From an optimization exercise on the open Yosys and OpenROAD flow, aimed at small area; shortcuts taken in it are not production practice.
At most, simulation tests tie the RTL to the original design; equivalence was not proved.
Not every run is shown, and edits may drop behaviour that the tests do not exercise.
The RTL of run 11 was laid out without a check of its function.

### design/flow/flow/run.sh
#!/bin/bash
# Layout: the standard flow (standard.sh), with these changes:
#  - after the standard synthesis, flow/polarity.py chooses the polarity of
#    each full-adder cell so that fewer inverters are needed between adders,
#    then flow/reabc.sh re-maps the other combinational logic with ABC
#    (combinational cells only; every register is left as synthesized);
#  - the input and output port buffers are the smallest buffer cell (buf_1)
#    rather than the delay buffer the flow picks by default;
#  - clock tree synthesis runs without dummy loads (CTS_ARGS repeats the
#    flow's CTS settings from config.mk and adds -dont_use_dummy_load).
# Each step writes its full output to its own log file in this folder.
set -euo pipefail
export BUFFER_PORTS_ARGS="-buffer_cell sky130_fd_sc_hd__buf_1"
export CTS_ARGS="-sink_clustering_enable -repair_clock_nets -sink_clustering_size 16 -sink_clustering_max_diameter 70 -buf_list sky130_fd_sc_hd__clkbuf_8 -dont_use_dummy_load"
R=orfs/results/sky130hd/snn_top/base
bash standard.sh synth > standard_synth.log 2>&1
cp "$R/1_2_yosys.v" 1_2_yosys.standard.v
python3 flow/polarity.py 1_2_yosys.standard.v 1_2_yosys.polarity.v --remap > polarity.log 2>&1
bash flow/reabc.sh 1_2_yosys.polarity.v "$R/1_2_yosys.v" > reabc.log 2>&1
touch "$R/1_2_yosys.v"
bash standard.sh > standard_flow.log 2>&1
### design/flow/flow/polarity.py
#!/usr/bin/env python3
"""Polarity optimisation of full-adder cells in a mapped sky130 netlist.

A full adder is self-dual: FA(~a, ~b, ~c) = (~sum, ~cout). Synthesis leaves
many inverters between adder cells; choosing, for each full adder, whether it
works on true or complemented signals lets most of them go. Every inverter
(except those driving output ports) is removed, each adder is given a
polarity, and one inverter is added for each signal whose other polarity is
still needed. Only combinational cells change; flip-flops keep their cells,
names and connections' logic values.

usage: polarity.py in.v out.v [--remap]
"""
import re
import sys

OUT_PINS = {"X", "Y", "Q", "Q_N", "SUM", "COUT", "HI", "LO"}


def is_inv(t):
    return re.match(r"sky130_fd_sc_hd__(inv|clkinv)_\d+$", t) is not None


def is_fa(t):
    return re.match(r"sky130_fd_sc_hd__fa_\d+$", t) is not None


def is_const(n):
    return re.match(r"^1'[bh][01]$", n) is not None


def const_not(n):
    return "1'b1" if n.endswith("0") else "1'b0"


def main():
    src = open(sys.argv[1]).read()
    m = re.search(r"^(module\s.*?;\n)(.*?)(^endmodule)", src, re.S | re.M)
    head, body = m.group(1), m.group(2)
    cell_re = re.compile(r"^  (sky130_fd_sc_hd__\w+)\s+(\S+)\s*\((.*?)\);\n", re.S | re.M)
    decls = []
    cells = []
    pos = 0
    for cm in cell_re.finditer(body):
        pre = body[pos:cm.start()]
        decls.append(pre)
        pins = [(p, n.strip()) for p, n in re.findall(r"\.(\w+)\(([^()]*)\)", cm.group(3))]
        cells.append([cm.group(1), cm.group(2), pins])
        pos = cm.end()
    tail = body[pos:]
    decl_text = "".join(decls) + tail
    assert "assign" not in decl_text, "assign statements not supported"

    outputs = set()
    for om in re.finditer(r"^\s*output\s+(\[(\d+):(\d+)\]\s+)?(\S+);", head + decl_text, re.M):
        name = om.group(4)
        if om.group(1):
            hi, lo = int(om.group(2)), int(om.group(3))
            for i in range(min(hi, lo), max(hi, lo) + 1):
                outputs.add(f"{name}[{i}]")
        else:
            outputs.add(name)

    driver = {}
    for ci, (t, name, pins) in enumerate(cells):
        for p, n in pins:
            if p in OUT_PINS and n:
                driver[n] = (ci, p)

    # inverters kept as ordinary cells: those driving output ports
    removable = set()
    for ci, (t, name, pins) in enumerate(cells):
        if is_inv(t):
            y = dict(pins)["Y"]
            if y not in outputs:
                removable.add(ci)

    memo = {}

    def root(n):
        if is_const(n):
            return (n, 0)
        if n in memo:
            return memo[n]
        d = driver.get(n)
        if d is not None and d[0] in removable:
            a = dict(cells[d[0]][2])["A"]
            r, p = root(a)
            res = (r, p ^ 1)
        else:
            res = (n, 0)
        memo[n] = res
        return res

    fa_ids = [ci for ci, c in enumerate(cells) if is_fa(c[0])]
    flip = {ci: 0 for ci in fa_ids}
    # FAs driving output ports keep their polarity
    fixed = set()
    for ci in fa_ids:
        for p, n in cells[ci][2]:
            if p in OUT_PINS and n in outputs:
                fixed.add(ci)

    # demand counts: dem[r] = [count true, count complement]
    dem = {}
    uses = []   # (ci, pin index, root, pol)
    for ci, (t, name, pins) in enumerate(cells):
        if ci in removable:
            continue
        for k, (p, n) in enumerate(pins):
            if p in OUT_PINS or not n:
                continue
            r, pol = root(n)
            uses.append((ci, k, r, pol))
    for n in outputs:
        pass  # output port nets are driven directly (never renamed)

    fa_in = {ci: [] for ci in fa_ids}
    for (ci, k, r, pol) in uses:
        if ci in flip:
            fa_in[ci].append((r, pol))
    fa_dem = {}
    for (ci, k, r, pol) in uses:
        eff = pol ^ flip.get(ci, 0)
        dem.setdefault(r, [0, 0])[eff] += 1
        fa_dem.setdefault(r, [0, 0])
        if ci in flip:
            fa_dem[r][eff] += 1

    def natural(r):
        d = driver.get(r)
        if d is not None and d[0] in flip:
            return flip[d[0]]
        return 0

    remap = "--remap" in sys.argv

    def boxed(r):
        # driven by a cell the re-mapping keeps (or an input port)
        d = driver.get(r)
        if d is None:
            return True
        t = cells[d[0]][0]
        return is_fa(t) or re.match(r"sky130_fd_sc_hd__(df|edf|sdf|dl|conb)", t) is not None

    def cost(r):
        if is_const(r):
            return 0
        dd = dem.get(r, [0, 0])
        if remap:
            if not boxed(r):
                return 0
            dd = fa_dem.get(r, [0, 0])
        return 1 if dd[natural(r) ^ 1] > 0 else 0

    fa_out = {}
    for ci in fa_ids:
        fa_out[ci] = [n for p, n in cells[ci][2] if p in OUT_PINS and n]

    def delta(ci):
        ins = fa_in[ci]
        outs = fa_out[ci]
        touched = set(r for r, _ in ins) | set(outs)
        before = sum(cost(r) for r in touched)
        f = flip[ci]
        for r, pol in ins:
            dem[r][pol ^ f] -= 1
            dem[r][pol ^ f ^ 1] += 1
            fa_dem[r][pol ^ f] -= 1
            fa_dem[r][pol ^ f ^ 1] += 1
        flip[ci] ^= 1
        after = sum(cost(r) for r in touched)
        # undo
        flip[ci] ^= 1
        for r, pol in ins:
            dem[r][pol ^ f ^ 1] -= 1
            dem[r][pol ^ f] += 1
            fa_dem[r][pol ^ f ^ 1] -= 1
            fa_dem[r][pol ^ f] += 1
        return after - before

    def do_flip(ci):
        f = flip[ci]
        for r, pol in fa_in[ci]:
            dem[r][pol ^ f] -= 1
            dem[r][pol ^ f ^ 1] += 1
            fa_dem[r][pol ^ f] -= 1
            fa_dem[r][pol ^ f ^ 1] += 1
        flip[ci] ^= 1

    roots = set(dem) | set(n for ci in fa_ids for n in fa_out[ci])
    start = sum(cost(r) for r in roots)
    improved = True
    passes = 0
    while improved and passes < 50:
        improved = False
        passes += 1
        for ci in fa_ids:
            if ci in fixed:
                continue
            if delta(ci) < 0:
                do_flip(ci)
                improved = True
    # then a deterministic annealing search, keeping the best assignment
    import math
    import random
    rng = random.Random(1)
    cur = sum(cost(r) for r in roots)
    best = cur
    best_flip = dict(flip)
    free = [ci for ci in fa_ids if ci not in fixed]
    steps = 40 * len(free)
    for it in range(steps):
        temp = 1.0 * (1 - it / steps) + 0.02
        ci = free[rng.randrange(len(free))]
        dlt = delta(ci)
        if dlt <= 0 or rng.random() < math.exp(-dlt / temp):
            do_flip(ci)
            cur += dlt
            if cur < best:
                best = cur
                best_flip = dict(flip)
    for ci in fa_ids:
        if flip[ci] != best_flip[ci]:
            do_flip(ci)
    improved = True
    while improved:
        improved = False
        for ci in free:
            if delta(ci) < 0:
                do_flip(ci)
                improved = True
    end = sum(cost(r) for r in roots)
    print(f"polarity: {len(removable)} inverters before, {end} after "
          f"({sum(flip.values())} of {len(fa_ids)} adders flipped; {start} without flips)",
          file=sys.stderr)

    # ---- rebuild
    new_wires = []
    new_cells = []
    comp_net = {}   # root -> complement net name
    true_net = {}   # root -> true net name
    cnt = [0]

    def fresh():
        cnt[0] += 1
        w = f"_pol{cnt[0]}_"
        new_wires.append(w)
        return w

    for r in roots:
        if is_const(r):
            true_net[r] = r
            comp_net[r] = const_not(r)
            continue
        dd = dem.get(r, [0, 0])
        if natural(r) == 0:
            true_net[r] = r
            if dd[1] > 0:
                c = fresh()
                comp_net[r] = c
                new_cells.append((r, c))
        else:
            c = fresh()
            comp_net[r] = c
            if dd[0] > 0:
                true_net[r] = r
                new_cells.append((c, r))

    # rewire
    for (ci, k, r, pol) in uses:
        eff = pol ^ flip.get(ci, 0)
        if r not in true_net:   # root with no flip involvement (not in roots)
            true_net[r] = r
        if eff == 0:
            net = true_net[r]
        else:
            if r not in comp_net:
                if is_const(r):
                    comp_net[r] = const_not(r)
                else:
                    c = fresh()
                    comp_net[r] = c
                    new_cells.append((r, c))
            net = comp_net[r]
        p, _ = cells[ci][2][k]
        cells[ci][2][k] = (p, net)
    for ci in fa_ids:
        if flip[ci]:
            pins = cells[ci][2]
            for k, (p, n) in enumerate(pins):
                if p in OUT_PINS and n:
                    pins[k] = (p, comp_net[n])

    # adders with an unused output: a half adder whose sum is unused is an
    # AND gate, a full adder whose sum is unused is a majority gate, a half
    # adder whose carry is unused is an XOR gate
    loads = {}
    for ci, (t, name, pins) in enumerate(cells):
        if ci in removable:
            continue
        for p, n in pins:
            if p not in OUT_PINS and n:
                loads[n] = loads.get(n, 0) + 1
    for a, y in new_cells:
        loads[a] = loads.get(a, 0) + 1

    def unused(n):
        return (not n) or (loads.get(n, 0) == 0 and n not in outputs)

    nrep = 0
    for ci, c in enumerate(cells):
        t, name, pins = c
        pd = dict(pins)
        if re.match(r"sky130_fd_sc_hd__ha_\d+$", t):
            if unused(pd.get("SUM")) and not unused(pd.get("COUT")):
                c[0] = "sky130_fd_sc_hd__and2_1"
                c[2] = [("A", pd["A"]), ("B", pd["B"]), ("X", pd["COUT"])]
                nrep += 1
            elif unused(pd.get("COUT")) and not unused(pd.get("SUM")):
                c[0] = "sky130_fd_sc_hd__xor2_1"
                c[2] = [("A", pd["A"]), ("B", pd["B"]), ("X", pd["SUM"])]
                nrep += 1
        elif is_fa(t):
            if unused(pd.get("SUM")) and not unused(pd.get("COUT")):
                c[0] = "sky130_fd_sc_hd__maj3_1"
                c[2] = [("A", pd["A"]), ("B", pd["B"]), ("C", pd["CIN"]), ("X", pd["COUT"])]
                nrep += 1
    print(f"polarity: {nrep} adders with an unused output replaced by smaller gates", file=sys.stderr)

    def v(n):
        return n + " " if n.startswith("\\") else n

    out = [head]
    out.append(decl_text.rstrip("\n") + "\n" if decl_text.strip() else "")
    for w in new_wires:
        out.append(f"  wire {w};\n")
    for ci, (t, name, pins) in enumerate(cells):
        if ci in removable:
            continue
        pl = ",\n".join(f"    .{p}({v(n)})" for p, n in pins)
        out.append(f"  {t} {name} (\n{pl}\n  );\n")
    for i, (a, y) in enumerate(new_cells):
        out.append(f"  sky130_fd_sc_hd__inv_1 _polinv{i}_ (\n    .A({v(a)}),\n    .Y({v(y)})\n  );\n")
    out.append("endmodule\n")
    open(sys.argv[2], "w").write(src[:m.start()] + "".join(out) + src[m.end():])


main()
### design/flow/flow/reabc.sh
#!/bin/bash
# reabc.sh IN.v OUT.v : re-map the netlist's plain combinational logic with
# ABC (as ORFS's synthesis does, same script, liberty and don't-use cells),
# keeping every flip-flop, tie cell and full-adder cell as it is (half
# adders are re-mapped with the logic around them).
# Run after polarity.py, so that ABC can fold the inverters that pass added
# into the surrounding logic.
set -euo pipefail
IN=$1
OUT=$2
P=$FLOW_HOME/platforms/sky130hd
LIB=$P/lib/sky130_fd_sc_hd__tt_025C_1v80.lib
YOSYS=${YOSYS_EXE:-$FLOW_HOME/../tools/install/yosys/bin/yosys}
DONT_USE=""
for c in $(sed -n '/^export DONT_USE_CELLS/,/^$/p' $P/config.mk | tr -d '\\' | tr ' ' '\n' | grep '^sky130_'); do
  DONT_USE="$DONT_USE -dont_use $c"
done
cat > reabc.ys <<EOT
read_liberty -ignore_miss_func $LIB
read_verilog $IN
hierarchy -top snn_top
setattr -mod -set keep_hierarchy 1 sky130_fd_sc_hd__fa_* sky130_fd_sc_hd__df* sky130_fd_sc_hd__edf* sky130_fd_sc_hd__conb_1
flatten
opt -purge
abc -script $FLOW_HOME/scripts/abc_speed.script -liberty $LIB $DONT_USE -D 14000
setundef -zero
splitnets
opt_clean -purge
hilomap -singleton -hicell sky130_fd_sc_hd__conb_1 HI -locell sky130_fd_sc_hd__conb_1 LO
insbuf -buf sky130_fd_sc_hd__buf_1 A X
opt_clean -purge
select snn_top
write_verilog -noattr -noexpr -nohex -nodec -selected $OUT
EOT
$YOSYS -s reabc.ys
### design/flow/standard.sh
#!/bin/bash
# synth_recipe.tcl (not shown) runs the flow's synth.tcl, then flattens the netlist and writes it again
# the make line also repeats each setting of config.mk as NAME=value (left out here)
make -C /OpenROAD-flow-scripts/flow DESIGN_CONFIG=/design/flow/config.mk WORK_HOME=/design/flow/orfs CLKGATE_MAP_FILE= SYNTH_SCRIPT=/design/flow/synth_recipe.tcl "${@:-finish}"
### design/flow/config.mk
export PLATFORM = sky130hd
export DESIGN_NAME = snn_top
export DESIGN_NICKNAME = snn_top
export VERILOG_FILES = /design/flow/design.v
export SDC_FILE = /design/flow/constraint.sdc
export NUM_CORES = 4
export LEC_CHECK = 0
export CAP_MARGIN = 10
export CORE_MARGIN = 2
export CORE_UTILIZATION = 65
export CTS_BUF_LIST = sky130_fd_sc_hd__clkbuf_8
export CTS_CLUSTER_DIAMETER = 70
export CTS_CLUSTER_SIZE = 16
export PLACE_DENSITY = 0.75
export SLEW_MARGIN = 10
### design/flow/constraint.sdc
create_clock -name core_clock -period 14.0 [get_ports {clk}]
set_input_delay 2.8000 -clock core_clock [delete_from_list [all_inputs] [get_ports {clk}]]
set_output_delay 2.8000 -clock core_clock [all_outputs]
set_load 0.01 [all_outputs]
### design/flow/design.v
module delta_mod #(
    parameter DATA_WIDTH = 11,
    parameter STEP_SIZE = 4,
    parameter MAX_VAL = 2047,
    parameter MIN_VAL = 0
)(
    input  logic clk,
    input  logic rst_n,
    input  logic [DATA_WIDTH-1:0] ecg_in,
    output logic [1:0] dm_spike_out,          
    output logic [DATA_WIDTH-1:0] signal
);
    logic init;
    logic last_cycle_spiked;
    logic [11:0] diff;    
    logic unused0;
    rca #(.W(12)) u_diff (
        .a({1'b0, ecg_in}), .b(~{1'b0, signal}), .cin(1'b1), .s(diff), .cout(unused0)
    );
    logic lt4, up, down;
    assign lt4  = ~|signal[10:2];
    assign up   = !diff[11] && ((|diff[10:3]) || (diff[2] && (diff[1] || diff[0])));
    assign down = lt4 || (diff[11] && (!(&diff[10:3]) || !diff[2]));
    logic [8:0] step_hi;
    logic unused1;
    rca #(.W(9)) u_step (
        .a(signal[10:2]), .b({9{~up}}), .cin(up), .s(step_hi), .cout(unused1)
    );
    logic [10:0] next_up, next_down;
    assign next_up   = (&signal[10:2]) ? 11'h7ff : {step_hi, signal[1:0]};
    assign next_down = lt4 ? 11'h000 : {step_hi, signal[1:0]};
    always_ff @(posedge clk or negedge rst_n) begin
        if (!rst_n) begin
            signal <= '0;
            dm_spike_out <= 2'b00;
            init <= 1'b0;
            last_cycle_spiked <= 1'b0;
        end else begin
            dm_spike_out <= 2'b00;
            if (!init) begin
                signal <= ecg_in;
                init <= 1'b1;
            end else if (last_cycle_spiked) begin
                last_cycle_spiked <= 1'b0;
            end else if (up) begin
                dm_spike_out[0] <= 1'b1;
                last_cycle_spiked <= 1'b1;
                signal <= next_up;
            end else if (down) begin
                dm_spike_out[1] <= 1'b1;
                last_cycle_spiked <= 1'b1;
                signal <= next_down;
            end
        end
    end
endmodule
module aer_input2 (
    input  logic       clk,
    input  logic       rst_n,
    input  logic       step_rst,
    input  logic [1:0] spike_vec,
    output logic [1:0] serviced,
    output logic       busy
);
    logic [1:0] pending;
    assign pending = spike_vec & ~serviced;
    assign busy    = |pending;
    always_ff @(posedge clk or negedge rst_n) begin
        if (!rst_n)
            serviced <= '0;
        else if (step_rst)
            serviced <= '0;
        else begin
            serviced[0] <= serviced[0] | pending[0];
            serviced[1] <= serviced[1] | (pending[1] & ~pending[0]);
        end
    end
endmodule
module aer_hidden_busy (
    input  logic        clk,
    input  logic        rst_n,
    input  logic        step_rst,
    input  logic [23:0] spike_vec,    
    output logic        busy
);
    logic [3:0] served;    
    always_ff @(posedge clk or negedge rst_n) begin
        if (!rst_n)
            served <= '0;
        else if (step_rst)
            served <= '0;
        else if (!served[3])
            served <= served + 4'd1;
    end
    logic [3:0] cnt [3];
    generate
        for (genvar l = 0; l < 3; l++) begin : pc
            popcount8 u_pc (.v(spike_vec[8*l +: 8]), .n(cnt[l]));
        end
    endgenerate
    assign busy = (cnt[0] > served) | (cnt[1] > served) | (cnt[2] > served);
endmodule
module lif_hidden_L1 (
    input  logic [15:0] v,
    input  logic [2:0] sel,
    input  logic [7:0] spikes,
    output logic [18:0] p
);
    logic nz_n;
    assign nz_n = ~(|v[7:0]);
    logic [5:0] w0, g0;
    always_comb begin
        case (sel)
            3'd0: w0 = 6'h14;
            3'd1: w0 = 6'h20;
            3'd2: w0 = 6'h18;
            3'd3: w0 = 6'hc;
            3'd4: w0 = 6'h24;
            3'd5: w0 = 6'h1c;
            3'd6: w0 = 6'h1a;
            3'd7: w0 = 6'h8;
            default: w0 = '0;
        endcase
    end
    assign g0 = spikes[0] ? w0 : '0;
    logic [6:0] w1, g1;
    always_comb begin
        case (sel)
            3'd0: w1 = 7'h74;
            3'd1: w1 = 7'h28;
            3'd2: w1 = 7'h10;
            3'd3: w1 = 7'h1c;
            3'd4: w1 = 7'h18;
            3'd5: w1 = 7'h8;
            3'd6: w1 = 7'h33;
            3'd7: w1 = 7'h20;
            default: w1 = '0;
        endcase
    end
    assign g1 = spikes[1] ? w1 : '0;
    logic [5:0] w2, g2;
    always_comb begin
        case (sel)
            3'd0: w2 = 6'h1c;
            3'd1: w2 = 6'h8;
            3'd2: w2 = 6'h30;
            3'd3: w2 = 6'h14;
            3'd4: w2 = 6'h4;
            3'd5: w2 = 6'h34;
            3'd6: w2 = 6'h2a;
            3'd7: w2 = 6'h14;
            default: w2 = '0;
        endcase
    end
    assign g2 = spikes[2] ? w2 : '0;
    logic [6:0] w3, g3;
    always_comb begin
        case (sel)
            3'd0: w3 = 7'h4;
            3'd1: w3 = 7'h14;
            3'd2: w3 = 7'h20;
            3'd3: w3 = 7'h58;
            3'd4: w3 = 7'h2c;
            3'd5: w3 = 7'h10;
            3'd6: w3 = 7'h1c;
            3'd7: w3 = 7'h18;
            default: w3 = '0;
        endcase
    end
    assign g3 = spikes[3] ? w3 : '0;
    logic [6:0] w4, g4;
    always_comb begin
        case (sel)
            3'd0: w4 = 7'h24;
            3'd1: w4 = 7'hc;
            3'd2: w4 = 7'h8;
            3'd3: w4 = 7'h38;
            3'd4: w4 = 7'h14;
            3'd5: w4 = 7'h18;
            3'd6: w4 = 7'h28;
            3'd7: w4 = 7'h74;
            default: w4 = '0;
        endcase
    end
    assign g4 = spikes[4] ? w4 : '0;
    logic [6:0] w5, g5;
    always_comb begin
        case (sel)
            3'd0: w5 = 7'h10;
            3'd1: w5 = 7'h1c;
            3'd2: w5 = 7'h24;
            3'd3: w5 = 7'h10;
            3'd4: w5 = 7'hc;
            3'd5: w5 = 7'h54;
            3'd6: w5 = 7'h9;
            3'd7: w5 = 7'h30;
            default: w5 = '0;
        endcase
    end
    assign g5 = spikes[5] ? w5 : '0;
    logic [5:0] w6, g6;
    always_comb begin
        case (sel)
            3'd0: w6 = 6'h8;
            3'd1: w6 = 6'h2c;
            3'd2: w6 = 6'hc;
            3'd3: w6 = 6'h4;
            3'd4: w6 = 6'h20;
            3'd5: w6 = 6'h14;
            3'd6: w6 = 6'h37;
            3'd7: w6 = 6'h1c;
            default: w6 = '0;
        endcase
    end
    assign g6 = spikes[6] ? w6 : '0;
    logic [6:0] w7, g7;
    always_comb begin
        case (sel)
            3'd0: w7 = 7'h18;
            3'd1: w7 = 7'h4;
            3'd2: w7 = 7'h18;
            3'd3: w7 = 7'h20;
            3'd4: w7 = 7'h8;
            3'd5: w7 = 7'h28;
            3'd6: w7 = 7'ha;
            3'd7: w7 = 7'h70;
            default: w7 = '0;
        endcase
    end
    assign g7 = spikes[7] ? w7 : '0;
    logic h_1;
    logic h_2;
    logic h_3;
    logic h_4;
    logic h_5;
    logic h_6;
    logic h_7;
    logic h_8;
    logic h_9;
    logic h_10;
    logic h_11;
    logic h_12;
    logic h_13;
    logic h_14;
    logic h_15;
    logic h_16;
    logic h_17;
    logic h_18;
    logic h_19;
    logic h_20;
    logic h_21;
    logic h_22;
    logic h_23;
    logic h_24;
    logic h_25;
    logic h_26;
    logic h_27;
    logic h_28;
    logic h_29;
    logic h_30;
    logic h_31;
    logic h_32;
    logic h_33;
    logic h_34;
    logic h_35;
    logic h_36;
    logic h_37;
    logic h_38;
    logic h_39;
    logic h_40;
    logic h_41;
    logic h_42;
    logic h_43;
    logic h_44;
    logic h_45;
    logic h_46;
    logic h_47;
    logic h_48;
    logic h_49;
    logic h_50;
    logic h_51;
    logic h_52;
    logic h_53;
    logic h_54;
    logic h_55;
    logic h_56;
    logic h_57;
    logic h_58;
    logic h_59;
    logic h_60;
    logic h_61;
    logic h_62;
    logic h_63;
    logic h_64;
    logic h_65;
    logic h_66;
    logic h_67;
    logic h_68;
    logic h_69;
    logic h_70;
    logic h_71;
    logic h_72;
    logic h_73;
    logic h_74;
    logic h_75;
    logic h_76;
    logic h_77;
    logic h_78;
    logic h_79;
    logic h_80;
    logic h_81;
    logic h_82;
    logic h_83;
    logic h_84;
    logic h_85;
    logic h_86;
    logic h_87;
    logic h_88;
    logic h_89;
    logic h_90;
    logic h_91;
    logic h_92;
    logic h_93;
    logic h_94;
    logic h_95;
    logic h_96;
    logic h_97;
    logic h_98;
    logic h_99;
    logic h_100;
    logic h_101;
    logic h_102;
    logic h_103;
    logic h_104;
    logic h_105;
    logic h_106;
    logic h_107;
    logic h_108;
    logic h_109;
    logic h_110;
    logic h_111;
    logic h_112;
    logic h_113;
    logic h_114;
    logic h_115;
    logic h_116;
    logic h_117;
    logic h_118;
    logic h_119;
    logic h_120;
    logic h_121;
    logic h_122;
    logic h_123;
    logic h_124;
    logic h_125;
    logic h_126;
    logic h_127;
    logic h_128;
    logic h_129;
    logic h_130;
    logic h_131;
    logic h_132;
    logic h_133;
    logic h_134;
    logic h_135;
    logic h_136;
    logic h_137;
    logic h_138;
    logic h_139;
    logic h_140;
    logic h_141;
    logic h_142;
    logic h_143;
    logic h_144;
    logic h_145;
    logic h_146;
    logic h_147;
    logic h_148;
    logic h_149;
    logic h_150;
    logic h_151;
    logic h_152;
    assign h_1 = v[10] ^ g0[2];
    assign h_2 = v[10] & g0[2];
    assign h_3 = v[11] ^ g0[3] ^ g1[3];
    assign h_4 = (v[11] & g0[3]) | (v[11] & g1[3]) | (g0[3] & g1[3]);
    assign h_5 = v[12] ^ g0[4] ^ g1[4];
    assign h_6 = (v[12] & g0[4]) | (v[12] & g1[4]) | (g0[4] & g1[4]);
    assign h_7 = v[13] ^ g0[5] ^ g1[5];
    assign h_8 = (v[13] & g0[5]) | (v[13] & g1[5]) | (g0[5] & g1[5]);
    assign h_9 = v[9] ^ g0[1];
    assign h_10 = v[9] & g0[1];
    assign h_11 = h_1 ^ g1[2] ^ g2[2];
    assign h_12 = (h_1 & g1[2]) | (h_1 & g2[2]) | (g1[2] & g2[2]);
    assign h_13 = g3[2] ^ g4[2] ^ g5[2];
    assign h_14 = (g3[2] & g4[2]) | (g3[2] & g5[2]) | (g4[2] & g5[2]);
    assign h_15 = h_2 ^ h_3 ^ g2[3];
    assign h_16 = (h_2 & h_3) | (h_2 & g2[3]) | (h_3 & g2[3]);
    assign h_17 = g3[3] ^ g4[3] ^ g5[3];
    assign h_18 = (g3[3] & g4[3]) | (g3[3] & g5[3]) | (g4[3] & g5[3]);
    assign h_19 = g6[3] ^ g7[3];
    assign h_20 = g6[3] & g7[3];
    assign h_21 = h_4 ^ h_5 ^ g2[4];
    assign h_22 = (h_4 & h_5) | (h_4 & g2[4]) | (h_5 & g2[4]);
    assign h_23 = g3[4] ^ g4[4] ^ g5[4];
    assign h_24 = (g3[4] & g4[4]) | (g3[4] & g5[4]) | (g4[4] & g5[4]);
    assign h_25 = g6[4] ^ g7[4] ^ 1'b1;
    assign h_26 = (g6[4] & g7[4]) | (g6[4] & 1'b1) | (g7[4] & 1'b1);
    assign h_27 = h_6 ^ h_7 ^ g2[5];
    assign h_28 = (h_6 & h_7) | (h_6 & g2[5]) | (h_7 & g2[5]);
    assign h_29 = g3[5] ^ g4[5] ^ g5[5];
    assign h_30 = (g3[5] & g4[5]) | (g3[5] & g5[5]) | (g4[5] & g5[5]);
    assign h_31 = g6[5] ^ g7[5] ^ 1'b1;
    assign h_32 = (g6[5] & g7[5]) | (g6[5] & 1'b1) | (g7[5] & 1'b1);
    assign h_33 = h_8 ^ v[14] ^ ~g1[6];
    assign h_34 = (h_8 & v[14]) | (h_8 & ~g1[6]) | (v[14] & ~g1[6]);
    assign h_35 = ~g3[6] ^ ~g4[6] ^ ~g5[6];
    assign h_36 = (~g3[6] & ~g4[6]) | (~g3[6] & ~g5[6]) | (~g4[6] & ~g5[6]);
    assign h_37 = v[8] ^ g1[0];
    assign h_38 = v[8] & g1[0];
    assign h_39 = h_9 ^ g1[1] ^ g2[1];
    assign h_40 = (h_9 & g1[1]) | (h_9 & g2[1]) | (g1[1] & g2[1]);
    assign h_41 = g6[1] ^ g7[1];
    assign h_42 = g6[1] & g7[1];
    assign h_43 = h_10 ^ h_11 ^ h_13;
    assign h_44 = (h_10 & h_11) | (h_10 & h_13) | (h_11 & h_13);
    assign h_45 = g6[2] ^ g7[2] ^ 1'b1;
    assign h_46 = (g6[2] & g7[2]) | (g6[2] & 1'b1) | (g7[2] & 1'b1);
    assign h_47 = h_12 ^ h_14 ^ h_15;
    assign h_48 = (h_12 & h_14) | (h_12 & h_15) | (h_14 & h_15);
    assign h_49 = h_17 ^ h_19 ^ 1'b1;
    assign h_50 = (h_17 & h_19) | (h_17 & 1'b1) | (h_19 & 1'b1);
    assign h_51 = h_16 ^ h_18 ^ h_20;
    assign h_52 = (h_16 & h_18) | (h_16 & h_20) | (h_18 & h_20);
    assign h_53 = h_21 ^ h_23 ^ h_25;
    assign h_54 = (h_21 & h_23) | (h_21 & h_25) | (h_23 & h_25);
    assign h_55 = h_22 ^ h_24 ^ h_26;
    assign h_56 = (h_22 & h_24) | (h_22 & h_26) | (h_24 & h_26);
    assign h_57 = h_27 ^ h_29 ^ h_31;
    assign h_58 = (h_27 & h_29) | (h_27 & h_31) | (h_29 & h_31);
    assign h_59 = h_28 ^ h_30 ^ h_32;
    assign h_60 = (h_28 & h_30) | (h_28 & h_32) | (h_30 & h_32);
    assign h_61 = h_33 ^ h_35 ^ ~g7[6];
    assign h_62 = (h_33 & h_35) | (h_33 & ~g7[6]) | (h_35 & ~g7[6]);
    assign h_63 = h_34 ^ h_36;
    assign h_64 = h_34 & h_36;
    assign h_65 = h_37 ^ g5[0];
    assign h_66 = h_37 & g5[0];
    assign h_67 = h_38 ^ h_39 ^ h_41;
    assign h_68 = (h_38 & h_39) | (h_38 & h_41) | (h_39 & h_41);
    assign h_69 = h_40 ^ h_42 ^ h_43;
    assign h_70 = (h_40 & h_42) | (h_40 & h_43) | (h_42 & h_43);
    assign h_71 = h_44 ^ h_46 ^ h_47;
    assign h_72 = (h_44 & h_46) | (h_44 & h_47) | (h_46 & h_47);
    assign h_73 = h_48 ^ h_50 ^ h_51;
    assign h_74 = (h_48 & h_50) | (h_48 & h_51) | (h_50 & h_51);
    assign h_75 = h_52 ^ h_54 ^ h_55;
    assign h_76 = (h_52 & h_54) | (h_52 & h_55) | (h_54 & h_55);
    assign h_77 = h_56 ^ h_58 ^ h_59;
    assign h_78 = (h_56 & h_58) | (h_56 & h_59) | (h_58 & h_59);
    assign h_79 = h_60 ^ h_62 ^ h_63;
    assign h_80 = (h_60 & h_62) | (h_60 & h_63) | (h_62 & h_63);
    assign h_81 = v[0] ^ ~v[8];
    assign h_82 = v[0] & ~v[8];
    assign h_83 = v[1] ^ ~v[9];
    assign h_84 = v[1] & ~v[9];
    assign h_85 = v[2] ^ ~v[10];
    assign h_86 = v[2] & ~v[10];
    assign h_87 = v[3] ^ ~v[11];
    assign h_88 = v[3] & ~v[11];
    assign h_89 = v[4] ^ ~v[12];
    assign h_90 = v[4] & ~v[12];
    assign h_91 = v[5] ^ ~v[13];
    assign h_92 = v[5] & ~v[13];
    assign h_93 = v[6] ^ ~v[14];
    assign h_94 = v[6] & ~v[14];
    assign h_95 = v[7] ^ v[15] ^ 1'b1;
    assign h_96 = (v[7] & v[15]) | (v[7] & 1'b1) | (v[15] & 1'b1);
    assign h_97 = h_65 ^ g6[0] ^ 1'b1;
    assign h_98 = (h_65 & g6[0]) | (h_65 & 1'b1) | (g6[0] & 1'b1);
    assign h_99 = h_66 ^ h_67 ^ 1'b1;
    assign h_100 = (h_66 & h_67) | (h_66 & 1'b1) | (h_67 & 1'b1);
    assign h_101 = h_68 ^ h_69 ^ h_45;
    assign h_102 = (h_68 & h_69) | (h_68 & h_45) | (h_69 & h_45);
    assign h_103 = h_70 ^ h_71 ^ h_49;
    assign h_104 = (h_70 & h_71) | (h_70 & h_49) | (h_71 & h_49);
    assign h_105 = h_72 ^ h_73 ^ h_53;
    assign h_106 = (h_72 & h_73) | (h_72 & h_53) | (h_73 & h_53);
    assign h_107 = h_74 ^ h_75 ^ h_57;
    assign h_108 = (h_74 & h_75) | (h_74 & h_57) | (h_75 & h_57);
    assign h_109 = h_76 ^ h_77 ^ h_61;
    assign h_110 = (h_76 & h_77) | (h_76 & h_61) | (h_77 & h_61);
    assign h_111 = h_78 ^ h_79 ^ ~v[15];
    assign h_112 = (h_78 & h_79) | (h_78 & ~v[15]) | (h_79 & ~v[15]);
    assign h_113 = h_80 ^ h_64;
    assign h_114 = h_80 & h_64;
    assign h_115 = h_81 ^ nz_n;
    assign h_116 = h_81 & nz_n;
    assign h_117 = h_82 ^ h_83 ^ h_116;
    assign h_118 = (h_82 & h_83) | (h_82 & h_116) | (h_83 & h_116);
    assign h_119 = h_84 ^ h_85 ^ h_118;
    assign h_120 = (h_84 & h_85) | (h_84 & h_118) | (h_85 & h_118);
    assign h_121 = h_86 ^ h_87 ^ h_120;
    assign h_122 = (h_86 & h_87) | (h_86 & h_120) | (h_87 & h_120);
    assign h_123 = h_88 ^ h_89 ^ h_122;
    assign h_124 = (h_88 & h_89) | (h_88 & h_122) | (h_89 & h_122);
    assign h_125 = h_90 ^ h_91 ^ h_124;
    assign h_126 = (h_90 & h_91) | (h_90 & h_124) | (h_91 & h_124);
    assign h_127 = h_92 ^ h_93 ^ h_126;
    assign h_128 = (h_92 & h_93) | (h_92 & h_126) | (h_93 & h_126);
    assign h_129 = h_94 ^ h_95 ^ h_128;
    assign h_130 = (h_94 & h_95) | (h_94 & h_128) | (h_95 & h_128);
    assign h_131 = h_96 ^ h_97 ^ h_130;
    assign h_132 = (h_96 & h_97) | (h_96 & h_130) | (h_97 & h_130);
    assign h_133 = h_98 ^ h_99 ^ h_132;
    assign h_134 = (h_98 & h_99) | (h_98 & h_132) | (h_99 & h_132);
    assign h_135 = h_100 ^ h_101 ^ h_134;
    assign h_136 = (h_100 & h_101) | (h_100 & h_134) | (h_101 & h_134);
    assign h_137 = h_102 ^ h_103 ^ h_136;
    assign h_138 = (h_102 & h_103) | (h_102 & h_136) | (h_103 & h_136);
    assign h_139 = h_104 ^ h_105 ^ h_138;
    assign h_140 = (h_104 & h_105) | (h_104 & h_138) | (h_105 & h_138);
    assign h_141 = h_106 ^ h_107 ^ h_140;
    assign h_142 = (h_106 & h_107) | (h_106 & h_140) | (h_107 & h_140);
    assign h_143 = h_108 ^ h_109 ^ h_142;
    assign h_144 = (h_108 & h_109) | (h_108 & h_142) | (h_109 & h_142);
    assign h_145 = h_110 ^ h_111 ^ h_144;
    assign h_146 = (h_110 & h_111) | (h_110 & h_144) | (h_111 & h_144);
    assign h_147 = h_112 ^ h_113 ^ h_146;
    assign h_148 = (h_112 & h_113) | (h_112 & h_146) | (h_113 & h_146);
    assign h_149 = h_114 ^ 1'b1 ^ h_148;
    assign h_150 = (h_114 & 1'b1) | (h_114 & h_148) | (1'b1 & h_148);
    assign h_151 = 1'b1 ^ h_150;
    assign h_152 = 1'b1 & h_150;
    assign p = {h_151, h_149, h_147, h_145, h_143, h_141, h_139, h_137, h_135, h_133, h_131, h_129, h_127, h_125, h_123, h_121, h_119, h_117, h_115};
endmodule
module lif_hidden_L2 (
    input  logic [15:0] v,
    input  logic [2:0] sel,
    input  logic [7:0] spikes,
    output logic [18:0] p
);
    logic nz_n;
    assign nz_n = ~(|v[7:0]);
    logic [3:0] w0, g0;
    always_comb begin
        case (sel)
            3'd0: w0 = 4'h8;
            3'd1: w0 = 4'h5;
            3'd2: w0 = 4'h3;
            3'd3: w0 = 4'h6;
            3'd4: w0 = 4'ha;
            3'd5: w0 = 4'h1;
            3'd6: w0 = 4'h7;
            3'd7: w0 = 4'h4;
            default: w0 = '0;
        endcase
    end
    assign g0 = spikes[0] ? w0 : '0;
    logic [4:0] w1, g1;
    always_comb begin
        case (sel)
            3'd0: w1 = 5'h1c;
            3'd1: w1 = 5'h9;
            3'd2: w1 = 5'h7;
            3'd3: w1 = 5'h4;
            3'd4: w1 = 5'h2;
            3'd5: w1 = 5'h6;
            3'd6: w1 = 5'h8;
            3'd7: w1 = 5'h5;
            default: w1 = '0;
        endcase
    end
    assign g1 = spikes[1] ? w1 : '0;
    logic [3:0] w2, g2;
    always_comb begin
        case (sel)
            3'd0: w2 = 4'h6;
            3'd1: w2 = 4'h1;
            3'd2: w2 = 4'hb;
            3'd3: w2 = 4'hc;
            3'd4: w2 = 4'h4;
            3'd5: w2 = 4'h8;
            3'd6: w2 = 4'h2;
            3'd7: w2 = 4'h6;
            default: w2 = '0;
        endcase
    end
    assign g2 = spikes[2] ? w2 : '0;
    logic [4:0] w3, g3;
    always_comb begin
        case (sel)
            3'd0: w3 = 5'h2;
            3'd1: w3 = 5'h8;
            3'd2: w3 = 5'h5;
            3'd3: w3 = 5'h3;
            3'd4: w3 = 5'h9;
            3'd5: w3 = 5'h19;
            3'd6: w3 = 5'h4;
            3'd7: w3 = 5'h3;
            default: w3 = '0;
        endcase
    end
    assign g3 = spikes[3] ? w3 : '0;
    logic [4:0] w4, g4;
    always_comb begin
        case (sel)
            3'd0: w4 = 5'h7;
            3'd1: w4 = 5'h4;
            3'd2: w4 = 5'h1;
            3'd3: w4 = 5'h7;
            3'd4: w4 = 5'h6;
            3'd5: w4 = 5'hb;
            3'd6: w4 = 5'h3;
            3'd7: w4 = 5'h1e;
            default: w4 = '0;
        endcase
    end
    assign g4 = spikes[4] ? w4 : '0;
    logic [4:0] w5, g5;
    always_comb begin
        case (sel)
            3'd0: w5 = 5'h3;
            3'd1: w5 = 5'h6;
            3'd2: w5 = 5'h8;
            3'd3: w5 = 5'h16;
            3'd4: w5 = 5'h5;
            3'd5: w5 = 5'h3;
            3'd6: w5 = 5'h5;
            3'd7: w5 = 5'hb;
            default: w5 = '0;
        endcase
    end
    assign g5 = spikes[5] ? w5 : '0;
    logic [4:0] w6, g6;
    always_comb begin
        case (sel)
            3'd0: w6 = 5'h1;
            3'd1: w6 = 5'ha;
            3'd2: w6 = 5'h2;
            3'd3: w6 = 5'h1;
            3'd4: w6 = 5'h7;
            3'd5: w6 = 5'h4;
            3'd6: w6 = 5'h17;
            3'd7: w6 = 5'h8;
            default: w6 = '0;
        endcase
    end
    assign g6 = spikes[6] ? w6 : '0;
    logic [4:0] w7, g7;
    always_comb begin
        case (sel)
            3'd0: w7 = 5'h5;
            3'd1: w7 = 5'h3;
            3'd2: w7 = 5'h9;
            3'd3: w7 = 5'h8;
            3'd4: w7 = 5'h3;
            3'd5: w7 = 5'h2;
            3'd6: w7 = 5'hd;
            3'd7: w7 = 5'h19;
            default: w7 = '0;
        endcase
    end
    assign g7 = spikes[7] ? w7 : '0;
    logic h_1;
    logic h_2;
    logic h_3;
    logic h_4;
    logic h_5;
    logic h_6;
    logic h_7;
    logic h_8;
    logic h_9;
    logic h_10;
    logic h_11;
    logic h_12;
    logic h_13;
    logic h_14;
    logic h_15;
    logic h_16;
    logic h_17;
    logic h_18;
    logic h_19;
    logic h_20;
    logic h_21;
    logic h_22;
    logic h_23;
    logic h_24;
    logic h_25;
    logic h_26;
    logic h_27;
    logic h_28;
    logic h_29;
    logic h_30;
    logic h_31;
    logic h_32;
    logic h_33;
    logic h_34;
    logic h_35;
    logic h_36;
    logic h_37;
    logic h_38;
    logic h_39;
    logic h_40;
    logic h_41;
    logic h_42;
    logic h_43;
    logic h_44;
    logic h_45;
    logic h_46;
    logic h_47;
    logic h_48;
    logic h_49;
    logic h_50;
    logic h_51;
    logic h_52;
    logic h_53;
    logic h_54;
    logic h_55;
    logic h_56;
    logic h_57;
    logic h_58;
    logic h_59;
    logic h_60;
    logic h_61;
    logic h_62;
    logic h_63;
    logic h_64;
    logic h_65;
    logic h_66;
    logic h_67;
    logic h_68;
    logic h_69;
    logic h_70;
    logic h_71;
    logic h_72;
    logic h_73;
    logic h_74;
    logic h_75;
    logic h_76;
    logic h_77;
    logic h_78;
    logic h_79;
    logic h_80;
    logic h_81;
    logic h_82;
    logic h_83;
    logic h_84;
    logic h_85;
    logic h_86;
    logic h_87;
    logic h_88;
    logic h_89;
    logic h_90;
    logic h_91;
    logic h_92;
    logic h_93;
    logic h_94;
    logic h_95;
    logic h_96;
    logic h_97;
    logic h_98;
    logic h_99;
    logic h_100;
    logic h_101;
    logic h_102;
    logic h_103;
    logic h_104;
    logic h_105;
    logic h_106;
    logic h_107;
    logic h_108;
    logic h_109;
    logic h_110;
    logic h_111;
    logic h_112;
    logic h_113;
    logic h_114;
    logic h_115;
    logic h_116;
    logic h_117;
    logic h_118;
    logic h_119;
    logic h_120;
    logic h_121;
    logic h_122;
    logic h_123;
    logic h_124;
    logic h_125;
    logic h_126;
    logic h_127;
    logic h_128;
    logic h_129;
    logic h_130;
    logic h_131;
    logic h_132;
    logic h_133;
    logic h_134;
    logic h_135;
    logic h_136;
    logic h_137;
    logic h_138;
    logic h_139;
    logic h_140;
    logic h_141;
    logic h_142;
    logic h_143;
    logic h_144;
    assign h_1 = v[10] ^ g0[0];
    assign h_2 = v[10] & g0[0];
    assign h_3 = v[11] ^ g0[1] ^ g1[1];
    assign h_4 = (v[11] & g0[1]) | (v[11] & g1[1]) | (g0[1] & g1[1]);
    assign h_5 = v[12] ^ g0[2] ^ g1[2];
    assign h_6 = (v[12] & g0[2]) | (v[12] & g1[2]) | (g0[2] & g1[2]);
    assign h_7 = v[13] ^ g0[3] ^ g1[3];
    assign h_8 = (v[13] & g0[3]) | (v[13] & g1[3]) | (g0[3] & g1[3]);
    assign h_9 = h_1 ^ g1[0] ^ g2[0];
    assign h_10 = (h_1 & g1[0]) | (h_1 & g2[0]) | (g1[0] & g2[0]);
    assign h_11 = g3[0] ^ g4[0];
    assign h_12 = g3[0] & g4[0];
    assign h_13 = h_2 ^ h_3 ^ g2[1];
    assign h_14 = (h_2 & h_3) | (h_2 & g2[1]) | (h_3 & g2[1]);
    assign h_15 = g3[1] ^ g4[1] ^ g5[1];
    assign h_16 = (g3[1] & g4[1]) | (g3[1] & g5[1]) | (g4[1] & g5[1]);
    assign h_17 = g6[1] ^ g7[1];
    assign h_18 = g6[1] & g7[1];
    assign h_19 = h_4 ^ h_5 ^ g2[2];
    assign h_20 = (h_4 & h_5) | (h_4 & g2[2]) | (h_5 & g2[2]);
    assign h_21 = g3[2] ^ g4[2] ^ g5[2];
    assign h_22 = (g3[2] & g4[2]) | (g3[2] & g5[2]) | (g4[2] & g5[2]);
    assign h_23 = g6[2] ^ g7[2] ^ 1'b1;
    assign h_24 = (g6[2] & g7[2]) | (g6[2] & 1'b1) | (g7[2] & 1'b1);
    assign h_25 = h_6 ^ h_7 ^ g2[3];
    assign h_26 = (h_6 & h_7) | (h_6 & g2[3]) | (h_7 & g2[3]);
    assign h_27 = g3[3] ^ g4[3] ^ g5[3];
    assign h_28 = (g3[3] & g4[3]) | (g3[3] & g5[3]) | (g4[3] & g5[3]);
    assign h_29 = g6[3] ^ g7[3] ^ 1'b1;
    assign h_30 = (g6[3] & g7[3]) | (g6[3] & 1'b1) | (g7[3] & 1'b1);
    assign h_31 = h_8 ^ v[14] ^ ~g1[4];
    assign h_32 = (h_8 & v[14]) | (h_8 & ~g1[4]) | (v[14] & ~g1[4]);
    assign h_33 = ~g3[4] ^ ~g4[4] ^ ~g5[4];
    assign h_34 = (~g3[4] & ~g4[4]) | (~g3[4] & ~g5[4]) | (~g4[4] & ~g5[4]);
    assign h_35 = ~g6[4] ^ ~g7[4] ^ 1'b1;
    assign h_36 = (~g6[4] & ~g7[4]) | (~g6[4] & 1'b1) | (~g7[4] & 1'b1);
    assign h_37 = h_9 ^ h_11 ^ g5[0];
    assign h_38 = (h_9 & h_11) | (h_9 & g5[0]) | (h_11 & g5[0]);
    assign h_39 = h_10 ^ h_12 ^ h_13;
    assign h_40 = (h_10 & h_12) | (h_10 & h_13) | (h_12 & h_13);
    assign h_41 = h_15 ^ h_17;
    assign h_42 = h_15 & h_17;
    assign h_43 = h_14 ^ h_16 ^ h_18;
    assign h_44 = (h_14 & h_16) | (h_14 & h_18) | (h_16 & h_18);
    assign h_45 = h_19 ^ h_21 ^ h_23;
    assign h_46 = (h_19 & h_21) | (h_19 & h_23) | (h_21 & h_23);
    assign h_47 = h_20 ^ h_22 ^ h_24;
    assign h_48 = (h_20 & h_22) | (h_20 & h_24) | (h_22 & h_24);
    assign h_49 = h_25 ^ h_27 ^ h_29;
    assign h_50 = (h_25 & h_27) | (h_25 & h_29) | (h_27 & h_29);
    assign h_51 = h_26 ^ h_28 ^ h_30;
    assign h_52 = (h_26 & h_28) | (h_26 & h_30) | (h_28 & h_30);
    assign h_53 = h_31 ^ h_33 ^ h_35;
    assign h_54 = (h_31 & h_33) | (h_31 & h_35) | (h_33 & h_35);
    assign h_55 = h_32 ^ h_34 ^ h_36;
    assign h_56 = (h_32 & h_34) | (h_32 & h_36) | (h_34 & h_36);
    assign h_57 = ~v[15] ^ 1'b1;
    assign h_58 = ~v[15] & 1'b1;
    assign h_59 = h_37 ^ g6[0];
    assign h_60 = h_37 & g6[0];
    assign h_61 = h_38 ^ h_39 ^ h_41;
    assign h_62 = (h_38 & h_39) | (h_38 & h_41) | (h_39 & h_41);
    assign h_63 = h_40 ^ h_42 ^ h_43;
    assign h_64 = (h_40 & h_42) | (h_40 & h_43) | (h_42 & h_43);
    assign h_65 = h_44 ^ h_46 ^ h_47;
    assign h_66 = (h_44 & h_46) | (h_44 & h_47) | (h_46 & h_47);
    assign h_67 = h_48 ^ h_50 ^ h_51;
    assign h_68 = (h_48 & h_50) | (h_48 & h_51) | (h_50 & h_51);
    assign h_69 = h_52 ^ h_54 ^ h_55;
    assign h_70 = (h_52 & h_54) | (h_52 & h_55) | (h_54 & h_55);
    assign h_71 = h_56 ^ h_58;
    assign h_72 = h_56 & h_58;
    assign h_73 = v[0] ^ ~v[8];
    assign h_74 = v[0] & ~v[8];
    assign h_75 = v[1] ^ ~v[9];
    assign h_76 = v[1] & ~v[9];
    assign h_77 = v[2] ^ ~v[10];
    assign h_78 = v[2] & ~v[10];
    assign h_79 = v[3] ^ ~v[11];
    assign h_80 = v[3] & ~v[11];
    assign h_81 = v[4] ^ ~v[12];
    assign h_82 = v[4] & ~v[12];
    assign h_83 = v[5] ^ ~v[13];
    assign h_84 = v[5] & ~v[13];
    assign h_85 = v[6] ^ ~v[14];
    assign h_86 = v[6] & ~v[14];
    assign h_87 = v[7] ^ v[15] ^ 1'b1;
    assign h_88 = (v[7] & v[15]) | (v[7] & 1'b1) | (v[15] & 1'b1);
    assign h_89 = v[8] ^ 1'b1;
    assign h_90 = v[8] & 1'b1;
    assign h_91 = v[9] ^ 1'b1;
    assign h_92 = v[9] & 1'b1;
    assign h_93 = h_59 ^ g7[0] ^ 1'b1;
    assign h_94 = (h_59 & g7[0]) | (h_59 & 1'b1) | (g7[0] & 1'b1);
    assign h_95 = h_60 ^ h_61 ^ 1'b1;
    assign h_96 = (h_60 & h_61) | (h_60 & 1'b1) | (h_61 & 1'b1);
    assign h_97 = h_62 ^ h_63 ^ h_45;
    assign h_98 = (h_62 & h_63) | (h_62 & h_45) | (h_63 & h_45);
    assign h_99 = h_64 ^ h_65 ^ h_49;
    assign h_100 = (h_64 & h_65) | (h_64 & h_49) | (h_65 & h_49);
    assign h_101 = h_66 ^ h_67 ^ h_53;
    assign h_102 = (h_66 & h_67) | (h_66 & h_53) | (h_67 & h_53);
    assign h_103 = h_68 ^ h_69 ^ h_57;
    assign h_104 = (h_68 & h_69) | (h_68 & h_57) | (h_69 & h_57);
    assign h_105 = h_70 ^ h_71 ^ 1'b1;
    assign h_106 = (h_70 & h_71) | (h_70 & 1'b1) | (h_71 & 1'b1);
    assign h_107 = h_73 ^ nz_n;
    assign h_108 = h_73 & nz_n;
    assign h_109 = h_74 ^ h_75 ^ h_108;
    assign h_110 = (h_74 & h_75) | (h_74 & h_108) | (h_75 & h_108);
    assign h_111 = h_76 ^ h_77 ^ h_110;
    assign h_112 = (h_76 & h_77) | (h_76 & h_110) | (h_77 & h_110);
    assign h_113 = h_78 ^ h_79 ^ h_112;
    assign h_114 = (h_78 & h_79) | (h_78 & h_112) | (h_79 & h_112);
    assign h_115 = h_80 ^ h_81 ^ h_114;
    assign h_116 = (h_80 & h_81) | (h_80 & h_114) | (h_81 & h_114);
    assign h_117 = h_82 ^ h_83 ^ h_116;
    assign h_118 = (h_82 & h_83) | (h_82 & h_116) | (h_83 & h_116);
    assign h_119 = h_84 ^ h_85 ^ h_118;
    assign h_120 = (h_84 & h_85) | (h_84 & h_118) | (h_85 & h_118);
    assign h_121 = h_86 ^ h_87 ^ h_120;
    assign h_122 = (h_86 & h_87) | (h_86 & h_120) | (h_87 & h_120);
    assign h_123 = h_88 ^ h_89 ^ h_122;
    assign h_124 = (h_88 & h_89) | (h_88 & h_122) | (h_89 & h_122);
    assign h_125 = h_90 ^ h_91 ^ h_124;
    assign h_126 = (h_90 & h_91) | (h_90 & h_124) | (h_91 & h_124);
    assign h_127 = h_92 ^ h_93 ^ h_126;
    assign h_128 = (h_92 & h_93) | (h_92 & h_126) | (h_93 & h_126);
    assign h_129 = h_94 ^ h_95 ^ h_128;
    assign h_130 = (h_94 & h_95) | (h_94 & h_128) | (h_95 & h_128);
    assign h_131 = h_96 ^ h_97 ^ h_130;
    assign h_132 = (h_96 & h_97) | (h_96 & h_130) | (h_97 & h_130);
    assign h_133 = h_98 ^ h_99 ^ h_132;
    assign h_134 = (h_98 & h_99) | (h_98 & h_132) | (h_99 & h_132);
    assign h_135 = h_100 ^ h_101 ^ h_134;
    assign h_136 = (h_100 & h_101) | (h_100 & h_134) | (h_101 & h_134);
    assign h_137 = h_102 ^ h_103 ^ h_136;
    assign h_138 = (h_102 & h_103) | (h_102 & h_136) | (h_103 & h_136);
    assign h_139 = h_104 ^ h_105 ^ h_138;
    assign h_140 = (h_104 & h_105) | (h_104 & h_138) | (h_105 & h_138);
    assign h_141 = h_106 ^ h_72 ^ h_140;
    assign h_142 = (h_106 & h_72) | (h_106 & h_140) | (h_72 & h_140);
    assign h_143 = 1'b1 ^ h_142;
    assign h_144 = 1'b1 & h_142;
    assign p = {h_143, h_141, h_139, h_137, h_135, h_133, h_131, h_129, h_127, h_125, h_123, h_121, h_119, h_117, h_115, h_113, h_111, h_109, h_107};
endmodule
module lif_hidden_L3 (
    input  logic [15:0] v,
    input  logic [2:0] sel,
    input  logic [7:0] spikes,
    output logic [18:0] p
);
    logic nz_n;
    assign nz_n = ~(|v[7:0]);
    logic [3:0] w0, g0;
    always_comb begin
        case (sel)
            3'd0: w0 = 4'hb;
            3'd1: w0 = 4'h9;
            3'd2: w0 = 4'h4;
            3'd3: w0 = 4'h2;
            3'd4: w0 = 4'h7;
            3'd5: w0 = 4'h8;
            3'd6: w0 = 4'h2;
            3'd7: w0 = 4'h6;
            default: w0 = '0;
        endcase
    end
    assign g0 = spikes[0] ? w0 : '0;
    logic [4:0] w1, g1;
    always_comb begin
        case (sel)
            3'd0: w1 = 5'h1b;
            3'd1: w1 = 5'h3;
            3'd2: w1 = 5'ha;
            3'd3: w1 = 5'h6;
            3'd4: w1 = 5'h3;
            3'd5: w1 = 5'h4;
            3'd6: w1 = 5'h7;
            3'd7: w1 = 5'h1;
            default: w1 = '0;
        endcase
    end
    assign g1 = spikes[1] ? w1 : '0;
    logic [3:0] w2, g2;
    always_comb begin
        case (sel)
            3'd0: w2 = 4'h3;
            3'd1: w2 = 4'h8;
            3'd2: w2 = 4'h7;
            3'd3: w2 = 4'h9;
            3'd4: w2 = 4'h6;
            3'd5: w2 = 4'h5;
            3'd6: w2 = 4'h4;
            3'd7: w2 = 4'h3;
            default: w2 = '0;
        endcase
    end
    assign g2 = spikes[2] ? w2 : '0;
    logic [4:0] w3, g3;
    always_comb begin
        case (sel)
            3'd0: w3 = 5'h7;
            3'd1: w3 = 5'h1;
            3'd2: w3 = 5'h2;
            3'd3: w3 = 5'h1b;
            3'd4: w3 = 5'ha;
            3'd5: w3 = 5'h9;
            3'd6: w3 = 5'h6;
            3'd7: w3 = 5'h8;
            default: w3 = '0;
        endcase
    end
    assign g3 = spikes[3] ? w3 : '0;
    logic [4:0] w4, g4;
    always_comb begin
        case (sel)
            3'd0: w4 = 5'h2;
            3'd1: w4 = 5'h5;
            3'd2: w4 = 5'h8;
            3'd3: w4 = 5'h3;
            3'd4: w4 = 5'h4;
            3'd5: w4 = 5'h6;
            3'd6: w4 = 5'h8;
            3'd7: w4 = 5'h19;
            default: w4 = '0;
        endcase
    end
    assign g4 = spikes[4] ? w4 : '0;
    logic [4:0] w5, g5;
    always_comb begin
        case (sel)
            3'd0: w5 = 5'h6;
            3'd1: w5 = 5'h7;
            3'd2: w5 = 5'h5;
            3'd3: w5 = 5'hc;
            3'd4: w5 = 5'h1;
            3'd5: w5 = 5'h1e;
            3'd6: w5 = 5'h1;
            3'd7: w5 = 5'ha;
            default: w5 = '0;
        endcase
    end
    assign g5 = spikes[5] ? w5 : '0;
    logic [4:0] w6, g6;
    always_comb begin
        case (sel)
            3'd0: w6 = 5'h4;
            3'd1: w6 = 5'hc;
            3'd2: w6 = 5'h1;
            3'd3: w6 = 5'h7;
            3'd4: w6 = 5'h5;
            3'd5: w6 = 5'h3;
            3'd6: w6 = 5'h15;
            3'd7: w6 = 5'h5;
            default: w6 = '0;
        endcase
    end
    assign g6 = spikes[6] ? w6 : '0;
    logic [4:0] w7, g7;
    always_comb begin
        case (sel)
            3'd0: w7 = 5'h1;
            3'd1: w7 = 5'h6;
            3'd2: w7 = 5'h3;
            3'd3: w7 = 5'h4;
            3'd4: w7 = 5'h8;
            3'd5: w7 = 5'hb;
            3'd6: w7 = 5'h9;
            3'd7: w7 = 5'h1e;
            default: w7 = '0;
        endcase
    end
    assign g7 = spikes[7] ? w7 : '0;
    logic h_1;
    logic h_2;
    logic h_3;
    logic h_4;
    logic h_5;
    logic h_6;
    logic h_7;
    logic h_8;
    logic h_9;
    logic h_10;
    logic h_11;
    logic h_12;
    logic h_13;
    logic h_14;
    logic h_15;
    logic h_16;
    logic h_17;
    logic h_18;
    logic h_19;
    logic h_20;
    logic h_21;
    logic h_22;
    logic h_23;
    logic h_24;
    logic h_25;
    logic h_26;
    logic h_27;
    logic h_28;
    logic h_29;
    logic h_30;
    logic h_31;
    logic h_32;
    logic h_33;
    logic h_34;
    logic h_35;
    logic h_36;
    logic h_37;
    logic h_38;
    logic h_39;
    logic h_40;
    logic h_41;
    logic h_42;
    logic h_43;
    logic h_44;
    logic h_45;
    logic h_46;
    logic h_47;
    logic h_48;
    logic h_49;
    logic h_50;
    logic h_51;
    logic h_52;
    logic h_53;
    logic h_54;
    logic h_55;
    logic h_56;
    logic h_57;
    logic h_58;
    logic h_59;
    logic h_60;
    logic h_61;
    logic h_62;
    logic h_63;
    logic h_64;
    logic h_65;
    logic h_66;
    logic h_67;
    logic h_68;
    logic h_69;
    logic h_70;
    logic h_71;
    logic h_72;
    logic h_73;
    logic h_74;
    logic h_75;
    logic h_76;
    logic h_77;
    logic h_78;
    logic h_79;
    logic h_80;
    logic h_81;
    logic h_82;
    logic h_83;
    logic h_84;
    logic h_85;
    logic h_86;
    logic h_87;
    logic h_88;
    logic h_89;
    logic h_90;
    logic h_91;
    logic h_92;
    logic h_93;
    logic h_94;
    logic h_95;
    logic h_96;
    logic h_97;
    logic h_98;
    logic h_99;
    logic h_100;
    logic h_101;
    logic h_102;
    logic h_103;
    logic h_104;
    logic h_105;
    logic h_106;
    logic h_107;
    logic h_108;
    logic h_109;
    logic h_110;
    logic h_111;
    logic h_112;
    logic h_113;
    logic h_114;
    logic h_115;
    logic h_116;
    logic h_117;
    logic h_118;
    logic h_119;
    logic h_120;
    logic h_121;
    logic h_122;
    logic h_123;
    logic h_124;
    logic h_125;
    logic h_126;
    logic h_127;
    logic h_128;
    logic h_129;
    logic h_130;
    logic h_131;
    logic h_132;
    logic h_133;
    logic h_134;
    logic h_135;
    logic h_136;
    logic h_137;
    logic h_138;
    logic h_139;
    logic h_140;
    logic h_141;
    logic h_142;
    logic h_143;
    logic h_144;
    assign h_1 = v[10] ^ g0[0];
    assign h_2 = v[10] & g0[0];
    assign h_3 = v[11] ^ g0[1] ^ g1[1];
    assign h_4 = (v[11] & g0[1]) | (v[11] & g1[1]) | (g0[1] & g1[1]);
    assign h_5 = v[12] ^ g0[2] ^ g1[2];
    assign h_6 = (v[12] & g0[2]) | (v[12] & g1[2]) | (g0[2] & g1[2]);
    assign h_7 = v[13] ^ g0[3] ^ g1[3];
    assign h_8 = (v[13] & g0[3]) | (v[13] & g1[3]) | (g0[3] & g1[3]);
    assign h_9 = h_1 ^ g1[0] ^ g2[0];
    assign h_10 = (h_1 & g1[0]) | (h_1 & g2[0]) | (g1[0] & g2[0]);
    assign h_11 = g3[0] ^ g4[0];
    assign h_12 = g3[0] & g4[0];
    assign h_13 = h_2 ^ h_3 ^ g2[1];
    assign h_14 = (h_2 & h_3) | (h_2 & g2[1]) | (h_3 & g2[1]);
    assign h_15 = g3[1] ^ g4[1] ^ g5[1];
    assign h_16 = (g3[1] & g4[1]) | (g3[1] & g5[1]) | (g4[1] & g5[1]);
    assign h_17 = g6[1] ^ g7[1];
    assign h_18 = g6[1] & g7[1];
    assign h_19 = h_4 ^ h_5 ^ g2[2];
    assign h_20 = (h_4 & h_5) | (h_4 & g2[2]) | (h_5 & g2[2]);
    assign h_21 = g3[2] ^ g4[2] ^ g5[2];
    assign h_22 = (g3[2] & g4[2]) | (g3[2] & g5[2]) | (g4[2] & g5[2]);
    assign h_23 = g6[2] ^ g7[2] ^ 1'b1;
    assign h_24 = (g6[2] & g7[2]) | (g6[2] & 1'b1) | (g7[2] & 1'b1);
    assign h_25 = h_6 ^ h_7 ^ g2[3];
    assign h_26 = (h_6 & h_7) | (h_6 & g2[3]) | (h_7 & g2[3]);
    assign h_27 = g3[3] ^ g4[3] ^ g5[3];
    assign h_28 = (g3[3] & g4[3]) | (g3[3] & g5[3]) | (g4[3] & g5[3]);
    assign h_29 = g6[3] ^ g7[3] ^ 1'b1;
    assign h_30 = (g6[3] & g7[3]) | (g6[3] & 1'b1) | (g7[3] & 1'b1);
    assign h_31 = h_8 ^ v[14] ^ ~g1[4];
    assign h_32 = (h_8 & v[14]) | (h_8 & ~g1[4]) | (v[14] & ~g1[4]);
    assign h_33 = ~g3[4] ^ ~g4[4] ^ ~g5[4];
    assign h_34 = (~g3[4] & ~g4[4]) | (~g3[4] & ~g5[4]) | (~g4[4] & ~g5[4]);
    assign h_35 = ~g6[4] ^ ~g7[4] ^ 1'b1;
    assign h_36 = (~g6[4] & ~g7[4]) | (~g6[4] & 1'b1) | (~g7[4] & 1'b1);
    assign h_37 = h_9 ^ h_11 ^ g5[0];
    assign h_38 = (h_9 & h_11) | (h_9 & g5[0]) | (h_11 & g5[0]);
    assign h_39 = h_10 ^ h_12 ^ h_13;
    assign h_40 = (h_10 & h_12) | (h_10 & h_13) | (h_12 & h_13);
    assign h_41 = h_15 ^ h_17;
    assign h_42 = h_15 & h_17;
    assign h_43 = h_14 ^ h_16 ^ h_18;
    assign h_44 = (h_14 & h_16) | (h_14 & h_18) | (h_16 & h_18);
    assign h_45 = h_19 ^ h_21 ^ h_23;
    assign h_46 = (h_19 & h_21) | (h_19 & h_23) | (h_21 & h_23);
    assign h_47 = h_20 ^ h_22 ^ h_24;
    assign h_48 = (h_20 & h_22) | (h_20 & h_24) | (h_22 & h_24);
    assign h_49 = h_25 ^ h_27 ^ h_29;
    assign h_50 = (h_25 & h_27) | (h_25 & h_29) | (h_27 & h_29);
    assign h_51 = h_26 ^ h_28 ^ h_30;
    assign h_52 = (h_26 & h_28) | (h_26 & h_30) | (h_28 & h_30);
    assign h_53 = h_31 ^ h_33 ^ h_35;
    assign h_54 = (h_31 & h_33) | (h_31 & h_35) | (h_33 & h_35);
    assign h_55 = h_32 ^ h_34 ^ h_36;
    assign h_56 = (h_32 & h_34) | (h_32 & h_36) | (h_34 & h_36);
    assign h_57 = ~v[15] ^ 1'b1;
    assign h_58 = ~v[15] & 1'b1;
    assign h_59 = h_37 ^ g6[0];
    assign h_60 = h_37 & g6[0];
    assign h_61 = h_38 ^ h_39 ^ h_41;
    assign h_62 = (h_38 & h_39) | (h_38 & h_41) | (h_39 & h_41);
    assign h_63 = h_40 ^ h_42 ^ h_43;
    assign h_64 = (h_40 & h_42) | (h_40 & h_43) | (h_42 & h_43);
    assign h_65 = h_44 ^ h_46 ^ h_47;
    assign h_66 = (h_44 & h_46) | (h_44 & h_47) | (h_46 & h_47);
    assign h_67 = h_48 ^ h_50 ^ h_51;
    assign h_68 = (h_48 & h_50) | (h_48 & h_51) | (h_50 & h_51);
    assign h_69 = h_52 ^ h_54 ^ h_55;
    assign h_70 = (h_52 & h_54) | (h_52 & h_55) | (h_54 & h_55);
    assign h_71 = h_56 ^ h_58;
    assign h_72 = h_56 & h_58;
    assign h_73 = v[0] ^ ~v[8];
    assign h_74 = v[0] & ~v[8];
    assign h_75 = v[1] ^ ~v[9];
    assign h_76 = v[1] & ~v[9];
    assign h_77 = v[2] ^ ~v[10];
    assign h_78 = v[2] & ~v[10];
    assign h_79 = v[3] ^ ~v[11];
    assign h_80 = v[3] & ~v[11];
    assign h_81 = v[4] ^ ~v[12];
    assign h_82 = v[4] & ~v[12];
    assign h_83 = v[5] ^ ~v[13];
    assign h_84 = v[5] & ~v[13];
    assign h_85 = v[6] ^ ~v[14];
    assign h_86 = v[6] & ~v[14];
    assign h_87 = v[7] ^ v[15] ^ 1'b1;
    assign h_88 = (v[7] & v[15]) | (v[7] & 1'b1) | (v[15] & 1'b1);
    assign h_89 = v[8] ^ 1'b1;
    assign h_90 = v[8] & 1'b1;
    assign h_91 = v[9] ^ 1'b1;
    assign h_92 = v[9] & 1'b1;
    assign h_93 = h_59 ^ g7[0] ^ 1'b1;
    assign h_94 = (h_59 & g7[0]) | (h_59 & 1'b1) | (g7[0] & 1'b1);
    assign h_95 = h_60 ^ h_61 ^ 1'b1;
    assign h_96 = (h_60 & h_61) | (h_60 & 1'b1) | (h_61 & 1'b1);
    assign h_97 = h_62 ^ h_63 ^ h_45;
    assign h_98 = (h_62 & h_63) | (h_62 & h_45) | (h_63 & h_45);
    assign h_99 = h_64 ^ h_65 ^ h_49;
    assign h_100 = (h_64 & h_65) | (h_64 & h_49) | (h_65 & h_49);
    assign h_101 = h_66 ^ h_67 ^ h_53;
    assign h_102 = (h_66 & h_67) | (h_66 & h_53) | (h_67 & h_53);
    assign h_103 = h_68 ^ h_69 ^ h_57;
    assign h_104 = (h_68 & h_69) | (h_68 & h_57) | (h_69 & h_57);
    assign h_105 = h_70 ^ h_71 ^ 1'b1;
    assign h_106 = (h_70 & h_71) | (h_70 & 1'b1) | (h_71 & 1'b1);
    assign h_107 = h_73 ^ nz_n;
    assign h_108 = h_73 & nz_n;
    assign h_109 = h_74 ^ h_75 ^ h_108;
    assign h_110 = (h_74 & h_75) | (h_74 & h_108) | (h_75 & h_108);
    assign h_111 = h_76 ^ h_77 ^ h_110;
    assign h_112 = (h_76 & h_77) | (h_76 & h_110) | (h_77 & h_110);
    assign h_113 = h_78 ^ h_79 ^ h_112;
    assign h_114 = (h_78 & h_79) | (h_78 & h_112) | (h_79 & h_112);
    assign h_115 = h_80 ^ h_81 ^ h_114;
    assign h_116 = (h_80 & h_81) | (h_80 & h_114) | (h_81 & h_114);
    assign h_117 = h_82 ^ h_83 ^ h_116;
    assign h_118 = (h_82 & h_83) | (h_82 & h_116) | (h_83 & h_116);
    assign h_119 = h_84 ^ h_85 ^ h_118;
    assign h_120 = (h_84 & h_85) | (h_84 & h_118) | (h_85 & h_118);
    assign h_121 = h_86 ^ h_87 ^ h_120;
    assign h_122 = (h_86 & h_87) | (h_86 & h_120) | (h_87 & h_120);
    assign h_123 = h_88 ^ h_89 ^ h_122;
    assign h_124 = (h_88 & h_89) | (h_88 & h_122) | (h_89 & h_122);
    assign h_125 = h_90 ^ h_91 ^ h_124;
    assign h_126 = (h_90 & h_91) | (h_90 & h_124) | (h_91 & h_124);
    assign h_127 = h_92 ^ h_93 ^ h_126;
    assign h_128 = (h_92 & h_93) | (h_92 & h_126) | (h_93 & h_126);
    assign h_129 = h_94 ^ h_95 ^ h_128;
    assign h_130 = (h_94 & h_95) | (h_94 & h_128) | (h_95 & h_128);
    assign h_131 = h_96 ^ h_97 ^ h_130;
    assign h_132 = (h_96 & h_97) | (h_96 & h_130) | (h_97 & h_130);
    assign h_133 = h_98 ^ h_99 ^ h_132;
    assign h_134 = (h_98 & h_99) | (h_98 & h_132) | (h_99 & h_132);
    assign h_135 = h_100 ^ h_101 ^ h_134;
    assign h_136 = (h_100 & h_101) | (h_100 & h_134) | (h_101 & h_134);
    assign h_137 = h_102 ^ h_103 ^ h_136;
    assign h_138 = (h_102 & h_103) | (h_102 & h_136) | (h_103 & h_136);
    assign h_139 = h_104 ^ h_105 ^ h_138;
    assign h_140 = (h_104 & h_105) | (h_104 & h_138) | (h_105 & h_138);
    assign h_141 = h_106 ^ h_72 ^ h_140;
    assign h_142 = (h_106 & h_72) | (h_106 & h_140) | (h_72 & h_140);
    assign h_143 = 1'b1 ^ h_142;
    assign h_144 = 1'b1 & h_142;
    assign p = {h_143, h_141, h_139, h_137, h_135, h_133, h_131, h_129, h_127, h_125, h_123, h_121, h_119, h_117, h_115, h_113, h_111, h_109, h_107};
endmodule
module mac_step (
    input  logic [14:0] z,
    input  logic [15:0] w,
    input  logic [33:0] s_in,
    input  logic [33:17] c_in,
    input  logic cm_in,
    output logic [33:0] s_out,
    output logic [33:17] c_out,
    output logic cm_out
);
    logic m_1;
    logic m_2;
    logic m_3;
    logic m_4;
    logic m_5;
    logic m_6;
    logic m_7;
    logic m_8;
    logic m_9;
    logic m_10;
    logic m_11;
    logic m_12;
    logic m_13;
    logic m_14;
    logic m_15;
    logic m_16;
    logic m_17;
    logic m_18;
    logic m_19;
    logic m_20;
    logic m_21;
    logic m_22;
    logic m_23;
    logic m_24;
    logic m_25;
    logic m_26;
    logic m_27;
    logic m_28;
    logic m_29;
    logic m_30;
    logic m_31;
    logic m_32;
    logic m_33;
    logic m_34;
    logic m_35;
    logic m_36;
    logic m_37;
    logic m_38;
    logic m_39;
    logic m_40;
    logic m_41;
    logic m_42;
    logic m_43;
    logic m_44;
    logic m_45;
    logic m_46;
    logic m_47;
    logic m_48;
    logic m_49;
    logic m_50;
    logic m_51;
    logic m_52;
    logic m_53;
    logic m_54;
    logic m_55;
    logic m_56;
    logic m_57;
    logic m_58;
    logic m_59;
    logic m_60;
    logic m_61;
    logic m_62;
    logic m_63;
    logic m_64;
    logic m_65;
    logic m_66;
    logic m_67;
    logic m_68;
    logic m_69;
    logic m_70;
    logic m_71;
    logic m_72;
    logic m_73;
    logic m_74;
    logic m_75;
    logic m_76;
    logic m_77;
    logic m_78;
    logic m_79;
    logic m_80;
    logic m_81;
    logic m_82;
    logic m_83;
    logic m_84;
    logic m_85;
    logic m_86;
    logic m_87;
    logic m_88;
    logic m_89;
    logic m_90;
    logic m_91;
    logic m_92;
    logic m_93;
    logic m_94;
    logic m_95;
    logic m_96;
    logic m_97;
    logic m_98;
    logic m_99;
    logic m_100;
    logic m_101;
    logic m_102;
    logic m_103;
    logic m_104;
    logic m_105;
    logic m_106;
    logic m_107;
    logic m_108;
    logic m_109;
    logic m_110;
    logic m_111;
    logic m_112;
    logic m_113;
    logic m_114;
    logic m_115;
    logic m_116;
    logic m_117;
    logic m_118;
    logic m_119;
    logic m_120;
    logic m_121;
    logic m_122;
    logic m_123;
    logic m_124;
    logic m_125;
    logic m_126;
    logic m_127;
    logic m_128;
    logic m_129;
    logic m_130;
    logic m_131;
    logic m_132;
    logic m_133;
    logic m_134;
    logic m_135;
    logic m_136;
    logic m_137;
    logic m_138;
    logic m_139;
    logic m_140;
    logic m_141;
    logic m_142;
    logic m_143;
    logic m_144;
    logic m_145;
    logic m_146;
    logic m_147;
    logic m_148;
    logic m_149;
    logic m_150;
    logic m_151;
    logic m_152;
    logic m_153;
    logic m_154;
    logic m_155;
    logic m_156;
    logic m_157;
    logic m_158;
    logic m_159;
    logic m_160;
    logic m_161;
    logic m_162;
    logic m_163;
    logic m_164;
    logic m_165;
    logic m_166;
    logic m_167;
    logic m_168;
    logic m_169;
    logic m_170;
    logic m_171;
    logic m_172;
    logic m_173;
    logic m_174;
    logic m_175;
    logic m_176;
    logic m_177;
    logic m_178;
    logic m_179;
    logic m_180;
    logic m_181;
    logic m_182;
    logic m_183;
    logic m_184;
    logic m_185;
    logic m_186;
    logic m_187;
    logic m_188;
    logic m_189;
    logic m_190;
    logic m_191;
    logic m_192;
    logic m_193;
    logic m_194;
    logic m_195;
    logic m_196;
    logic m_197;
    logic m_198;
    logic m_199;
    logic m_200;
    logic m_201;
    logic m_202;
    logic m_203;
    logic m_204;
    logic m_205;
    logic m_206;
    logic m_207;
    logic m_208;
    logic m_209;
    logic m_210;
    logic m_211;
    logic m_212;
    logic m_213;
    logic m_214;
    logic m_215;
    logic m_216;
    logic m_217;
    logic m_218;
    logic m_219;
    logic m_220;
    logic m_221;
    logic m_222;
    logic m_223;
    logic m_224;
    logic m_225;
    logic m_226;
    logic m_227;
    logic m_228;
    logic m_229;
    logic m_230;
    logic m_231;
    logic m_232;
    logic m_233;
    logic m_234;
    logic m_235;
    logic m_236;
    logic m_237;
    logic m_238;
    logic m_239;
    logic m_240;
    logic m_241;
    logic m_242;
    logic m_243;
    logic m_244;
    logic m_245;
    logic m_246;
    logic m_247;
    logic m_248;
    logic m_249;
    logic m_250;
    logic m_251;
    logic m_252;
    logic m_253;
    logic m_254;
    logic m_255;
    logic m_256;
    logic m_257;
    logic m_258;
    logic m_259;
    logic m_260;
    logic m_261;
    logic m_262;
    logic m_263;
    logic m_264;
    logic m_265;
    logic m_266;
    logic m_267;
    logic m_268;
    logic m_269;
    logic m_270;
    logic m_271;
    logic m_272;
    logic m_273;
    logic m_274;
    logic m_275;
    logic m_276;
    logic m_277;
    logic m_278;
    logic m_279;
    logic m_280;
    logic m_281;
    logic m_282;
    logic m_283;
    logic m_284;
    logic m_285;
    logic m_286;
    logic m_287;
    logic m_288;
    logic m_289;
    logic m_290;
    logic m_291;
    logic m_292;
    logic m_293;
    logic m_294;
    logic m_295;
    logic m_296;
    logic m_297;
    logic m_298;
    logic m_299;
    logic m_300;
    logic m_301;
    logic m_302;
    logic m_303;
    logic m_304;
    logic m_305;
    logic m_306;
    logic m_307;
    logic m_308;
    logic m_309;
    logic m_310;
    logic m_311;
    logic m_312;
    logic m_313;
    logic m_314;
    logic m_315;
    logic m_316;
    logic m_317;
    logic m_318;
    logic m_319;
    logic m_320;
    logic m_321;
    logic m_322;
    logic m_323;
    logic m_324;
    logic m_325;
    logic m_326;
    logic m_327;
    logic m_328;
    logic m_329;
    logic m_330;
    logic m_331;
    logic m_332;
    logic m_333;
    logic m_334;
    logic m_335;
    logic m_336;
    logic m_337;
    logic m_338;
    logic m_339;
    logic m_340;
    logic m_341;
    logic m_342;
    logic m_343;
    logic m_344;
    logic m_345;
    logic m_346;
    logic m_347;
    logic m_348;
    logic m_349;
    logic m_350;
    logic m_351;
    logic m_352;
    logic m_353;
    logic m_354;
    logic m_355;
    logic m_356;
    logic m_357;
    logic m_358;
    logic m_359;
    logic m_360;
    logic m_361;
    logic m_362;
    logic m_363;
    logic m_364;
    logic m_365;
    logic m_366;
    logic m_367;
    logic m_368;
    logic m_369;
    logic m_370;
    logic m_371;
    logic m_372;
    logic m_373;
    logic m_374;
    logic m_375;
    logic m_376;
    logic m_377;
    logic m_378;
    logic m_379;
    logic m_380;
    logic m_381;
    logic m_382;
    logic m_383;
    logic m_384;
    logic m_385;
    logic m_386;
    logic m_387;
    logic m_388;
    logic m_389;
    logic m_390;
    logic m_391;
    logic m_392;
    logic m_393;
    logic m_394;
    logic m_395;
    logic m_396;
    logic m_397;
    logic m_398;
    logic m_399;
    logic m_400;
    logic m_401;
    logic m_402;
    logic m_403;
    logic m_404;
    logic m_405;
    logic m_406;
    logic m_407;
    logic m_408;
    logic m_409;
    logic m_410;
    logic m_411;
    logic m_412;
    logic m_413;
    logic m_414;
    logic m_415;
    logic m_416;
    logic m_417;
    logic m_418;
    logic m_419;
    logic m_420;
    logic m_421;
    logic m_422;
    logic m_423;
    logic m_424;
    logic m_425;
    logic m_426;
    logic m_427;
    logic m_428;
    logic m_429;
    logic m_430;
    logic m_431;
    logic m_432;
    logic m_433;
    logic m_434;
    logic m_435;
    logic m_436;
    logic m_437;
    logic m_438;
    logic m_439;
    logic m_440;
    logic m_441;
    logic m_442;
    logic m_443;
    logic m_444;
    logic m_445;
    logic m_446;
    logic m_447;
    logic m_448;
    logic m_449;
    logic m_450;
    logic m_451;
    logic m_452;
    logic m_453;
    logic m_454;
    logic m_455;
    logic m_456;
    logic m_457;
    logic m_458;
    logic m_459;
    logic m_460;
    logic m_461;
    logic m_462;
    logic m_463;
    logic m_464;
    logic m_465;
    logic m_466;
    logic m_467;
    logic m_468;
    logic m_469;
    logic m_470;
    logic m_471;
    logic m_472;
    logic m_473;
    logic m_474;
    logic m_475;
    logic m_476;
    logic m_477;
    logic m_478;
    logic m_479;
    logic m_480;
    logic m_481;
    logic m_482;
    logic m_483;
    logic m_484;
    logic m_485;
    logic m_486;
    logic m_487;
    logic m_488;
    logic m_489;
    logic m_490;
    logic m_491;
    logic m_492;
    logic m_493;
    logic m_494;
    logic m_495;
    logic m_496;
    logic m_497;
    logic m_498;
    logic m_499;
    logic m_500;
    logic m_501;
    logic m_502;
    logic m_503;
    logic m_504;
    logic m_505;
    logic m_506;
    logic m_507;
    logic m_508;
    logic m_509;
    logic m_510;
    logic m_511;
    logic m_512;
    logic m_513;
    logic m_514;
    logic m_515;
    logic m_516;
    assign m_1 = (z[12] & w[0]) ^ (z[11] & w[1]);
    assign m_2 = (z[12] & w[0]) & (z[11] & w[1]);
    assign m_3 = (z[13] & w[0]) ^ (z[12] & w[1]) ^ (z[11] & w[2]);
    assign m_4 = ((z[13] & w[0]) & (z[12] & w[1])) | ((z[13] & w[0]) & (z[11] & w[2])) | ((z[12] & w[1]) & (z[11] & w[2]));
    assign m_5 = (z[10] & w[3]) ^ (z[9] & w[4]);
    assign m_6 = (z[10] & w[3]) & (z[9] & w[4]);
    assign m_7 = (z[14] & w[0]) ^ (z[13] & w[1]) ^ (z[12] & w[2]);
    assign m_8 = ((z[14] & w[0]) & (z[13] & w[1])) | ((z[14] & w[0]) & (z[12] & w[2])) | ((z[13] & w[1]) & (z[12] & w[2]));
    assign m_9 = (z[11] & w[3]) ^ (z[10] & w[4]) ^ (z[9] & w[5]);
    assign m_10 = ((z[11] & w[3]) & (z[10] & w[4])) | ((z[11] & w[3]) & (z[9] & w[5])) | ((z[10] & w[4]) & (z[9] & w[5]));
    assign m_11 = (z[8] & w[6]) ^ (z[7] & w[7]);
    assign m_12 = (z[8] & w[6]) & (z[7] & w[7]);
    assign m_13 = (z[14] & w[1]) ^ (z[13] & w[2]) ^ (z[12] & w[3]);
    assign m_14 = ((z[14] & w[1]) & (z[13] & w[2])) | ((z[14] & w[1]) & (z[12] & w[3])) | ((z[13] & w[2]) & (z[12] & w[3]));
    assign m_15 = (z[11] & w[4]) ^ (z[10] & w[5]) ^ (z[9] & w[6]);
    assign m_16 = ((z[11] & w[4]) & (z[10] & w[5])) | ((z[11] & w[4]) & (z[9] & w[6])) | ((z[10] & w[5]) & (z[9] & w[6]));
    assign m_17 = (z[8] & w[7]) ^ (z[7] & w[8]) ^ (z[6] & w[9]);
    assign m_18 = ((z[8] & w[7]) & (z[7] & w[8])) | ((z[8] & w[7]) & (z[6] & w[9])) | ((z[7] & w[8]) & (z[6] & w[9]));
    assign m_19 = (z[14] & w[2]) ^ (z[13] & w[3]) ^ (z[12] & w[4]);
    assign m_20 = ((z[14] & w[2]) & (z[13] & w[3])) | ((z[14] & w[2]) & (z[12] & w[4])) | ((z[13] & w[3]) & (z[12] & w[4]));
    assign m_21 = (z[11] & w[5]) ^ (z[10] & w[6]) ^ (z[9] & w[7]);
    assign m_22 = ((z[11] & w[5]) & (z[10] & w[6])) | ((z[11] & w[5]) & (z[9] & w[7])) | ((z[10] & w[6]) & (z[9] & w[7]));
    assign m_23 = (z[8] & w[8]) ^ (z[7] & w[9]);
    assign m_24 = (z[8] & w[8]) & (z[7] & w[9]);
    assign m_25 = (z[14] & w[3]) ^ (z[13] & w[4]) ^ (z[12] & w[5]);
    assign m_26 = ((z[14] & w[3]) & (z[13] & w[4])) | ((z[14] & w[3]) & (z[12] & w[5])) | ((z[13] & w[4]) & (z[12] & w[5]));
    assign m_27 = (z[11] & w[6]) ^ (z[10] & w[7]) ^ (z[9] & w[8]);
    assign m_28 = ((z[11] & w[6]) & (z[10] & w[7])) | ((z[11] & w[6]) & (z[9] & w[8])) | ((z[10] & w[7]) & (z[9] & w[8]));
    assign m_29 = (z[8] & w[9]) ^ (z[7] & w[10]) ^ (z[6] & w[11]);
    assign m_30 = ((z[8] & w[9]) & (z[7] & w[10])) | ((z[8] & w[9]) & (z[6] & w[11])) | ((z[7] & w[10]) & (z[6] & w[11]));
    assign m_31 = (z[14] & w[4]) ^ (z[13] & w[5]) ^ (z[12] & w[6]);
    assign m_32 = ((z[14] & w[4]) & (z[13] & w[5])) | ((z[14] & w[4]) & (z[12] & w[6])) | ((z[13] & w[5]) & (z[12] & w[6]));
    assign m_33 = (z[11] & w[7]) ^ (z[10] & w[8]) ^ (z[9] & w[9]);
    assign m_34 = ((z[11] & w[7]) & (z[10] & w[8])) | ((z[11] & w[7]) & (z[9] & w[9])) | ((z[10] & w[8]) & (z[9] & w[9]));
    assign m_35 = (z[14] & w[5]) ^ (z[13] & w[6]) ^ (z[12] & w[7]);
    assign m_36 = ((z[14] & w[5]) & (z[13] & w[6])) | ((z[14] & w[5]) & (z[12] & w[7])) | ((z[13] & w[6]) & (z[12] & w[7]));
    assign m_37 = (z[8] & w[0]) ^ (z[7] & w[1]);
    assign m_38 = (z[8] & w[0]) & (z[7] & w[1]);
    assign m_39 = (z[9] & w[0]) ^ (z[8] & w[1]) ^ (z[7] & w[2]);
    assign m_40 = ((z[9] & w[0]) & (z[8] & w[1])) | ((z[9] & w[0]) & (z[7] & w[2])) | ((z[8] & w[1]) & (z[7] & w[2]));
    assign m_41 = (z[6] & w[3]) ^ (z[5] & w[4]);
    assign m_42 = (z[6] & w[3]) & (z[5] & w[4]);
    assign m_43 = (z[10] & w[0]) ^ (z[9] & w[1]) ^ (z[8] & w[2]);
    assign m_44 = ((z[10] & w[0]) & (z[9] & w[1])) | ((z[10] & w[0]) & (z[8] & w[2])) | ((z[9] & w[1]) & (z[8] & w[2]));
    assign m_45 = (z[7] & w[3]) ^ (z[6] & w[4]) ^ (z[5] & w[5]);
    assign m_46 = ((z[7] & w[3]) & (z[6] & w[4])) | ((z[7] & w[3]) & (z[5] & w[5])) | ((z[6] & w[4]) & (z[5] & w[5]));
    assign m_47 = (z[4] & w[6]) ^ (z[3] & w[7]);
    assign m_48 = (z[4] & w[6]) & (z[3] & w[7]);
    assign m_49 = (z[11] & w[0]) ^ (z[10] & w[1]) ^ (z[9] & w[2]);
    assign m_50 = ((z[11] & w[0]) & (z[10] & w[1])) | ((z[11] & w[0]) & (z[9] & w[2])) | ((z[10] & w[1]) & (z[9] & w[2]));
    assign m_51 = (z[8] & w[3]) ^ (z[7] & w[4]) ^ (z[6] & w[5]);
    assign m_52 = ((z[8] & w[3]) & (z[7] & w[4])) | ((z[8] & w[3]) & (z[6] & w[5])) | ((z[7] & w[4]) & (z[6] & w[5]));
    assign m_53 = (z[5] & w[6]) ^ (z[4] & w[7]) ^ (z[3] & w[8]);
    assign m_54 = ((z[5] & w[6]) & (z[4] & w[7])) | ((z[5] & w[6]) & (z[3] & w[8])) | ((z[4] & w[7]) & (z[3] & w[8]));
    assign m_55 = (z[2] & w[9]) ^ (z[1] & w[10]);
    assign m_56 = (z[2] & w[9]) & (z[1] & w[10]);
    assign m_57 = m_1 ^ (z[10] & w[2]) ^ (z[9] & w[3]);
    assign m_58 = (m_1 & (z[10] & w[2])) | (m_1 & (z[9] & w[3])) | ((z[10] & w[2]) & (z[9] & w[3]));
    assign m_59 = (z[8] & w[4]) ^ (z[7] & w[5]) ^ (z[6] & w[6]);
    assign m_60 = ((z[8] & w[4]) & (z[7] & w[5])) | ((z[8] & w[4]) & (z[6] & w[6])) | ((z[7] & w[5]) & (z[6] & w[6]));
    assign m_61 = (z[5] & w[7]) ^ (z[4] & w[8]) ^ (z[3] & w[9]);
    assign m_62 = ((z[5] & w[7]) & (z[4] & w[8])) | ((z[5] & w[7]) & (z[3] & w[9])) | ((z[4] & w[8]) & (z[3] & w[9]));
    assign m_63 = (z[2] & w[10]) ^ (z[1] & w[11]) ^ (z[0] & w[12]);
    assign m_64 = ((z[2] & w[10]) & (z[1] & w[11])) | ((z[2] & w[10]) & (z[0] & w[12])) | ((z[1] & w[11]) & (z[0] & w[12]));
    assign m_65 = m_2 ^ m_3 ^ m_5;
    assign m_66 = (m_2 & m_3) | (m_2 & m_5) | (m_3 & m_5);
    assign m_67 = (z[8] & w[5]) ^ (z[7] & w[6]) ^ (z[6] & w[7]);
    assign m_68 = ((z[8] & w[5]) & (z[7] & w[6])) | ((z[8] & w[5]) & (z[6] & w[7])) | ((z[7] & w[6]) & (z[6] & w[7]));
    assign m_69 = (z[5] & w[8]) ^ (z[4] & w[9]) ^ (z[3] & w[10]);
    assign m_70 = ((z[5] & w[8]) & (z[4] & w[9])) | ((z[5] & w[8]) & (z[3] & w[10])) | ((z[4] & w[9]) & (z[3] & w[10]));
    assign m_71 = (z[2] & w[11]) ^ (z[1] & w[12]) ^ (z[0] & w[13]);
    assign m_72 = ((z[2] & w[11]) & (z[1] & w[12])) | ((z[2] & w[11]) & (z[0] & w[13])) | ((z[1] & w[12]) & (z[0] & w[13]));
    assign m_73 = m_4 ^ m_6 ^ m_7;
    assign m_74 = (m_4 & m_6) | (m_4 & m_7) | (m_6 & m_7);
    assign m_75 = m_9 ^ m_11 ^ (z[6] & w[8]);
    assign m_76 = (m_9 & m_11) | (m_9 & (z[6] & w[8])) | (m_11 & (z[6] & w[8]));
    assign m_77 = (z[5] & w[9]) ^ (z[4] & w[10]) ^ (z[3] & w[11]);
    assign m_78 = ((z[5] & w[9]) & (z[4] & w[10])) | ((z[5] & w[9]) & (z[3] & w[11])) | ((z[4] & w[10]) & (z[3] & w[11]));
    assign m_79 = (z[2] & w[12]) ^ (z[1] & w[13]) ^ (z[0] & w[14]);
    assign m_80 = ((z[2] & w[12]) & (z[1] & w[13])) | ((z[2] & w[12]) & (z[0] & w[14])) | ((z[1] & w[13]) & (z[0] & w[14]));
    assign m_81 = m_8 ^ m_10 ^ m_12;
    assign m_82 = (m_8 & m_10) | (m_8 & m_12) | (m_10 & m_12);
    assign m_83 = m_13 ^ m_15 ^ m_17;
    assign m_84 = (m_13 & m_15) | (m_13 & m_17) | (m_15 & m_17);
    assign m_85 = (z[5] & w[10]) ^ (z[4] & w[11]) ^ (z[3] & w[12]);
    assign m_86 = ((z[5] & w[10]) & (z[4] & w[11])) | ((z[5] & w[10]) & (z[3] & w[12])) | ((z[4] & w[11]) & (z[3] & w[12]));
    assign m_87 = (z[2] & w[13]) ^ (z[1] & w[14]) ^ ~(z[0] & w[15]);
    assign m_88 = ((z[2] & w[13]) & (z[1] & w[14])) | ((z[2] & w[13]) & ~(z[0] & w[15])) | ((z[1] & w[14]) & ~(z[0] & w[15]));
    assign m_89 = m_14 ^ m_16 ^ m_18;
    assign m_90 = (m_14 & m_16) | (m_14 & m_18) | (m_16 & m_18);
    assign m_91 = m_19 ^ m_21 ^ m_23;
    assign m_92 = (m_19 & m_21) | (m_19 & m_23) | (m_21 & m_23);
    assign m_93 = (z[6] & w[10]) ^ (z[5] & w[11]) ^ (z[4] & w[12]);
    assign m_94 = ((z[6] & w[10]) & (z[5] & w[11])) | ((z[6] & w[10]) & (z[4] & w[12])) | ((z[5] & w[11]) & (z[4] & w[12]));
    assign m_95 = (z[3] & w[13]) ^ (z[2] & w[14]) ^ ~(z[1] & w[15]);
    assign m_96 = ((z[3] & w[13]) & (z[2] & w[14])) | ((z[3] & w[13]) & ~(z[1] & w[15])) | ((z[2] & w[14]) & ~(z[1] & w[15]));
    assign m_97 = m_20 ^ m_22 ^ m_24;
    assign m_98 = (m_20 & m_22) | (m_20 & m_24) | (m_22 & m_24);
    assign m_99 = m_25 ^ m_27 ^ m_29;
    assign m_100 = (m_25 & m_27) | (m_25 & m_29) | (m_27 & m_29);
    assign m_101 = (z[5] & w[12]) ^ (z[4] & w[13]) ^ (z[3] & w[14]);
    assign m_102 = ((z[5] & w[12]) & (z[4] & w[13])) | ((z[5] & w[12]) & (z[3] & w[14])) | ((z[4] & w[13]) & (z[3] & w[14]));
    assign m_103 = ~(z[2] & w[15]) ^ s_in[17] ^ c_in[17];
    assign m_104 = (~(z[2] & w[15]) & s_in[17]) | (~(z[2] & w[15]) & c_in[17]) | (s_in[17] & c_in[17]);
    assign m_105 = m_26 ^ m_28 ^ m_30;
    assign m_106 = (m_26 & m_28) | (m_26 & m_30) | (m_28 & m_30);
    assign m_107 = m_31 ^ m_33 ^ (z[8] & w[10]);
    assign m_108 = (m_31 & m_33) | (m_31 & (z[8] & w[10])) | (m_33 & (z[8] & w[10]));
    assign m_109 = (z[7] & w[11]) ^ (z[6] & w[12]) ^ (z[5] & w[13]);
    assign m_110 = ((z[7] & w[11]) & (z[6] & w[12])) | ((z[7] & w[11]) & (z[5] & w[13])) | ((z[6] & w[12]) & (z[5] & w[13]));
    assign m_111 = (z[4] & w[14]) ^ ~(z[3] & w[15]) ^ s_in[18];
    assign m_112 = ((z[4] & w[14]) & ~(z[3] & w[15])) | ((z[4] & w[14]) & s_in[18]) | (~(z[3] & w[15]) & s_in[18]);
    assign m_113 = m_32 ^ m_34 ^ m_35;
    assign m_114 = (m_32 & m_34) | (m_32 & m_35) | (m_34 & m_35);
    assign m_115 = (z[11] & w[8]) ^ (z[10] & w[9]) ^ (z[9] & w[10]);
    assign m_116 = ((z[11] & w[8]) & (z[10] & w[9])) | ((z[11] & w[8]) & (z[9] & w[10])) | ((z[10] & w[9]) & (z[9] & w[10]));
    assign m_117 = (z[8] & w[11]) ^ (z[7] & w[12]) ^ (z[6] & w[13]);
    assign m_118 = ((z[8] & w[11]) & (z[7] & w[12])) | ((z[8] & w[11]) & (z[6] & w[13])) | ((z[7] & w[12]) & (z[6] & w[13]));
    assign m_119 = (z[5] & w[14]) ^ ~(z[4] & w[15]) ^ s_in[19];
    assign m_120 = ((z[5] & w[14]) & ~(z[4] & w[15])) | ((z[5] & w[14]) & s_in[19]) | (~(z[4] & w[15]) & s_in[19]);
    assign m_121 = m_36 ^ (z[14] & w[6]) ^ (z[13] & w[7]);
    assign m_122 = (m_36 & (z[14] & w[6])) | (m_36 & (z[13] & w[7])) | ((z[14] & w[6]) & (z[13] & w[7]));
    assign m_123 = (z[12] & w[8]) ^ (z[11] & w[9]) ^ (z[10] & w[10]);
    assign m_124 = ((z[12] & w[8]) & (z[11] & w[9])) | ((z[12] & w[8]) & (z[10] & w[10])) | ((z[11] & w[9]) & (z[10] & w[10]));
    assign m_125 = (z[9] & w[11]) ^ (z[8] & w[12]) ^ (z[7] & w[13]);
    assign m_126 = ((z[9] & w[11]) & (z[8] & w[12])) | ((z[9] & w[11]) & (z[7] & w[13])) | ((z[8] & w[12]) & (z[7] & w[13]));
    assign m_127 = (z[6] & w[14]) ^ ~(z[5] & w[15]) ^ s_in[20];
    assign m_128 = ((z[6] & w[14]) & ~(z[5] & w[15])) | ((z[6] & w[14]) & s_in[20]) | (~(z[5] & w[15]) & s_in[20]);
    assign m_129 = (z[14] & w[7]) ^ (z[13] & w[8]) ^ (z[12] & w[9]);
    assign m_130 = ((z[14] & w[7]) & (z[13] & w[8])) | ((z[14] & w[7]) & (z[12] & w[9])) | ((z[13] & w[8]) & (z[12] & w[9]));
    assign m_131 = (z[11] & w[10]) ^ (z[10] & w[11]) ^ (z[9] & w[12]);
    assign m_132 = ((z[11] & w[10]) & (z[10] & w[11])) | ((z[11] & w[10]) & (z[9] & w[12])) | ((z[10] & w[11]) & (z[9] & w[12]));
    assign m_133 = (z[8] & w[13]) ^ (z[7] & w[14]) ^ ~(z[6] & w[15]);
    assign m_134 = ((z[8] & w[13]) & (z[7] & w[14])) | ((z[8] & w[13]) & ~(z[6] & w[15])) | ((z[7] & w[14]) & ~(z[6] & w[15]));
    assign m_135 = (z[14] & w[8]) ^ (z[13] & w[9]) ^ (z[12] & w[10]);
    assign m_136 = ((z[14] & w[8]) & (z[13] & w[9])) | ((z[14] & w[8]) & (z[12] & w[10])) | ((z[13] & w[9]) & (z[12] & w[10]));
    assign m_137 = (z[11] & w[11]) ^ (z[10] & w[12]) ^ (z[9] & w[13]);
    assign m_138 = ((z[11] & w[11]) & (z[10] & w[12])) | ((z[11] & w[11]) & (z[9] & w[13])) | ((z[10] & w[12]) & (z[9] & w[13]));
    assign m_139 = (z[14] & w[9]) ^ (z[13] & w[10]) ^ (z[12] & w[11]);
    assign m_140 = ((z[14] & w[9]) & (z[13] & w[10])) | ((z[14] & w[9]) & (z[12] & w[11])) | ((z[13] & w[10]) & (z[12] & w[11]));
    assign m_141 = (z[5] & w[0]) ^ (z[4] & w[1]);
    assign m_142 = (z[5] & w[0]) & (z[4] & w[1]);
    assign m_143 = (z[6] & w[0]) ^ (z[5] & w[1]) ^ (z[4] & w[2]);
    assign m_144 = ((z[6] & w[0]) & (z[5] & w[1])) | ((z[6] & w[0]) & (z[4] & w[2])) | ((z[5] & w[1]) & (z[4] & w[2]));
    assign m_145 = (z[3] & w[3]) ^ (z[2] & w[4]);
    assign m_146 = (z[3] & w[3]) & (z[2] & w[4]);
    assign m_147 = (z[7] & w[0]) ^ (z[6] & w[1]) ^ (z[5] & w[2]);
    assign m_148 = ((z[7] & w[0]) & (z[6] & w[1])) | ((z[7] & w[0]) & (z[5] & w[2])) | ((z[6] & w[1]) & (z[5] & w[2]));
    assign m_149 = (z[4] & w[3]) ^ (z[3] & w[4]) ^ (z[2] & w[5]);
    assign m_150 = ((z[4] & w[3]) & (z[3] & w[4])) | ((z[4] & w[3]) & (z[2] & w[5])) | ((z[3] & w[4]) & (z[2] & w[5]));
    assign m_151 = (z[1] & w[6]) ^ (z[0] & w[7]);
    assign m_152 = (z[1] & w[6]) & (z[0] & w[7]);
    assign m_153 = m_37 ^ (z[6] & w[2]) ^ (z[5] & w[3]);
    assign m_154 = (m_37 & (z[6] & w[2])) | (m_37 & (z[5] & w[3])) | ((z[6] & w[2]) & (z[5] & w[3]));
    assign m_155 = (z[4] & w[4]) ^ (z[3] & w[5]) ^ (z[2] & w[6]);
    assign m_156 = ((z[4] & w[4]) & (z[3] & w[5])) | ((z[4] & w[4]) & (z[2] & w[6])) | ((z[3] & w[5]) & (z[2] & w[6]));
    assign m_157 = (z[1] & w[7]) ^ (z[0] & w[8]) ^ s_in[8];
    assign m_158 = ((z[1] & w[7]) & (z[0] & w[8])) | ((z[1] & w[7]) & s_in[8]) | ((z[0] & w[8]) & s_in[8]);
    assign m_159 = m_38 ^ m_39 ^ m_41;
    assign m_160 = (m_38 & m_39) | (m_38 & m_41) | (m_39 & m_41);
    assign m_161 = (z[4] & w[5]) ^ (z[3] & w[6]) ^ (z[2] & w[7]);
    assign m_162 = ((z[4] & w[5]) & (z[3] & w[6])) | ((z[4] & w[5]) & (z[2] & w[7])) | ((z[3] & w[6]) & (z[2] & w[7]));
    assign m_163 = (z[1] & w[8]) ^ (z[0] & w[9]) ^ s_in[9];
    assign m_164 = ((z[1] & w[8]) & (z[0] & w[9])) | ((z[1] & w[8]) & s_in[9]) | ((z[0] & w[9]) & s_in[9]);
    assign m_165 = m_40 ^ m_42 ^ m_43;
    assign m_166 = (m_40 & m_42) | (m_40 & m_43) | (m_42 & m_43);
    assign m_167 = m_45 ^ m_47 ^ (z[2] & w[8]);
    assign m_168 = (m_45 & m_47) | (m_45 & (z[2] & w[8])) | (m_47 & (z[2] & w[8]));
    assign m_169 = (z[1] & w[9]) ^ (z[0] & w[10]) ^ s_in[10];
    assign m_170 = ((z[1] & w[9]) & (z[0] & w[10])) | ((z[1] & w[9]) & s_in[10]) | ((z[0] & w[10]) & s_in[10]);
    assign m_171 = m_44 ^ m_46 ^ m_48;
    assign m_172 = (m_44 & m_46) | (m_44 & m_48) | (m_46 & m_48);
    assign m_173 = m_49 ^ m_51 ^ m_53;
    assign m_174 = (m_49 & m_51) | (m_49 & m_53) | (m_51 & m_53);
    assign m_175 = m_55 ^ (z[0] & w[11]) ^ s_in[11];
    assign m_176 = (m_55 & (z[0] & w[11])) | (m_55 & s_in[11]) | ((z[0] & w[11]) & s_in[11]);
    assign m_177 = m_50 ^ m_52 ^ m_54;
    assign m_178 = (m_50 & m_52) | (m_50 & m_54) | (m_52 & m_54);
    assign m_179 = m_56 ^ m_57 ^ m_59;
    assign m_180 = (m_56 & m_57) | (m_56 & m_59) | (m_57 & m_59);
    assign m_181 = m_61 ^ m_63 ^ s_in[12];
    assign m_182 = (m_61 & m_63) | (m_61 & s_in[12]) | (m_63 & s_in[12]);
    assign m_183 = m_58 ^ m_60 ^ m_62;
    assign m_184 = (m_58 & m_60) | (m_58 & m_62) | (m_60 & m_62);
    assign m_185 = m_64 ^ m_65 ^ m_67;
    assign m_186 = (m_64 & m_65) | (m_64 & m_67) | (m_65 & m_67);
    assign m_187 = m_69 ^ m_71 ^ s_in[13];
    assign m_188 = (m_69 & m_71) | (m_69 & s_in[13]) | (m_71 & s_in[13]);
    assign m_189 = m_66 ^ m_68 ^ m_70;
    assign m_190 = (m_66 & m_68) | (m_66 & m_70) | (m_68 & m_70);
    assign m_191 = m_72 ^ m_73 ^ m_75;
    assign m_192 = (m_72 & m_73) | (m_72 & m_75) | (m_73 & m_75);
    assign m_193 = m_77 ^ m_79 ^ s_in[14];
    assign m_194 = (m_77 & m_79) | (m_77 & s_in[14]) | (m_79 & s_in[14]);
    assign m_195 = m_74 ^ m_76 ^ m_78;
    assign m_196 = (m_74 & m_76) | (m_74 & m_78) | (m_76 & m_78);
    assign m_197 = m_80 ^ m_81 ^ m_83;
    assign m_198 = (m_80 & m_81) | (m_80 & m_83) | (m_81 & m_83);
    assign m_199 = m_85 ^ m_87 ^ s_in[15];
    assign m_200 = (m_85 & m_87) | (m_85 & s_in[15]) | (m_87 & s_in[15]);
    assign m_201 = m_82 ^ m_84 ^ m_86;
    assign m_202 = (m_82 & m_84) | (m_82 & m_86) | (m_84 & m_86);
    assign m_203 = m_88 ^ m_89 ^ m_91;
    assign m_204 = (m_88 & m_89) | (m_88 & m_91) | (m_89 & m_91);
    assign m_205 = m_93 ^ m_95 ^ s_in[16];
    assign m_206 = (m_93 & m_95) | (m_93 & s_in[16]) | (m_95 & s_in[16]);
    assign m_207 = m_90 ^ m_92 ^ m_94;
    assign m_208 = (m_90 & m_92) | (m_90 & m_94) | (m_92 & m_94);
    assign m_209 = m_96 ^ m_97 ^ m_99;
    assign m_210 = (m_96 & m_97) | (m_96 & m_99) | (m_97 & m_99);
    assign m_211 = m_101 ^ m_103 ^ cm_in;
    assign m_212 = (m_101 & m_103) | (m_101 & cm_in) | (m_103 & cm_in);
    assign m_213 = m_98 ^ m_100 ^ m_102;
    assign m_214 = (m_98 & m_100) | (m_98 & m_102) | (m_100 & m_102);
    assign m_215 = m_104 ^ m_105 ^ m_107;
    assign m_216 = (m_104 & m_105) | (m_104 & m_107) | (m_105 & m_107);
    assign m_217 = m_109 ^ m_111 ^ c_in[18];
    assign m_218 = (m_109 & m_111) | (m_109 & c_in[18]) | (m_111 & c_in[18]);
    assign m_219 = m_106 ^ m_108 ^ m_110;
    assign m_220 = (m_106 & m_108) | (m_106 & m_110) | (m_108 & m_110);
    assign m_221 = m_112 ^ m_113 ^ m_115;
    assign m_222 = (m_112 & m_113) | (m_112 & m_115) | (m_113 & m_115);
    assign m_223 = m_117 ^ m_119 ^ c_in[19];
    assign m_224 = (m_117 & m_119) | (m_117 & c_in[19]) | (m_119 & c_in[19]);
    assign m_225 = m_114 ^ m_116 ^ m_118;
    assign m_226 = (m_114 & m_116) | (m_114 & m_118) | (m_116 & m_118);
    assign m_227 = m_120 ^ m_121 ^ m_123;
    assign m_228 = (m_120 & m_121) | (m_120 & m_123) | (m_121 & m_123);
    assign m_229 = m_125 ^ m_127 ^ c_in[20];
    assign m_230 = (m_125 & m_127) | (m_125 & c_in[20]) | (m_127 & c_in[20]);
    assign m_231 = m_122 ^ m_124 ^ m_126;
    assign m_232 = (m_122 & m_124) | (m_122 & m_126) | (m_124 & m_126);
    assign m_233 = m_128 ^ m_129 ^ m_131;
    assign m_234 = (m_128 & m_129) | (m_128 & m_131) | (m_129 & m_131);
    assign m_235 = m_133 ^ s_in[21] ^ c_in[21];
    assign m_236 = (m_133 & s_in[21]) | (m_133 & c_in[21]) | (s_in[21] & c_in[21]);
    assign m_237 = m_130 ^ m_132 ^ m_134;
    assign m_238 = (m_130 & m_132) | (m_130 & m_134) | (m_132 & m_134);
    assign m_239 = m_135 ^ m_137 ^ (z[8] & w[14]);
    assign m_240 = (m_135 & m_137) | (m_135 & (z[8] & w[14])) | (m_137 & (z[8] & w[14]));
    assign m_241 = ~(z[7] & w[15]) ^ s_in[22] ^ c_in[22];
    assign m_242 = (~(z[7] & w[15]) & s_in[22]) | (~(z[7] & w[15]) & c_in[22]) | (s_in[22] & c_in[22]);
    assign m_243 = m_136 ^ m_138 ^ m_139;
    assign m_244 = (m_136 & m_138) | (m_136 & m_139) | (m_138 & m_139);
    assign m_245 = (z[11] & w[12]) ^ (z[10] & w[13]) ^ (z[9] & w[14]);
    assign m_246 = ((z[11] & w[12]) & (z[10] & w[13])) | ((z[11] & w[12]) & (z[9] & w[14])) | ((z[10] & w[13]) & (z[9] & w[14]));
    assign m_247 = ~(z[8] & w[15]) ^ s_in[23] ^ c_in[23];
    assign m_248 = (~(z[8] & w[15]) & s_in[23]) | (~(z[8] & w[15]) & c_in[23]) | (s_in[23] & c_in[23]);
    assign m_249 = m_140 ^ (z[14] & w[10]) ^ (z[13] & w[11]);
    assign m_250 = (m_140 & (z[14] & w[10])) | (m_140 & (z[13] & w[11])) | ((z[14] & w[10]) & (z[13] & w[11]));
    assign m_251 = (z[12] & w[12]) ^ (z[11] & w[13]) ^ (z[10] & w[14]);
    assign m_252 = ((z[12] & w[12]) & (z[11] & w[13])) | ((z[12] & w[12]) & (z[10] & w[14])) | ((z[11] & w[13]) & (z[10] & w[14]));
    assign m_253 = ~(z[9] & w[15]) ^ s_in[24] ^ c_in[24];
    assign m_254 = (~(z[9] & w[15]) & s_in[24]) | (~(z[9] & w[15]) & c_in[24]) | (s_in[24] & c_in[24]);
    assign m_255 = (z[14] & w[11]) ^ (z[13] & w[12]) ^ (z[12] & w[13]);
    assign m_256 = ((z[14] & w[11]) & (z[13] & w[12])) | ((z[14] & w[11]) & (z[12] & w[13])) | ((z[13] & w[12]) & (z[12] & w[13]));
    assign m_257 = (z[11] & w[14]) ^ ~(z[10] & w[15]) ^ s_in[25];
    assign m_258 = ((z[11] & w[14]) & ~(z[10] & w[15])) | ((z[11] & w[14]) & s_in[25]) | (~(z[10] & w[15]) & s_in[25]);
    assign m_259 = (z[14] & w[12]) ^ (z[13] & w[13]) ^ (z[12] & w[14]);
    assign m_260 = ((z[14] & w[12]) & (z[13] & w[13])) | ((z[14] & w[12]) & (z[12] & w[14])) | ((z[13] & w[13]) & (z[12] & w[14]));
    assign m_261 = (z[3] & w[0]) ^ (z[2] & w[1]);
    assign m_262 = (z[3] & w[0]) & (z[2] & w[1]);
    assign m_263 = (z[4] & w[0]) ^ (z[3] & w[1]) ^ (z[2] & w[2]);
    assign m_264 = ((z[4] & w[0]) & (z[3] & w[1])) | ((z[4] & w[0]) & (z[2] & w[2])) | ((z[3] & w[1]) & (z[2] & w[2]));
    assign m_265 = (z[1] & w[3]) ^ (z[0] & w[4]);
    assign m_266 = (z[1] & w[3]) & (z[0] & w[4]);
    assign m_267 = m_141 ^ (z[3] & w[2]) ^ (z[2] & w[3]);
    assign m_268 = (m_141 & (z[3] & w[2])) | (m_141 & (z[2] & w[3])) | ((z[3] & w[2]) & (z[2] & w[3]));
    assign m_269 = (z[1] & w[4]) ^ (z[0] & w[5]) ^ s_in[5];
    assign m_270 = ((z[1] & w[4]) & (z[0] & w[5])) | ((z[1] & w[4]) & s_in[5]) | ((z[0] & w[5]) & s_in[5]);
    assign m_271 = m_142 ^ m_143 ^ m_145;
    assign m_272 = (m_142 & m_143) | (m_142 & m_145) | (m_143 & m_145);
    assign m_273 = (z[1] & w[5]) ^ (z[0] & w[6]) ^ s_in[6];
    assign m_274 = ((z[1] & w[5]) & (z[0] & w[6])) | ((z[1] & w[5]) & s_in[6]) | ((z[0] & w[6]) & s_in[6]);
    assign m_275 = m_144 ^ m_146 ^ m_147;
    assign m_276 = (m_144 & m_146) | (m_144 & m_147) | (m_146 & m_147);
    assign m_277 = m_149 ^ m_151 ^ s_in[7];
    assign m_278 = (m_149 & m_151) | (m_149 & s_in[7]) | (m_151 & s_in[7]);
    assign m_279 = m_148 ^ m_150 ^ m_152;
    assign m_280 = (m_148 & m_150) | (m_148 & m_152) | (m_150 & m_152);
    assign m_281 = m_153 ^ m_155 ^ m_157;
    assign m_282 = (m_153 & m_155) | (m_153 & m_157) | (m_155 & m_157);
    assign m_283 = m_154 ^ m_156 ^ m_158;
    assign m_284 = (m_154 & m_156) | (m_154 & m_158) | (m_156 & m_158);
    assign m_285 = m_159 ^ m_161 ^ m_163;
    assign m_286 = (m_159 & m_161) | (m_159 & m_163) | (m_161 & m_163);
    assign m_287 = m_160 ^ m_162 ^ m_164;
    assign m_288 = (m_160 & m_162) | (m_160 & m_164) | (m_162 & m_164);
    assign m_289 = m_165 ^ m_167 ^ m_169;
    assign m_290 = (m_165 & m_167) | (m_165 & m_169) | (m_167 & m_169);
    assign m_291 = m_166 ^ m_168 ^ m_170;
    assign m_292 = (m_166 & m_168) | (m_166 & m_170) | (m_168 & m_170);
    assign m_293 = m_171 ^ m_173 ^ m_175;
    assign m_294 = (m_171 & m_173) | (m_171 & m_175) | (m_173 & m_175);
    assign m_295 = m_172 ^ m_174 ^ m_176;
    assign m_296 = (m_172 & m_174) | (m_172 & m_176) | (m_174 & m_176);
    assign m_297 = m_177 ^ m_179 ^ m_181;
    assign m_298 = (m_177 & m_179) | (m_177 & m_181) | (m_179 & m_181);
    assign m_299 = m_178 ^ m_180 ^ m_182;
    assign m_300 = (m_178 & m_180) | (m_178 & m_182) | (m_180 & m_182);
    assign m_301 = m_183 ^ m_185 ^ m_187;
    assign m_302 = (m_183 & m_185) | (m_183 & m_187) | (m_185 & m_187);
    assign m_303 = m_184 ^ m_186 ^ m_188;
    assign m_304 = (m_184 & m_186) | (m_184 & m_188) | (m_186 & m_188);
    assign m_305 = m_189 ^ m_191 ^ m_193;
    assign m_306 = (m_189 & m_191) | (m_189 & m_193) | (m_191 & m_193);
    assign m_307 = m_190 ^ m_192 ^ m_194;
    assign m_308 = (m_190 & m_192) | (m_190 & m_194) | (m_192 & m_194);
    assign m_309 = m_195 ^ m_197 ^ m_199;
    assign m_310 = (m_195 & m_197) | (m_195 & m_199) | (m_197 & m_199);
    assign m_311 = m_196 ^ m_198 ^ m_200;
    assign m_312 = (m_196 & m_198) | (m_196 & m_200) | (m_198 & m_200);
    assign m_313 = m_201 ^ m_203 ^ m_205;
    assign m_314 = (m_201 & m_203) | (m_201 & m_205) | (m_203 & m_205);
    assign m_315 = m_202 ^ m_204 ^ m_206;
    assign m_316 = (m_202 & m_204) | (m_202 & m_206) | (m_204 & m_206);
    assign m_317 = m_207 ^ m_209 ^ m_211;
    assign m_318 = (m_207 & m_209) | (m_207 & m_211) | (m_209 & m_211);
    assign m_319 = m_208 ^ m_210 ^ m_212;
    assign m_320 = (m_208 & m_210) | (m_208 & m_212) | (m_210 & m_212);
    assign m_321 = m_213 ^ m_215 ^ m_217;
    assign m_322 = (m_213 & m_215) | (m_213 & m_217) | (m_215 & m_217);
    assign m_323 = m_214 ^ m_216 ^ m_218;
    assign m_324 = (m_214 & m_216) | (m_214 & m_218) | (m_216 & m_218);
    assign m_325 = m_219 ^ m_221 ^ m_223;
    assign m_326 = (m_219 & m_221) | (m_219 & m_223) | (m_221 & m_223);
    assign m_327 = m_220 ^ m_222 ^ m_224;
    assign m_328 = (m_220 & m_222) | (m_220 & m_224) | (m_222 & m_224);
    assign m_329 = m_225 ^ m_227 ^ m_229;
    assign m_330 = (m_225 & m_227) | (m_225 & m_229) | (m_227 & m_229);
    assign m_331 = m_226 ^ m_228 ^ m_230;
    assign m_332 = (m_226 & m_228) | (m_226 & m_230) | (m_228 & m_230);
    assign m_333 = m_231 ^ m_233 ^ m_235;
    assign m_334 = (m_231 & m_233) | (m_231 & m_235) | (m_233 & m_235);
    assign m_335 = m_232 ^ m_234 ^ m_236;
    assign m_336 = (m_232 & m_234) | (m_232 & m_236) | (m_234 & m_236);
    assign m_337 = m_237 ^ m_239 ^ m_241;
    assign m_338 = (m_237 & m_239) | (m_237 & m_241) | (m_239 & m_241);
    assign m_339 = m_238 ^ m_240 ^ m_242;
    assign m_340 = (m_238 & m_240) | (m_238 & m_242) | (m_240 & m_242);
    assign m_341 = m_243 ^ m_245 ^ m_247;
    assign m_342 = (m_243 & m_245) | (m_243 & m_247) | (m_245 & m_247);
    assign m_343 = m_244 ^ m_246 ^ m_248;
    assign m_344 = (m_244 & m_246) | (m_244 & m_248) | (m_246 & m_248);
    assign m_345 = m_249 ^ m_251 ^ m_253;
    assign m_346 = (m_249 & m_251) | (m_249 & m_253) | (m_251 & m_253);
    assign m_347 = m_250 ^ m_252 ^ m_254;
    assign m_348 = (m_250 & m_252) | (m_250 & m_254) | (m_252 & m_254);
    assign m_349 = m_255 ^ m_257 ^ c_in[25];
    assign m_350 = (m_255 & m_257) | (m_255 & c_in[25]) | (m_257 & c_in[25]);
    assign m_351 = m_256 ^ m_258 ^ m_259;
    assign m_352 = (m_256 & m_258) | (m_256 & m_259) | (m_258 & m_259);
    assign m_353 = ~(z[11] & w[15]) ^ s_in[26] ^ c_in[26];
    assign m_354 = (~(z[11] & w[15]) & s_in[26]) | (~(z[11] & w[15]) & c_in[26]) | (s_in[26] & c_in[26]);
    assign m_355 = m_260 ^ (z[14] & w[13]) ^ (z[13] & w[14]);
    assign m_356 = (m_260 & (z[14] & w[13])) | (m_260 & (z[13] & w[14])) | ((z[14] & w[13]) & (z[13] & w[14]));
    assign m_357 = ~(z[12] & w[15]) ^ s_in[27] ^ c_in[27];
    assign m_358 = (~(z[12] & w[15]) & s_in[27]) | (~(z[12] & w[15]) & c_in[27]) | (s_in[27] & c_in[27]);
    assign m_359 = (z[14] & w[14]) ^ ~(z[13] & w[15]) ^ s_in[28];
    assign m_360 = ((z[14] & w[14]) & ~(z[13] & w[15])) | ((z[14] & w[14]) & s_in[28]) | (~(z[13] & w[15]) & s_in[28]);
    assign m_361 = (z[2] & w[0]) ^ (z[1] & w[1]);
    assign m_362 = (z[2] & w[0]) & (z[1] & w[1]);
    assign m_363 = m_261 ^ (z[1] & w[2]) ^ (z[0] & w[3]);
    assign m_364 = (m_261 & (z[1] & w[2])) | (m_261 & (z[0] & w[3])) | ((z[1] & w[2]) & (z[0] & w[3]));
    assign m_365 = m_262 ^ m_263 ^ m_265;
    assign m_366 = (m_262 & m_263) | (m_262 & m_265) | (m_263 & m_265);
    assign m_367 = m_264 ^ m_266 ^ m_267;
    assign m_368 = (m_264 & m_266) | (m_264 & m_267) | (m_266 & m_267);
    assign m_369 = m_268 ^ m_270 ^ m_271;
    assign m_370 = (m_268 & m_270) | (m_268 & m_271) | (m_270 & m_271);
    assign m_371 = m_272 ^ m_274 ^ m_275;
    assign m_372 = (m_272 & m_274) | (m_272 & m_275) | (m_274 & m_275);
    assign m_373 = m_276 ^ m_278 ^ m_279;
    assign m_374 = (m_276 & m_278) | (m_276 & m_279) | (m_278 & m_279);
    assign m_375 = m_280 ^ m_282 ^ m_283;
    assign m_376 = (m_280 & m_282) | (m_280 & m_283) | (m_282 & m_283);
    assign m_377 = m_284 ^ m_286 ^ m_287;
    assign m_378 = (m_284 & m_286) | (m_284 & m_287) | (m_286 & m_287);
    assign m_379 = m_288 ^ m_290 ^ m_291;
    assign m_380 = (m_288 & m_290) | (m_288 & m_291) | (m_290 & m_291);
    assign m_381 = m_292 ^ m_294 ^ m_295;
    assign m_382 = (m_292 & m_294) | (m_292 & m_295) | (m_294 & m_295);
    assign m_383 = m_296 ^ m_298 ^ m_299;
    assign m_384 = (m_296 & m_298) | (m_296 & m_299) | (m_298 & m_299);
    assign m_385 = m_300 ^ m_302 ^ m_303;
    assign m_386 = (m_300 & m_302) | (m_300 & m_303) | (m_302 & m_303);
    assign m_387 = m_304 ^ m_306 ^ m_307;
    assign m_388 = (m_304 & m_306) | (m_304 & m_307) | (m_306 & m_307);
    assign m_389 = m_308 ^ m_310 ^ m_311;
    assign m_390 = (m_308 & m_310) | (m_308 & m_311) | (m_310 & m_311);
    assign m_391 = m_312 ^ m_314 ^ m_315;
    assign m_392 = (m_312 & m_314) | (m_312 & m_315) | (m_314 & m_315);
    assign m_393 = m_316 ^ m_318 ^ m_319;
    assign m_394 = (m_316 & m_318) | (m_316 & m_319) | (m_318 & m_319);
    assign m_395 = m_320 ^ m_322 ^ m_323;
    assign m_396 = (m_320 & m_322) | (m_320 & m_323) | (m_322 & m_323);
    assign m_397 = m_324 ^ m_326 ^ m_327;
    assign m_398 = (m_324 & m_326) | (m_324 & m_327) | (m_326 & m_327);
    assign m_399 = m_328 ^ m_330 ^ m_331;
    assign m_400 = (m_328 & m_330) | (m_328 & m_331) | (m_330 & m_331);
    assign m_401 = m_332 ^ m_334 ^ m_335;
    assign m_402 = (m_332 & m_334) | (m_332 & m_335) | (m_334 & m_335);
    assign m_403 = m_336 ^ m_338 ^ m_339;
    assign m_404 = (m_336 & m_338) | (m_336 & m_339) | (m_338 & m_339);
    assign m_405 = m_340 ^ m_342 ^ m_343;
    assign m_406 = (m_340 & m_342) | (m_340 & m_343) | (m_342 & m_343);
    assign m_407 = m_344 ^ m_346 ^ m_347;
    assign m_408 = (m_344 & m_346) | (m_344 & m_347) | (m_346 & m_347);
    assign m_409 = m_348 ^ m_350 ^ m_351;
    assign m_410 = (m_348 & m_350) | (m_348 & m_351) | (m_350 & m_351);
    assign m_411 = m_352 ^ m_354 ^ m_355;
    assign m_412 = (m_352 & m_354) | (m_352 & m_355) | (m_354 & m_355);
    assign m_413 = m_356 ^ m_358 ^ m_359;
    assign m_414 = (m_356 & m_358) | (m_356 & m_359) | (m_358 & m_359);
    assign m_415 = m_360 ^ ~(z[14] & w[15]) ^ s_in[29];
    assign m_416 = (m_360 & ~(z[14] & w[15])) | (m_360 & s_in[29]) | (~(z[14] & w[15]) & s_in[29]);
    assign m_417 = (z[1] & w[0]) ^ (z[0] & w[1]);
    assign m_418 = (z[1] & w[0]) & (z[0] & w[1]);
    assign m_419 = m_361 ^ (z[0] & w[2]) ^ s_in[2];
    assign m_420 = (m_361 & (z[0] & w[2])) | (m_361 & s_in[2]) | ((z[0] & w[2]) & s_in[2]);
    assign m_421 = m_362 ^ m_363 ^ s_in[3];
    assign m_422 = (m_362 & m_363) | (m_362 & s_in[3]) | (m_363 & s_in[3]);
    assign m_423 = m_364 ^ m_365 ^ s_in[4];
    assign m_424 = (m_364 & m_365) | (m_364 & s_in[4]) | (m_365 & s_in[4]);
    assign m_425 = m_366 ^ m_367 ^ m_269;
    assign m_426 = (m_366 & m_367) | (m_366 & m_269) | (m_367 & m_269);
    assign m_427 = m_368 ^ m_369 ^ m_273;
    assign m_428 = (m_368 & m_369) | (m_368 & m_273) | (m_369 & m_273);
    assign m_429 = m_370 ^ m_371 ^ m_277;
    assign m_430 = (m_370 & m_371) | (m_370 & m_277) | (m_371 & m_277);
    assign m_431 = m_372 ^ m_373 ^ m_281;
    assign m_432 = (m_372 & m_373) | (m_372 & m_281) | (m_373 & m_281);
    assign m_433 = m_374 ^ m_375 ^ m_285;
    assign m_434 = (m_374 & m_375) | (m_374 & m_285) | (m_375 & m_285);
    assign m_435 = m_376 ^ m_377 ^ m_289;
    assign m_436 = (m_376 & m_377) | (m_376 & m_289) | (m_377 & m_289);
    assign m_437 = m_378 ^ m_379 ^ m_293;
    assign m_438 = (m_378 & m_379) | (m_378 & m_293) | (m_379 & m_293);
    assign m_439 = m_380 ^ m_381 ^ m_297;
    assign m_440 = (m_380 & m_381) | (m_380 & m_297) | (m_381 & m_297);
    assign m_441 = m_382 ^ m_383 ^ m_301;
    assign m_442 = (m_382 & m_383) | (m_382 & m_301) | (m_383 & m_301);
    assign m_443 = m_384 ^ m_385 ^ m_305;
    assign m_444 = (m_384 & m_385) | (m_384 & m_305) | (m_385 & m_305);
    assign m_445 = m_386 ^ m_387 ^ m_309;
    assign m_446 = (m_386 & m_387) | (m_386 & m_309) | (m_387 & m_309);
    assign m_447 = m_388 ^ m_389 ^ m_313;
    assign m_448 = (m_388 & m_389) | (m_388 & m_313) | (m_389 & m_313);
    assign m_449 = m_390 ^ m_391 ^ m_317;
    assign m_450 = (m_390 & m_391) | (m_390 & m_317) | (m_391 & m_317);
    assign m_451 = m_392 ^ m_393 ^ m_321;
    assign m_452 = (m_392 & m_393) | (m_392 & m_321) | (m_393 & m_321);
    assign m_453 = m_394 ^ m_395 ^ m_325;
    assign m_454 = (m_394 & m_395) | (m_394 & m_325) | (m_395 & m_325);
    assign m_455 = m_396 ^ m_397 ^ m_329;
    assign m_456 = (m_396 & m_397) | (m_396 & m_329) | (m_397 & m_329);
    assign m_457 = m_398 ^ m_399 ^ m_333;
    assign m_458 = (m_398 & m_399) | (m_398 & m_333) | (m_399 & m_333);
    assign m_459 = m_400 ^ m_401 ^ m_337;
    assign m_460 = (m_400 & m_401) | (m_400 & m_337) | (m_401 & m_337);
    assign m_461 = m_402 ^ m_403 ^ m_341;
    assign m_462 = (m_402 & m_403) | (m_402 & m_341) | (m_403 & m_341);
    assign m_463 = m_404 ^ m_405 ^ m_345;
    assign m_464 = (m_404 & m_405) | (m_404 & m_345) | (m_405 & m_345);
    assign m_465 = m_406 ^ m_407 ^ m_349;
    assign m_466 = (m_406 & m_407) | (m_406 & m_349) | (m_407 & m_349);
    assign m_467 = m_408 ^ m_409 ^ m_353;
    assign m_468 = (m_408 & m_409) | (m_408 & m_353) | (m_409 & m_353);
    assign m_469 = m_410 ^ m_411 ^ m_357;
    assign m_470 = (m_410 & m_411) | (m_410 & m_357) | (m_411 & m_357);
    assign m_471 = m_412 ^ m_413 ^ c_in[28];
    assign m_472 = (m_412 & m_413) | (m_412 & c_in[28]) | (m_413 & c_in[28]);
    assign m_473 = m_414 ^ m_415 ^ c_in[29];
    assign m_474 = (m_414 & m_415) | (m_414 & c_in[29]) | (m_415 & c_in[29]);
    assign m_475 = m_416 ^ s_in[30] ^ c_in[30];
    assign m_476 = (m_416 & s_in[30]) | (m_416 & c_in[30]) | (s_in[30] & c_in[30]);
    assign m_477 = s_in[31] ^ c_in[31];
    assign m_478 = s_in[31] & c_in[31];
    assign m_479 = s_in[32] ^ c_in[32];
    assign m_480 = s_in[32] & c_in[32];
    assign m_481 = s_in[33] ^ c_in[33];
    assign m_482 = s_in[33] & c_in[33];
    assign m_483 = (z[0] & w[0]) ^ s_in[0];
    assign m_484 = (z[0] & w[0]) & s_in[0];
    assign m_485 = m_417 ^ s_in[1] ^ m_484;
    assign m_486 = (m_417 & s_in[1]) | (m_417 & m_484) | (s_in[1] & m_484);
    assign m_487 = m_418 ^ m_419 ^ m_486;
    assign m_488 = (m_418 & m_419) | (m_418 & m_486) | (m_419 & m_486);
    assign m_489 = m_420 ^ m_421 ^ m_488;
    assign m_490 = (m_420 & m_421) | (m_420 & m_488) | (m_421 & m_488);
    assign m_491 = m_422 ^ m_423 ^ m_490;
    assign m_492 = (m_422 & m_423) | (m_422 & m_490) | (m_423 & m_490);
    assign m_493 = m_424 ^ m_425 ^ m_492;
    assign m_494 = (m_424 & m_425) | (m_424 & m_492) | (m_425 & m_492);
    assign m_495 = m_426 ^ m_427 ^ m_494;
    assign m_496 = (m_426 & m_427) | (m_426 & m_494) | (m_427 & m_494);
    assign m_497 = m_428 ^ m_429 ^ m_496;
    assign m_498 = (m_428 & m_429) | (m_428 & m_496) | (m_429 & m_496);
    assign m_499 = m_430 ^ m_431 ^ m_498;
    assign m_500 = (m_430 & m_431) | (m_430 & m_498) | (m_431 & m_498);
    assign m_501 = m_432 ^ m_433 ^ m_500;
    assign m_502 = (m_432 & m_433) | (m_432 & m_500) | (m_433 & m_500);
    assign m_503 = m_434 ^ m_435 ^ m_502;
    assign m_504 = (m_434 & m_435) | (m_434 & m_502) | (m_435 & m_502);
    assign m_505 = m_436 ^ m_437 ^ m_504;
    assign m_506 = (m_436 & m_437) | (m_436 & m_504) | (m_437 & m_504);
    assign m_507 = m_438 ^ m_439 ^ m_506;
    assign m_508 = (m_438 & m_439) | (m_438 & m_506) | (m_439 & m_506);
    assign m_509 = m_440 ^ m_441 ^ m_508;
    assign m_510 = (m_440 & m_441) | (m_440 & m_508) | (m_441 & m_508);
    assign m_511 = m_442 ^ m_443 ^ m_510;
    assign m_512 = (m_442 & m_443) | (m_442 & m_510) | (m_443 & m_510);
    assign m_513 = m_444 ^ m_445 ^ m_512;
    assign m_514 = (m_444 & m_445) | (m_444 & m_512) | (m_445 & m_512);
    assign m_515 = m_446 ^ m_447 ^ m_514;
    assign m_516 = (m_446 & m_447) | (m_446 & m_514) | (m_447 & m_514);
    assign s_out[0] = m_483;
    assign s_out[1] = m_485;
    assign s_out[2] = m_487;
    assign s_out[3] = m_489;
    assign s_out[4] = m_491;
    assign s_out[5] = m_493;
    assign s_out[6] = m_495;
    assign s_out[7] = m_497;
    assign s_out[8] = m_499;
    assign s_out[9] = m_501;
    assign s_out[10] = m_503;
    assign s_out[11] = m_505;
    assign s_out[12] = m_507;
    assign s_out[13] = m_509;
    assign s_out[14] = m_511;
    assign s_out[15] = m_513;
    assign s_out[16] = m_515;
    assign cm_out = m_516;
    assign s_out[17] = m_448;
    assign c_out[17] = m_449;
    assign s_out[18] = m_450;
    assign c_out[18] = m_451;
    assign s_out[19] = m_452;
    assign c_out[19] = m_453;
    assign s_out[20] = m_454;
    assign c_out[20] = m_455;
    assign s_out[21] = m_456;
    assign c_out[21] = m_457;
    assign s_out[22] = m_458;
    assign c_out[22] = m_459;
    assign s_out[23] = m_460;
    assign c_out[23] = m_461;
    assign s_out[24] = m_462;
    assign c_out[24] = m_463;
    assign s_out[25] = m_464;
    assign c_out[25] = m_465;
    assign s_out[26] = m_466;
    assign c_out[26] = m_467;
    assign s_out[27] = m_468;
    assign c_out[27] = m_469;
    assign s_out[28] = m_470;
    assign c_out[28] = m_471;
    assign s_out[29] = m_472;
    assign c_out[29] = m_473;
    assign s_out[30] = m_474;
    assign c_out[30] = m_475;
    assign s_out[31] = m_476;
    assign c_out[31] = m_477;
    assign s_out[32] = m_478;
    assign c_out[32] = m_479;
    assign s_out[33] = m_480;
    assign c_out[33] = m_481;
endmodule
module popcount8 (
    input  logic [7:0] v,
    output logic [3:0] n
);
    logic p_1;
    logic p_2;
    logic p_3;
    logic p_4;
    logic p_5;
    logic p_6;
    logic p_7;
    logic p_8;
    logic p_9;
    logic p_10;
    logic p_11;
    logic p_12;
    logic p_13;
    logic p_14;
    logic p_15;
    logic p_16;
    assign p_1 = v[0] ^ v[1] ^ v[2];
    assign p_2 = (v[0] & v[1]) | (v[0] & v[2]) | (v[1] & v[2]);
    assign p_3 = p_1 ^ v[3] ^ v[4];
    assign p_4 = (p_1 & v[3]) | (p_1 & v[4]) | (v[3] & v[4]);
    assign p_5 = p_3 ^ v[5];
    assign p_6 = p_3 & v[5];
    assign p_7 = p_5 ^ v[6];
    assign p_8 = p_5 & v[6];
    assign p_9 = p_6 ^ p_4 ^ p_2;
    assign p_10 = (p_6 & p_4) | (p_6 & p_2) | (p_4 & p_2);
    assign p_11 = p_7 ^ v[7];
    assign p_12 = p_7 & v[7];
    assign p_13 = p_8 ^ p_9 ^ p_12;
    assign p_14 = (p_8 & p_9) | (p_8 & p_12) | (p_9 & p_12);
    assign p_15 = p_10 ^ p_14;
    assign p_16 = p_10 & p_14;
    assign n = {p_16, p_15, p_13, p_11};
endmodule
module rca #(
    parameter int W = 8
)(
    input  logic [W-1:0] a,
    input  logic [W-1:0] b,
    input  logic         cin,
    output logic [W-1:0] s,
    output logic         cout
);
    logic [W:0] c;
    assign c[0] = cin;
    generate
        for (genvar i = 0; i < W; i++) begin : bit_
            assign s[i]   = a[i] ^ b[i] ^ c[i];
            assign c[i+1] = (a[i] & b[i]) | (a[i] & c[i]) | (b[i] & c[i]);
        end
    endgenerate
    assign cout = c[W];
endmodule
module lif_decay (
    input  logic signed [15:0] v,
    output logic signed [15:0] d
);
    logic unused;
    rca #(.W(16)) u_add (
        .a(v), .b(~{{8{v[15]}}, v[15:8]}), .cin(~(|v[7:0])), .s(d), .cout(unused)
    );
endmodule
module lif_addsat #(
    parameter int I_WIDTH = 11
)(
    input  logic signed [15:0]        d,
    input  logic signed [I_WIDTH-1:0] cur,
    output logic signed [15:0]        v_next,
    output logic                      spike
);
    logic [11:0] r;
    logic unused;
    rca #(.W(12)) u_add (
        .a({{3{d[15]}}, d[15:7]}), .b(12'($signed(cur))), .cin(1'b0), .s(r), .cout(unused)
    );
    logic [6:0] lo;
    logic minsat;
    assign lo = d[6:0];
    assign spike  = (!r[11] && (|r[10:8])) || (r[11:8] == 4'h0 && (&r[7:0]) && (&lo));
    assign minsat = (r[11] && !(&r[10:8])) || (r[11:8] == 4'hf && r[7:0] == 8'h00 && lo == 7'h00);
    assign v_next = spike  ? 16'shc000 :
                    minsat ? 16'sh8000 : {r[8:0], lo};
endmodule
module lif_spike_ge (
    input  logic signed [15:0] d,
    input  logic [7:0]         q_hi,     
    output logic               spike
);
    logic [8:0] c;
    assign c[0] = &d[6:0];
    generate
        for (genvar i = 0; i < 8; i++) begin : bit_
            assign c[i+1] = (d[7+i] & ~q_hi[i]) | (d[7+i] & c[i]) | (~q_hi[i] & c[i]);
        end
    endgenerate
    assign spike = !d[15] && c[8];
endmodule
module lif_sat (
    input  logic [18:0]        p,
    output logic signed [15:0] v_next,
    output logic               spike
);
    logic minsat;
    assign spike  = !p[18] && ((|p[17:15]) || (&p[14:0]));
    assign minsat = p[18] && (!(&p[17:15]) || !(|p[14:0]));
    assign v_next = spike  ? 16'shc000 :
                    minsat ? 16'sh8000 : p[15:0];
endmodule
module lpf_unit (
    input  logic        clk,
    input  logic        rst_n,
    input  logic        spike_in,
    output logic [14:0] y
);
    logic [7:0] lo;
    logic       co;
    rca #(.W(8)) u_lo (
        .a(y[7:0]), .b({1'b1, ~y[14:8]}), .cin(~(|y[7:0])), .s(lo), .cout(co)
    );
    logic inc, dec, ov;
    assign ov  = spike_in & co & (&y[14:8]);
    assign inc = spike_in & co & ~(&y[14:8]);
    assign dec = ~spike_in & ~co;
    logic [6:0] hi;
    logic unused;
    rca #(.W(7)) u_hi (
        .a(y[14:8]), .b({7{dec}}), .cin(inc), .s(hi), .cout(unused)
    );
    always_ff @(posedge clk or negedge rst_n) begin
        if (!rst_n)
            y <= '0;
        else
            y <= {hi, lo | {8{ov}}};
    end
endmodule
module output_decoder #(
    parameter logic signed [31:0] THRESHOLD = 32'h0001_0000
)(
    input  logic               clk,
    input  logic               rst_n,
    input  logic [7:0]         lpf_spike,      
    input  logic               weight_en,
    input  logic [2:0]         weight_addr,
    input  logic signed [15:0] weight_data,
    input  logic               start,
    output logic               done,
    output logic signed [31:0] prediction,
    output logic               match
);
    logic [14:0] z [8];
    genvar i;
    generate
        for (i = 0; i < 8; i++) begin : bank
            lpf_unit lpf_inst (.clk(clk), .rst_n(rst_n), .spike_in(lpf_spike[i]), .y(z[i]));
        end
    endgenerate
    logic signed [15:0] weights [8];
    always_ff @(posedge clk) begin
        if (weight_en)
            weights[weight_addr] <= weight_data;
    end
    logic [3:0] dc;
    logic idle;
    assign idle = (dc == 4'd0) || (dc == 4'd10);
    assign done = (dc == 4'd10);
    always_ff @(posedge clk or negedge rst_n) begin
        if (!rst_n)
            dc <= 4'd0;
        else if (idle)
            dc <= start ? 4'd1 : 4'd0;
        else if (dc == 4'd9)
            dc <= 4'd10;
        else
            dc <= dc + 4'd1;
    end
    logic [2:0] ptr;
    assign ptr = dc[2:0] - 3'd1;
    localparam logic [33:0] ACC_INIT = 34'h2_0004_0000;    
    logic [33:0]  s_acc, s_nx;
    logic [33:17] c_acc, c_nx;
    logic         cm, cm_nx;
    mac_step u_mac (
        .z(z[ptr]), .w(weights[ptr]),
        .s_in(s_acc), .c_in(c_acc), .cm_in(cm),
        .s_out(s_nx), .c_out(c_nx), .cm_out(cm_nx)
    );
    always_ff @(posedge clk) begin
        if (idle) begin
            s_acc <= ACC_INIT;
            c_acc <= '0;
            cm    <= 1'b0;
        end else begin
            s_acc <= s_nx;
            c_acc <= c_nx;
            cm    <= cm_nx;
        end
    end
    logic [33:17] acc_hi;
    logic unused;
    rca #(.W(17)) u_final (
        .a(s_acc[33:17]), .b(c_acc), .cin(cm), .s(acc_hi), .cout(unused)
    );
    logic [31:0] val_sat;
    always_comb begin
        if (acc_hi[33:31] != 3'b000 && acc_hi[33:31] != 3'b111)
            val_sat = acc_hi[33] ? 32'h8000_0000 : 32'h7FFF_FFFF;
        else
            val_sat = {acc_hi[31:17], s_acc[16:0]};
    end
    always_ff @(posedge clk or negedge rst_n) begin
        if (!rst_n)
            prediction <= '0;
        else if (dc == 4'd9)
            prediction <= val_sat;
    end
    assign match = !prediction[31] &&
                   ((|prediction[30:17]) || (prediction[16] && (|prediction[15:0])));
endmodule
module snn_top #(
    parameter int ECG_WIDTH          = 11,   
    parameter int DM_STEP_SIZE       = 4,    
    parameter int NUM_HIDDEN_LAYERS  = 4,
    parameter int NEURONS_PER_LAYER  = 8,
    parameter int NEURON_WIDTH       = 16,   
    parameter int NEURON_FRAC_WIDTH  = 8,    
    parameter int CURRENT_WIDTH      = 16,
    parameter int CURRENT_FRAC_WIDTH = 1,
    parameter int WEIGHT_WIDTH       = 8,
    parameter int NUM_TIMESTEPS      = 10,   
    parameter logic signed [31:0] MATCH_THRESHOLD = 32'h0001_0000
)(
    input  logic                                        clk,
    input  logic                                        rst_n,
    input  logic [ECG_WIDTH-1:0]                        ecg_in,
    input  logic                                        inference_start,
    output logic                                        inference_done,
    output logic                                        match,
    output logic [1:0]                                  dm_spike_raster,  
    output logic [NUM_HIDDEN_LAYERS*NEURONS_PER_LAYER-1:0] spike_raster,
    output logic signed [31:0]                          prediction,
    input  logic                                        weight_en,
    input  logic [$clog2(NEURONS_PER_LAYER)-1:0]        weight_addr,
    input  logic signed [NEURON_WIDTH-1:0]              weight_data
);
    localparam logic [127:0] INPUT_WEIGHTS_FLAT = {
        8'sd86,  -8'sd128,  
        -8'sd16,  8'sd112,  
        8'sd104,  8'sd70,   
        8'sd112, -8'sd88,   
        -8'sd86,  8'sd92,   
        8'sd80,   8'sd98,   
        8'sd74,   8'sd120,  
        -8'sd94,  8'sd96    
    };
    localparam logic [511:0] L1_WEIGHTS = {
        -8'sd32,  8'sd56,  8'sd96, -8'sd24,  8'sd48,  8'sd40,  8'sd64,  8'sd16,   
         8'sd20,  8'sd110, 8'sd18,  8'sd80,  8'sd56,  8'sd84,  8'sd102, 8'sd52,   
         8'sd80,  8'sd40, -8'sd88,  8'sd48,  8'sd32,  8'sd104, 8'sd16,  8'sd56,   
         8'sd16,  8'sd64,  8'sd24,  8'sd40,  8'sd88,  8'sd8,   8'sd48,  8'sd72,   
         8'sd64,  8'sd8,   8'sd32,  8'sd112, -8'sd80, 8'sd40,  8'sd56,  8'sd24,   
         8'sd48,  8'sd24,  8'sd72,  8'sd16,  8'sd64,  8'sd96,  8'sd32,  8'sd48,   
         8'sd8,   8'sd88,  8'sd56,  8'sd24,  8'sd40,  8'sd16,  8'sd80,  8'sd64,   
         8'sd48,  8'sd16,  8'sd32,  8'sd72,  8'sd8,   8'sd56, -8'sd24,  8'sd40    
    };
    localparam logic [511:0] L2_WEIGHTS = {
        -8'sd56,  8'sd64,  8'sd88, -8'sd16,  8'sd24,  8'sd48,  8'sd40,  8'sd32,   
         8'sd104, -8'sd72, 8'sd40,  8'sd24,  8'sd32,  8'sd16,  8'sd64,  8'sd56,   
         8'sd16,  8'sd32,  8'sd24,  8'sd88, -8'sd56, 8'sd64,  8'sd48,  8'sd8,    
         8'sd24,  8'sd56,  8'sd40,  8'sd48,  8'sd72,  8'sd32,  8'sd16,  8'sd80,   
         8'sd64,  8'sd8,  -8'sd80,  8'sd56,  8'sd24,  8'sd96,  8'sd32,  8'sd48,   
         8'sd72,  8'sd16,  8'sd64,  8'sd8,   8'sd40,  8'sd88,  8'sd56,  8'sd24,   
         8'sd24,  8'sd80,  8'sd48,  8'sd32,  8'sd64,  8'sd8,   8'sd72,  8'sd40,   
         8'sd40,  8'sd8,   8'sd24,  8'sd56,  8'sd16,  8'sd48, -8'sd32,  8'sd64    
    };
    localparam logic [511:0] L3_WEIGHTS = {
        -8'sd16,  8'sd40,  8'sd80, -8'sd56,  8'sd64,  8'sd24,  8'sd8,   8'sd48,   
         8'sd72, -8'sd88,  8'sd8,   8'sd64,  8'sd48,  8'sd32,  8'sd56,  8'sd16,   
         8'sd88,  8'sd24, -8'sd16,  8'sd48,  8'sd72,  8'sd40,  8'sd32,  8'sd64,   
         8'sd64,  8'sd40,  8'sd8,   8'sd32,  8'sd80,  8'sd48,  8'sd24,  8'sd56,   
         8'sd32,  8'sd56,  8'sd96,  8'sd24, -8'sd40, 8'sd72,  8'sd48,  8'sd16,   
         8'sd24,  8'sd8,   8'sd40,  8'sd64,  8'sd16,  8'sd56,  8'sd80,  8'sd32,   
         8'sd48,  8'sd96,  8'sd56,  8'sd40,  8'sd8,   8'sd64,  8'sd24,  8'sd72,   
         8'sd8,   8'sd32,  8'sd48,  8'sd16,  8'sd56,  8'sd24, -8'sd40,  8'sd88    
    };
    localparam logic [1535:0] HIDDEN_WEIGHTS_FLAT = {L3_WEIGHTS, L2_WEIGHTS, L1_WEIGHTS};
    localparam int NEURON_ADDR_WIDTH = $clog2(NEURONS_PER_LAYER);
    typedef enum logic [2:0] {
        S_IDLE, S_SAMPLE, S_PROCESS, S_UPDATE, S_OUTPUT, S_DONE
    } fsm_state_t;
    fsm_state_t state, state_next;
    logic [$clog2(NUM_TIMESTEPS)-1:0] timestep, timestep_next;
    logic neuron_en, timestep_rst, output_start;
    logic output_done, output_done_seen;
    logic all_aer_done;
    logic [1:0]           dm_spikes;
    logic [ECG_WIDTH-1:0] dm_reconstructed;
    delta_mod #(
        .DATA_WIDTH(ECG_WIDTH),
        .STEP_SIZE(DM_STEP_SIZE),
        .MAX_VAL((1 << ECG_WIDTH) - 1),
        .MIN_VAL(0)
    ) u_delta_mod (
        .clk        (clk),
        .rst_n      (rst_n),
        .ecg_in     (ecg_in),
        .dm_spike_out(dm_spikes),
        .signal     (dm_reconstructed)
    );
    assign dm_spike_raster = dm_spikes;
    logic [1:0] in_serviced;
    logic       in_busy, hid_busy;
    aer_input2 u_input_aer (
        .clk(clk), .rst_n(rst_n), .step_rst(timestep_rst),
        .spike_vec(dm_spikes), .serviced(in_serviced), .busy(in_busy)
    );
    logic [31:0] spk;    
    assign spike_raster = spk;
    aer_hidden_busy u_hidden_aer (
        .clk(clk), .rst_n(rst_n), .step_rst(timestep_rst),
        .spike_vec(spk[23:0]), .busy(hid_busy)
    );
    assign all_aer_done = !in_busy && !hid_busy;
    logic [2:0] ph;
    logic [3:0] ucnt;      
    logic       zmode;     
    logic       pass;
    assign pass = !ucnt[3];
    always_ff @(posedge clk or negedge rst_n) begin
        if (!rst_n) begin
            ph    <= '0;
            ucnt  <= '0;
            zmode <= 1'b1;
        end else begin
            ph <= ph + 3'd1;
            if (neuron_en)
                ucnt <= '0;
            else if (pass)
                ucnt <= ucnt + 4'd1;
            if (ucnt == 4'd7)
                zmode <= 1'b0;
        end
    end
    logic signed [15:0] ring [NUM_HIDDEN_LAYERS][NEURONS_PER_LAYER];
    logic signed [15:0] head [NUM_HIDDEN_LAYERS];
    logic signed [15:0] upd  [NUM_HIDDEN_LAYERS];
    generate
        for (genvar L = 0; L < NUM_HIDDEN_LAYERS; L++) begin : gen_ring
            assign head[L] = ring[L][0];
            always_ff @(posedge clk) begin
                for (int i = 0; i < NEURONS_PER_LAYER-1; i++)
                    ring[L][i] <= ring[L][i+1];
                ring[L][NEURONS_PER_LAYER-1] <= !pass ? ring[L][0] :
                                                zmode ? 16'sd0 : upd[L];
            end
        end
    endgenerate
    logic [1:0] s_lat;      
    always_ff @(posedge clk or negedge rst_n) begin
        if (!rst_n)
            s_lat <= '0;
        else if (neuron_en)
            s_lat <= in_serviced;
    end
    logic signed [10:0] itab [4][NEURONS_PER_LAYER];
    logic [7:0]         qtab [4][NEURONS_PER_LAYER];
    generate
        for (genvar n = 0; n < NEURONS_PER_LAYER; n++) begin : gen_l0_tab
            localparam int W0 = $signed(INPUT_WEIGHTS_FLAT[16*n +: 8]);
            localparam int W1 = $signed(INPUT_WEIGHTS_FLAT[16*n + 8 +: 8]);
            assign itab[0][n] = 11'sd0;
            assign itab[1][n] = 11'(W0);
            assign itab[2][n] = 11'(W1);
            assign itab[3][n] = 11'(W0 + W1);
            for (genvar c = 0; c < 4; c++) begin : gen_q
                localparam int IC = (c == 0) ? 0 : (c == 1) ? W0 : (c == 2) ? W1 : W0 + W1;
                assign qtab[c][n] = (IC > 0) ? 8'(255 - IC) : 8'd255;
            end
        end
    endgenerate
    logic signed [15:0] l0_v;
    logic l0_unused_spike;
    lif_addsat #(.I_WIDTH(11)) u_l0_add (
        .d(head[0]), .cur(itab[s_lat][ph]), .v_next(l0_v), .spike(l0_unused_spike)
    );
    lif_decay u_l0_decay (.v(l0_v), .d(upd[0]));
    logic [3:0] l0_test;
    logic [3:0] l0_cand [NEURONS_PER_LAYER];
    assign l0_test[0] = 1'b0;
    generate
        for (genvar c = 1; c < 4; c++) begin : gen_l0_test
            lif_spike_ge u_test (.d(upd[0]), .q_hi(qtab[c][ph]), .spike(l0_test[c]));
        end
        for (genvar n = 0; n < NEURONS_PER_LAYER; n++) begin : gen_l0_cand
            localparam int W0 = $signed(INPUT_WEIGHTS_FLAT[16*n +: 8]);
            localparam int W1 = $signed(INPUT_WEIGHTS_FLAT[16*n + 8 +: 8]);
            assign l0_cand[n][0] = 1'b0;
            for (genvar c = 1; c < 4; c++) begin : gen_c
                localparam int IC = (c == 1) ? W0 : (c == 2) ? W1 : W0 + W1;
                if (IC > 0) begin : g_reg
                    always_ff @(posedge clk) begin
                        if (pass && ph == 3'(n))
                            l0_cand[n][c] <= l0_test[c] & ~zmode;
                    end
                end else begin : g_zero
                    assign l0_cand[n][c] = 1'b0;
                end
            end
        end
    endgenerate
    logic [NEURONS_PER_LAYER-1:0] hid_next [1:NUM_HIDDEN_LAYERS-1];
    logic [18:0] hid_p [1:NUM_HIDDEN_LAYERS-1];
    lif_hidden_L1 u_lif1 (.v(head[1]), .sel(ph), .spikes(spk[7:0]),   .p(hid_p[1]));
    lif_hidden_L2 u_lif2 (.v(head[2]), .sel(ph), .spikes(spk[15:8]),  .p(hid_p[2]));
    lif_hidden_L3 u_lif3 (.v(head[3]), .sel(ph), .spikes(spk[23:16]), .p(hid_p[3]));
    generate
        for (genvar L = 1; L < NUM_HIDDEN_LAYERS; L++) begin : gen_hidden
            logic sp;
            lif_sat u_sat (.p(hid_p[L]), .v_next(upd[L]), .spike(sp));
            always_ff @(posedge clk) begin
                if (pass)
                    hid_next[L][ph] <= sp & ~zmode;
            end
        end
    endgenerate
    always_ff @(posedge clk or negedge rst_n) begin
        if (!rst_n)
            spk <= '0;
        else if (neuron_en) begin
            for (int n = 0; n < NEURONS_PER_LAYER; n++)
                spk[n] <= l0_cand[n][in_serviced];
            spk[31:8] <= {hid_next[3], hid_next[2], hid_next[1]};
        end
    end
    logic [7:0] spk_old;
    always_ff @(posedge clk or negedge rst_n) begin
        if (!rst_n)
            spk_old <= '0;
        else if (neuron_en)
            spk_old <= spk[31:24];
    end
    logic [7:0] lpf_spike;
    always_comb begin
        for (int k = 0; k < 8; k++)
            lpf_spike[k] = (ucnt > 4'(k)) ? spk[24+k] : spk_old[k];
    end
    output_decoder #(
        .THRESHOLD(MATCH_THRESHOLD)
    ) u_output_decoder (
        .clk        (clk),
        .rst_n      (rst_n),
        .lpf_spike  (lpf_spike),
        .weight_en  (weight_en),
        .weight_addr(weight_addr),
        .weight_data(weight_data),
        .start      (output_start),
        .done       (output_done),
        .prediction (prediction),
        .match      (match)
    );
    always_comb begin
        state_next     = state;
        timestep_next  = timestep;
        neuron_en      = 1'b0;
        timestep_rst   = 1'b0;
        output_start   = 1'b0;
        inference_done = 1'b0;
        case (state)
            S_IDLE:
                if (inference_start) begin
                    timestep_next = '0;
                    state_next    = S_SAMPLE;
                end
            S_SAMPLE: begin
                timestep_rst = 1'b1;
                output_start = 1'b1;
                state_next   = S_PROCESS;
            end
            S_PROCESS:
                if (all_aer_done && (output_done || output_done_seen)) state_next = S_UPDATE;
            S_UPDATE: begin
                neuron_en     = 1'b1;
                timestep_next = timestep + 1;
                if (timestep + 1 >= NUM_TIMESTEPS)
                    state_next = S_OUTPUT;
                else
                    state_next = S_SAMPLE;
            end
            S_OUTPUT: begin
                output_start = 1'b1;
                if (output_done) state_next = S_DONE;
            end
            S_DONE: begin
                inference_done = 1'b1;
                state_next     = S_IDLE;
            end
            default: state_next = S_IDLE;
        endcase
    end
    always_ff @(posedge clk or negedge rst_n) begin
        if (!rst_n) begin
            state    <= S_IDLE;
            timestep <= '0;
            output_done_seen <= 1'b0;
        end else begin
            state    <= state_next;
            timestep <= timestep_next;
            if (state == S_SAMPLE)
                output_done_seen <= 1'b0;
            else if (state == S_PROCESS && output_done)
                output_done_seen <= 1'b1;
        end
    end
endmodule
Run 1, I/O nets highlighted:
Scale: 2 px per um.
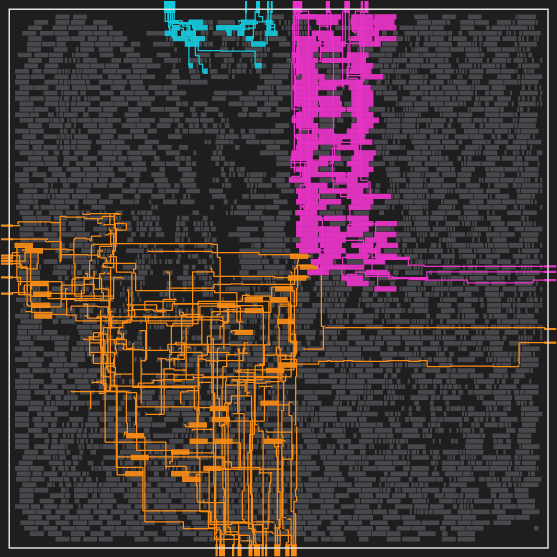
port	color	bits	direction	edge	end cells	buffers	wire
weight_data	magenta	16	input	13 north, 3 east	128	16	1890 um
ecg_in	cyan	11	input	north	23	11	322 um
spike_raster	orange	32	output	22 south, 8 west, 2 east	32	35	6870 um

Run 1, wiring heat map:
Scale: 1.5 px per um. 27 x 27 tiles, from black (low) to pale yellow (high), scaled to the fullest tile. Values are wire area over tile area, all layers added.
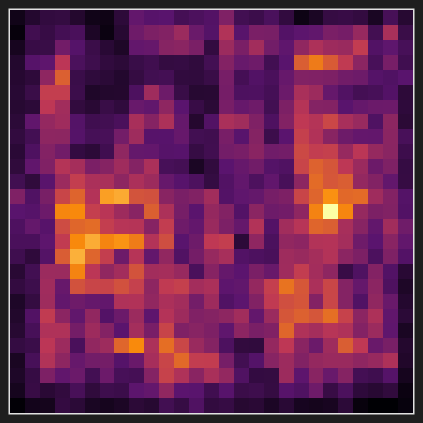
tiles over half the peak	13%
emptiest ninth of the die	north-west
nearly empty tiles	0.50%
mean over tiles	0.24
Via Count: 28.02k
GRT Total Usage: 30.26%

==> results.txt, run 1 <==
* Number of I/O port buffers at 101
* Max cap viols at 0
* Multi-input logic portion of the cell area at 46.49%
* YS warnings at 51
* First-pass GRT wire length at 167.1 mm
* Worst flop-to-flop path endpoint: l0_cand[4][3]
* Largest cell class: multi-input gates
* Gpl congestion at 0.9198
* Clock-cell share at 2.146%
* Area grow syn2layout at 5.668%
* Hpwl dp at 76.05 mm
* Status: complete, no violations
* Reg area at 22290 sq um
* Avg Inst Size Synth at 12.37 sq um
* Antenna diode count at 3
* Worst setup path endpoint: l0_cand[4][3]
* Min-Delay Path Depth at 0
* CP Launch Type: flip-flop
* Core area at 69660 sq um
* FILL cells at 5033
* Root Driver: clkbuf_8
* Crit Path Category: reg -> reg
* Clk_buf instances at 75
* Initial core utilization at 65.35%
* Final wirelength at 104.8 mm
* Largest net degree at the start of global routing at 167
* Flip-flop and latch count at 969
* R2R depth at 34
* Setup tns final at 0 ps
* I/O Pins at 102
* Plain + repair buffers at 163
* Multi-Input Combinational at 2461
* Fin. max-slew vios at 0
* Die width at 268.6 um
* Clock Sinks at 969
* Met2 routed WL at 51.65 mm
* Total die area at 72170 sq um
* Worst setup path start: ph[1]
* Final min period at 13210 ps
* Initial antenna violation count at 5
* Crit-path max FO at 27
* Area of the multi-input gates at 22360 sq um
* Final nets at 4350
* Part of the cycle the worst path needs at 94.36%
* Remaining Overflow, GRT at 0
* Crit-path most repeated cell: fa_1
* Pre-antenna DRT Iters at 6
* H-tree Lvls at 3
* Post-detailed-route count of antenna-violating nets at 0
* Die Span Y at 268.6 um
* Worst EP arrival at 13590 ps
* Clock transition at path regs at 90 ps
* DRT iter0 DRCs at 2494
* R2R Setup Slk at 790 ps
* Clk latency of the worst-skew pair at 690 ps
* Metal3 WL at 6.696 mm
* Slew at the pin closest to its max-slew limit at 1199 ps
* Sequential share of cell area at 46.34%
* Final setup fails at 0
* Hold Path End: ring[5][0]
* Final non-filler cell total at 4709
* Routed met1 length at 42.46 mm
* Max Used Layer: met5
* Max-slew headroom at 20.09%
* Critical path's slowest cell: fa_1
* Cts bufs inserted at 75
* Signal buffers share of area at 1.805%
* Row Count at 97
* Max Buffers Root-to-Sink at 3
* Worst clock skew at 95.71 ps
* Placed cell count at 4630
* Inverters at 98
* Unrepaired setup endpoints after global routing: false
* CTS tree: built
* Max Freq at 75.69 MHz
* Synthesized cell area at 45520 sq um
* Hold Crit Class: reg -> reg
* DR DRC count at 0
* Share of layout cells above drive strength 1 at 7.010%
* Vias in the first global route at 29.98k
* Max incr delay on CP at 810 ps
* Hold_sp: ring[6][0]
* Vias per cell at 5.951
* Hold Fails Final Rpt at 0
* Hold_buf cts at 0
* Required time worst endpoint at 14380 ps
Run 1, close-up of the layout:
Window x 57 to 77, y 57 to 77 um. Cells in gray, sequential cells in the stronger gray; small squares are vias.
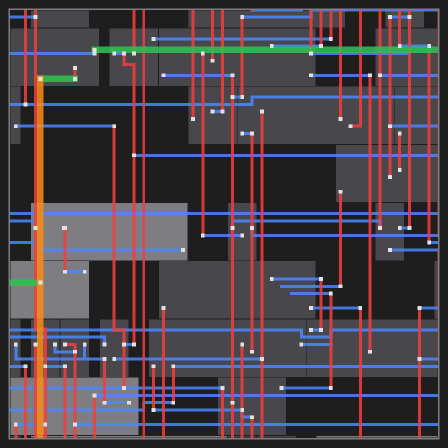
layer	color
M2	red
M3	green
M1	blue
M4	orange
most frequent	fa_1 (6), nand2_1 (5)
netlist names of flops here include	ring (2), hid_next (1)
sequential cells in the window	3
cells with their middle in the window	18

==> run 1: critical path, delay by kind of cell (launching register included) <==
kind	cells	cell delay [ps]
AND/OR/NAND/NOR	5	1370
AO/OA/AOI/OAI	8	1860
adder cells (fa/ha/maj)	21	8990
flip-flops	1	670
==> run 1: what timing repair did <==
action,CTS,global route
endpoints found under the setup margin,0,11
setup buffers,0,0
gates resized for setup,0,2
==> run 1: layer usage <==
metal | global-route usage (%) | vias up
met5 | 0 | -
met4 | 11.19 | 4
met3 | 5.361 | 277
met2 | 50.77 | 1040
met1 | 39.92 | 14280
li1 | - | 12420
==> run 1: cells in the final DEF (no fill, tap or decap), drive strengths merged, types with 11 or more instances in the layout <==
cell type  count
a21boi        33
a21oi        114
a221oi        13
a22o          28
a22oi         15
a31oi         15
a32o          12
and2          77
and3          34
buf          162
clkbuf        76
dfrtp        234
dfxtp        564
edfxtp       170
fa           548
inv           96
mux2          12
mux2i         44
mux4          37
nand2        364
nand2b        58
nand3         33
nand4         26
nor2         431
nor2b         27
nor3          45
nor4          37
o21a          11
o21ai        125
o22ai         20
o31ai         16
or2           44
xnor2         50
xor2          65
==> run 1: per-stage QoR <==
stage	util, %	setup slack, ps	instance area [sq um]	hold WS, ps
after detailed placement	67.52	704.3	47040	312.1
after global routing	69.05	8.828	48100	279.6
final	69.05	788.9	48100	273.5
after CTS	69.00	647.8	48070	268.9
after floorplan	-	895.4	45530	309.6
after global placement	67.52	929.4	47040	309.5
==> run 1: flip-flops by register name (all words and copies together) (netlist names), 8 cells and up <==
register	flops
spk_old	8
u_output_decoder.bank.lpf_inst.y	120
l0_cand	18
u_delta_mod.signal	11
u_output_decoder.weights	128
u_output_decoder.prediction	32
ring	512
spk	32
hid_next	24
u_output_decoder.s_acc	34
u_output_decoder.c_acc	17
Run 1, clock wires, drivers and flops:
Scale: 2 px per um.
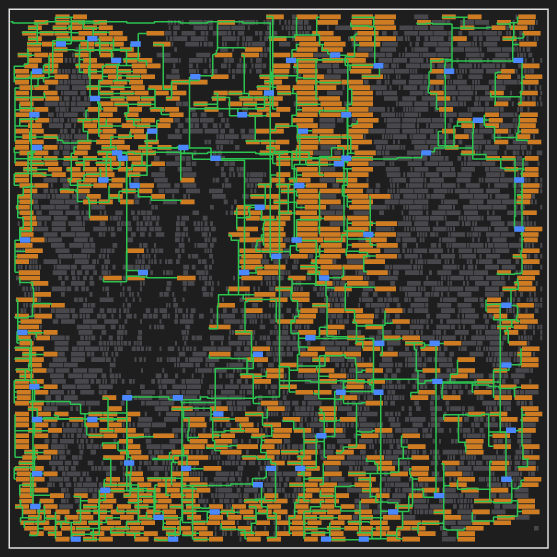

==> run 2, diff against run 1 <==
--- a/design/flow/flow/run.sh
+++ b/design/flow/flow/run.sh
@@ -13,3 +13,3 @@
 export BUFFER_PORTS_ARGS="-buffer_cell sky130_fd_sc_hd__buf_1"
-export CTS_ARGS="-sink_clustering_enable -repair_clock_nets -sink_clustering_size 16 -sink_clustering_max_diameter 70 -buf_list sky130_fd_sc_hd__clkbuf_8 -dont_use_dummy_load"
+export CTS_ARGS="-sink_clustering_enable -repair_clock_nets -sink_clustering_size 18 -sink_clustering_max_diameter 60 -buf_list sky130_fd_sc_hd__clkbuf_8 -dont_use_dummy_load"
 R=orfs/results/sky130hd/snn_top/base
--- a/design/flow/config.mk
+++ b/design/flow/config.mk
@@ -11,4 +11,4 @@
 export CTS_BUF_LIST = sky130_fd_sc_hd__clkbuf_8
-export CTS_CLUSTER_DIAMETER = 70
-export CTS_CLUSTER_SIZE = 16
+export CTS_CLUSTER_DIAMETER = 60
+export CTS_CLUSTER_SIZE = 18
 export PLACE_DENSITY = 0.75
Run 2, clock wires, drivers and flops:
Scale: 2 px per um.
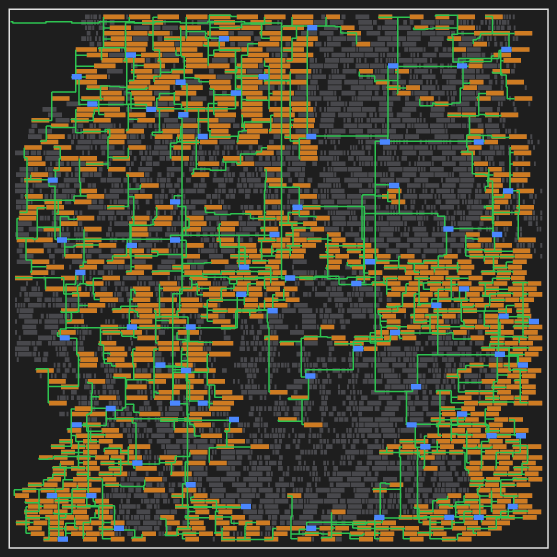
[clock-net drivers] blue | count: 72
[flip-flops] orange | count: 969
[clock wires] green | length: 9660 um
routed clock nets	73
flops lie	spread over the die

Run 2, the whole layout, all layers:
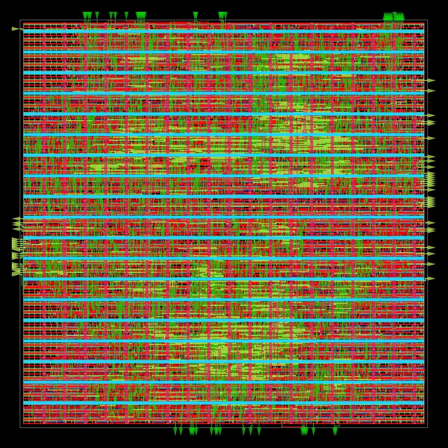
die width: 268.7 um
final wirelength: 100.4 mm
fin util: 68.97%

==> results.txt, run 2 <==
* Wire per inst at 21.27 um
* YS warnings at 51
* R2R depth at 36
* Crit-path most repeated cell: fa_1
* Largest register FFs at 512
* Worst clock skew at 75.07 ps
* Worst flop-to-flop path endpoint: l0_cand[6][1]
* Area grow syn2layout at 5.532%
* Max incr delay on CP at 890 ps
* Area of the multi-input gates at 22310 sq um
* Fin. max-slew vios at 0
* Hold_sp: ring[4][8]
* Cts bufs inserted at 72
* Worst EP arrival at 13680 ps
* Root Driver: clkbuf_8
* Crit Path Category: reg -> reg
* Reg area at 22290 sq um
* Final nets at 4362
* Max-slew headroom at 20.51%
* CP Capture Type: flip-flop
* Avg Inst Size Synth at 12.35 sq um
* Core area at 69660 sq um
* DP Worst Slack at 968.5 ps
* Number of I/O port buffers at 101
* Vias per cell at 5.909
* Post-synthesis cell count at 3687
* CTS resizes at 0
* Hold_buf cts at 0
* Most common cell after layout, fill and taps aside: dfxtp_1
* Part of the cycle the worst path needs at 93.95%
* Hold Path End: ring[3][8]
* Initial core utilization at 65.35%
* Slew at the pin closest to its max-slew limit at 1191 ps
* Max cap viols at 0
* Gpl congestion at 0.9531
* R2r startpoint: ph[1]
* DR DRC count at 0
* Critical path's slowest cell: dfrtp_2
* Hold Crit Class: reg -> reg
* Row Count at 97
* Final worst slack at 846.7 ps
* Min-Delay Path Depth at 0
* I/O Pins at 102
* Max Freq at 76.03 MHz
* CP Launch Type: flip-flop
* GRT Total Usage at 28.95%
* Crit-path max FO at 43
* DRT iter0 DRCs at 2725
* Post-detailed-route count of antenna-violating nets at 0
* Initial antenna violation count at 1
* H-tree Lvls at 3
* Required time worst endpoint at 14530 ps
* Remaining Overflow, GRT at 0
* Setup tns final at 0 ps
* Final min period at 13150 ps
* Clock Sinks at 969
* Clk latency of the worst-skew pair at 710 ps
* Hold Fails Final Rpt at 0
* Post-CTS setup buffers at 0
* First-pass GRT wire length at 159.5 mm
* FILL cells at 5037
* Largest net degree at the start of global routing at 150
* Synthesized cell area at 45530 sq um
* Clock transition at path regs at 100 ps
* Total die area at 72170 sq um
* CTS tree: built
* Pre-antenna DRT Iters at 6
* Status: complete, no violations
* Max Buffers Root-to-Sink at 3
* Hpwl dp at 72.05 mm
* Most frequent cells in the layout: dfxtp_1, fa_1, nor2_1
* Share of layout cells above drive strength 1 at 7.014%
* Unrepaired setup endpoints after global routing: false
* R2R Setup Slk at 850 ps
* Final setup fails at 0
* Vias in the first global route at 28.39k
* Via Count at 27.88k
Run 2, close-up of the layout:
Window x 57 to 77, y 57 to 77 um. Cells in gray, sequential cells in the stronger gray; small squares are vias.
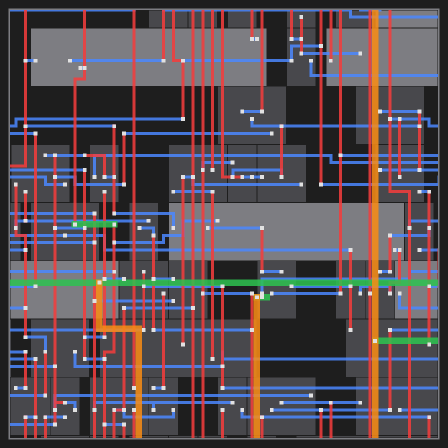
layer	color
M4	orange
M1	blue
M2	red
M3	green
sequential cells in the window	4
netlist names of flops here include	hid_next (2)
most frequent	nor2_1 (5), nand2_1 (4), xnor2_1 (3)
cells with their middle in the window	30

run 2: layout make-up:
type                    instances  area share (%)
flip-flops and latches        969           46.39
inverters                     102          0.7969
repair buffers                167           1.854
well taps                     940           2.448
diodes                          1        0.005208
multi-input cells            2468           46.44
clock buffers                  72           2.063
run 2: per-stage QoR:
stage | util (%) | hold WS [ps] | instance area [sq um] | std cells
global route | 68.97 | 252.2 | 48040 | 4719
finish | 68.97 | 257.6 | 48040 | 4719
global placement | 67.54 | 309.7 | 47050 | 4646
detailed placement | 67.54 | 312.1 | 47050 | 4646
CTS | 68.96 | 262.0 | 48040 | 4718
floorplan | - | 309.6 | 45530 | 3688
run 2: worst max path at each step:
stage / to / startpoint / cells after the start / slack (ps)
detailed placement: l0_cand[0][1] / ph[1] / 35 / 970
global placement: l0_cand[3][1] / ph[1] / 35 / 1110
finish: l0_cand[6][1] / ph[1] / 36 / 850
floorplan: l0_cand[0][1] / ph[1] / 36 / 980
global route: l0_cand[6][1] / ph[1] / 36 / 270
CTS: l0_cand[6][1] / ph[1] / 35 / 930
run 2: critical path: cells and delay by family, from the launching register on:
kind / cells / cell delay [ps]
AOI/OAI and AO/OA: 7 / 1600
DFF: 1 / 890
and+or+nand+nor: 7 / 1370
adders and majority gates: 21 / 8890
buffers and inverters: 1 / 220
run 2: routing by layer:
layer,GRT usage (%),routed length [um]
met2,41.75,43650
met4,7.658,2255
met3,7.114,10400
met1,44.44,44080
met5,0,0
Run 2, I/O nets highlighted:
Scale: 2 px per um.
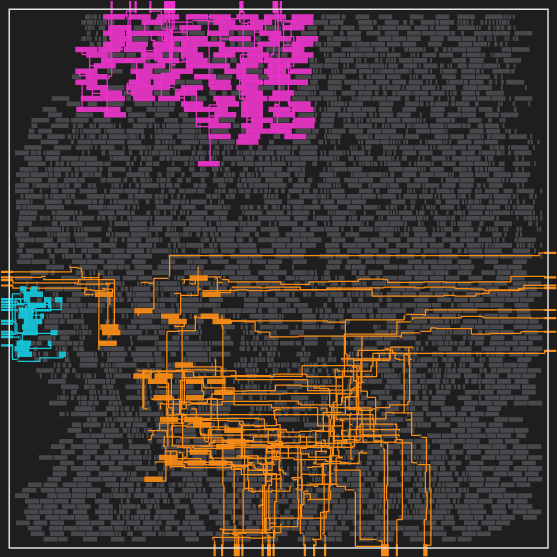

==> run 3, diff against run 2 <==
--- a/design/flow/design.v
+++ b/design/flow/design.v
@@ -31,5 +31,12 @@
     assign next_down = lt4 ? 11'h000 : {step_hi, signal[1:0]};
+    always_ff @(posedge clk) begin
+        if (!init)
+            signal <= ecg_in;
+        else if (!last_cycle_spiked && up)
+            signal <= next_up;
+        else if (!last_cycle_spiked && down)
+            signal <= next_down;
+    end
     always_ff @(posedge clk or negedge rst_n) begin
         if (!rst_n) begin
-            signal <= '0;
             dm_spike_out <= 2'b00;
@@ -40,3 +47,2 @@
             if (!init) begin
-                signal <= ecg_in;
                 init <= 1'b1;
@@ -47,3 +53,2 @@
                 last_cycle_spiked <= 1'b1;
-                signal <= next_up;
             end else if (down) begin
@@ -51,3 +56,2 @@
                 last_cycle_spiked <= 1'b1;
-                signal <= next_down;
             end
@@ -86,6 +90,4 @@
     logic [3:0] served;    
-    always_ff @(posedge clk or negedge rst_n) begin
-        if (!rst_n)
-            served <= '0;
-        else if (step_rst)
+    always_ff @(posedge clk) begin
+        if (step_rst)
             served <= '0;
@@ -2828,6 +2830,4 @@
     logic [1:0] s_lat;      
-    always_ff @(posedge clk or negedge rst_n) begin
-        if (!rst_n)
-            s_lat <= '0;
-        else if (neuron_en)
+    always_ff @(posedge clk) begin
+        if (neuron_en)
             s_lat <= in_serviced;
@@ -2969,2 +2969,4 @@
     end
+    always_ff @(posedge clk)
+        timestep <= timestep_next;
     always_ff @(posedge clk or negedge rst_n) begin
@@ -2972,3 +2974,2 @@
             state    <= S_IDLE;
-            timestep <= '0;
             output_done_seen <= 1'b0;
@@ -2976,3 +2977,2 @@
             state    <= state_next;
-            timestep <= timestep_next;
             if (state == S_SAMPLE)
--- a/design/flow/flow/run.sh
+++ b/design/flow/flow/run.sh
@@ -13,3 +13,3 @@
 export BUFFER_PORTS_ARGS="-buffer_cell sky130_fd_sc_hd__buf_1"
-export CTS_ARGS="-sink_clustering_enable -repair_clock_nets -sink_clustering_size 18 -sink_clustering_max_diameter 60 -buf_list sky130_fd_sc_hd__clkbuf_8 -dont_use_dummy_load"
+export CTS_ARGS="-sink_clustering_enable -repair_clock_nets -sink_clustering_size 17 -sink_clustering_max_diameter 70 -buf_list sky130_fd_sc_hd__clkbuf_8 -dont_use_dummy_load"
 R=orfs/results/sky130hd/snn_top/base
--- a/design/flow/config.mk
+++ b/design/flow/config.mk
@@ -11,4 +11,4 @@
 export CTS_BUF_LIST = sky130_fd_sc_hd__clkbuf_8
-export CTS_CLUSTER_DIAMETER = 60
-export CTS_CLUSTER_SIZE = 18
+export CTS_CLUSTER_DIAMETER = 70
+export CTS_CLUSTER_SIZE = 17
 export PLACE_DENSITY = 0.75
Run 3, I/O nets highlighted:
Scale: 2 px per um.
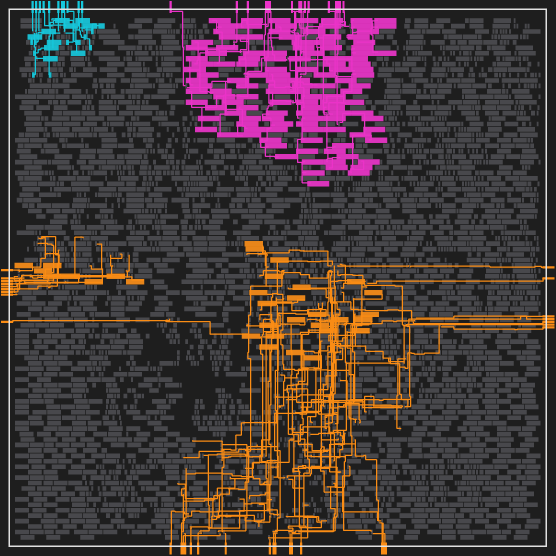
number of I/O port buffers: 101
I/O Pins: 102

Run 3, the whole layout, all layers:
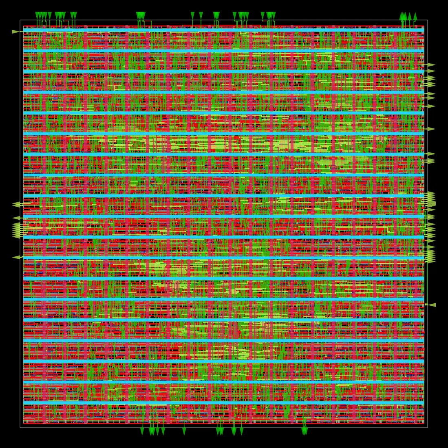
Die Span Y: 267.8 um
final instance area: 47700 sq um
final non-filler cell total: 4682
final wirelength: 104.6 mm

Run 3, clock wires, drivers and flops:
Scale: 2 px per um.
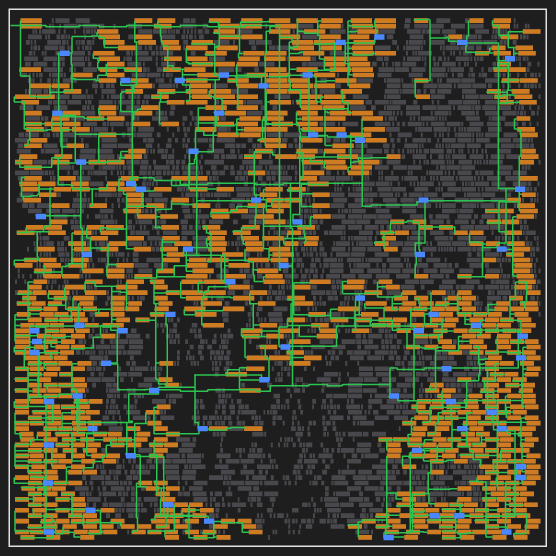
clk latency of the worst-skew pair: 720 ps
worst clock skew: 81.64 ps

==> results.txt, run 3 <==
* Status: complete, no violations
* Final setup fails at 0
* Post-detailed-route count of antenna-violating nets at 0
* Clock transition at path regs at 100 ps
* Final nets at 4331
* Max Buffers Root-to-Sink at 3
* Crit-path max FO at 35
* Core area at 68710 sq um
* Hpwl dp at 76.19 mm
* Gpl congestion at 0.9351
* Max Freq at 77.63 MHz
* Initial core utilization at 65.83%
* Critical path's slowest cell: dfrtp_2
* FILL cells at 4930
* Max cap viols at 0
* Vias per cell at 6.002
* Reg area at 22350 sq um
* Unrepaired setup endpoints after global routing: false
* Die width at 267.8 um
* Initial antenna violation count at 4
* CP top delay family: adder cells
* Final worst slack at 1118 ps
* CP Launch Type: flip-flop
* Area grow syn2layout at 5.469%
* Hold Fails Final Rpt at 0
* Synthesized cell area at 45230 sq um
* Most frequent cells in the layout: dfxtp_1, fa_1, nor2_1
* Final min period at 12880 ps
* Pre-antenna DRT Iters at 7
* CTS resizes at 0
* Fin. max-slew vios at 0
* Fin util at 69.43%
* CP Capture Type: flip-flop
* DRT iter0 DRCs at 2551
* Largest register FFs at 512
* Max-slew headroom at 23.47%
* Max incr delay on CP at 780 ps
* Hold_buf cts at 0
* H-tree Lvls at 3
* Area of the multi-input gates at 21910 sq um
* Via Count at 28.10k
* Crit Path Category: reg -> reg
* YS warnings at 51
* Post-CTS setup buffers at 0
* Slew at the pin closest to its max-slew limit at 1148 ps
* Part of the cycle the worst path needs at 92.01%
* Remaining Overflow, GRT at 0
* Most common cell after layout, fill and taps aside: dfxtp_1
* Hold Crit Class: reg -> reg
* Worst EP arrival at 13290 ps
* Crit-path most repeated cell: fa_1
* Row Count at 96
* Setup tns final at 0 ps
* First-pass GRT wire length at 165.4 mm
* CTS tree: built
* DP Worst Slack at 1209 ps
* Vias in the first global route at 29.42k
* Required time worst endpoint at 14410 ps
* Largest net degree at the start of global routing at 78
* Wire per inst at 22.33 um
* Root Driver: clkbuf_8
* Cts bufs inserted at 70
* Clock Sinks at 969
* Avg Inst Size Synth at 12.35 sq um
* Share of layout cells above drive strength 1 at 6.992%
* GRT Total Usage at 30.28%
* DR DRC count at 0
* Post-synthesis cell count at 3661
* Worst path bufs/invs at 2
* Total die area at 71710 sq um
## run 3: final cells by class
cell class	instances	share of cell area, %
diodes	4	0.02098
multi-input cells	2427	45.93
clock buffers	70	2.020
repair buffers	164	1.810
well taps	931	2.442
flip-flops and latches	969	46.86
inverters	117	0.9206
## run 3: layer usage
layer,vias up,track usage [%],wire length [um]
met1,14370,44.34,45040
met5,-,0,0
met4,0,8.184,2732
met3,210,6.662,8789
met2,1230,46.56,48010
li1,12290,-,-
## run 3: worst paths after layout
kind | slack, ps | endpoint | startpoint | cells past startpoint
max in group asynchronous | 9030 | u_output_decoder.dc[1] | rst_n | 4
setup / recovery | 1120 | l0_cand[0][3] | ph[2] | 37
min in group asynchronous | 2060 | u_output_decoder.prediction[26] | rst_n | 1
hold / removal | 300 | ring[5][12] | ring[6][12] | 0
hold reg to reg | 300 | ring[5][12] | ring[6][12] | 0
setup reg to reg | 1120 | l0_cand[0][3] | ph[2] | 37
## run 3: per-stage QoR
stage                     area (sq um)  hold WS [ps]  std cells
final                            47700         304.0       4682
after global routing             47700         302.1       4681
after CTS                        47670         308.4       4677
after detailed placement         46710         312.1       4607
after global placement           46710         309.5       4607
after floorplan                  45230         309.6       3662
==> run 4, diff against run 3 <==
--- a/design/flow/flow/run.sh
+++ b/design/flow/flow/run.sh
@@ -13,3 +13,3 @@
 export BUFFER_PORTS_ARGS="-buffer_cell sky130_fd_sc_hd__buf_1"
-export CTS_ARGS="-sink_clustering_enable -repair_clock_nets -sink_clustering_size 17 -sink_clustering_max_diameter 70 -buf_list sky130_fd_sc_hd__clkbuf_8 -dont_use_dummy_load"
+export CTS_ARGS="-sink_clustering_enable -repair_clock_nets -sink_clustering_size 16 -sink_clustering_max_diameter 70 -buf_list sky130_fd_sc_hd__clkbuf_8 -dont_use_dummy_load"
 R=orfs/results/sky130hd/snn_top/base
--- a/design/flow/config.mk
+++ b/design/flow/config.mk
@@ -12,3 +12,3 @@
 export CTS_CLUSTER_DIAMETER = 70
-export CTS_CLUSTER_SIZE = 17
+export CTS_CLUSTER_SIZE = 16
 export PLACE_DENSITY = 0.75
Run 4, clock wires, drivers and flops:
Scale: 2 px per um.
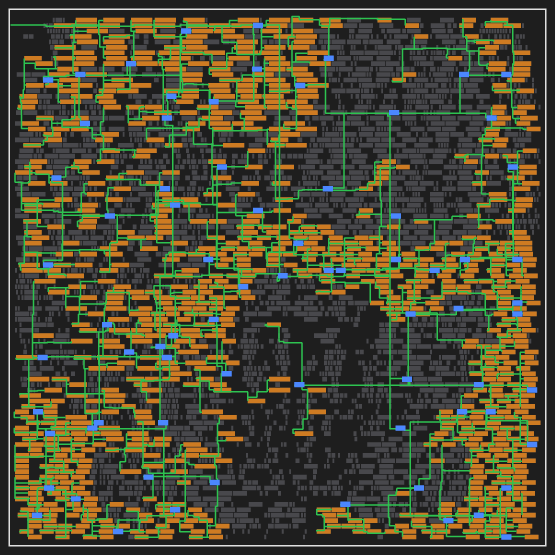
worst clock skew: 67.56 ps
clk latency of the worst-skew pair: 700 ps

Run 4, close-up of the layout:
Window x 57 to 77, y 57 to 77 um. Cells in gray, sequential cells in the stronger gray; small squares are vias.
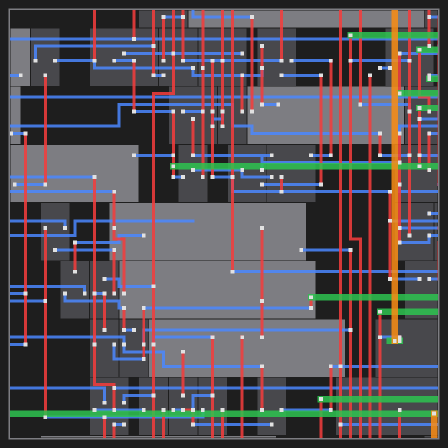

==> results.txt, run 4 <==
* Status: complete, no violations
* Root Driver: clkbuf_8
* Initial core utilization at 65.72%
* Most common cell after layout, fill and taps aside: dfxtp_1
* Post-CTS setup buffers at 0
* Max cap viols at 0
* Setup tns final at 0 ps
* Crit Path Category: reg -> reg
* Final setup fails at 0
* Most frequent cells in the layout: dfxtp_1, fa_1, nor2_1
* Largest register FFs at 512
* Avg Inst Size Synth at 12.37 sq um
* DRT iter0 DRCs at 2591
* Hold Crit Class: reg -> reg
* CP Capture Type: flip-flop
* Vias in the first global route at 29.45k
* Pre-antenna DRT Iters at 6
* Hpwl dp at 75.81 mm
* Unrepaired setup endpoints after global routing: false
* Worst path bufs/invs at 2
* Post-detailed-route count of antenna-violating nets at 0
* Max Freq at 83.59 MHz
* CTS resizes at 0
* Cts bufs inserted at 74
* Slew at the pin closest to its max-slew limit at 1151 ps
* Max Buffers Root-to-Sink at 3
* Max incr delay on CP at 790 ps
* Area grow syn2layout at 5.567%
* Share of layout cells above drive strength 1 at 6.820%
* YS warnings at 51
* Die Span Y at 267.6 um
* Gpl congestion at 0.9230
* Hold Fails Final Rpt at 0
* FILL cells at 4976
* CTS tree: built
* Required time worst endpoint at 14480 ps
* Row Count at 96
* CP top delay family: adder cells
* Clock transition at path regs at 100 ps
* Die width at 267.6 um
* Remaining Overflow, GRT at 0
* I/O Pins at 102
* Initial antenna violation count at 4
* Fin. max-slew vios at 0
* Via Count at 28.13k
* First-pass GRT wire length at 164.1 mm
* DP Area at 46640 sq um
* Number of I/O port buffers at 101
* Crit-path most repeated cell: fa_1
* Total die area at 71590 sq um
Run 4, the whole layout, all layers:
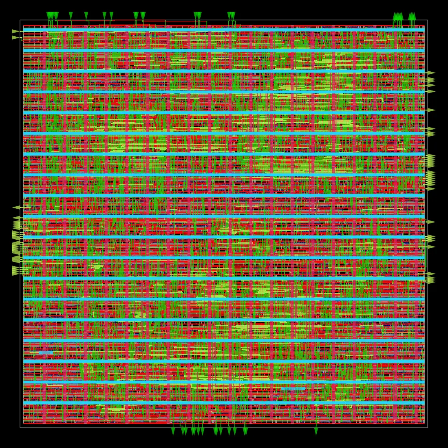
final wirelength: 103.9 mm
fin util: 69.37%
final non-filler cell total: 4672

-- run 4: final cells by class --
cell class,count,area [sq um],share of cell area (%)
Antenna cell,2,5.005,0.01050
Clock buffer,74,1018,2.137
Inverter,122,457.9,0.9608
Multi-Input combinational cell,2408,21800,45.73
Sequential cell,969,22350,46.89
Tap cell,931,1165,2.444
Timing Repair Buffer,166,870.8,1.827
-- run 4: final timing paths --
check                        startpoint                                       to  slack [ps]  cells past startpoint
max in group asynchronous         rst_n                   u_output_decoder.dc[1]        9980                      3
setup reg to reg                  ph[0]                            l0_cand[7][2]        2040                     36
setup / recovery                  ph[0]                            l0_cand[7][2]        2040                     36
min in group asynchronous         rst_n  u_output_decoder.bank[7].lpf_inst.y[14]        2350                      2
hold reg to reg            ring[25][14]                             ring[24][14]         290                      0
hold / removal             ring[25][14]                             ring[24][14]         290                      0
-- run 4: worst register-to-register path: cells and delay by family, from the launching register on --
kind	cells	cell delay (ps)
AO/OA/AOI/OAI	10	2810
flip-flops	1	790
adder cells (fa/ha/maj)	21	7370
buffers and inverters	2	200
AND/OR/NAND/NOR	3	650
-- run 4: metrics by stage --
step                cells  hold slack (ps)  worst slack [ps]
floorplan            3650            309.6              2472
finish               4672            294.5              2037
detailed placement   4596            312.1              2152
CTS                  4670            295.3              2146
global route         4671            296.3              1390
global placement     4596            309.7              2472
-- run 4: layer usage --
metal | track usage [%] | wire length (um)
met1 | 44.90 | 44610
met2 | 45.37 | 46940
met3 | 6.629 | 10040
met4 | 8.138 | 2244
met5 | 0 | 21
==> run 5, diff against run 4 <==
==> design/flow/flow/abc_remap.script (new file) <==
&get -n
&st
&dch
&nf
&st
&syn2
&if -g -K 6
&synch2
&nf
&st
&syn2
&if -g -K 6
&synch2
&nf
&st
&syn2
&if -g -K 6
&synch2
&nf
&st
&syn2
&if -g -K 6
&synch2
&nf
&st
&syn2
&if -g -K 6
&synch2
&nf
&put
topo
stime -c
dnsize -c
--- a/design/flow/flow/reabc.sh
+++ b/design/flow/flow/reabc.sh
@@ -2,3 +2,5 @@
 # reabc.sh IN.v OUT.v : re-map the netlist's plain combinational logic with
-# ABC (as ORFS's synthesis does, same script, liberty and don't-use cells),
+# ABC (ORFS's speed script without its buffering and upsizing, which the
+# layout's own timing repair does where needed; same liberty and
+# don't-use cells),
 # keeping every flip-flop, tie cell and full-adder cell as it is (half
@@ -24,3 +26,3 @@
 opt -purge
-abc -script $FLOW_HOME/scripts/abc_speed.script -liberty $LIB $DONT_USE -D 14000
+abc -script $(pwd)/flow/abc_remap.script -liberty $LIB $DONT_USE -D 14000
 setundef -zero
==> results.txt, run 5 <==
* CP Launch Type: flip-flop
* Core area at 68470 sq um
* Max Freq at 76.18 MHz
* Number of I/O port buffers at 101
* Final min period at 13130 ps
* Post-synthesis cell count at 3588
* Status: complete, no violations
* Critical path's slowest cell: nor4b_1
* Clock Sinks at 969
* Gpl congestion at 0.9284
* CP Capture Type: flip-flop
* Share of layout cells above drive strength 1 at 5.341%
* Hold Fails Final Rpt at 0
* Post-CTS setup buffers at 0
* Final setup fails at 0
* I/O Pins at 102
* Vias per cell at 6.042
* Max incr delay on CP at 870 ps
* Hold_ws at 280.0 ps
* Clock transition at path regs at 90 ps
* DR DRC count at 0
* DP Worst Slack at 969.0 ps
* Unrepaired setup endpoints after global routing: false
* Synthesized cell area at 44850 sq um
* DP Area at 46630 sq um
* Part of the cycle the worst path needs at 93.76%
* Max-slew headroom at 21.10%
* DRT iter0 DRCs at 2651
* Routed met1 length at 45.17 mm
* Crit Path Category: reg -> reg
* Remaining Overflow, GRT at 0
* Required time worst endpoint at 14400 ps
* Most frequent cells in the layout: dfxtp_1, fa_1, nor2_1
* Metal3 WL at 8.882 mm
* Hpwl dp at 75.50 mm
* First-pass GRT wire length at 165.4 mm
* Post-detailed-route count of antenna-violating nets at 0
* Clk latency of the worst-skew pair at 710 ps
* Max Buffers Root-to-Sink at 3
* Final nets at 4347
* Die width at 266.7 um
* Setup tns final at 0 ps
* Worst clock skew at 75.70 ps
* Max Used Layer: met5
* Final instance area at 47680 sq um
* Largest register FFs at 512
* Hold_buf cts at 0
* FILL cells at 4930
* Total die area at 71110 sq um
* Cts bufs inserted at 74
* Area grow syn2layout at 6.316%
* Die Span Y at 266.7 um
* Pre-antenna DRT Iters at 7
* Final worst slack at 873.2 ps
* Crit-path max FO at 25
* Met2 routed WL at 47.32 mm
* Hold Crit Class: reg -> reg
* CTS resizes at 0
* Root Driver: clkbuf_8
* Initial core utilization at 65.50%
* Reg area at 22350 sq um
* Crit-path most repeated cell: fa_1
* Worst EP arrival at 13530 ps
* Avg Inst Size Synth at 12.50 sq um
* CTS tree: built
* Largest net degree at the start of global routing at 73
* Fin. max-slew vios at 0
* Most common cell after layout, fill and taps aside: dfxtp_1
* Slew at the pin closest to its max-slew limit at 1171 ps
* Max cap viols at 0
* YS warnings at 51
* Area of the multi-input gates at 21880 sq um
* Initial antenna violation count at 2
* H-tree Lvls at 3
* Vias in the first global route at 29.56k
[run 5: critical path: cells and delay by family, from the launching register on]
kind / cells / cell delay (ps)
fa+ha+maj: 22 / 8140
flops: 1 / 660
buf+inv: 2 / 670
simple gates: 5 / 1670
compound gates: 6 / 1760
[run 5: cell type report]
type                       count  area share (%)
multi-input combinational   2435           45.89
sequential                   969           46.88
inverter                     119          0.9368
clock buffer                  74           2.136
timing repair buffer         166           1.842
antenna                        1        0.005248
tap                          882           2.315
[run 5: metal layers]
metal,GRT usage (%),up-vias
li1,-,12350
met1,45.22,14300
met2,46.45,1178
met3,6.228,240
met4,9.049,2
met5,0,-
[run 5: path summary, 6_finish.rpt]
path / start / endpoint / slack [ps] / cells after the start
min: ring[25][13] / ring[24][13] / 280 / 0
max in group asynchronous: rst_n / ph[1] / 9940 / 3
min reg2reg: ring[25][13] / ring[24][13] / 280 / 0
max: ph[1] / l0_cand[7][2] / 870 / 35
min in group asynchronous: rst_n / u_output_decoder.prediction[9] / 2100 / 1
max reg2reg: ph[1] / l0_cand[7][2] / 870 / 35
[run 5: through the flow]
step	utilization [%]	cells
finish	69.64	4646
global placement	68.11	4570
global route	69.64	4646
detailed placement	68.11	4570
CTS	69.60	4644
floorplan	-	3589
Run 5, wiring heat map:
Scale: 1.5 px per um. 27 x 27 tiles, from black (low) to pale yellow (high), scaled to the fullest tile. Values are wire area over tile area, all layers added.
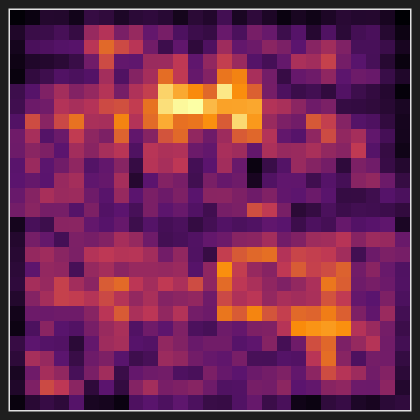
final wirelength: 104.2 mm
Via Count: 28.07k
wire per inst: 22.42 um
GRT Total Usage: 30.55%

Run 5, cell outlines without signal wires:
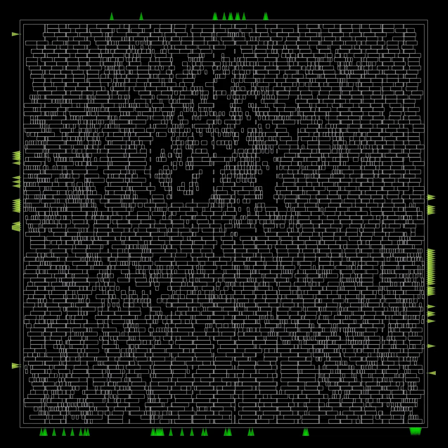
sequential share of cell area: 46.88%
Tapcells: 882
Row Count: 96
fin util: 69.64%

Run 5, I/O nets highlighted:
Scale: 2 px per um.
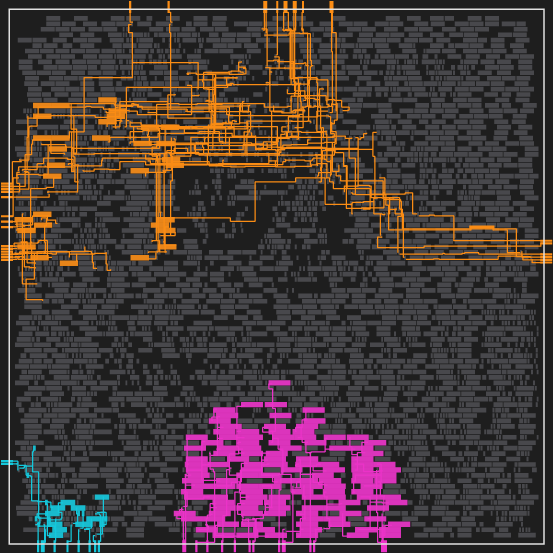
port	color	bits	direction	edge	end cells	buffers	wire
ecg_in	cyan	11	input	9 south, 2 west	22	11	321 um
spike_raster	orange	32	output	14 west, 12 north, 6 east	32	34	6470 um
weight_data	magenta	16	input	south	128	16	1360 um

Run 5, clock wires, drivers and flops:
Scale: 2 px per um.
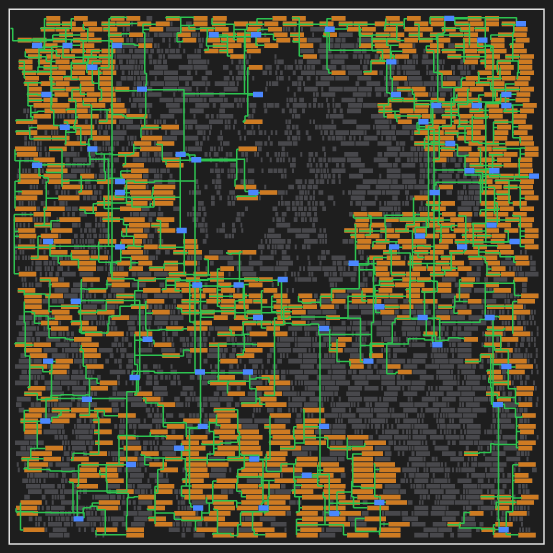

==> run 6, diff against run 5 <==
--- a/design/flow/flow/run.sh
+++ b/design/flow/flow/run.sh
@@ -13,3 +13,3 @@
 export BUFFER_PORTS_ARGS="-buffer_cell sky130_fd_sc_hd__buf_1"
-export CTS_ARGS="-sink_clustering_enable -repair_clock_nets -sink_clustering_size 16 -sink_clustering_max_diameter 70 -buf_list sky130_fd_sc_hd__clkbuf_8 -dont_use_dummy_load"
+export CTS_ARGS="-sink_clustering_enable -repair_clock_nets -sink_clustering_size 18 -sink_clustering_max_diameter 80 -buf_list sky130_fd_sc_hd__clkbuf_8 -dont_use_dummy_load"
 R=orfs/results/sky130hd/snn_top/base
--- a/design/flow/flow/reabc.sh
+++ b/design/flow/flow/reabc.sh
@@ -2,5 +2,3 @@
 # reabc.sh IN.v OUT.v : re-map the netlist's plain combinational logic with
-# ABC (ORFS's speed script without its buffering and upsizing, which the
-# layout's own timing repair does where needed; same liberty and
-# don't-use cells),
+# ABC (as ORFS's synthesis does, same script, liberty and don't-use cells),
 # keeping every flip-flop, tie cell and full-adder cell as it is (half
@@ -26,3 +24,3 @@
 opt -purge
-abc -script $(pwd)/flow/abc_remap.script -liberty $LIB $DONT_USE -D 14000
+abc -script $FLOW_HOME/scripts/abc_speed.script -liberty $LIB $DONT_USE -D 14000
 setundef -zero
--- a/design/flow/config.mk
+++ b/design/flow/config.mk
@@ -11,4 +11,4 @@
 export CTS_BUF_LIST = sky130_fd_sc_hd__clkbuf_8
-export CTS_CLUSTER_DIAMETER = 70
-export CTS_CLUSTER_SIZE = 16
+export CTS_CLUSTER_DIAMETER = 80
+export CTS_CLUSTER_SIZE = 18
 export PLACE_DENSITY = 0.75
removed: design/flow/flow/abc_remap.script
Run 6, clock wires, drivers and flops:
Scale: 2 px per um.
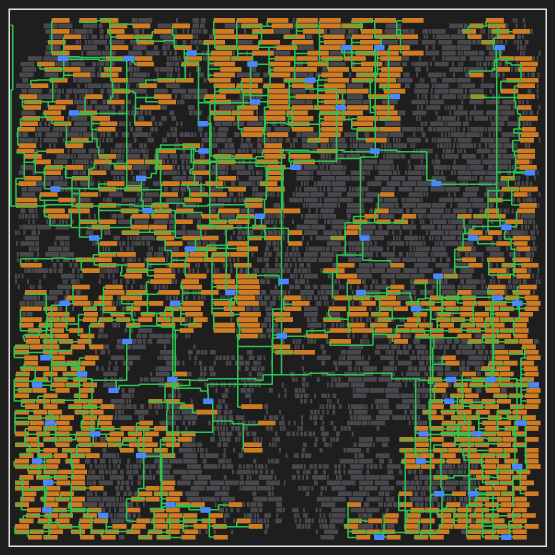
[clock-net drivers] blue | count: 66
[flip-flops] orange | count: 969
[clock wires] green | length: 9780 um
flops lie	spread over the die

Run 6, close-up of the layout:
Window x 57 to 77, y 57 to 77 um. Cells in gray, sequential cells in the stronger gray; small squares are vias.
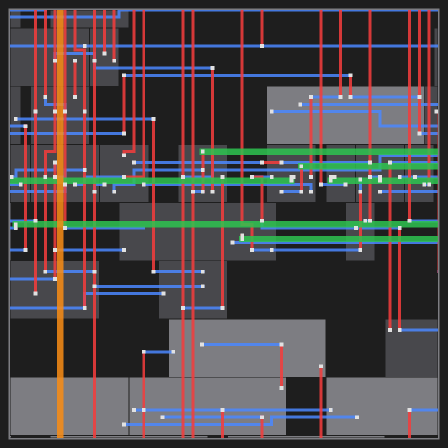
layer	color
M4	orange
M2	red
M3	green
M1	blue
netlist names of flops here include	ring (5)
cells with their middle in the window	21
sequential cells in the window	5
most frequent	dfxtp_1 (5), inv_1 (4)

==> results.txt, run 6 <==
* Worst EP arrival at 13450 ps
* Row Count at 96
* Fin util at 69.26%
* Cts bufs inserted at 66
* Share of layout cells above drive strength 1 at 6.863%
* Max Freq at 77.59 MHz
* Most frequent cells in the layout: dfxtp_1, fa_1, nor2_1
* Most common cell after layout, fill and taps aside: dfxtp_1
* Setup tns final at 0 ps
* Fin. max-slew vios at 0
* YS warnings at 51
* First-pass GRT wire length at 166.0 mm
* Clk latency of the worst-skew pair at 710 ps
* Placed cell count at 4595
* Final min period at 12890 ps
* Gpl congestion at 0.9448
* Largest net degree at the start of global routing at 170
* Worst clock skew at 97.81 ps
* Die width at 267.7 um
* Remaining Overflow, GRT at 0
* DRT iter0 DRCs at 2395
* Post-synthesis cell count at 3653
* Final nets at 4314
* Total die area at 71660 sq um
* Max cap viols at 0
* CTS resizes at 0
* DP Area at 46660 sq um
* Hold Fails Final Rpt at 0
* CP Launch Type: flip-flop
* Wire per inst at 22.46 um
* Hpwl dp at 75.94 mm
* CP Capture Type: flip-flop
* Max-slew headroom at 22.51%
* CTS tree: built
* Area grow syn2layout at 5.276%
* Crit-path max FO at 23
* Unrepaired setup endpoints after global routing: false
* Synthesized cell area at 45200 sq um
* Crit Path Category: reg -> reg
* Clock transition at path regs at 110 ps
* Crit-path most repeated cell: fa_1
* Hold_buf cts at 0
* Status: complete, no violations
* Slew at the pin closest to its max-slew limit at 1161 ps
* Avg Inst Size Synth at 12.37 sq um
* Pre-antenna DRT Iters at 6
* Final setup fails at 0
* Core area at 68710 sq um
* Number of I/O port buffers at 101
* Via Count at 27.89k
* Vias per cell at 5.980
* Max Buffers Root-to-Sink at 3
* Critical path's slowest cell: dfrtp_1
* Initial core utilization at 65.79%
* Final instance area at 47580 sq um
* Required time worst endpoint at 14560 ps
* Root Driver: clkbuf_8
* Die Span Y at 267.7 um
* I/O Pins at 102
* Post-detailed-route count of antenna-violating nets at 0
* H-tree Lvls at 3
* Initial antenna violation count at 3
* DR DRC count at 0
* Largest register FFs at 512
* Part of the cycle the worst path needs at 92.05%
* Final wirelength at 104.7 mm
* Clock Sinks at 969
* GRT Total Usage at 30.45%
* Post-CTS setup buffers at 0
* Vias in the first global route at 29.56k
* Hold Crit Class: reg -> reg
* Max incr delay on CP at 760 ps
Run 6, cell outlines without signal wires:
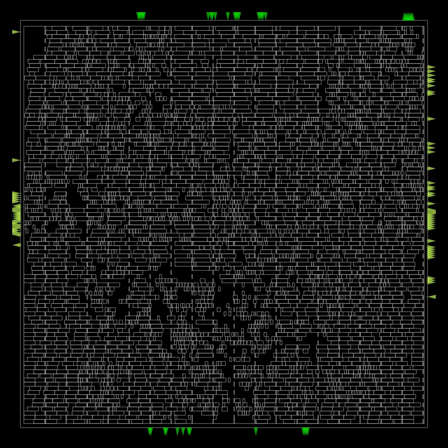
flip-flop and latch count: 969
sequential share of cell area: 46.97%
FILL cells: 4981
final non-filler cell total: 4663

## run 6: area by class of cell
class,count,area (sq um),share of cell area [%]
antenna,2,5.005,0.01052
clock buffer,66,908.4,1.909
inverter,125,469.2,0.9860
multi-input combinational,2410,21850,45.91
sequential,969,22350,46.97
tap,931,1165,2.448
timing repair buffer,160,838.3,1.762
## run 6: layer usage
layer,share of wire (%),vias up,GRT usage [%]
li1,-,12220,-
met1,42,14230,43.73
met2,46,1229,47.08
met3,8.9,205,6.712
met4,3.1,2,9.573
met5,0.011,-,0
## run 6: metrics by stage
| step | setup WS (ps) | hold slack (ps) |
|---|---|---|
| floorplan | 1583 | 309.6 |
| global placement | 1408 | 309.5 |
| detailed placement | 1110 | 312.1 |
| CTS | 1137 | 278.8 |
| global route | 352.4 | 293.7 |
| finish | 1112 | 291.8 |
## run 6: critical path, delay by kind of cell, from the launching register on
kind	cells	cell delay, ps
buffers and inverters	3	420
AND/OR/NAND/NOR	4	1560
multiplexers	1	220
AO/OA/AOI/OAI	9	2270
adder cells (fa/ha/maj)	21	7540
flip-flops	1	760
## run 6: final timing paths
path                       slack [ps]  depth (start not counted)                               to  startpoint
max                              1110                         38                    l0_cand[1][2]       ph[2]
min                               290                          0                       ring[1][9]  ring[2][9]
max reg2reg                      1110                         38                    l0_cand[1][2]       ph[2]
min reg2reg                       290                          0                       ring[1][9]  ring[2][9]
max in group asynchronous       10360                          2           u_output_decoder.dc[1]       rst_n
min in group asynchronous        2160                          1  u_output_decoder.prediction[22]       rst_n
--- run 7: outline of the changes from run 6 ---
design/flow/design.v: 2984 -> 2980 lines; modules unchanged: 14
  mac_step: edited, 1095 -> 1091 lines
  output_decoder: edited, 83 -> 83 lines
==> module output_decoder as of run 7 <==
module output_decoder #(
    parameter logic signed [31:0] THRESHOLD = 32'h0001_0000
)(
    input  logic               clk,
    input  logic               rst_n,
    input  logic [7:0]         lpf_spike,      
    input  logic               weight_en,
    input  logic [2:0]         weight_addr,
    input  logic signed [15:0] weight_data,
    input  logic               start,
    output logic               done,
    output logic signed [31:0] prediction,
    output logic               match
);
    logic [14:0] z [8];
    genvar i;
    generate
        for (i = 0; i < 8; i++) begin : bank
            lpf_unit lpf_inst (.clk(clk), .rst_n(rst_n), .spike_in(lpf_spike[i]), .y(z[i]));
        end
    endgenerate
    logic signed [15:0] weights [8];
    always_ff @(posedge clk) begin
        if (weight_en)
            weights[weight_addr] <= weight_data;
    end
    logic [3:0] dc;
    logic idle;
    assign idle = (dc == 4'd0) || (dc == 4'd10);
    assign done = (dc == 4'd10);
    always_ff @(posedge clk or negedge rst_n) begin
        if (!rst_n)
            dc <= 4'd0;
        else if (idle)
            dc <= start ? 4'd1 : 4'd0;
        else if (dc == 4'd9)
            dc <= 4'd10;
        else
            dc <= dc + 4'd1;
    end
    logic [2:0] ptr;
    assign ptr = dc[2:0] - 3'd1;
    localparam logic [33:0] ACC_INIT = 34'h2_0004_0000;    
    logic [33:0]  s_acc, s_nx;
    logic [33:21] c_acc, c_nx;
    logic         cm, cm_nx;
    mac_step u_mac (
        .z(z[ptr]), .w(weights[ptr]),
        .s_in(s_acc), .c_in(c_acc), .cm_in(cm),
        .s_out(s_nx), .c_out(c_nx), .cm_out(cm_nx)
    );
    always_ff @(posedge clk) begin
        if (idle) begin
            s_acc <= ACC_INIT;
            c_acc <= '0;
            cm    <= 1'b0;
        end else begin
            s_acc <= s_nx;
            c_acc <= c_nx;
            cm    <= cm_nx;
        end
    end
    logic [33:21] acc_hi;
    logic unused;
    rca #(.W(13)) u_final (
        .a(s_acc[33:21]), .b(c_acc), .cin(cm), .s(acc_hi), .cout(unused)
    );
    logic [31:0] val_sat;
    always_comb begin
        if (acc_hi[33:31] != 3'b000 && acc_hi[33:31] != 3'b111)
            val_sat = acc_hi[33] ? 32'h8000_0000 : 32'h7FFF_FFFF;
        else
            val_sat = {acc_hi[31:21], s_acc[20:0]};
    end
    always_ff @(posedge clk or negedge rst_n) begin
        if (!rst_n)
            prediction <= '0;
        else if (dc == 4'd9)
            prediction <= val_sat;
    end
    assign match = !prediction[31] &&
                   ((|prediction[30:17]) || (prediction[16] && (|prediction[15:0])));
endmodule
Run 7, I/O nets highlighted:
Scale: 2 px per um.
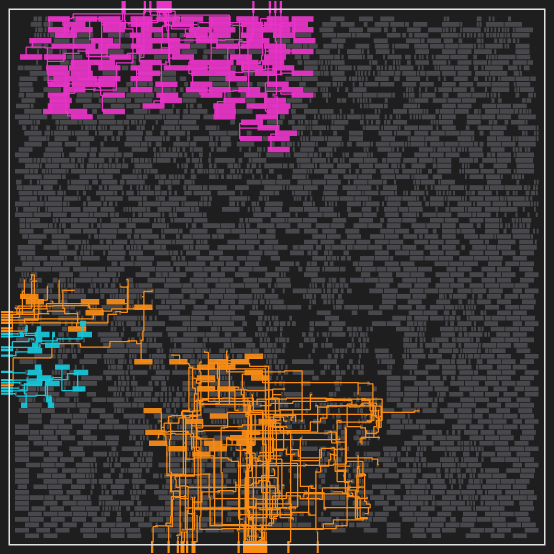
port	color	bits	direction	edge	end cells	buffers	wire
ecg_in	cyan	11	input	west	23	11	326 um
weight_data	magenta	16	input	north	128	16	1680 um
spike_raster	orange	32	output	24 south, 8 west	32	32	5770 um

Run 7, cell outlines without signal wires:
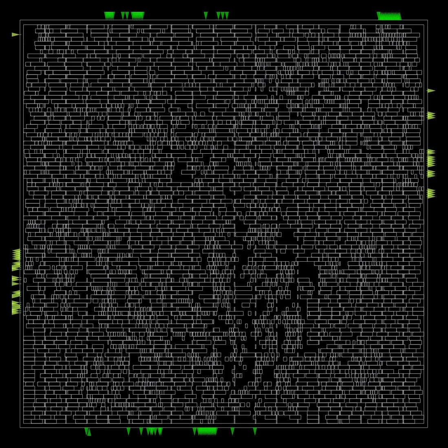
final non-filler cell total: 4603
fin util: 69.12%
core area: 68470 sq um

Run 7, the whole layout, all layers:
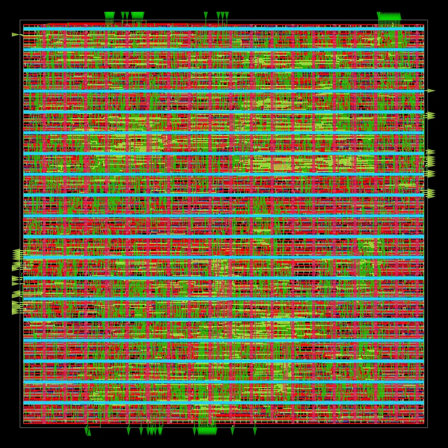
final wirelength: 105.3 mm
final instance area: 47320 sq um

==> results.txt, run 7 <==
* Max-slew headroom at 21.39%
* Max Freq at 78.86 MHz
* Required time worst endpoint at 14550 ps
* Wire per inst at 22.88 um
* Largest net degree at the start of global routing at 76
* Final worst slack at 1319 ps
* Post-synthesis cell count at 3635
* DP Area at 46410 sq um
* Clk latency of the worst-skew pair at 720 ps
* CTS resizes at 0
* Post-detailed-route count of antenna-violating nets at 0
* Placed cell count at 4535
* First-pass GRT wire length at 167.1 mm
* Vias in the first global route at 29.33k
* Cts bufs inserted at 66
* Final nets at 4298
* Slew at the pin closest to its max-slew limit at 1178 ps
* CP Capture Type: flip-flop
* Number of I/O port buffers at 101
* Final setup fails at 0
* Root Driver: clkbuf_8
* Largest register FFs at 512
* CP Launch Type: flip-flop
* GR peak layer: met2
* Status: complete, no violations
* Part of the cycle the worst path needs at 90.58%
* Crit Path Category: reg -> reg
* Most frequent cells in the layout: dfxtp_1, fa_1, nor2_1
* Hold Fails Final Rpt at 0
* Remaining Overflow, GRT at 0
* Total die area at 71260 sq um
* Post-CTS setup buffers at 0
* Via Count at 28.12k
* Vias per cell at 6.109
* DP Worst Slack at 1364 ps
* Met1 Use GR at 45.96%
* Max incr delay on CP at 840 ps
* YS warnings at 51
* Critical path's slowest cell: dfrtp_2
* Gpl congestion at 0.9510
* Initial antenna violation count at 2
* Hold Crit Class: reg -> reg
* FILL cells at 4891
* Share of layout cells above drive strength 1 at 7.341%
* Pre-antenna DRT Iters at 6
* Final min period at 12680 ps
* Row Count at 96
* Die Span Y at 267.0 um
* Unrepaired setup endpoints after global routing: false
* Worst EP arrival at 13230 ps
* Crit-path most repeated cell: fa_1
* GRT Total Usage at 30.83%
* Max Buffers Root-to-Sink at 3
* CTS tree: built
* Setup tns final at 0 ps
* Hold_buf cts at 0
* Clock transition at path regs at 100 ps
* I/O Pins at 102
* Initial core utilization at 65.64%
* Most common cell after layout, fill and taps aside: dfxtp_1
* Worst clock skew at 81.53 ps
* H-tree Lvls at 3
* Global Route met2 Usage at 46.10%
* Max cap viols at 0
* DR DRC count at 0
* Crit-path max FO at 40
* Avg Inst Size Synth at 12.36 sq um
* Hpwl dp at 77.01 mm
* Synthesized cell area at 44940 sq um
* Clock Sinks at 965
* DRT iter0 DRCs at 2815
* Fin. max-slew vios at 0
* Die width at 267.0 um
* GR Layer Usage met3 at 6.624%
* Area grow syn2layout at 5.298%
## run 7: cell type report
class	count	area (sq um)	area share (%)
antenna	2	5.005	0.01058
clock buffer	66	908.4	1.919
inverter	114	427.9	0.9042
multi-input combinational	2406	21720	45.90
sequential	965	22270	47.06
tap	882	1104	2.332
timing repair buffer	168	885.9	1.872
## run 7: metal layers
| metal | part of all wire (%) | vias up | wire length [um] |
|---|---|---|---|
| met3 | 9.3 | 211 | 9782 |
| met4 | 2.8 | 0 | 2911 |
| met2 | 45 | 1368 | 47530 |
| li1 | - | 12230 | - |
| met1 | 43 | 14310 | 45100 |
| met5 | 0 | - | 0 |
## run 7: per-stage QoR
step | util [%] | hold slack [ps]
finish | 69.12 | 280.9
CTS | 69.11 | 285.0
floorplan | - | 309.6
detailed placement | 67.79 | 312.1
global placement | 67.79 | 309.6
global route | 69.12 | 284.6
## run 7: critical path: cells and delay by family, from the launching register on
kind	cells	cell delay, ps
and+or+nand+nor	4	1490
buffers and inverters	2	300
adders and majority gates	23	8280
DFF	1	840
AOI/OAI and AO/OA	6	1670
## run 7: final timing paths
kind                        startpoint                        endpoint  slack (ps)  cells after the start
setup / recovery                 ph[2]                   l0_cand[3][3]        1320                     35
hold / removal             ring[13][5]                     ring[12][5]         280                      0
setup reg to reg                 ph[2]                   l0_cand[3][3]        1320                     35
hold reg to reg            ring[13][5]                     ring[12][5]         280                      0
max in group asynchronous        rst_n          u_output_decoder.dc[0]        8980                      4
min in group asynchronous        rst_n  u_output_decoder.prediction[4]        2100                      1
==> run 8, diff against run 7 <==
--- a/design/flow/flow/run.sh
+++ b/design/flow/flow/run.sh
@@ -13,3 +13,3 @@
 export BUFFER_PORTS_ARGS="-buffer_cell sky130_fd_sc_hd__buf_1"
-export CTS_ARGS="-sink_clustering_enable -repair_clock_nets -sink_clustering_size 18 -sink_clustering_max_diameter 80 -buf_list sky130_fd_sc_hd__clkbuf_8 -dont_use_dummy_load"
+export CTS_ARGS="-sink_clustering_enable -repair_clock_nets -sink_clustering_size 16 -sink_clustering_max_diameter 70 -buf_list sky130_fd_sc_hd__clkbuf_8 -dont_use_dummy_load"
 R=orfs/results/sky130hd/snn_top/base
--- a/design/flow/config.mk
+++ b/design/flow/config.mk
@@ -11,4 +11,5 @@
 export CTS_BUF_LIST = sky130_fd_sc_hd__clkbuf_8
-export CTS_CLUSTER_DIAMETER = 80
-export CTS_CLUSTER_SIZE = 18
+export CTS_CLUSTER_DIAMETER = 70
+export CTS_CLUSTER_SIZE = 16
+export GPL_TIMING_DRIVEN = 0
 export PLACE_DENSITY = 0.75
Run 8, cell outlines without signal wires:
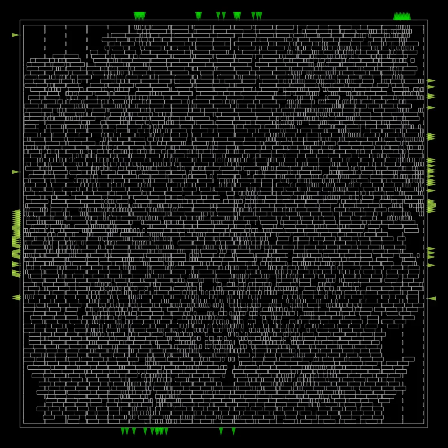
FILL cells: 4928
Tapcells: 931
fin util: 70.08%
sequential share of cell area: 46.35%
final non-filler cell total: 4752

Run 8, clock wires, drivers and flops:
Scale: 2 px per um.
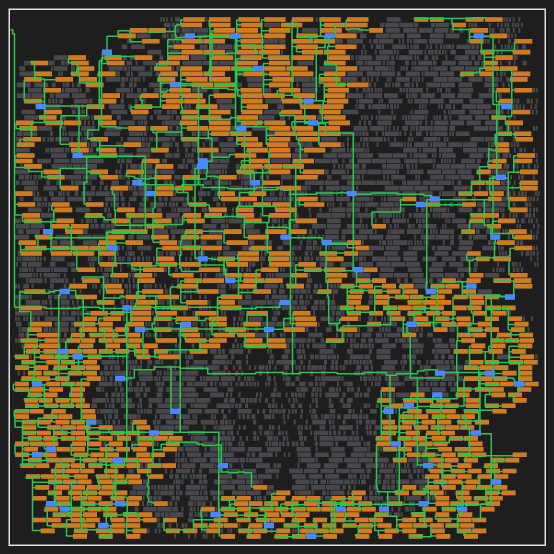
[clock wires] green | length: 9670 um
[flip-flops] orange | count: 965
[clock-net drivers] blue | count: 72
routed clock nets	73
worst clock skew: 113.1 ps
clk latency of the worst-skew pair: 740 ps

Run 8, I/O nets highlighted:
Scale: 2 px per um.
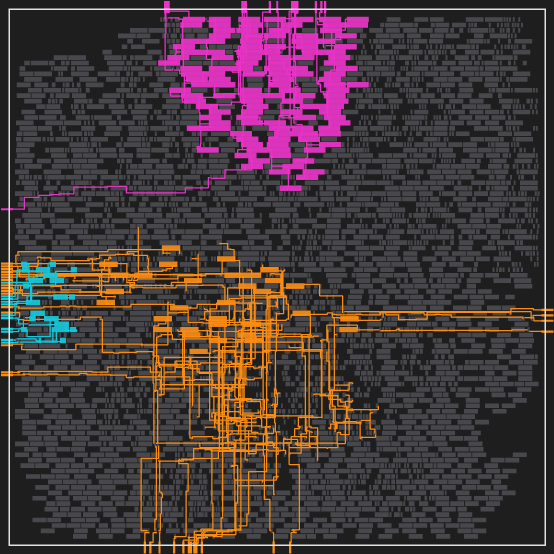

==> results.txt, run 8 <==
* Max incr delay on CP at 660 ps
* Area grow syn2layout at 6.714%
* Most frequent cells in the layout: dfxtp_1, fa_1, nor2_1
* Largest net degree at the start of global routing at 73
* Wire per inst at 21.63 um
* Avg Inst Size Synth at 12.44 sq um
* DP Worst Slack at 814.5 ps
* Initial antenna violation count at 2
* Crit-path max FO at 36
* Largest register FFs at 512
* Final worst slack at 546.5 ps
* Post-synthesis cell count at 3621
* GRT Total Usage at 29.79%
* Met2 routed WL at 44.88 mm
* Vias in the first global route at 28.80k
* Remaining Overflow, GRT at 0
* Hpwl dp at 76.34 mm
* Worst EP arrival at 13910 ps
* Clock transition at path regs at 120 ps
* Cts bufs inserted at 72
* Max Freq at 74.33 MHz
* Post-CTS setup buffers at 0
* Slew at the pin closest to its max-slew limit at 1361 ps
* Hold Crit Class: reg -> reg
* Root Driver: clkbuf_8
* Max Buffers Root-to-Sink at 3
* I/O Pins at 102
* Crit Path Category: reg -> reg
* Share of layout cells above drive strength 1 at 7.199%
* Synthesized cell area at 45040 sq um
* Post-detailed-route count of antenna-violating nets at 0
* Fin. max-slew vios at 0
* Vias per cell at 5.944
* CP Capture Type: flip-flop
* First-pass GRT wire length at 161.0 mm
* Final setup fails at 0
* Total die area at 71420 sq um
* Clock Sinks at 965
* Max cap viols at 0
* YS warnings at 51
* Final nets at 4399
* Crit-path most repeated cell: fa_1
* Hold_buf cts at 0
* Max-slew headroom at 9.249%
* Status: complete, no violations
* Final min period at 13450 ps
* Final wirelength at 102.8 mm
* Critical path's slowest cell: dfrtp_2
* Die Span Y at 267.2 um
* Unrepaired setup endpoints after global routing: false
* Routed met1 length at 43.87 mm
* Metal3 WL at 10.52 mm
* Pre-antenna DRT Iters at 8
* Core area at 68590 sq um
* H-tree Lvls at 3
## run 8: cell types whose count changed in the layout (fill, tap and decap cells not counted), sizes merged, moves of 8 or more
cell,before,now
clkbuf,67,133
buf,167,213
and2,75,87
nor3,54,45
nor4,42,51
nand2,375,383
## run 8: stage by stage
step	hold WS, ps	area (sq um)
global route	219.3	48070
global placement	309.6	46590
floorplan	309.6	45040
detailed placement	312.1	47060
finish	211.2	48070
CTS	200.8	48050
## run 8: critical path: cells and delay by family, from the launching register on
family / cells / cell delay (ps)
fa+ha+maj: 22 / 7880
compound gates: 7 / 1790
buf+inv: 6 / 1500
simple gates: 4 / 1330
flops: 1 / 660
## run 8: final timing paths
check	from	end	slack (ps)	cells past startpoint
setup / recovery	ph[0]	l0_cand[5][3]	550	39
hold / removal	ring[6][14]	ring[5][14]	210	0
setup reg to reg	ph[0]	l0_cand[5][3]	550	39
hold reg to reg	ring[6][14]	ring[5][14]	210	0
max in group asynchronous	rst_n	u_output_decoder.bank[7].lpf_inst.y[14]	10650	4
min in group asynchronous	rst_n	u_output_decoder.prediction[22]	2160	1
## run 8: layout make-up
cell class	instances	area (sq um)
sequential	965	22280
multi-input combinational	2396	21820
fill	4928	20520
tap	931	1165
clock buffer	72	991.0
timing repair buffer	127	805.8
buffer	147	584.3
inverter	113	424.2
antenna	1	2.502
## run 8: metal layers
metal | GRT usage (%) | vias to the layer above
met3 | 7.953 | 262
li1 | - | 12390
met5 | 0 | -
met1 | 44.10 | 14160
met2 | 43.64 | 1443
met4 | 9.125 | 2
==> run 9, diff against run 8 <==
--- a/design/flow/config.mk
+++ b/design/flow/config.mk
@@ -13,3 +13,2 @@
 export CTS_CLUSTER_SIZE = 16
-export GPL_TIMING_DRIVEN = 0
 export PLACE_DENSITY = 0.75
Run 9, I/O nets highlighted:
Scale: 2 px per um.
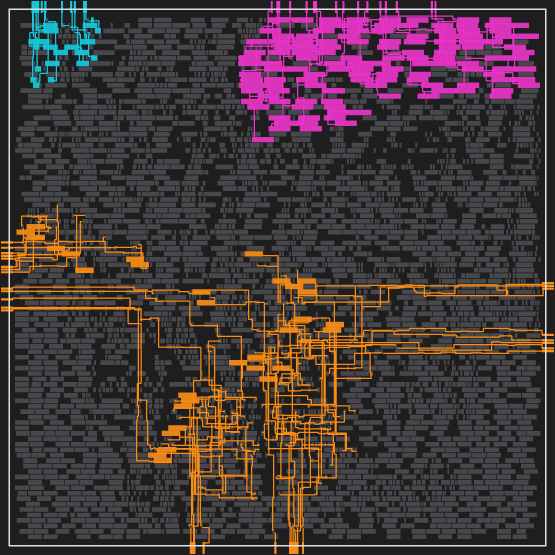
port	color	bits	direction	edge	end cells	buffers	wire
ecg_in	cyan	11	input	north	22	11	352 um
spike_raster	orange	32	output	13 west, 11 south, 8 east	32	32	6040 um
weight_data	magenta	16	input	north	128	16	1520 um

Run 9, cell outlines without signal wires:
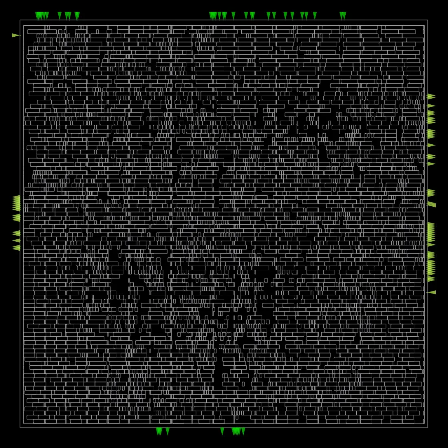
fin util: 69.28%
final non-filler cell total: 4650
core area: 68710 sq um
FILL cells: 4984

Run 9, the whole layout, all layers:
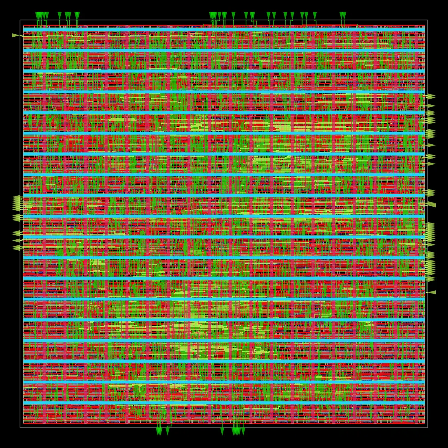
die width: 267.5 um
final wirelength: 104.3 mm
final instance area: 47600 sq um
total die area: 71530 sq um
Die Span Y: 267.5 um

==> results.txt, run 9 <==
* Status: complete, no violations
* Crit-path max FO at 61
* Initial core utilization at 65.67%
* R2R depth at 27
* Clock Sinks at 965
* Gpl congestion at 0.9443
* Via Count at 27.65k
* CP Launch Type: flip-flop
* Max cap viols at 0
* Root Driver: clkbuf_8
* Most frequent cells in the layout: dfxtp_1, fa_1, nor2_1
* Post-CTS setup buffers at 0
* Avg Inst Size Synth at 12.44 sq um
* Unrepaired setup endpoints after global routing: false
* Part of the cycle the worst path needs at 88.36%
* DRT iter0 DRCs at 2548
* Clk latency of the worst-skew pair at 720 ps
* Largest register FFs at 512
* CTS tree: built
* CP Capture Type: flip-flop
* Placed cell count at 4572
* Required time worst endpoint at 14580 ps
* Final min period at 12370 ps
* Hold Fails Final Rpt at 0
* Hpwl dp at 76.78 mm
* Row Count at 96
* Cts bufs inserted at 73
* Post-synthesis cell count at 3628
* Synthesized cell area at 45120 sq um
* H-tree Lvls at 3
* Vias per cell at 5.946
* YS warnings at 51
* Critical path's slowest cell: dfrtp_4
* Pre-antenna DRT Iters at 9
* R2r startpoint: u_output_decoder.dc[1]
* Slew at the pin closest to its max-slew limit at 1125 ps
* DP Worst Slack at 1582 ps
* Post-detailed-route count of antenna-violating nets at 0
* R2R Setup Slk at 1630 ps
* Initial antenna violation count at 2
* Vias in the first global route at 29.20k
* Max-slew headroom at 24.94%
* Share of layout cells above drive strength 1 at 7.593%
* Max incr delay on CP at 990 ps
* Crit-path most repeated cell: fa_1
* Max Freq at 80.84 MHz
* Area grow syn2layout at 5.511%
* Clock transition at path regs at 110 ps
* Final setup fails at 0
* Setup tns final at 0 ps
* Most common cell after layout, fill and taps aside: dfxtp_1
* Worst clock skew at 68.01 ps
==> run 9: per-layer routing <==
metal	global-route usage, %	vias to the layer above	wire [um]
met1	44.79	14120	45380
li1	-	12170	-
met3	6.988	203	9117
met2	45.98	1154	47160
met5	0	-	0
met4	7.957	0	2626
==> run 9: final cells by class <==
type / count / area [sq um]
flip-flops and latches: 965 / 22270
multi-input cells: 2401 / 21880
fillers: 4984 / 21100
well taps: 931 / 1165
clock buffers: 73 / 1005
repair buffers: 161 / 845.8
inverters: 114 / 427.9
diodes: 5 / 12.51
==> run 9: worst max-delay path, delay by kind of cell (launching register included) <==
kind                     cells  cell delay, ps
adder cells (fa/ha/maj)     20            9460
buffers and inverters        2             590
flip-flops                   1             990
multiplexers                 1             200
AND/OR/NAND/NOR              3             340
XOR/XNOR                     1             670
==> run 9: per-stage QoR <==
step	hold slack, ps	cell area, sq um
floorplan	309.6	45120
global placement	309.6	46580
detailed placement	312.1	46580
CTS	279.7	47590
global route	276.3	47600
finish	275.0	47600
==> run 9: worst max-delay path by stage <==
stage	from	endpoint	slack, ps	depth (start not counted)
global route	ph[1]	l0_cand[0][1]	1070	36
global placement	u_output_decoder.dc[1]	u_output_decoder.s_acc[20]	1740	27
CTS	u_output_decoder.dc[1]	u_output_decoder.s_acc[20]	1580	27
floorplan	u_output_decoder.dc[1]	u_output_decoder.s_acc[20]	750	25
finish	u_output_decoder.dc[1]	u_output_decoder.s_acc[20]	1630	27
detailed placement	u_output_decoder.dc[1]	u_output_decoder.s_acc[20]	1580	27
Run 9, wiring heat map:
Scale: 1.5 px per um. 27 x 27 tiles, from black (low) to pale yellow (high), scaled to the fullest tile. Values are wire area over tile area, all layers added.
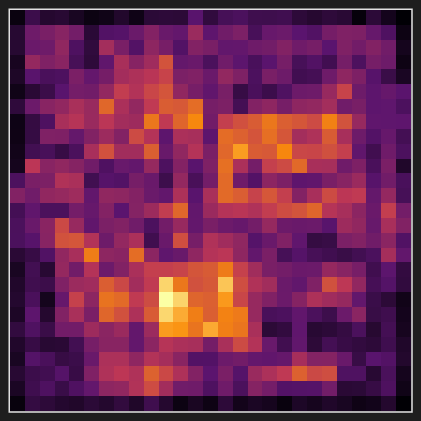

==> run 10, diff against run 9 <==
==> design/flow/flow/abc_remap.script (new file) <==
&get -n
&st
&dch
&nf
&st
&syn2
&if -g -K 6
&synch2
&nf
&st
&syn2
&if -g -K 6
&synch2
&nf
&st
&syn2
&if -g -K 6
&synch2
&nf
&st
&syn2
&if -g -K 6
&synch2
&nf
&st
&syn2
&if -g -K 6
&synch2
&nf
&put
topo
stime -c
dnsize -c
--- a/design/flow/flow/reabc.sh
+++ b/design/flow/flow/reabc.sh
@@ -2,3 +2,5 @@
 # reabc.sh IN.v OUT.v : re-map the netlist's plain combinational logic with
-# ABC (as ORFS's synthesis does, same script, liberty and don't-use cells),
+# ABC (ORFS's speed script without its buffering and upsizing, which the
+# layout's own timing repair does where needed; same liberty and
+# don't-use cells),
 # keeping every flip-flop, tie cell and full-adder cell as it is (half
@@ -24,3 +26,3 @@
 opt -purge
-abc -script $FLOW_HOME/scripts/abc_speed.script -liberty $LIB $DONT_USE -D 14000
+abc -script $(pwd)/flow/abc_remap.script -liberty $LIB $DONT_USE -D 14000
 setundef -zero
--- a/design/flow/config.mk
+++ b/design/flow/config.mk
@@ -13,2 +13,3 @@
 export CTS_CLUSTER_SIZE = 16
+export GPL_TIMING_DRIVEN = 0
 export PLACE_DENSITY = 0.75
Run 10, wiring heat map:
Scale: 1.5 px per um. 27 x 27 tiles, from black (low) to pale yellow (high), scaled to the fullest tile. Values are wire area over tile area, all layers added.
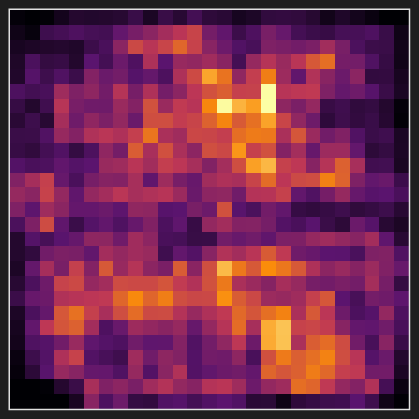
nearly empty tiles	2.2%
densest ninth of the die	north
fullest tile	0.69
mean over tiles	0.24
tiles over half the peak	20%

Run 10, cell outlines without signal wires:
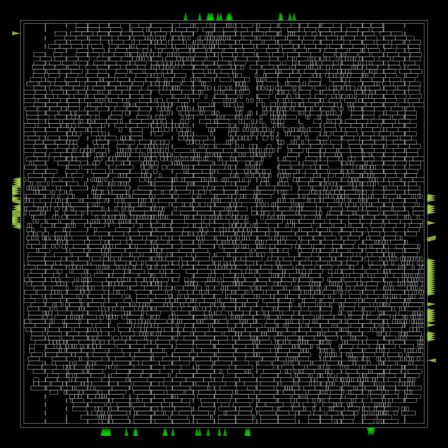
core area: 68230 sq um
sequential share of cell area: 46.31%
flip-flop and latch count: 965
final non-filler cell total: 4640
FILL cells: 4773

Run 10, I/O nets highlighted:
Scale: 2 px per um.
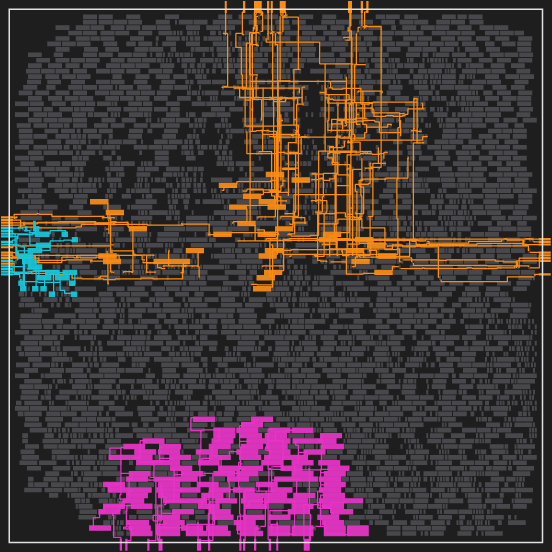
port	color	bits	direction	edge	end cells	buffers	wire
ecg_in	cyan	11	input	west	22	11	325 um
spike_raster	orange	32	output	15 north, 9 west, 8 east	32	64	5930 um
weight_data	magenta	16	input	south	128	16	1390 um

==> results.txt, run 10 <==
* Max-slew headroom at 29.79%
* CTS tree: built
* Row Count at 96
* DRT iter0 DRCs at 2703
* Final min period at 13400 ps
* Final wirelength at 101.4 mm
* R2R depth at 35
* DR DRC count at 0
* Initial antenna violation count at 1
* Fin. max-slew vios at 0
* R2R Setup Slk at 600 ps
* Setup tns final at 0 ps
* Total die area at 70670 sq um
* Crit Path Category: reg -> reg
* Worst EP arrival at 13750 ps
* First-pass GRT wire length at 162.8 mm
* Clock Sinks at 965
* CP Capture Type: flip-flop
* Post-synthesis cell count at 3533
* Vias in the first global route at 29.35k
* I/O Pins at 102
* Die Span Y at 265.8 um
* Max incr delay on CP at 800 ps
* Hpwl dp at 74.76 mm
* Status: complete, no violations
* Largest register FFs at 512
* Remaining Overflow, GRT at 0
* Root Driver: clkbuf_8
* GRT Total Usage at 29.86%
* Most common cell after layout, fill and taps aside: dfxtp_1
* Critical path's slowest cell: a211oi_1
* Max Buffers Root-to-Sink at 3
* Initial core utilization at 65.32%
* Slew at the pin closest to its max-slew limit at 1046 ps
* GR peak layer: met2
* Post-detailed-route count of antenna-violating nets at 0
* Wire per inst at 21.85 um
* H-tree Lvls at 3
* Die width at 265.8 um
* Global Route met2 Usage at 45.76%
* Synthesized cell area at 44560 sq um
* Vias per cell at 6.022
* Met1 Use GR at 43.60%
run 10: cell types whose count changed in the layout (fill, tap and decap cells not counted), moves of 24 or more:
cell / previous run / this run
inv_1: 110 / 0
buf_4: 59 / 1
or2_2: 49 / 1
or2_0: 0 / 49
buf_1: 100 / 166
clkinv_1: 3 / 114
and2_1: 24 / 0
run 10: metrics by stage:
step                      hold slack (ps)  area, sq um  worst slack (ps)
final                               287.9        48110             595.7
after global routing                293.5        48110             67.95
after CTS                           277.3        48080             516.1
after detailed placement            312.1        47060             593.1
after global placement              309.5        46060             -2804
after floorplan                     309.6        44570             186.8
run 10: worst min-delay path by stage:
stage,start,end,cells after the start
after floorplan,ring[1][0],ring[0][0],0
after global placement,ring[29][2],ring[28][2],0
after detailed placement,ring[17][2],ring[16][2],0
after CTS,ring[31][11],ring[30][11],0
after global routing,ring[23][13],ring[22][13],0
final,ring[17][0],ring[16][0],0
run 10: critical path: cells and delay by family, from the launching register on:
kind / cells / cell delay (ps)
buffers and inverters: 4 / 1110
AOI/OAI and AO/OA: 5 / 2140
DFF: 1 / 620
and+or+nand+nor: 4 / 1060
adders and majority gates: 22 / 8140
run 10: repair_timing:
action,CTS,global route
hold buffers,0,0
gates resized for setup,0,3
setup buffers,0,0
endpoints found under the setup margin,0,20
run 10: area by class of cell:
cell class                      count  area [sq um]  share of cell area [%]
Timing Repair Buffer              149          1104                   2.294
Clock buffer                       74          1018                   2.117
Inverter                          116         437.9                  0.9103
Buffer                             66         247.7                  0.5150
Multi-Input combinational cell   2386         21910                   45.55
Tap cell                          882          1104                   2.294
Antenna cell                        2         5.005                 0.01040
Sequential cell                   965         22280                   46.31
run 10: routing by layer:
layer	wire length, um	up-vias	part of all wire, %
met1	42490	14190	42
met4	2821	0	2.8
met2	46480	1283	46
met3	9614	220	9.5
met5	0	-	0
li1	-	12250	-
## Run 11: large edit since run 10, in outline
design/flow/design.v: 2980 -> 582 lines; modules unchanged: 0
  delta_mod: edited, 60 -> 47 lines
  aer_handler: new, 37 lines
  synapse_accumulator: new, 43 lines
  lif_neuron_fixed: new, 52 lines
  lpf_unit: edited, 27 -> 41 lines
  output_decoder: edited, 83 -> 94 lines
  snn_top: edited, 293 -> 265 lines
  removed: aer_input2, aer_hidden_busy, lif_hidden_L1, lif_hidden_L2, lif_hidden_L3, mac_step, popcount8, rca, lif_decay, lif_addsat, lif_spike_ge, lif_sat
==> module aer_handler as of run 11 <==
module aer_handler #(
    parameter int NUM_NEURONS = 16
)(
    input  logic                            clk,
    input  logic                            rst_n,
    input  logic                            step_rst,
    input  logic [NUM_NEURONS-1:0]          spike_vec,
    output logic [$clog2(NUM_NEURONS)-1:0]  aer_addr,
    output logic                            aer_valid
);
    localparam int ADDR_WIDTH = $clog2(NUM_NEURONS);
    logic [NUM_NEURONS-1:0]  serviced;
    logic [NUM_NEURONS-1:0]  pending;
    logic [ADDR_WIDTH-1:0]   grant_idx;
    logic                    any_pending;
    assign pending = spike_vec & ~serviced;
    always_comb begin
        grant_idx   = '0;
        any_pending = 1'b0;
        for (int i = 0; i < NUM_NEURONS; i++) begin
            if (pending[i] && !any_pending) begin
                grant_idx   = ADDR_WIDTH'(i);
                any_pending = 1'b1;
            end
        end
    end
    always_ff @(posedge clk or negedge rst_n) begin
        if (!rst_n)
            serviced <= '0;
        else if (step_rst)
            serviced <= '0;
        else if (any_pending)
            serviced[grant_idx] <= 1'b1;
    end
    assign aer_addr  = grant_idx;
    assign aer_valid = any_pending;
endmodule
==> module synapse_accumulator as of run 11 <==
module synapse_accumulator #(
    parameter int NUM_SYNAPSES = 256,
    parameter int WEIGHT_WIDTH = 8,
    parameter int ACCUM_WIDTH  = 16,
    parameter logic signed [(WEIGHT_WIDTH*NUM_SYNAPSES)-1:0] WEIGHTS = '0
)(
    input  logic                              clk,
    input  logic                              rst_n,
    input  logic                              accum_rst,
    input  logic                              spike_valid,
    input  logic [$clog2(NUM_SYNAPSES)-1:0]   spike_addr,
    output logic signed [ACCUM_WIDTH-1:0]     accum_out
);
    localparam logic signed [ACCUM_WIDTH-1:0] MAX_VAL = {1'b0, {(ACCUM_WIDTH-1){1'b1}}};
    localparam logic signed [ACCUM_WIDTH-1:0] MIN_VAL = {1'b1, {(ACCUM_WIDTH-1){1'b0}}};
    logic signed [ACCUM_WIDTH-1:0] accum_reg;
    logic signed [ACCUM_WIDTH-1:0] next_accum;
    logic signed [ACCUM_WIDTH:0] accum_wide;
    logic signed [WEIGHT_WIDTH-1:0] current_weight;
    assign current_weight = $signed(WEIGHTS[WEIGHT_WIDTH*spike_addr +: WEIGHT_WIDTH]);
    always_comb begin
        accum_wide = '0;
        next_accum = accum_reg;
        if (spike_valid) begin
            accum_wide = accum_reg + ACCUM_WIDTH'(current_weight);
            if (accum_wide > $signed({1'b0, MAX_VAL}))
                next_accum = MAX_VAL;
            else if (accum_wide < $signed({1'b1, MIN_VAL}))
                next_accum = MIN_VAL;
            else
                next_accum = accum_wide[ACCUM_WIDTH-1:0];
        end 
    end
    always_ff @(posedge clk or negedge rst_n) begin
        if (!rst_n)
            accum_reg <= '0;
        else if (accum_rst)
            accum_reg <= '0;
        else
            accum_reg <= next_accum;
    end
    assign accum_out = accum_reg;
endmodule
==> module delta_mod as of run 11 <==
module delta_mod#(
    parameter DATA_WIDTH = 11,
    parameter STEP_SIZE = 4,  
    parameter MAX_VAL = 2047,
    parameter MIN_VAL = 0
)(
    input logic clk,
    input logic rst_n,
    input logic [DATA_WIDTH-1:0] ecg_in,
    output logic [1:0] dm_spike_out,          
    output logic [DATA_WIDTH-1:0] signal
);
    logic init;
    logic last_cycle_spiked;
    wire [DATA_WIDTH:0] signal_plus = {1'b0, signal} + STEP_SIZE;
    wire [DATA_WIDTH:0] signal_minus = {1'b0, signal} - STEP_SIZE;
    wire [DATA_WIDTH-1:0] next_up = (signal_plus > MAX_VAL) ? MAX_VAL[DATA_WIDTH-1:0] : signal_plus[DATA_WIDTH-1:0];
    wire [DATA_WIDTH-1:0] next_down = (signal < STEP_SIZE) ? MIN_VAL[DATA_WIDTH-1:0] : signal_minus[DATA_WIDTH-1:0];
    always_ff @(posedge clk or negedge rst_n) begin
        if (!rst_n) begin
            signal <= '0;
            dm_spike_out[0] <= 1'b0;
            dm_spike_out[1] <= 1'b0;
            init <= 1'b0;
            last_cycle_spiked <= 1'b0;
        end else begin
            dm_spike_out[0] <= 1'b0;
            dm_spike_out[1] <= 1'b0;
            if (!init) begin
                signal <= ecg_in;
                init <= 1'b1;
            end else if (last_cycle_spiked) begin
                last_cycle_spiked <= 1'b0;
            end else begin
                if ({1'b0, ecg_in} > signal_plus) begin
                    dm_spike_out[0] <= 1'b1;
                    last_cycle_spiked <= 1'b1;
                    signal <= next_up;
                end else if ({1'b0, ecg_in} < signal_minus) begin
                    dm_spike_out[1] <= 1'b1;
                    last_cycle_spiked <= 1'b1;
                    signal <= next_down;
                end
            end
        end    
    end
endmodule
==> module lpf_unit as of run 11 <==
module lpf_unit #(
    parameter int WIDTH = 16,
    parameter int FRAC_WIDTH = 8
)(
    input logic clk,
    input logic rst_n,
    input logic spike_in,
    output logic signed [WIDTH-1:0] y_out
);
    typedef logic signed [WIDTH+10-1:0] decay_t;
    typedef logic signed [(2*WIDTH)+2-1:0] accum_t; 
    logic [WIDTH-1:0] y_reg;
    logic [WIDTH-1:0] y_next;
    decay_t decay_x512, decay_x2, decay_x510;
    accum_t term_decay, term_input, y_next_pre;
    localparam logic [WIDTH-1:0] MAX_VAL = {1'b0, {(WIDTH-1){1'b1}}};
    localparam logic [WIDTH-1:0] MIN_VAL = '0;
    always_comb begin
        decay_x512 = decay_t'($signed(y_reg)) <<< 9;
        decay_x2   = decay_t'($signed(y_reg)) <<< 1;
        decay_x510 = decay_x512 - decay_x2;
        term_decay = accum_t'(decay_x510 >>> 9);
        term_input = spike_in ? (accum_t'(1) << FRAC_WIDTH) : '0;
        y_next_pre = term_decay + term_input;
        if (y_next_pre >= accum_t'(MAX_VAL))
            y_next = MAX_VAL;
        else if (y_next_pre <= accum_t'(MIN_VAL))
            y_next = MIN_VAL;
        else
            y_next = y_next_pre[WIDTH-1:0];
    end
    always_ff @(posedge clk or negedge rst_n) begin
        if (!rst_n) begin
            y_reg <= 16'h0000;
            y_out <= 16'h0000;
        end else begin
            y_reg <= y_next;
            y_out <= y_next;
        end
    end
endmodule
==> module output_decoder as of run 11 <==
module output_decoder#(
    parameter int NUM_NEURONS = 16,
    parameter int WIDTH = 16,
    parameter int FRAC_WIDTH = 8,
    parameter int ADDR_WIDTH = 4,
    parameter logic signed [31:0] THRESHOLD = 32'h0001_0000
)(
    input logic clk,
    input logic rst_n,
    input logic [NUM_NEURONS-1:0] spike_in,
    input logic weight_en,
    input logic [ADDR_WIDTH-1:0] weight_addr,
    input logic signed [WIDTH-1:0] weight_data,
    input logic start,
    output logic done,
    output logic signed [31:0] prediction,
    output logic match
);
    localparam int GUARD_BITS = $clog2(NUM_NEURONS);
    localparam int ACCUM_WIDTH = (2 * WIDTH) + GUARD_BITS;
    logic signed [WIDTH-1:0] lpf_outputs [NUM_NEURONS];
    logic signed [WIDTH-1:0] lpf_snapshot [NUM_NEURONS];
    genvar i;
    generate
        for (i = 0; i < NUM_NEURONS; i++) begin : bank
            lpf_unit #(.WIDTH(WIDTH), .FRAC_WIDTH(FRAC_WIDTH)) lpf_inst (
                .clk(clk), .rst_n(rst_n), .spike_in(spike_in[i]), .y_out(lpf_outputs[i])
            );
        end
    endgenerate
    logic signed [WIDTH-1:0] weights [NUM_NEURONS];
    always_ff @(posedge clk) begin
        if (weight_en)
            weights[weight_addr] <= weight_data;
    end
    typedef enum logic [1:0] {IDLE, COMPUTE, FINISH} out_dec_state_t;
    out_dec_state_t state;
    logic [ADDR_WIDTH-1:0] ptr;
    logic signed [ACCUM_WIDTH-1:0] accum;  
    always_ff @(posedge clk or negedge rst_n) begin
        if (!rst_n) begin
            state <= IDLE;
            prediction <= '0;
            done <= '0;
            match <= '0;
            accum <= '0;
            ptr <= '0;
            for (int idx = 0; idx < NUM_NEURONS; idx++) begin
                lpf_snapshot[idx] <= '0;
            end
        end else begin
            case (state)
                IDLE: begin
                    done <= '0;
                    if (start) begin
                        ptr <= '0;
                        accum <= '0;
                        for (int idx = 0; idx < NUM_NEURONS; idx++) begin
                            lpf_snapshot[idx] <= lpf_outputs[idx];
                        end
                        state <= COMPUTE;
                    end
                end
                COMPUTE: begin
                    accum <= accum + ($signed({1'b0, lpf_snapshot[ptr]}) * weights[ptr]);
                    if (ptr == (ADDR_WIDTH'(NUM_NEURONS - 1)))
                        state <= FINISH;
                    else
                        ptr <= ptr + 1;
                end
                FINISH: begin
                    logic signed [31:0] val_sat;
                    if (accum > 36'sh0_7FFF_FFFF) begin
                        val_sat = 32'sh7FFF_FFFF; 
                    end else if (accum < 36'shF_8000_0000) begin
                        val_sat = 32'sh8000_0000;
                    end else begin
                        val_sat = accum[31:0];
                    end
                    prediction <= val_sat;
                    if ($signed(val_sat) > THRESHOLD)
                        match <= 1'b1;
                    else
                        match <= 1'b0;
                    done <= 1'b1;
                    state <= IDLE;
                end
                default: begin
                    state <= IDLE;
                end
            endcase
        end
    end
endmodule
==> design/flow/run.sh (new file) <==
#!/bin/bash
# synth_recipe.tcl (not shown) runs the flow's synth.tcl, then flattens the netlist and writes it again
# the make line also repeats each setting of config.mk as NAME=value (left out here)
make -C /OpenROAD-flow-scripts/flow DESIGN_CONFIG=/design/flow/config.mk WORK_HOME=/design/flow/orfs CLKGATE_MAP_FILE= SYNTH_SCRIPT=/design/flow/synth_recipe.tcl finish
==> design/flow/config.mk (replaced) <==
export PLATFORM = sky130hd
export DESIGN_NAME = snn_top
export DESIGN_NICKNAME = snn_top
export VERILOG_FILES = /design/flow/design.v
export SDC_FILE = /design/flow/constraint.sdc
export NUM_CORES = 4
export LEC_CHECK = 0
export CAP_MARGIN = 20
export CORE_MARGIN = 2
export CORE_UTILIZATION = 40
export PLACE_DENSITY = 0.6
export SLEW_MARGIN = 20
removed: design/flow/flow/run.sh
removed: design/flow/flow/abc_remap.script
removed: design/flow/flow/polarity.py
removed: design/flow/flow/reabc.sh
removed: design/flow/standard.sh
==> results.txt, run 11 <==
* Initial core utilization at 40.15%
* Post-detailed-route count of antenna-violating nets at 0
* Clock transition at path regs at 70 ps
* Area of the multi-input gates at 90200 sq um
* Clk latency of the worst-skew pair at 900 ps
* Hold_buf cts at 0
* Area grow syn2layout at 9.445%
* Initial antenna violation count at 9
* Critical path depth at 37
* Max incr delay on CP at 1020 ps
* Gpl congestion at 0.8824
* Max Buffers Root-to-Sink at 4
* Share of layout cells above drive strength 1 at 4.799%
* Largest net degree at the start of global routing at 143
* Worst flop-to-flop path endpoint: u_output_decoder.accum[34]
* Remaining Overflow, GRT at 0
* Final nets at 17.77k
* Vias per cell at 5.525
* Post-CTS setup buffers at 0
* Part of the cycle the worst path needs at 83.34%
* Hold Crit Class: reg -> reg
* Clock Sinks at 1512
* Root Driver: clkbuf_16
* Number of I/O port buffers at 101
* CTS resizes at 0
* R2R Setup Slk at 2330 ps
* Reg area at 38480 sq um
* Core area at 336300 sq um
* Setup tns final at 0 ps
* R2r startpoint: u_output_decoder.ptr[1]
* YS warnings at 42
* CTS tree: built
* First-pass GRT wire length at 578.3 mm
* Most frequent cells in the layout: nand2_1, ha_1, dfrtp_1
* Crit Path Category: reg -> reg
* FILL cells at 33.41k
* H-tree Lvls at 4
* Required time worst endpoint at 14800 ps
* Worst path bufs/invs at 5
* DRT iter0 DRCs at 6975
* Synthesized cell area at 135000 sq um
* Unrepaired setup endpoints after global routing: false
* R2R depth at 37
* I/O Pins at 102
* Crit-path most repeated cell: fa_1
* Pre-antenna DRT Iters at 7
* Slew at the pin closest to its max-slew limit at 1100 ps
* Hold_ws at 471.3 ps
* Fin. max-slew vios at 0
* CP top delay family: adder cells
* Most common cell after layout, fill and taps aside: nand2_1
* Vias in the first global route at 109.6k
* Final min period at 11670 ps
* Min-Delay Path Depth at 2
* Crit-path max FO at 36
* Cts bufs inserted at 196
* Avg Inst Size Synth at 8.518 sq um
* CP Launch Type: flip-flop
* Worst EP arrival at 12460 ps
* Hold Path End: u_output_decoder.lpf_snapshot[6][7]
* Max cap viols at 0
* Worst clock skew at 46.25 ps
* Status: complete, no violations
* Largest register FFs at 384
* Post-synthesis cell count at 15.85k
* CP Capture Type: flip-flop
* Hold_sp: u_output_decoder.lpf_snapshot[6][7]
* Fin util at 43.94%
* Placed cell count at 20.16k
* Hold Fails Final Rpt at 0
* Critical path's slowest cell: dfrtp_2
* Synth Register Bits at 1512
* Max-slew headroom at 26.49%
* DR DRC count at 0
* Max Freq at 85.71 MHz
## run 11: cell count changes in the layout (fill, tap and decap cells not counted), sizes merged, moves of 311 or more
cell / before / now
a21o: 6 / 317
o21ai: 133 / 1097
a21oi: 100 / 935
inv: 0 / 1287
xnor2: 53 / 676
nor2: 426 / 1208
xor2: 66 / 469
nand2: 369 / 1731
ha: 0 / 1635
dfrtp: 213 / 1384
dfxtp: 564 / 0
## run 11: how the worst max path moves through the flow
stage,slack [ps],start,to
2_1_floorplan,3760,u_output_decoder.ptr[0],u_output_decoder.accum[34]
3_3_place_gp,2630,u_output_decoder.ptr[1],u_output_decoder.accum[34]
3_5_place_dp,2550,u_output_decoder.ptr[1],u_output_decoder.accum[34]
4_1_cts,2490,u_output_decoder.ptr[1],u_output_decoder.accum[34]
5_1_grt,1820,u_output_decoder.ptr[1],u_output_decoder.accum[34]
6_report,2330,u_output_decoder.ptr[1],u_output_decoder.accum[34]
## run 11: area by class of cell
class,count,share of cell area [%]
Inverter,1278,3.246
Sequential cell,1512,26.04
Clock buffer,266,3.727
Multi-Input combinational cell,12640,61.03
Clock inverter,93,0.7983
Tap cell,4515,3.822
Timing Repair Buffer,216,1.329
Antenna cell,6,0.01016
## run 11: stage by stage
step                setup slack (ps)  area, sq um
finish                          2333       147800
global route                    1819       147800
CTS                             2489       147700
detailed placement              2549       141000
global placement                2631       141000
floorplan                       3764       135100
## run 11: cell families after synthesis
kind of cell / count (synthesis) / share of synthesized area [%]
muxes: 117 / 1.223
AOI/OAI and AO/OA: 4212 / 20.25
adders and majority gates: 1892 / 18.94
other: 2 / 0.005561
and+or+nand+nor: 5263 / 18.78
xor gates and xnor gates: 1145 / 7.438
buffers and inverters: 1710 / 4.866
DFF: 1512 / 28.49
## run 11: worst reg2reg max path, delay by kind of cell (launching register included)
kind                     cells  cell delay (ps)
adder cells (fa/ha/maj)     10             4730
AO/OA/AOI/OAI                9             2720
AND/OR/NAND/NOR             11             2280
flip-flops                   1             1020
buffers and inverters        5              620
XOR/XNOR                     2              210
## run 11: per-layer routing
| layer | GRT usage, % | part of all wire, % |
|---|---|---|
| met1 | 28.67 | 49 |
| met3 | 2.282 | 3.9 |
| met2 | 33.01 | 45 |
| met4 | 4.505 | 2.2 |
| met5 | 0 | 0.0077 |
Run 11, cell outlines without signal wires:
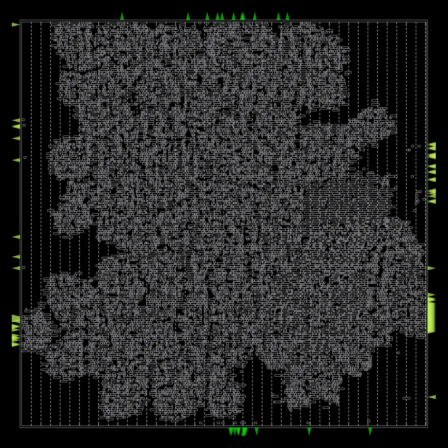
sequential share of cell area: 26.04%
final non-filler cell total: 20.52k

Run 11, wiring heat map:
Scale: 0.5 px per um. 29 x 29 tiles, from black (low) to pale yellow (high), scaled to the fullest tile. Values are wire area over tile area, all layers added.
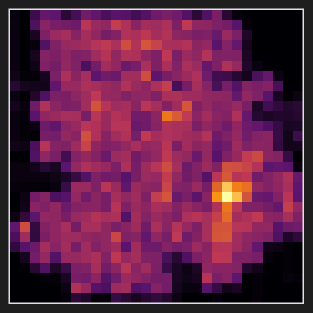
emptiest ninth of the die	north-east
mean over tiles	0.16
fullest tile	0.56
nearly empty tiles	13%
tiles over half the peak	6.1%
wire per inst: 17.14 um
GRT Total Usage: 20.24%
final wirelength: 351.7 mm
Via Count: 113.4k

Run 11, the whole layout, all layers:
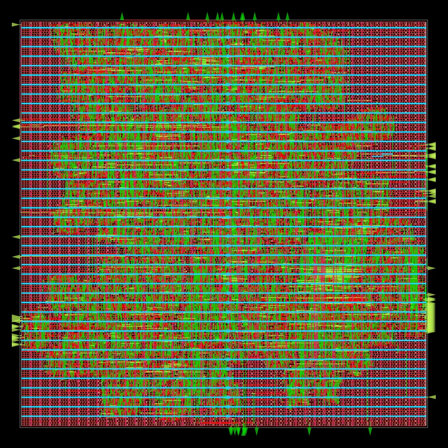
final instance area: 147800 sq um
Row Count: 213
die width: 585.0 um
total die area: 342300 sq um
Die Span Y: 585.0 um

-- separate check: timing with driven ports --
In the flow no input, the clock included, has a driving cell. The finished layouts below were timed again as built, in two steps. Step 1 sets driving cells, clkbuf_16 on the clock port and buf_2 on the other inputs (assumed; they add their load-dependent delay and slew). Step 2, shift: input delay + t, output delay - t, t = (earliest + latest rising clock arrival at the registers) / 2. This alone moves slack from input paths to output paths. Three values: ideal ports, drivers, drivers and shift; two values: the first two.
| run | shift t [ns] | slack for setup (ns) | worst setup path after step 2 | clock arrival spread, ns | worst data-port slew with drivers (ns) |
|---|---|---|---|---|---|
| run 1 | 0.717 | 0.789 / 0.789 / 0.789 | register to register | 0.117 / 0.117 | 0.11 |
| run 2 | 0.732 | 0.847 / 0.847 / 0.847 | register to register | 0.077 / 0.078 | 0.07 |
| run 3 | 0.739 | 1.118 / 1.118 / 1.118 | register to register | 0.084 / 0.084 | 0.12 |
| run 4 | 0.725 | 2.037 / 2.037 / 2.037 | register to register | 0.068 / 0.068 | 0.07 |
| run 5 | 0.734 | 0.873 / 0.873 / 0.873 | register to register | 0.075 / 0.076 | 0.06 |
| run 6 | 0.732 | 1.112 / 1.112 / 1.112 | register to register | 0.118 / 0.118 | 0.14 |
| run 7 | 0.748 | 1.319 / 1.319 / 1.319 | register to register | 0.081 / 0.081 | 0.07 |
| run 8 | 0.748 | 0.546 / 0.546 / 0.546 | register to register | 0.119 / 0.118 | 0.12 |
| run 9 | 0.752 | 1.629 / 1.629 / 1.629 | register to register | 0.072 / 0.072 | 0.05 |
| run 10 | 0.716 | 0.596 / 0.596 / 0.596 | register to register | 0.078 / 0.078 | 0.05 |
| run 11 | 0.978 | 2.333 / 2.333 / 2.333 | register to register | 0.058 / 0.058 | 0.14 |
After both steps every run listed still meets setup and hold.
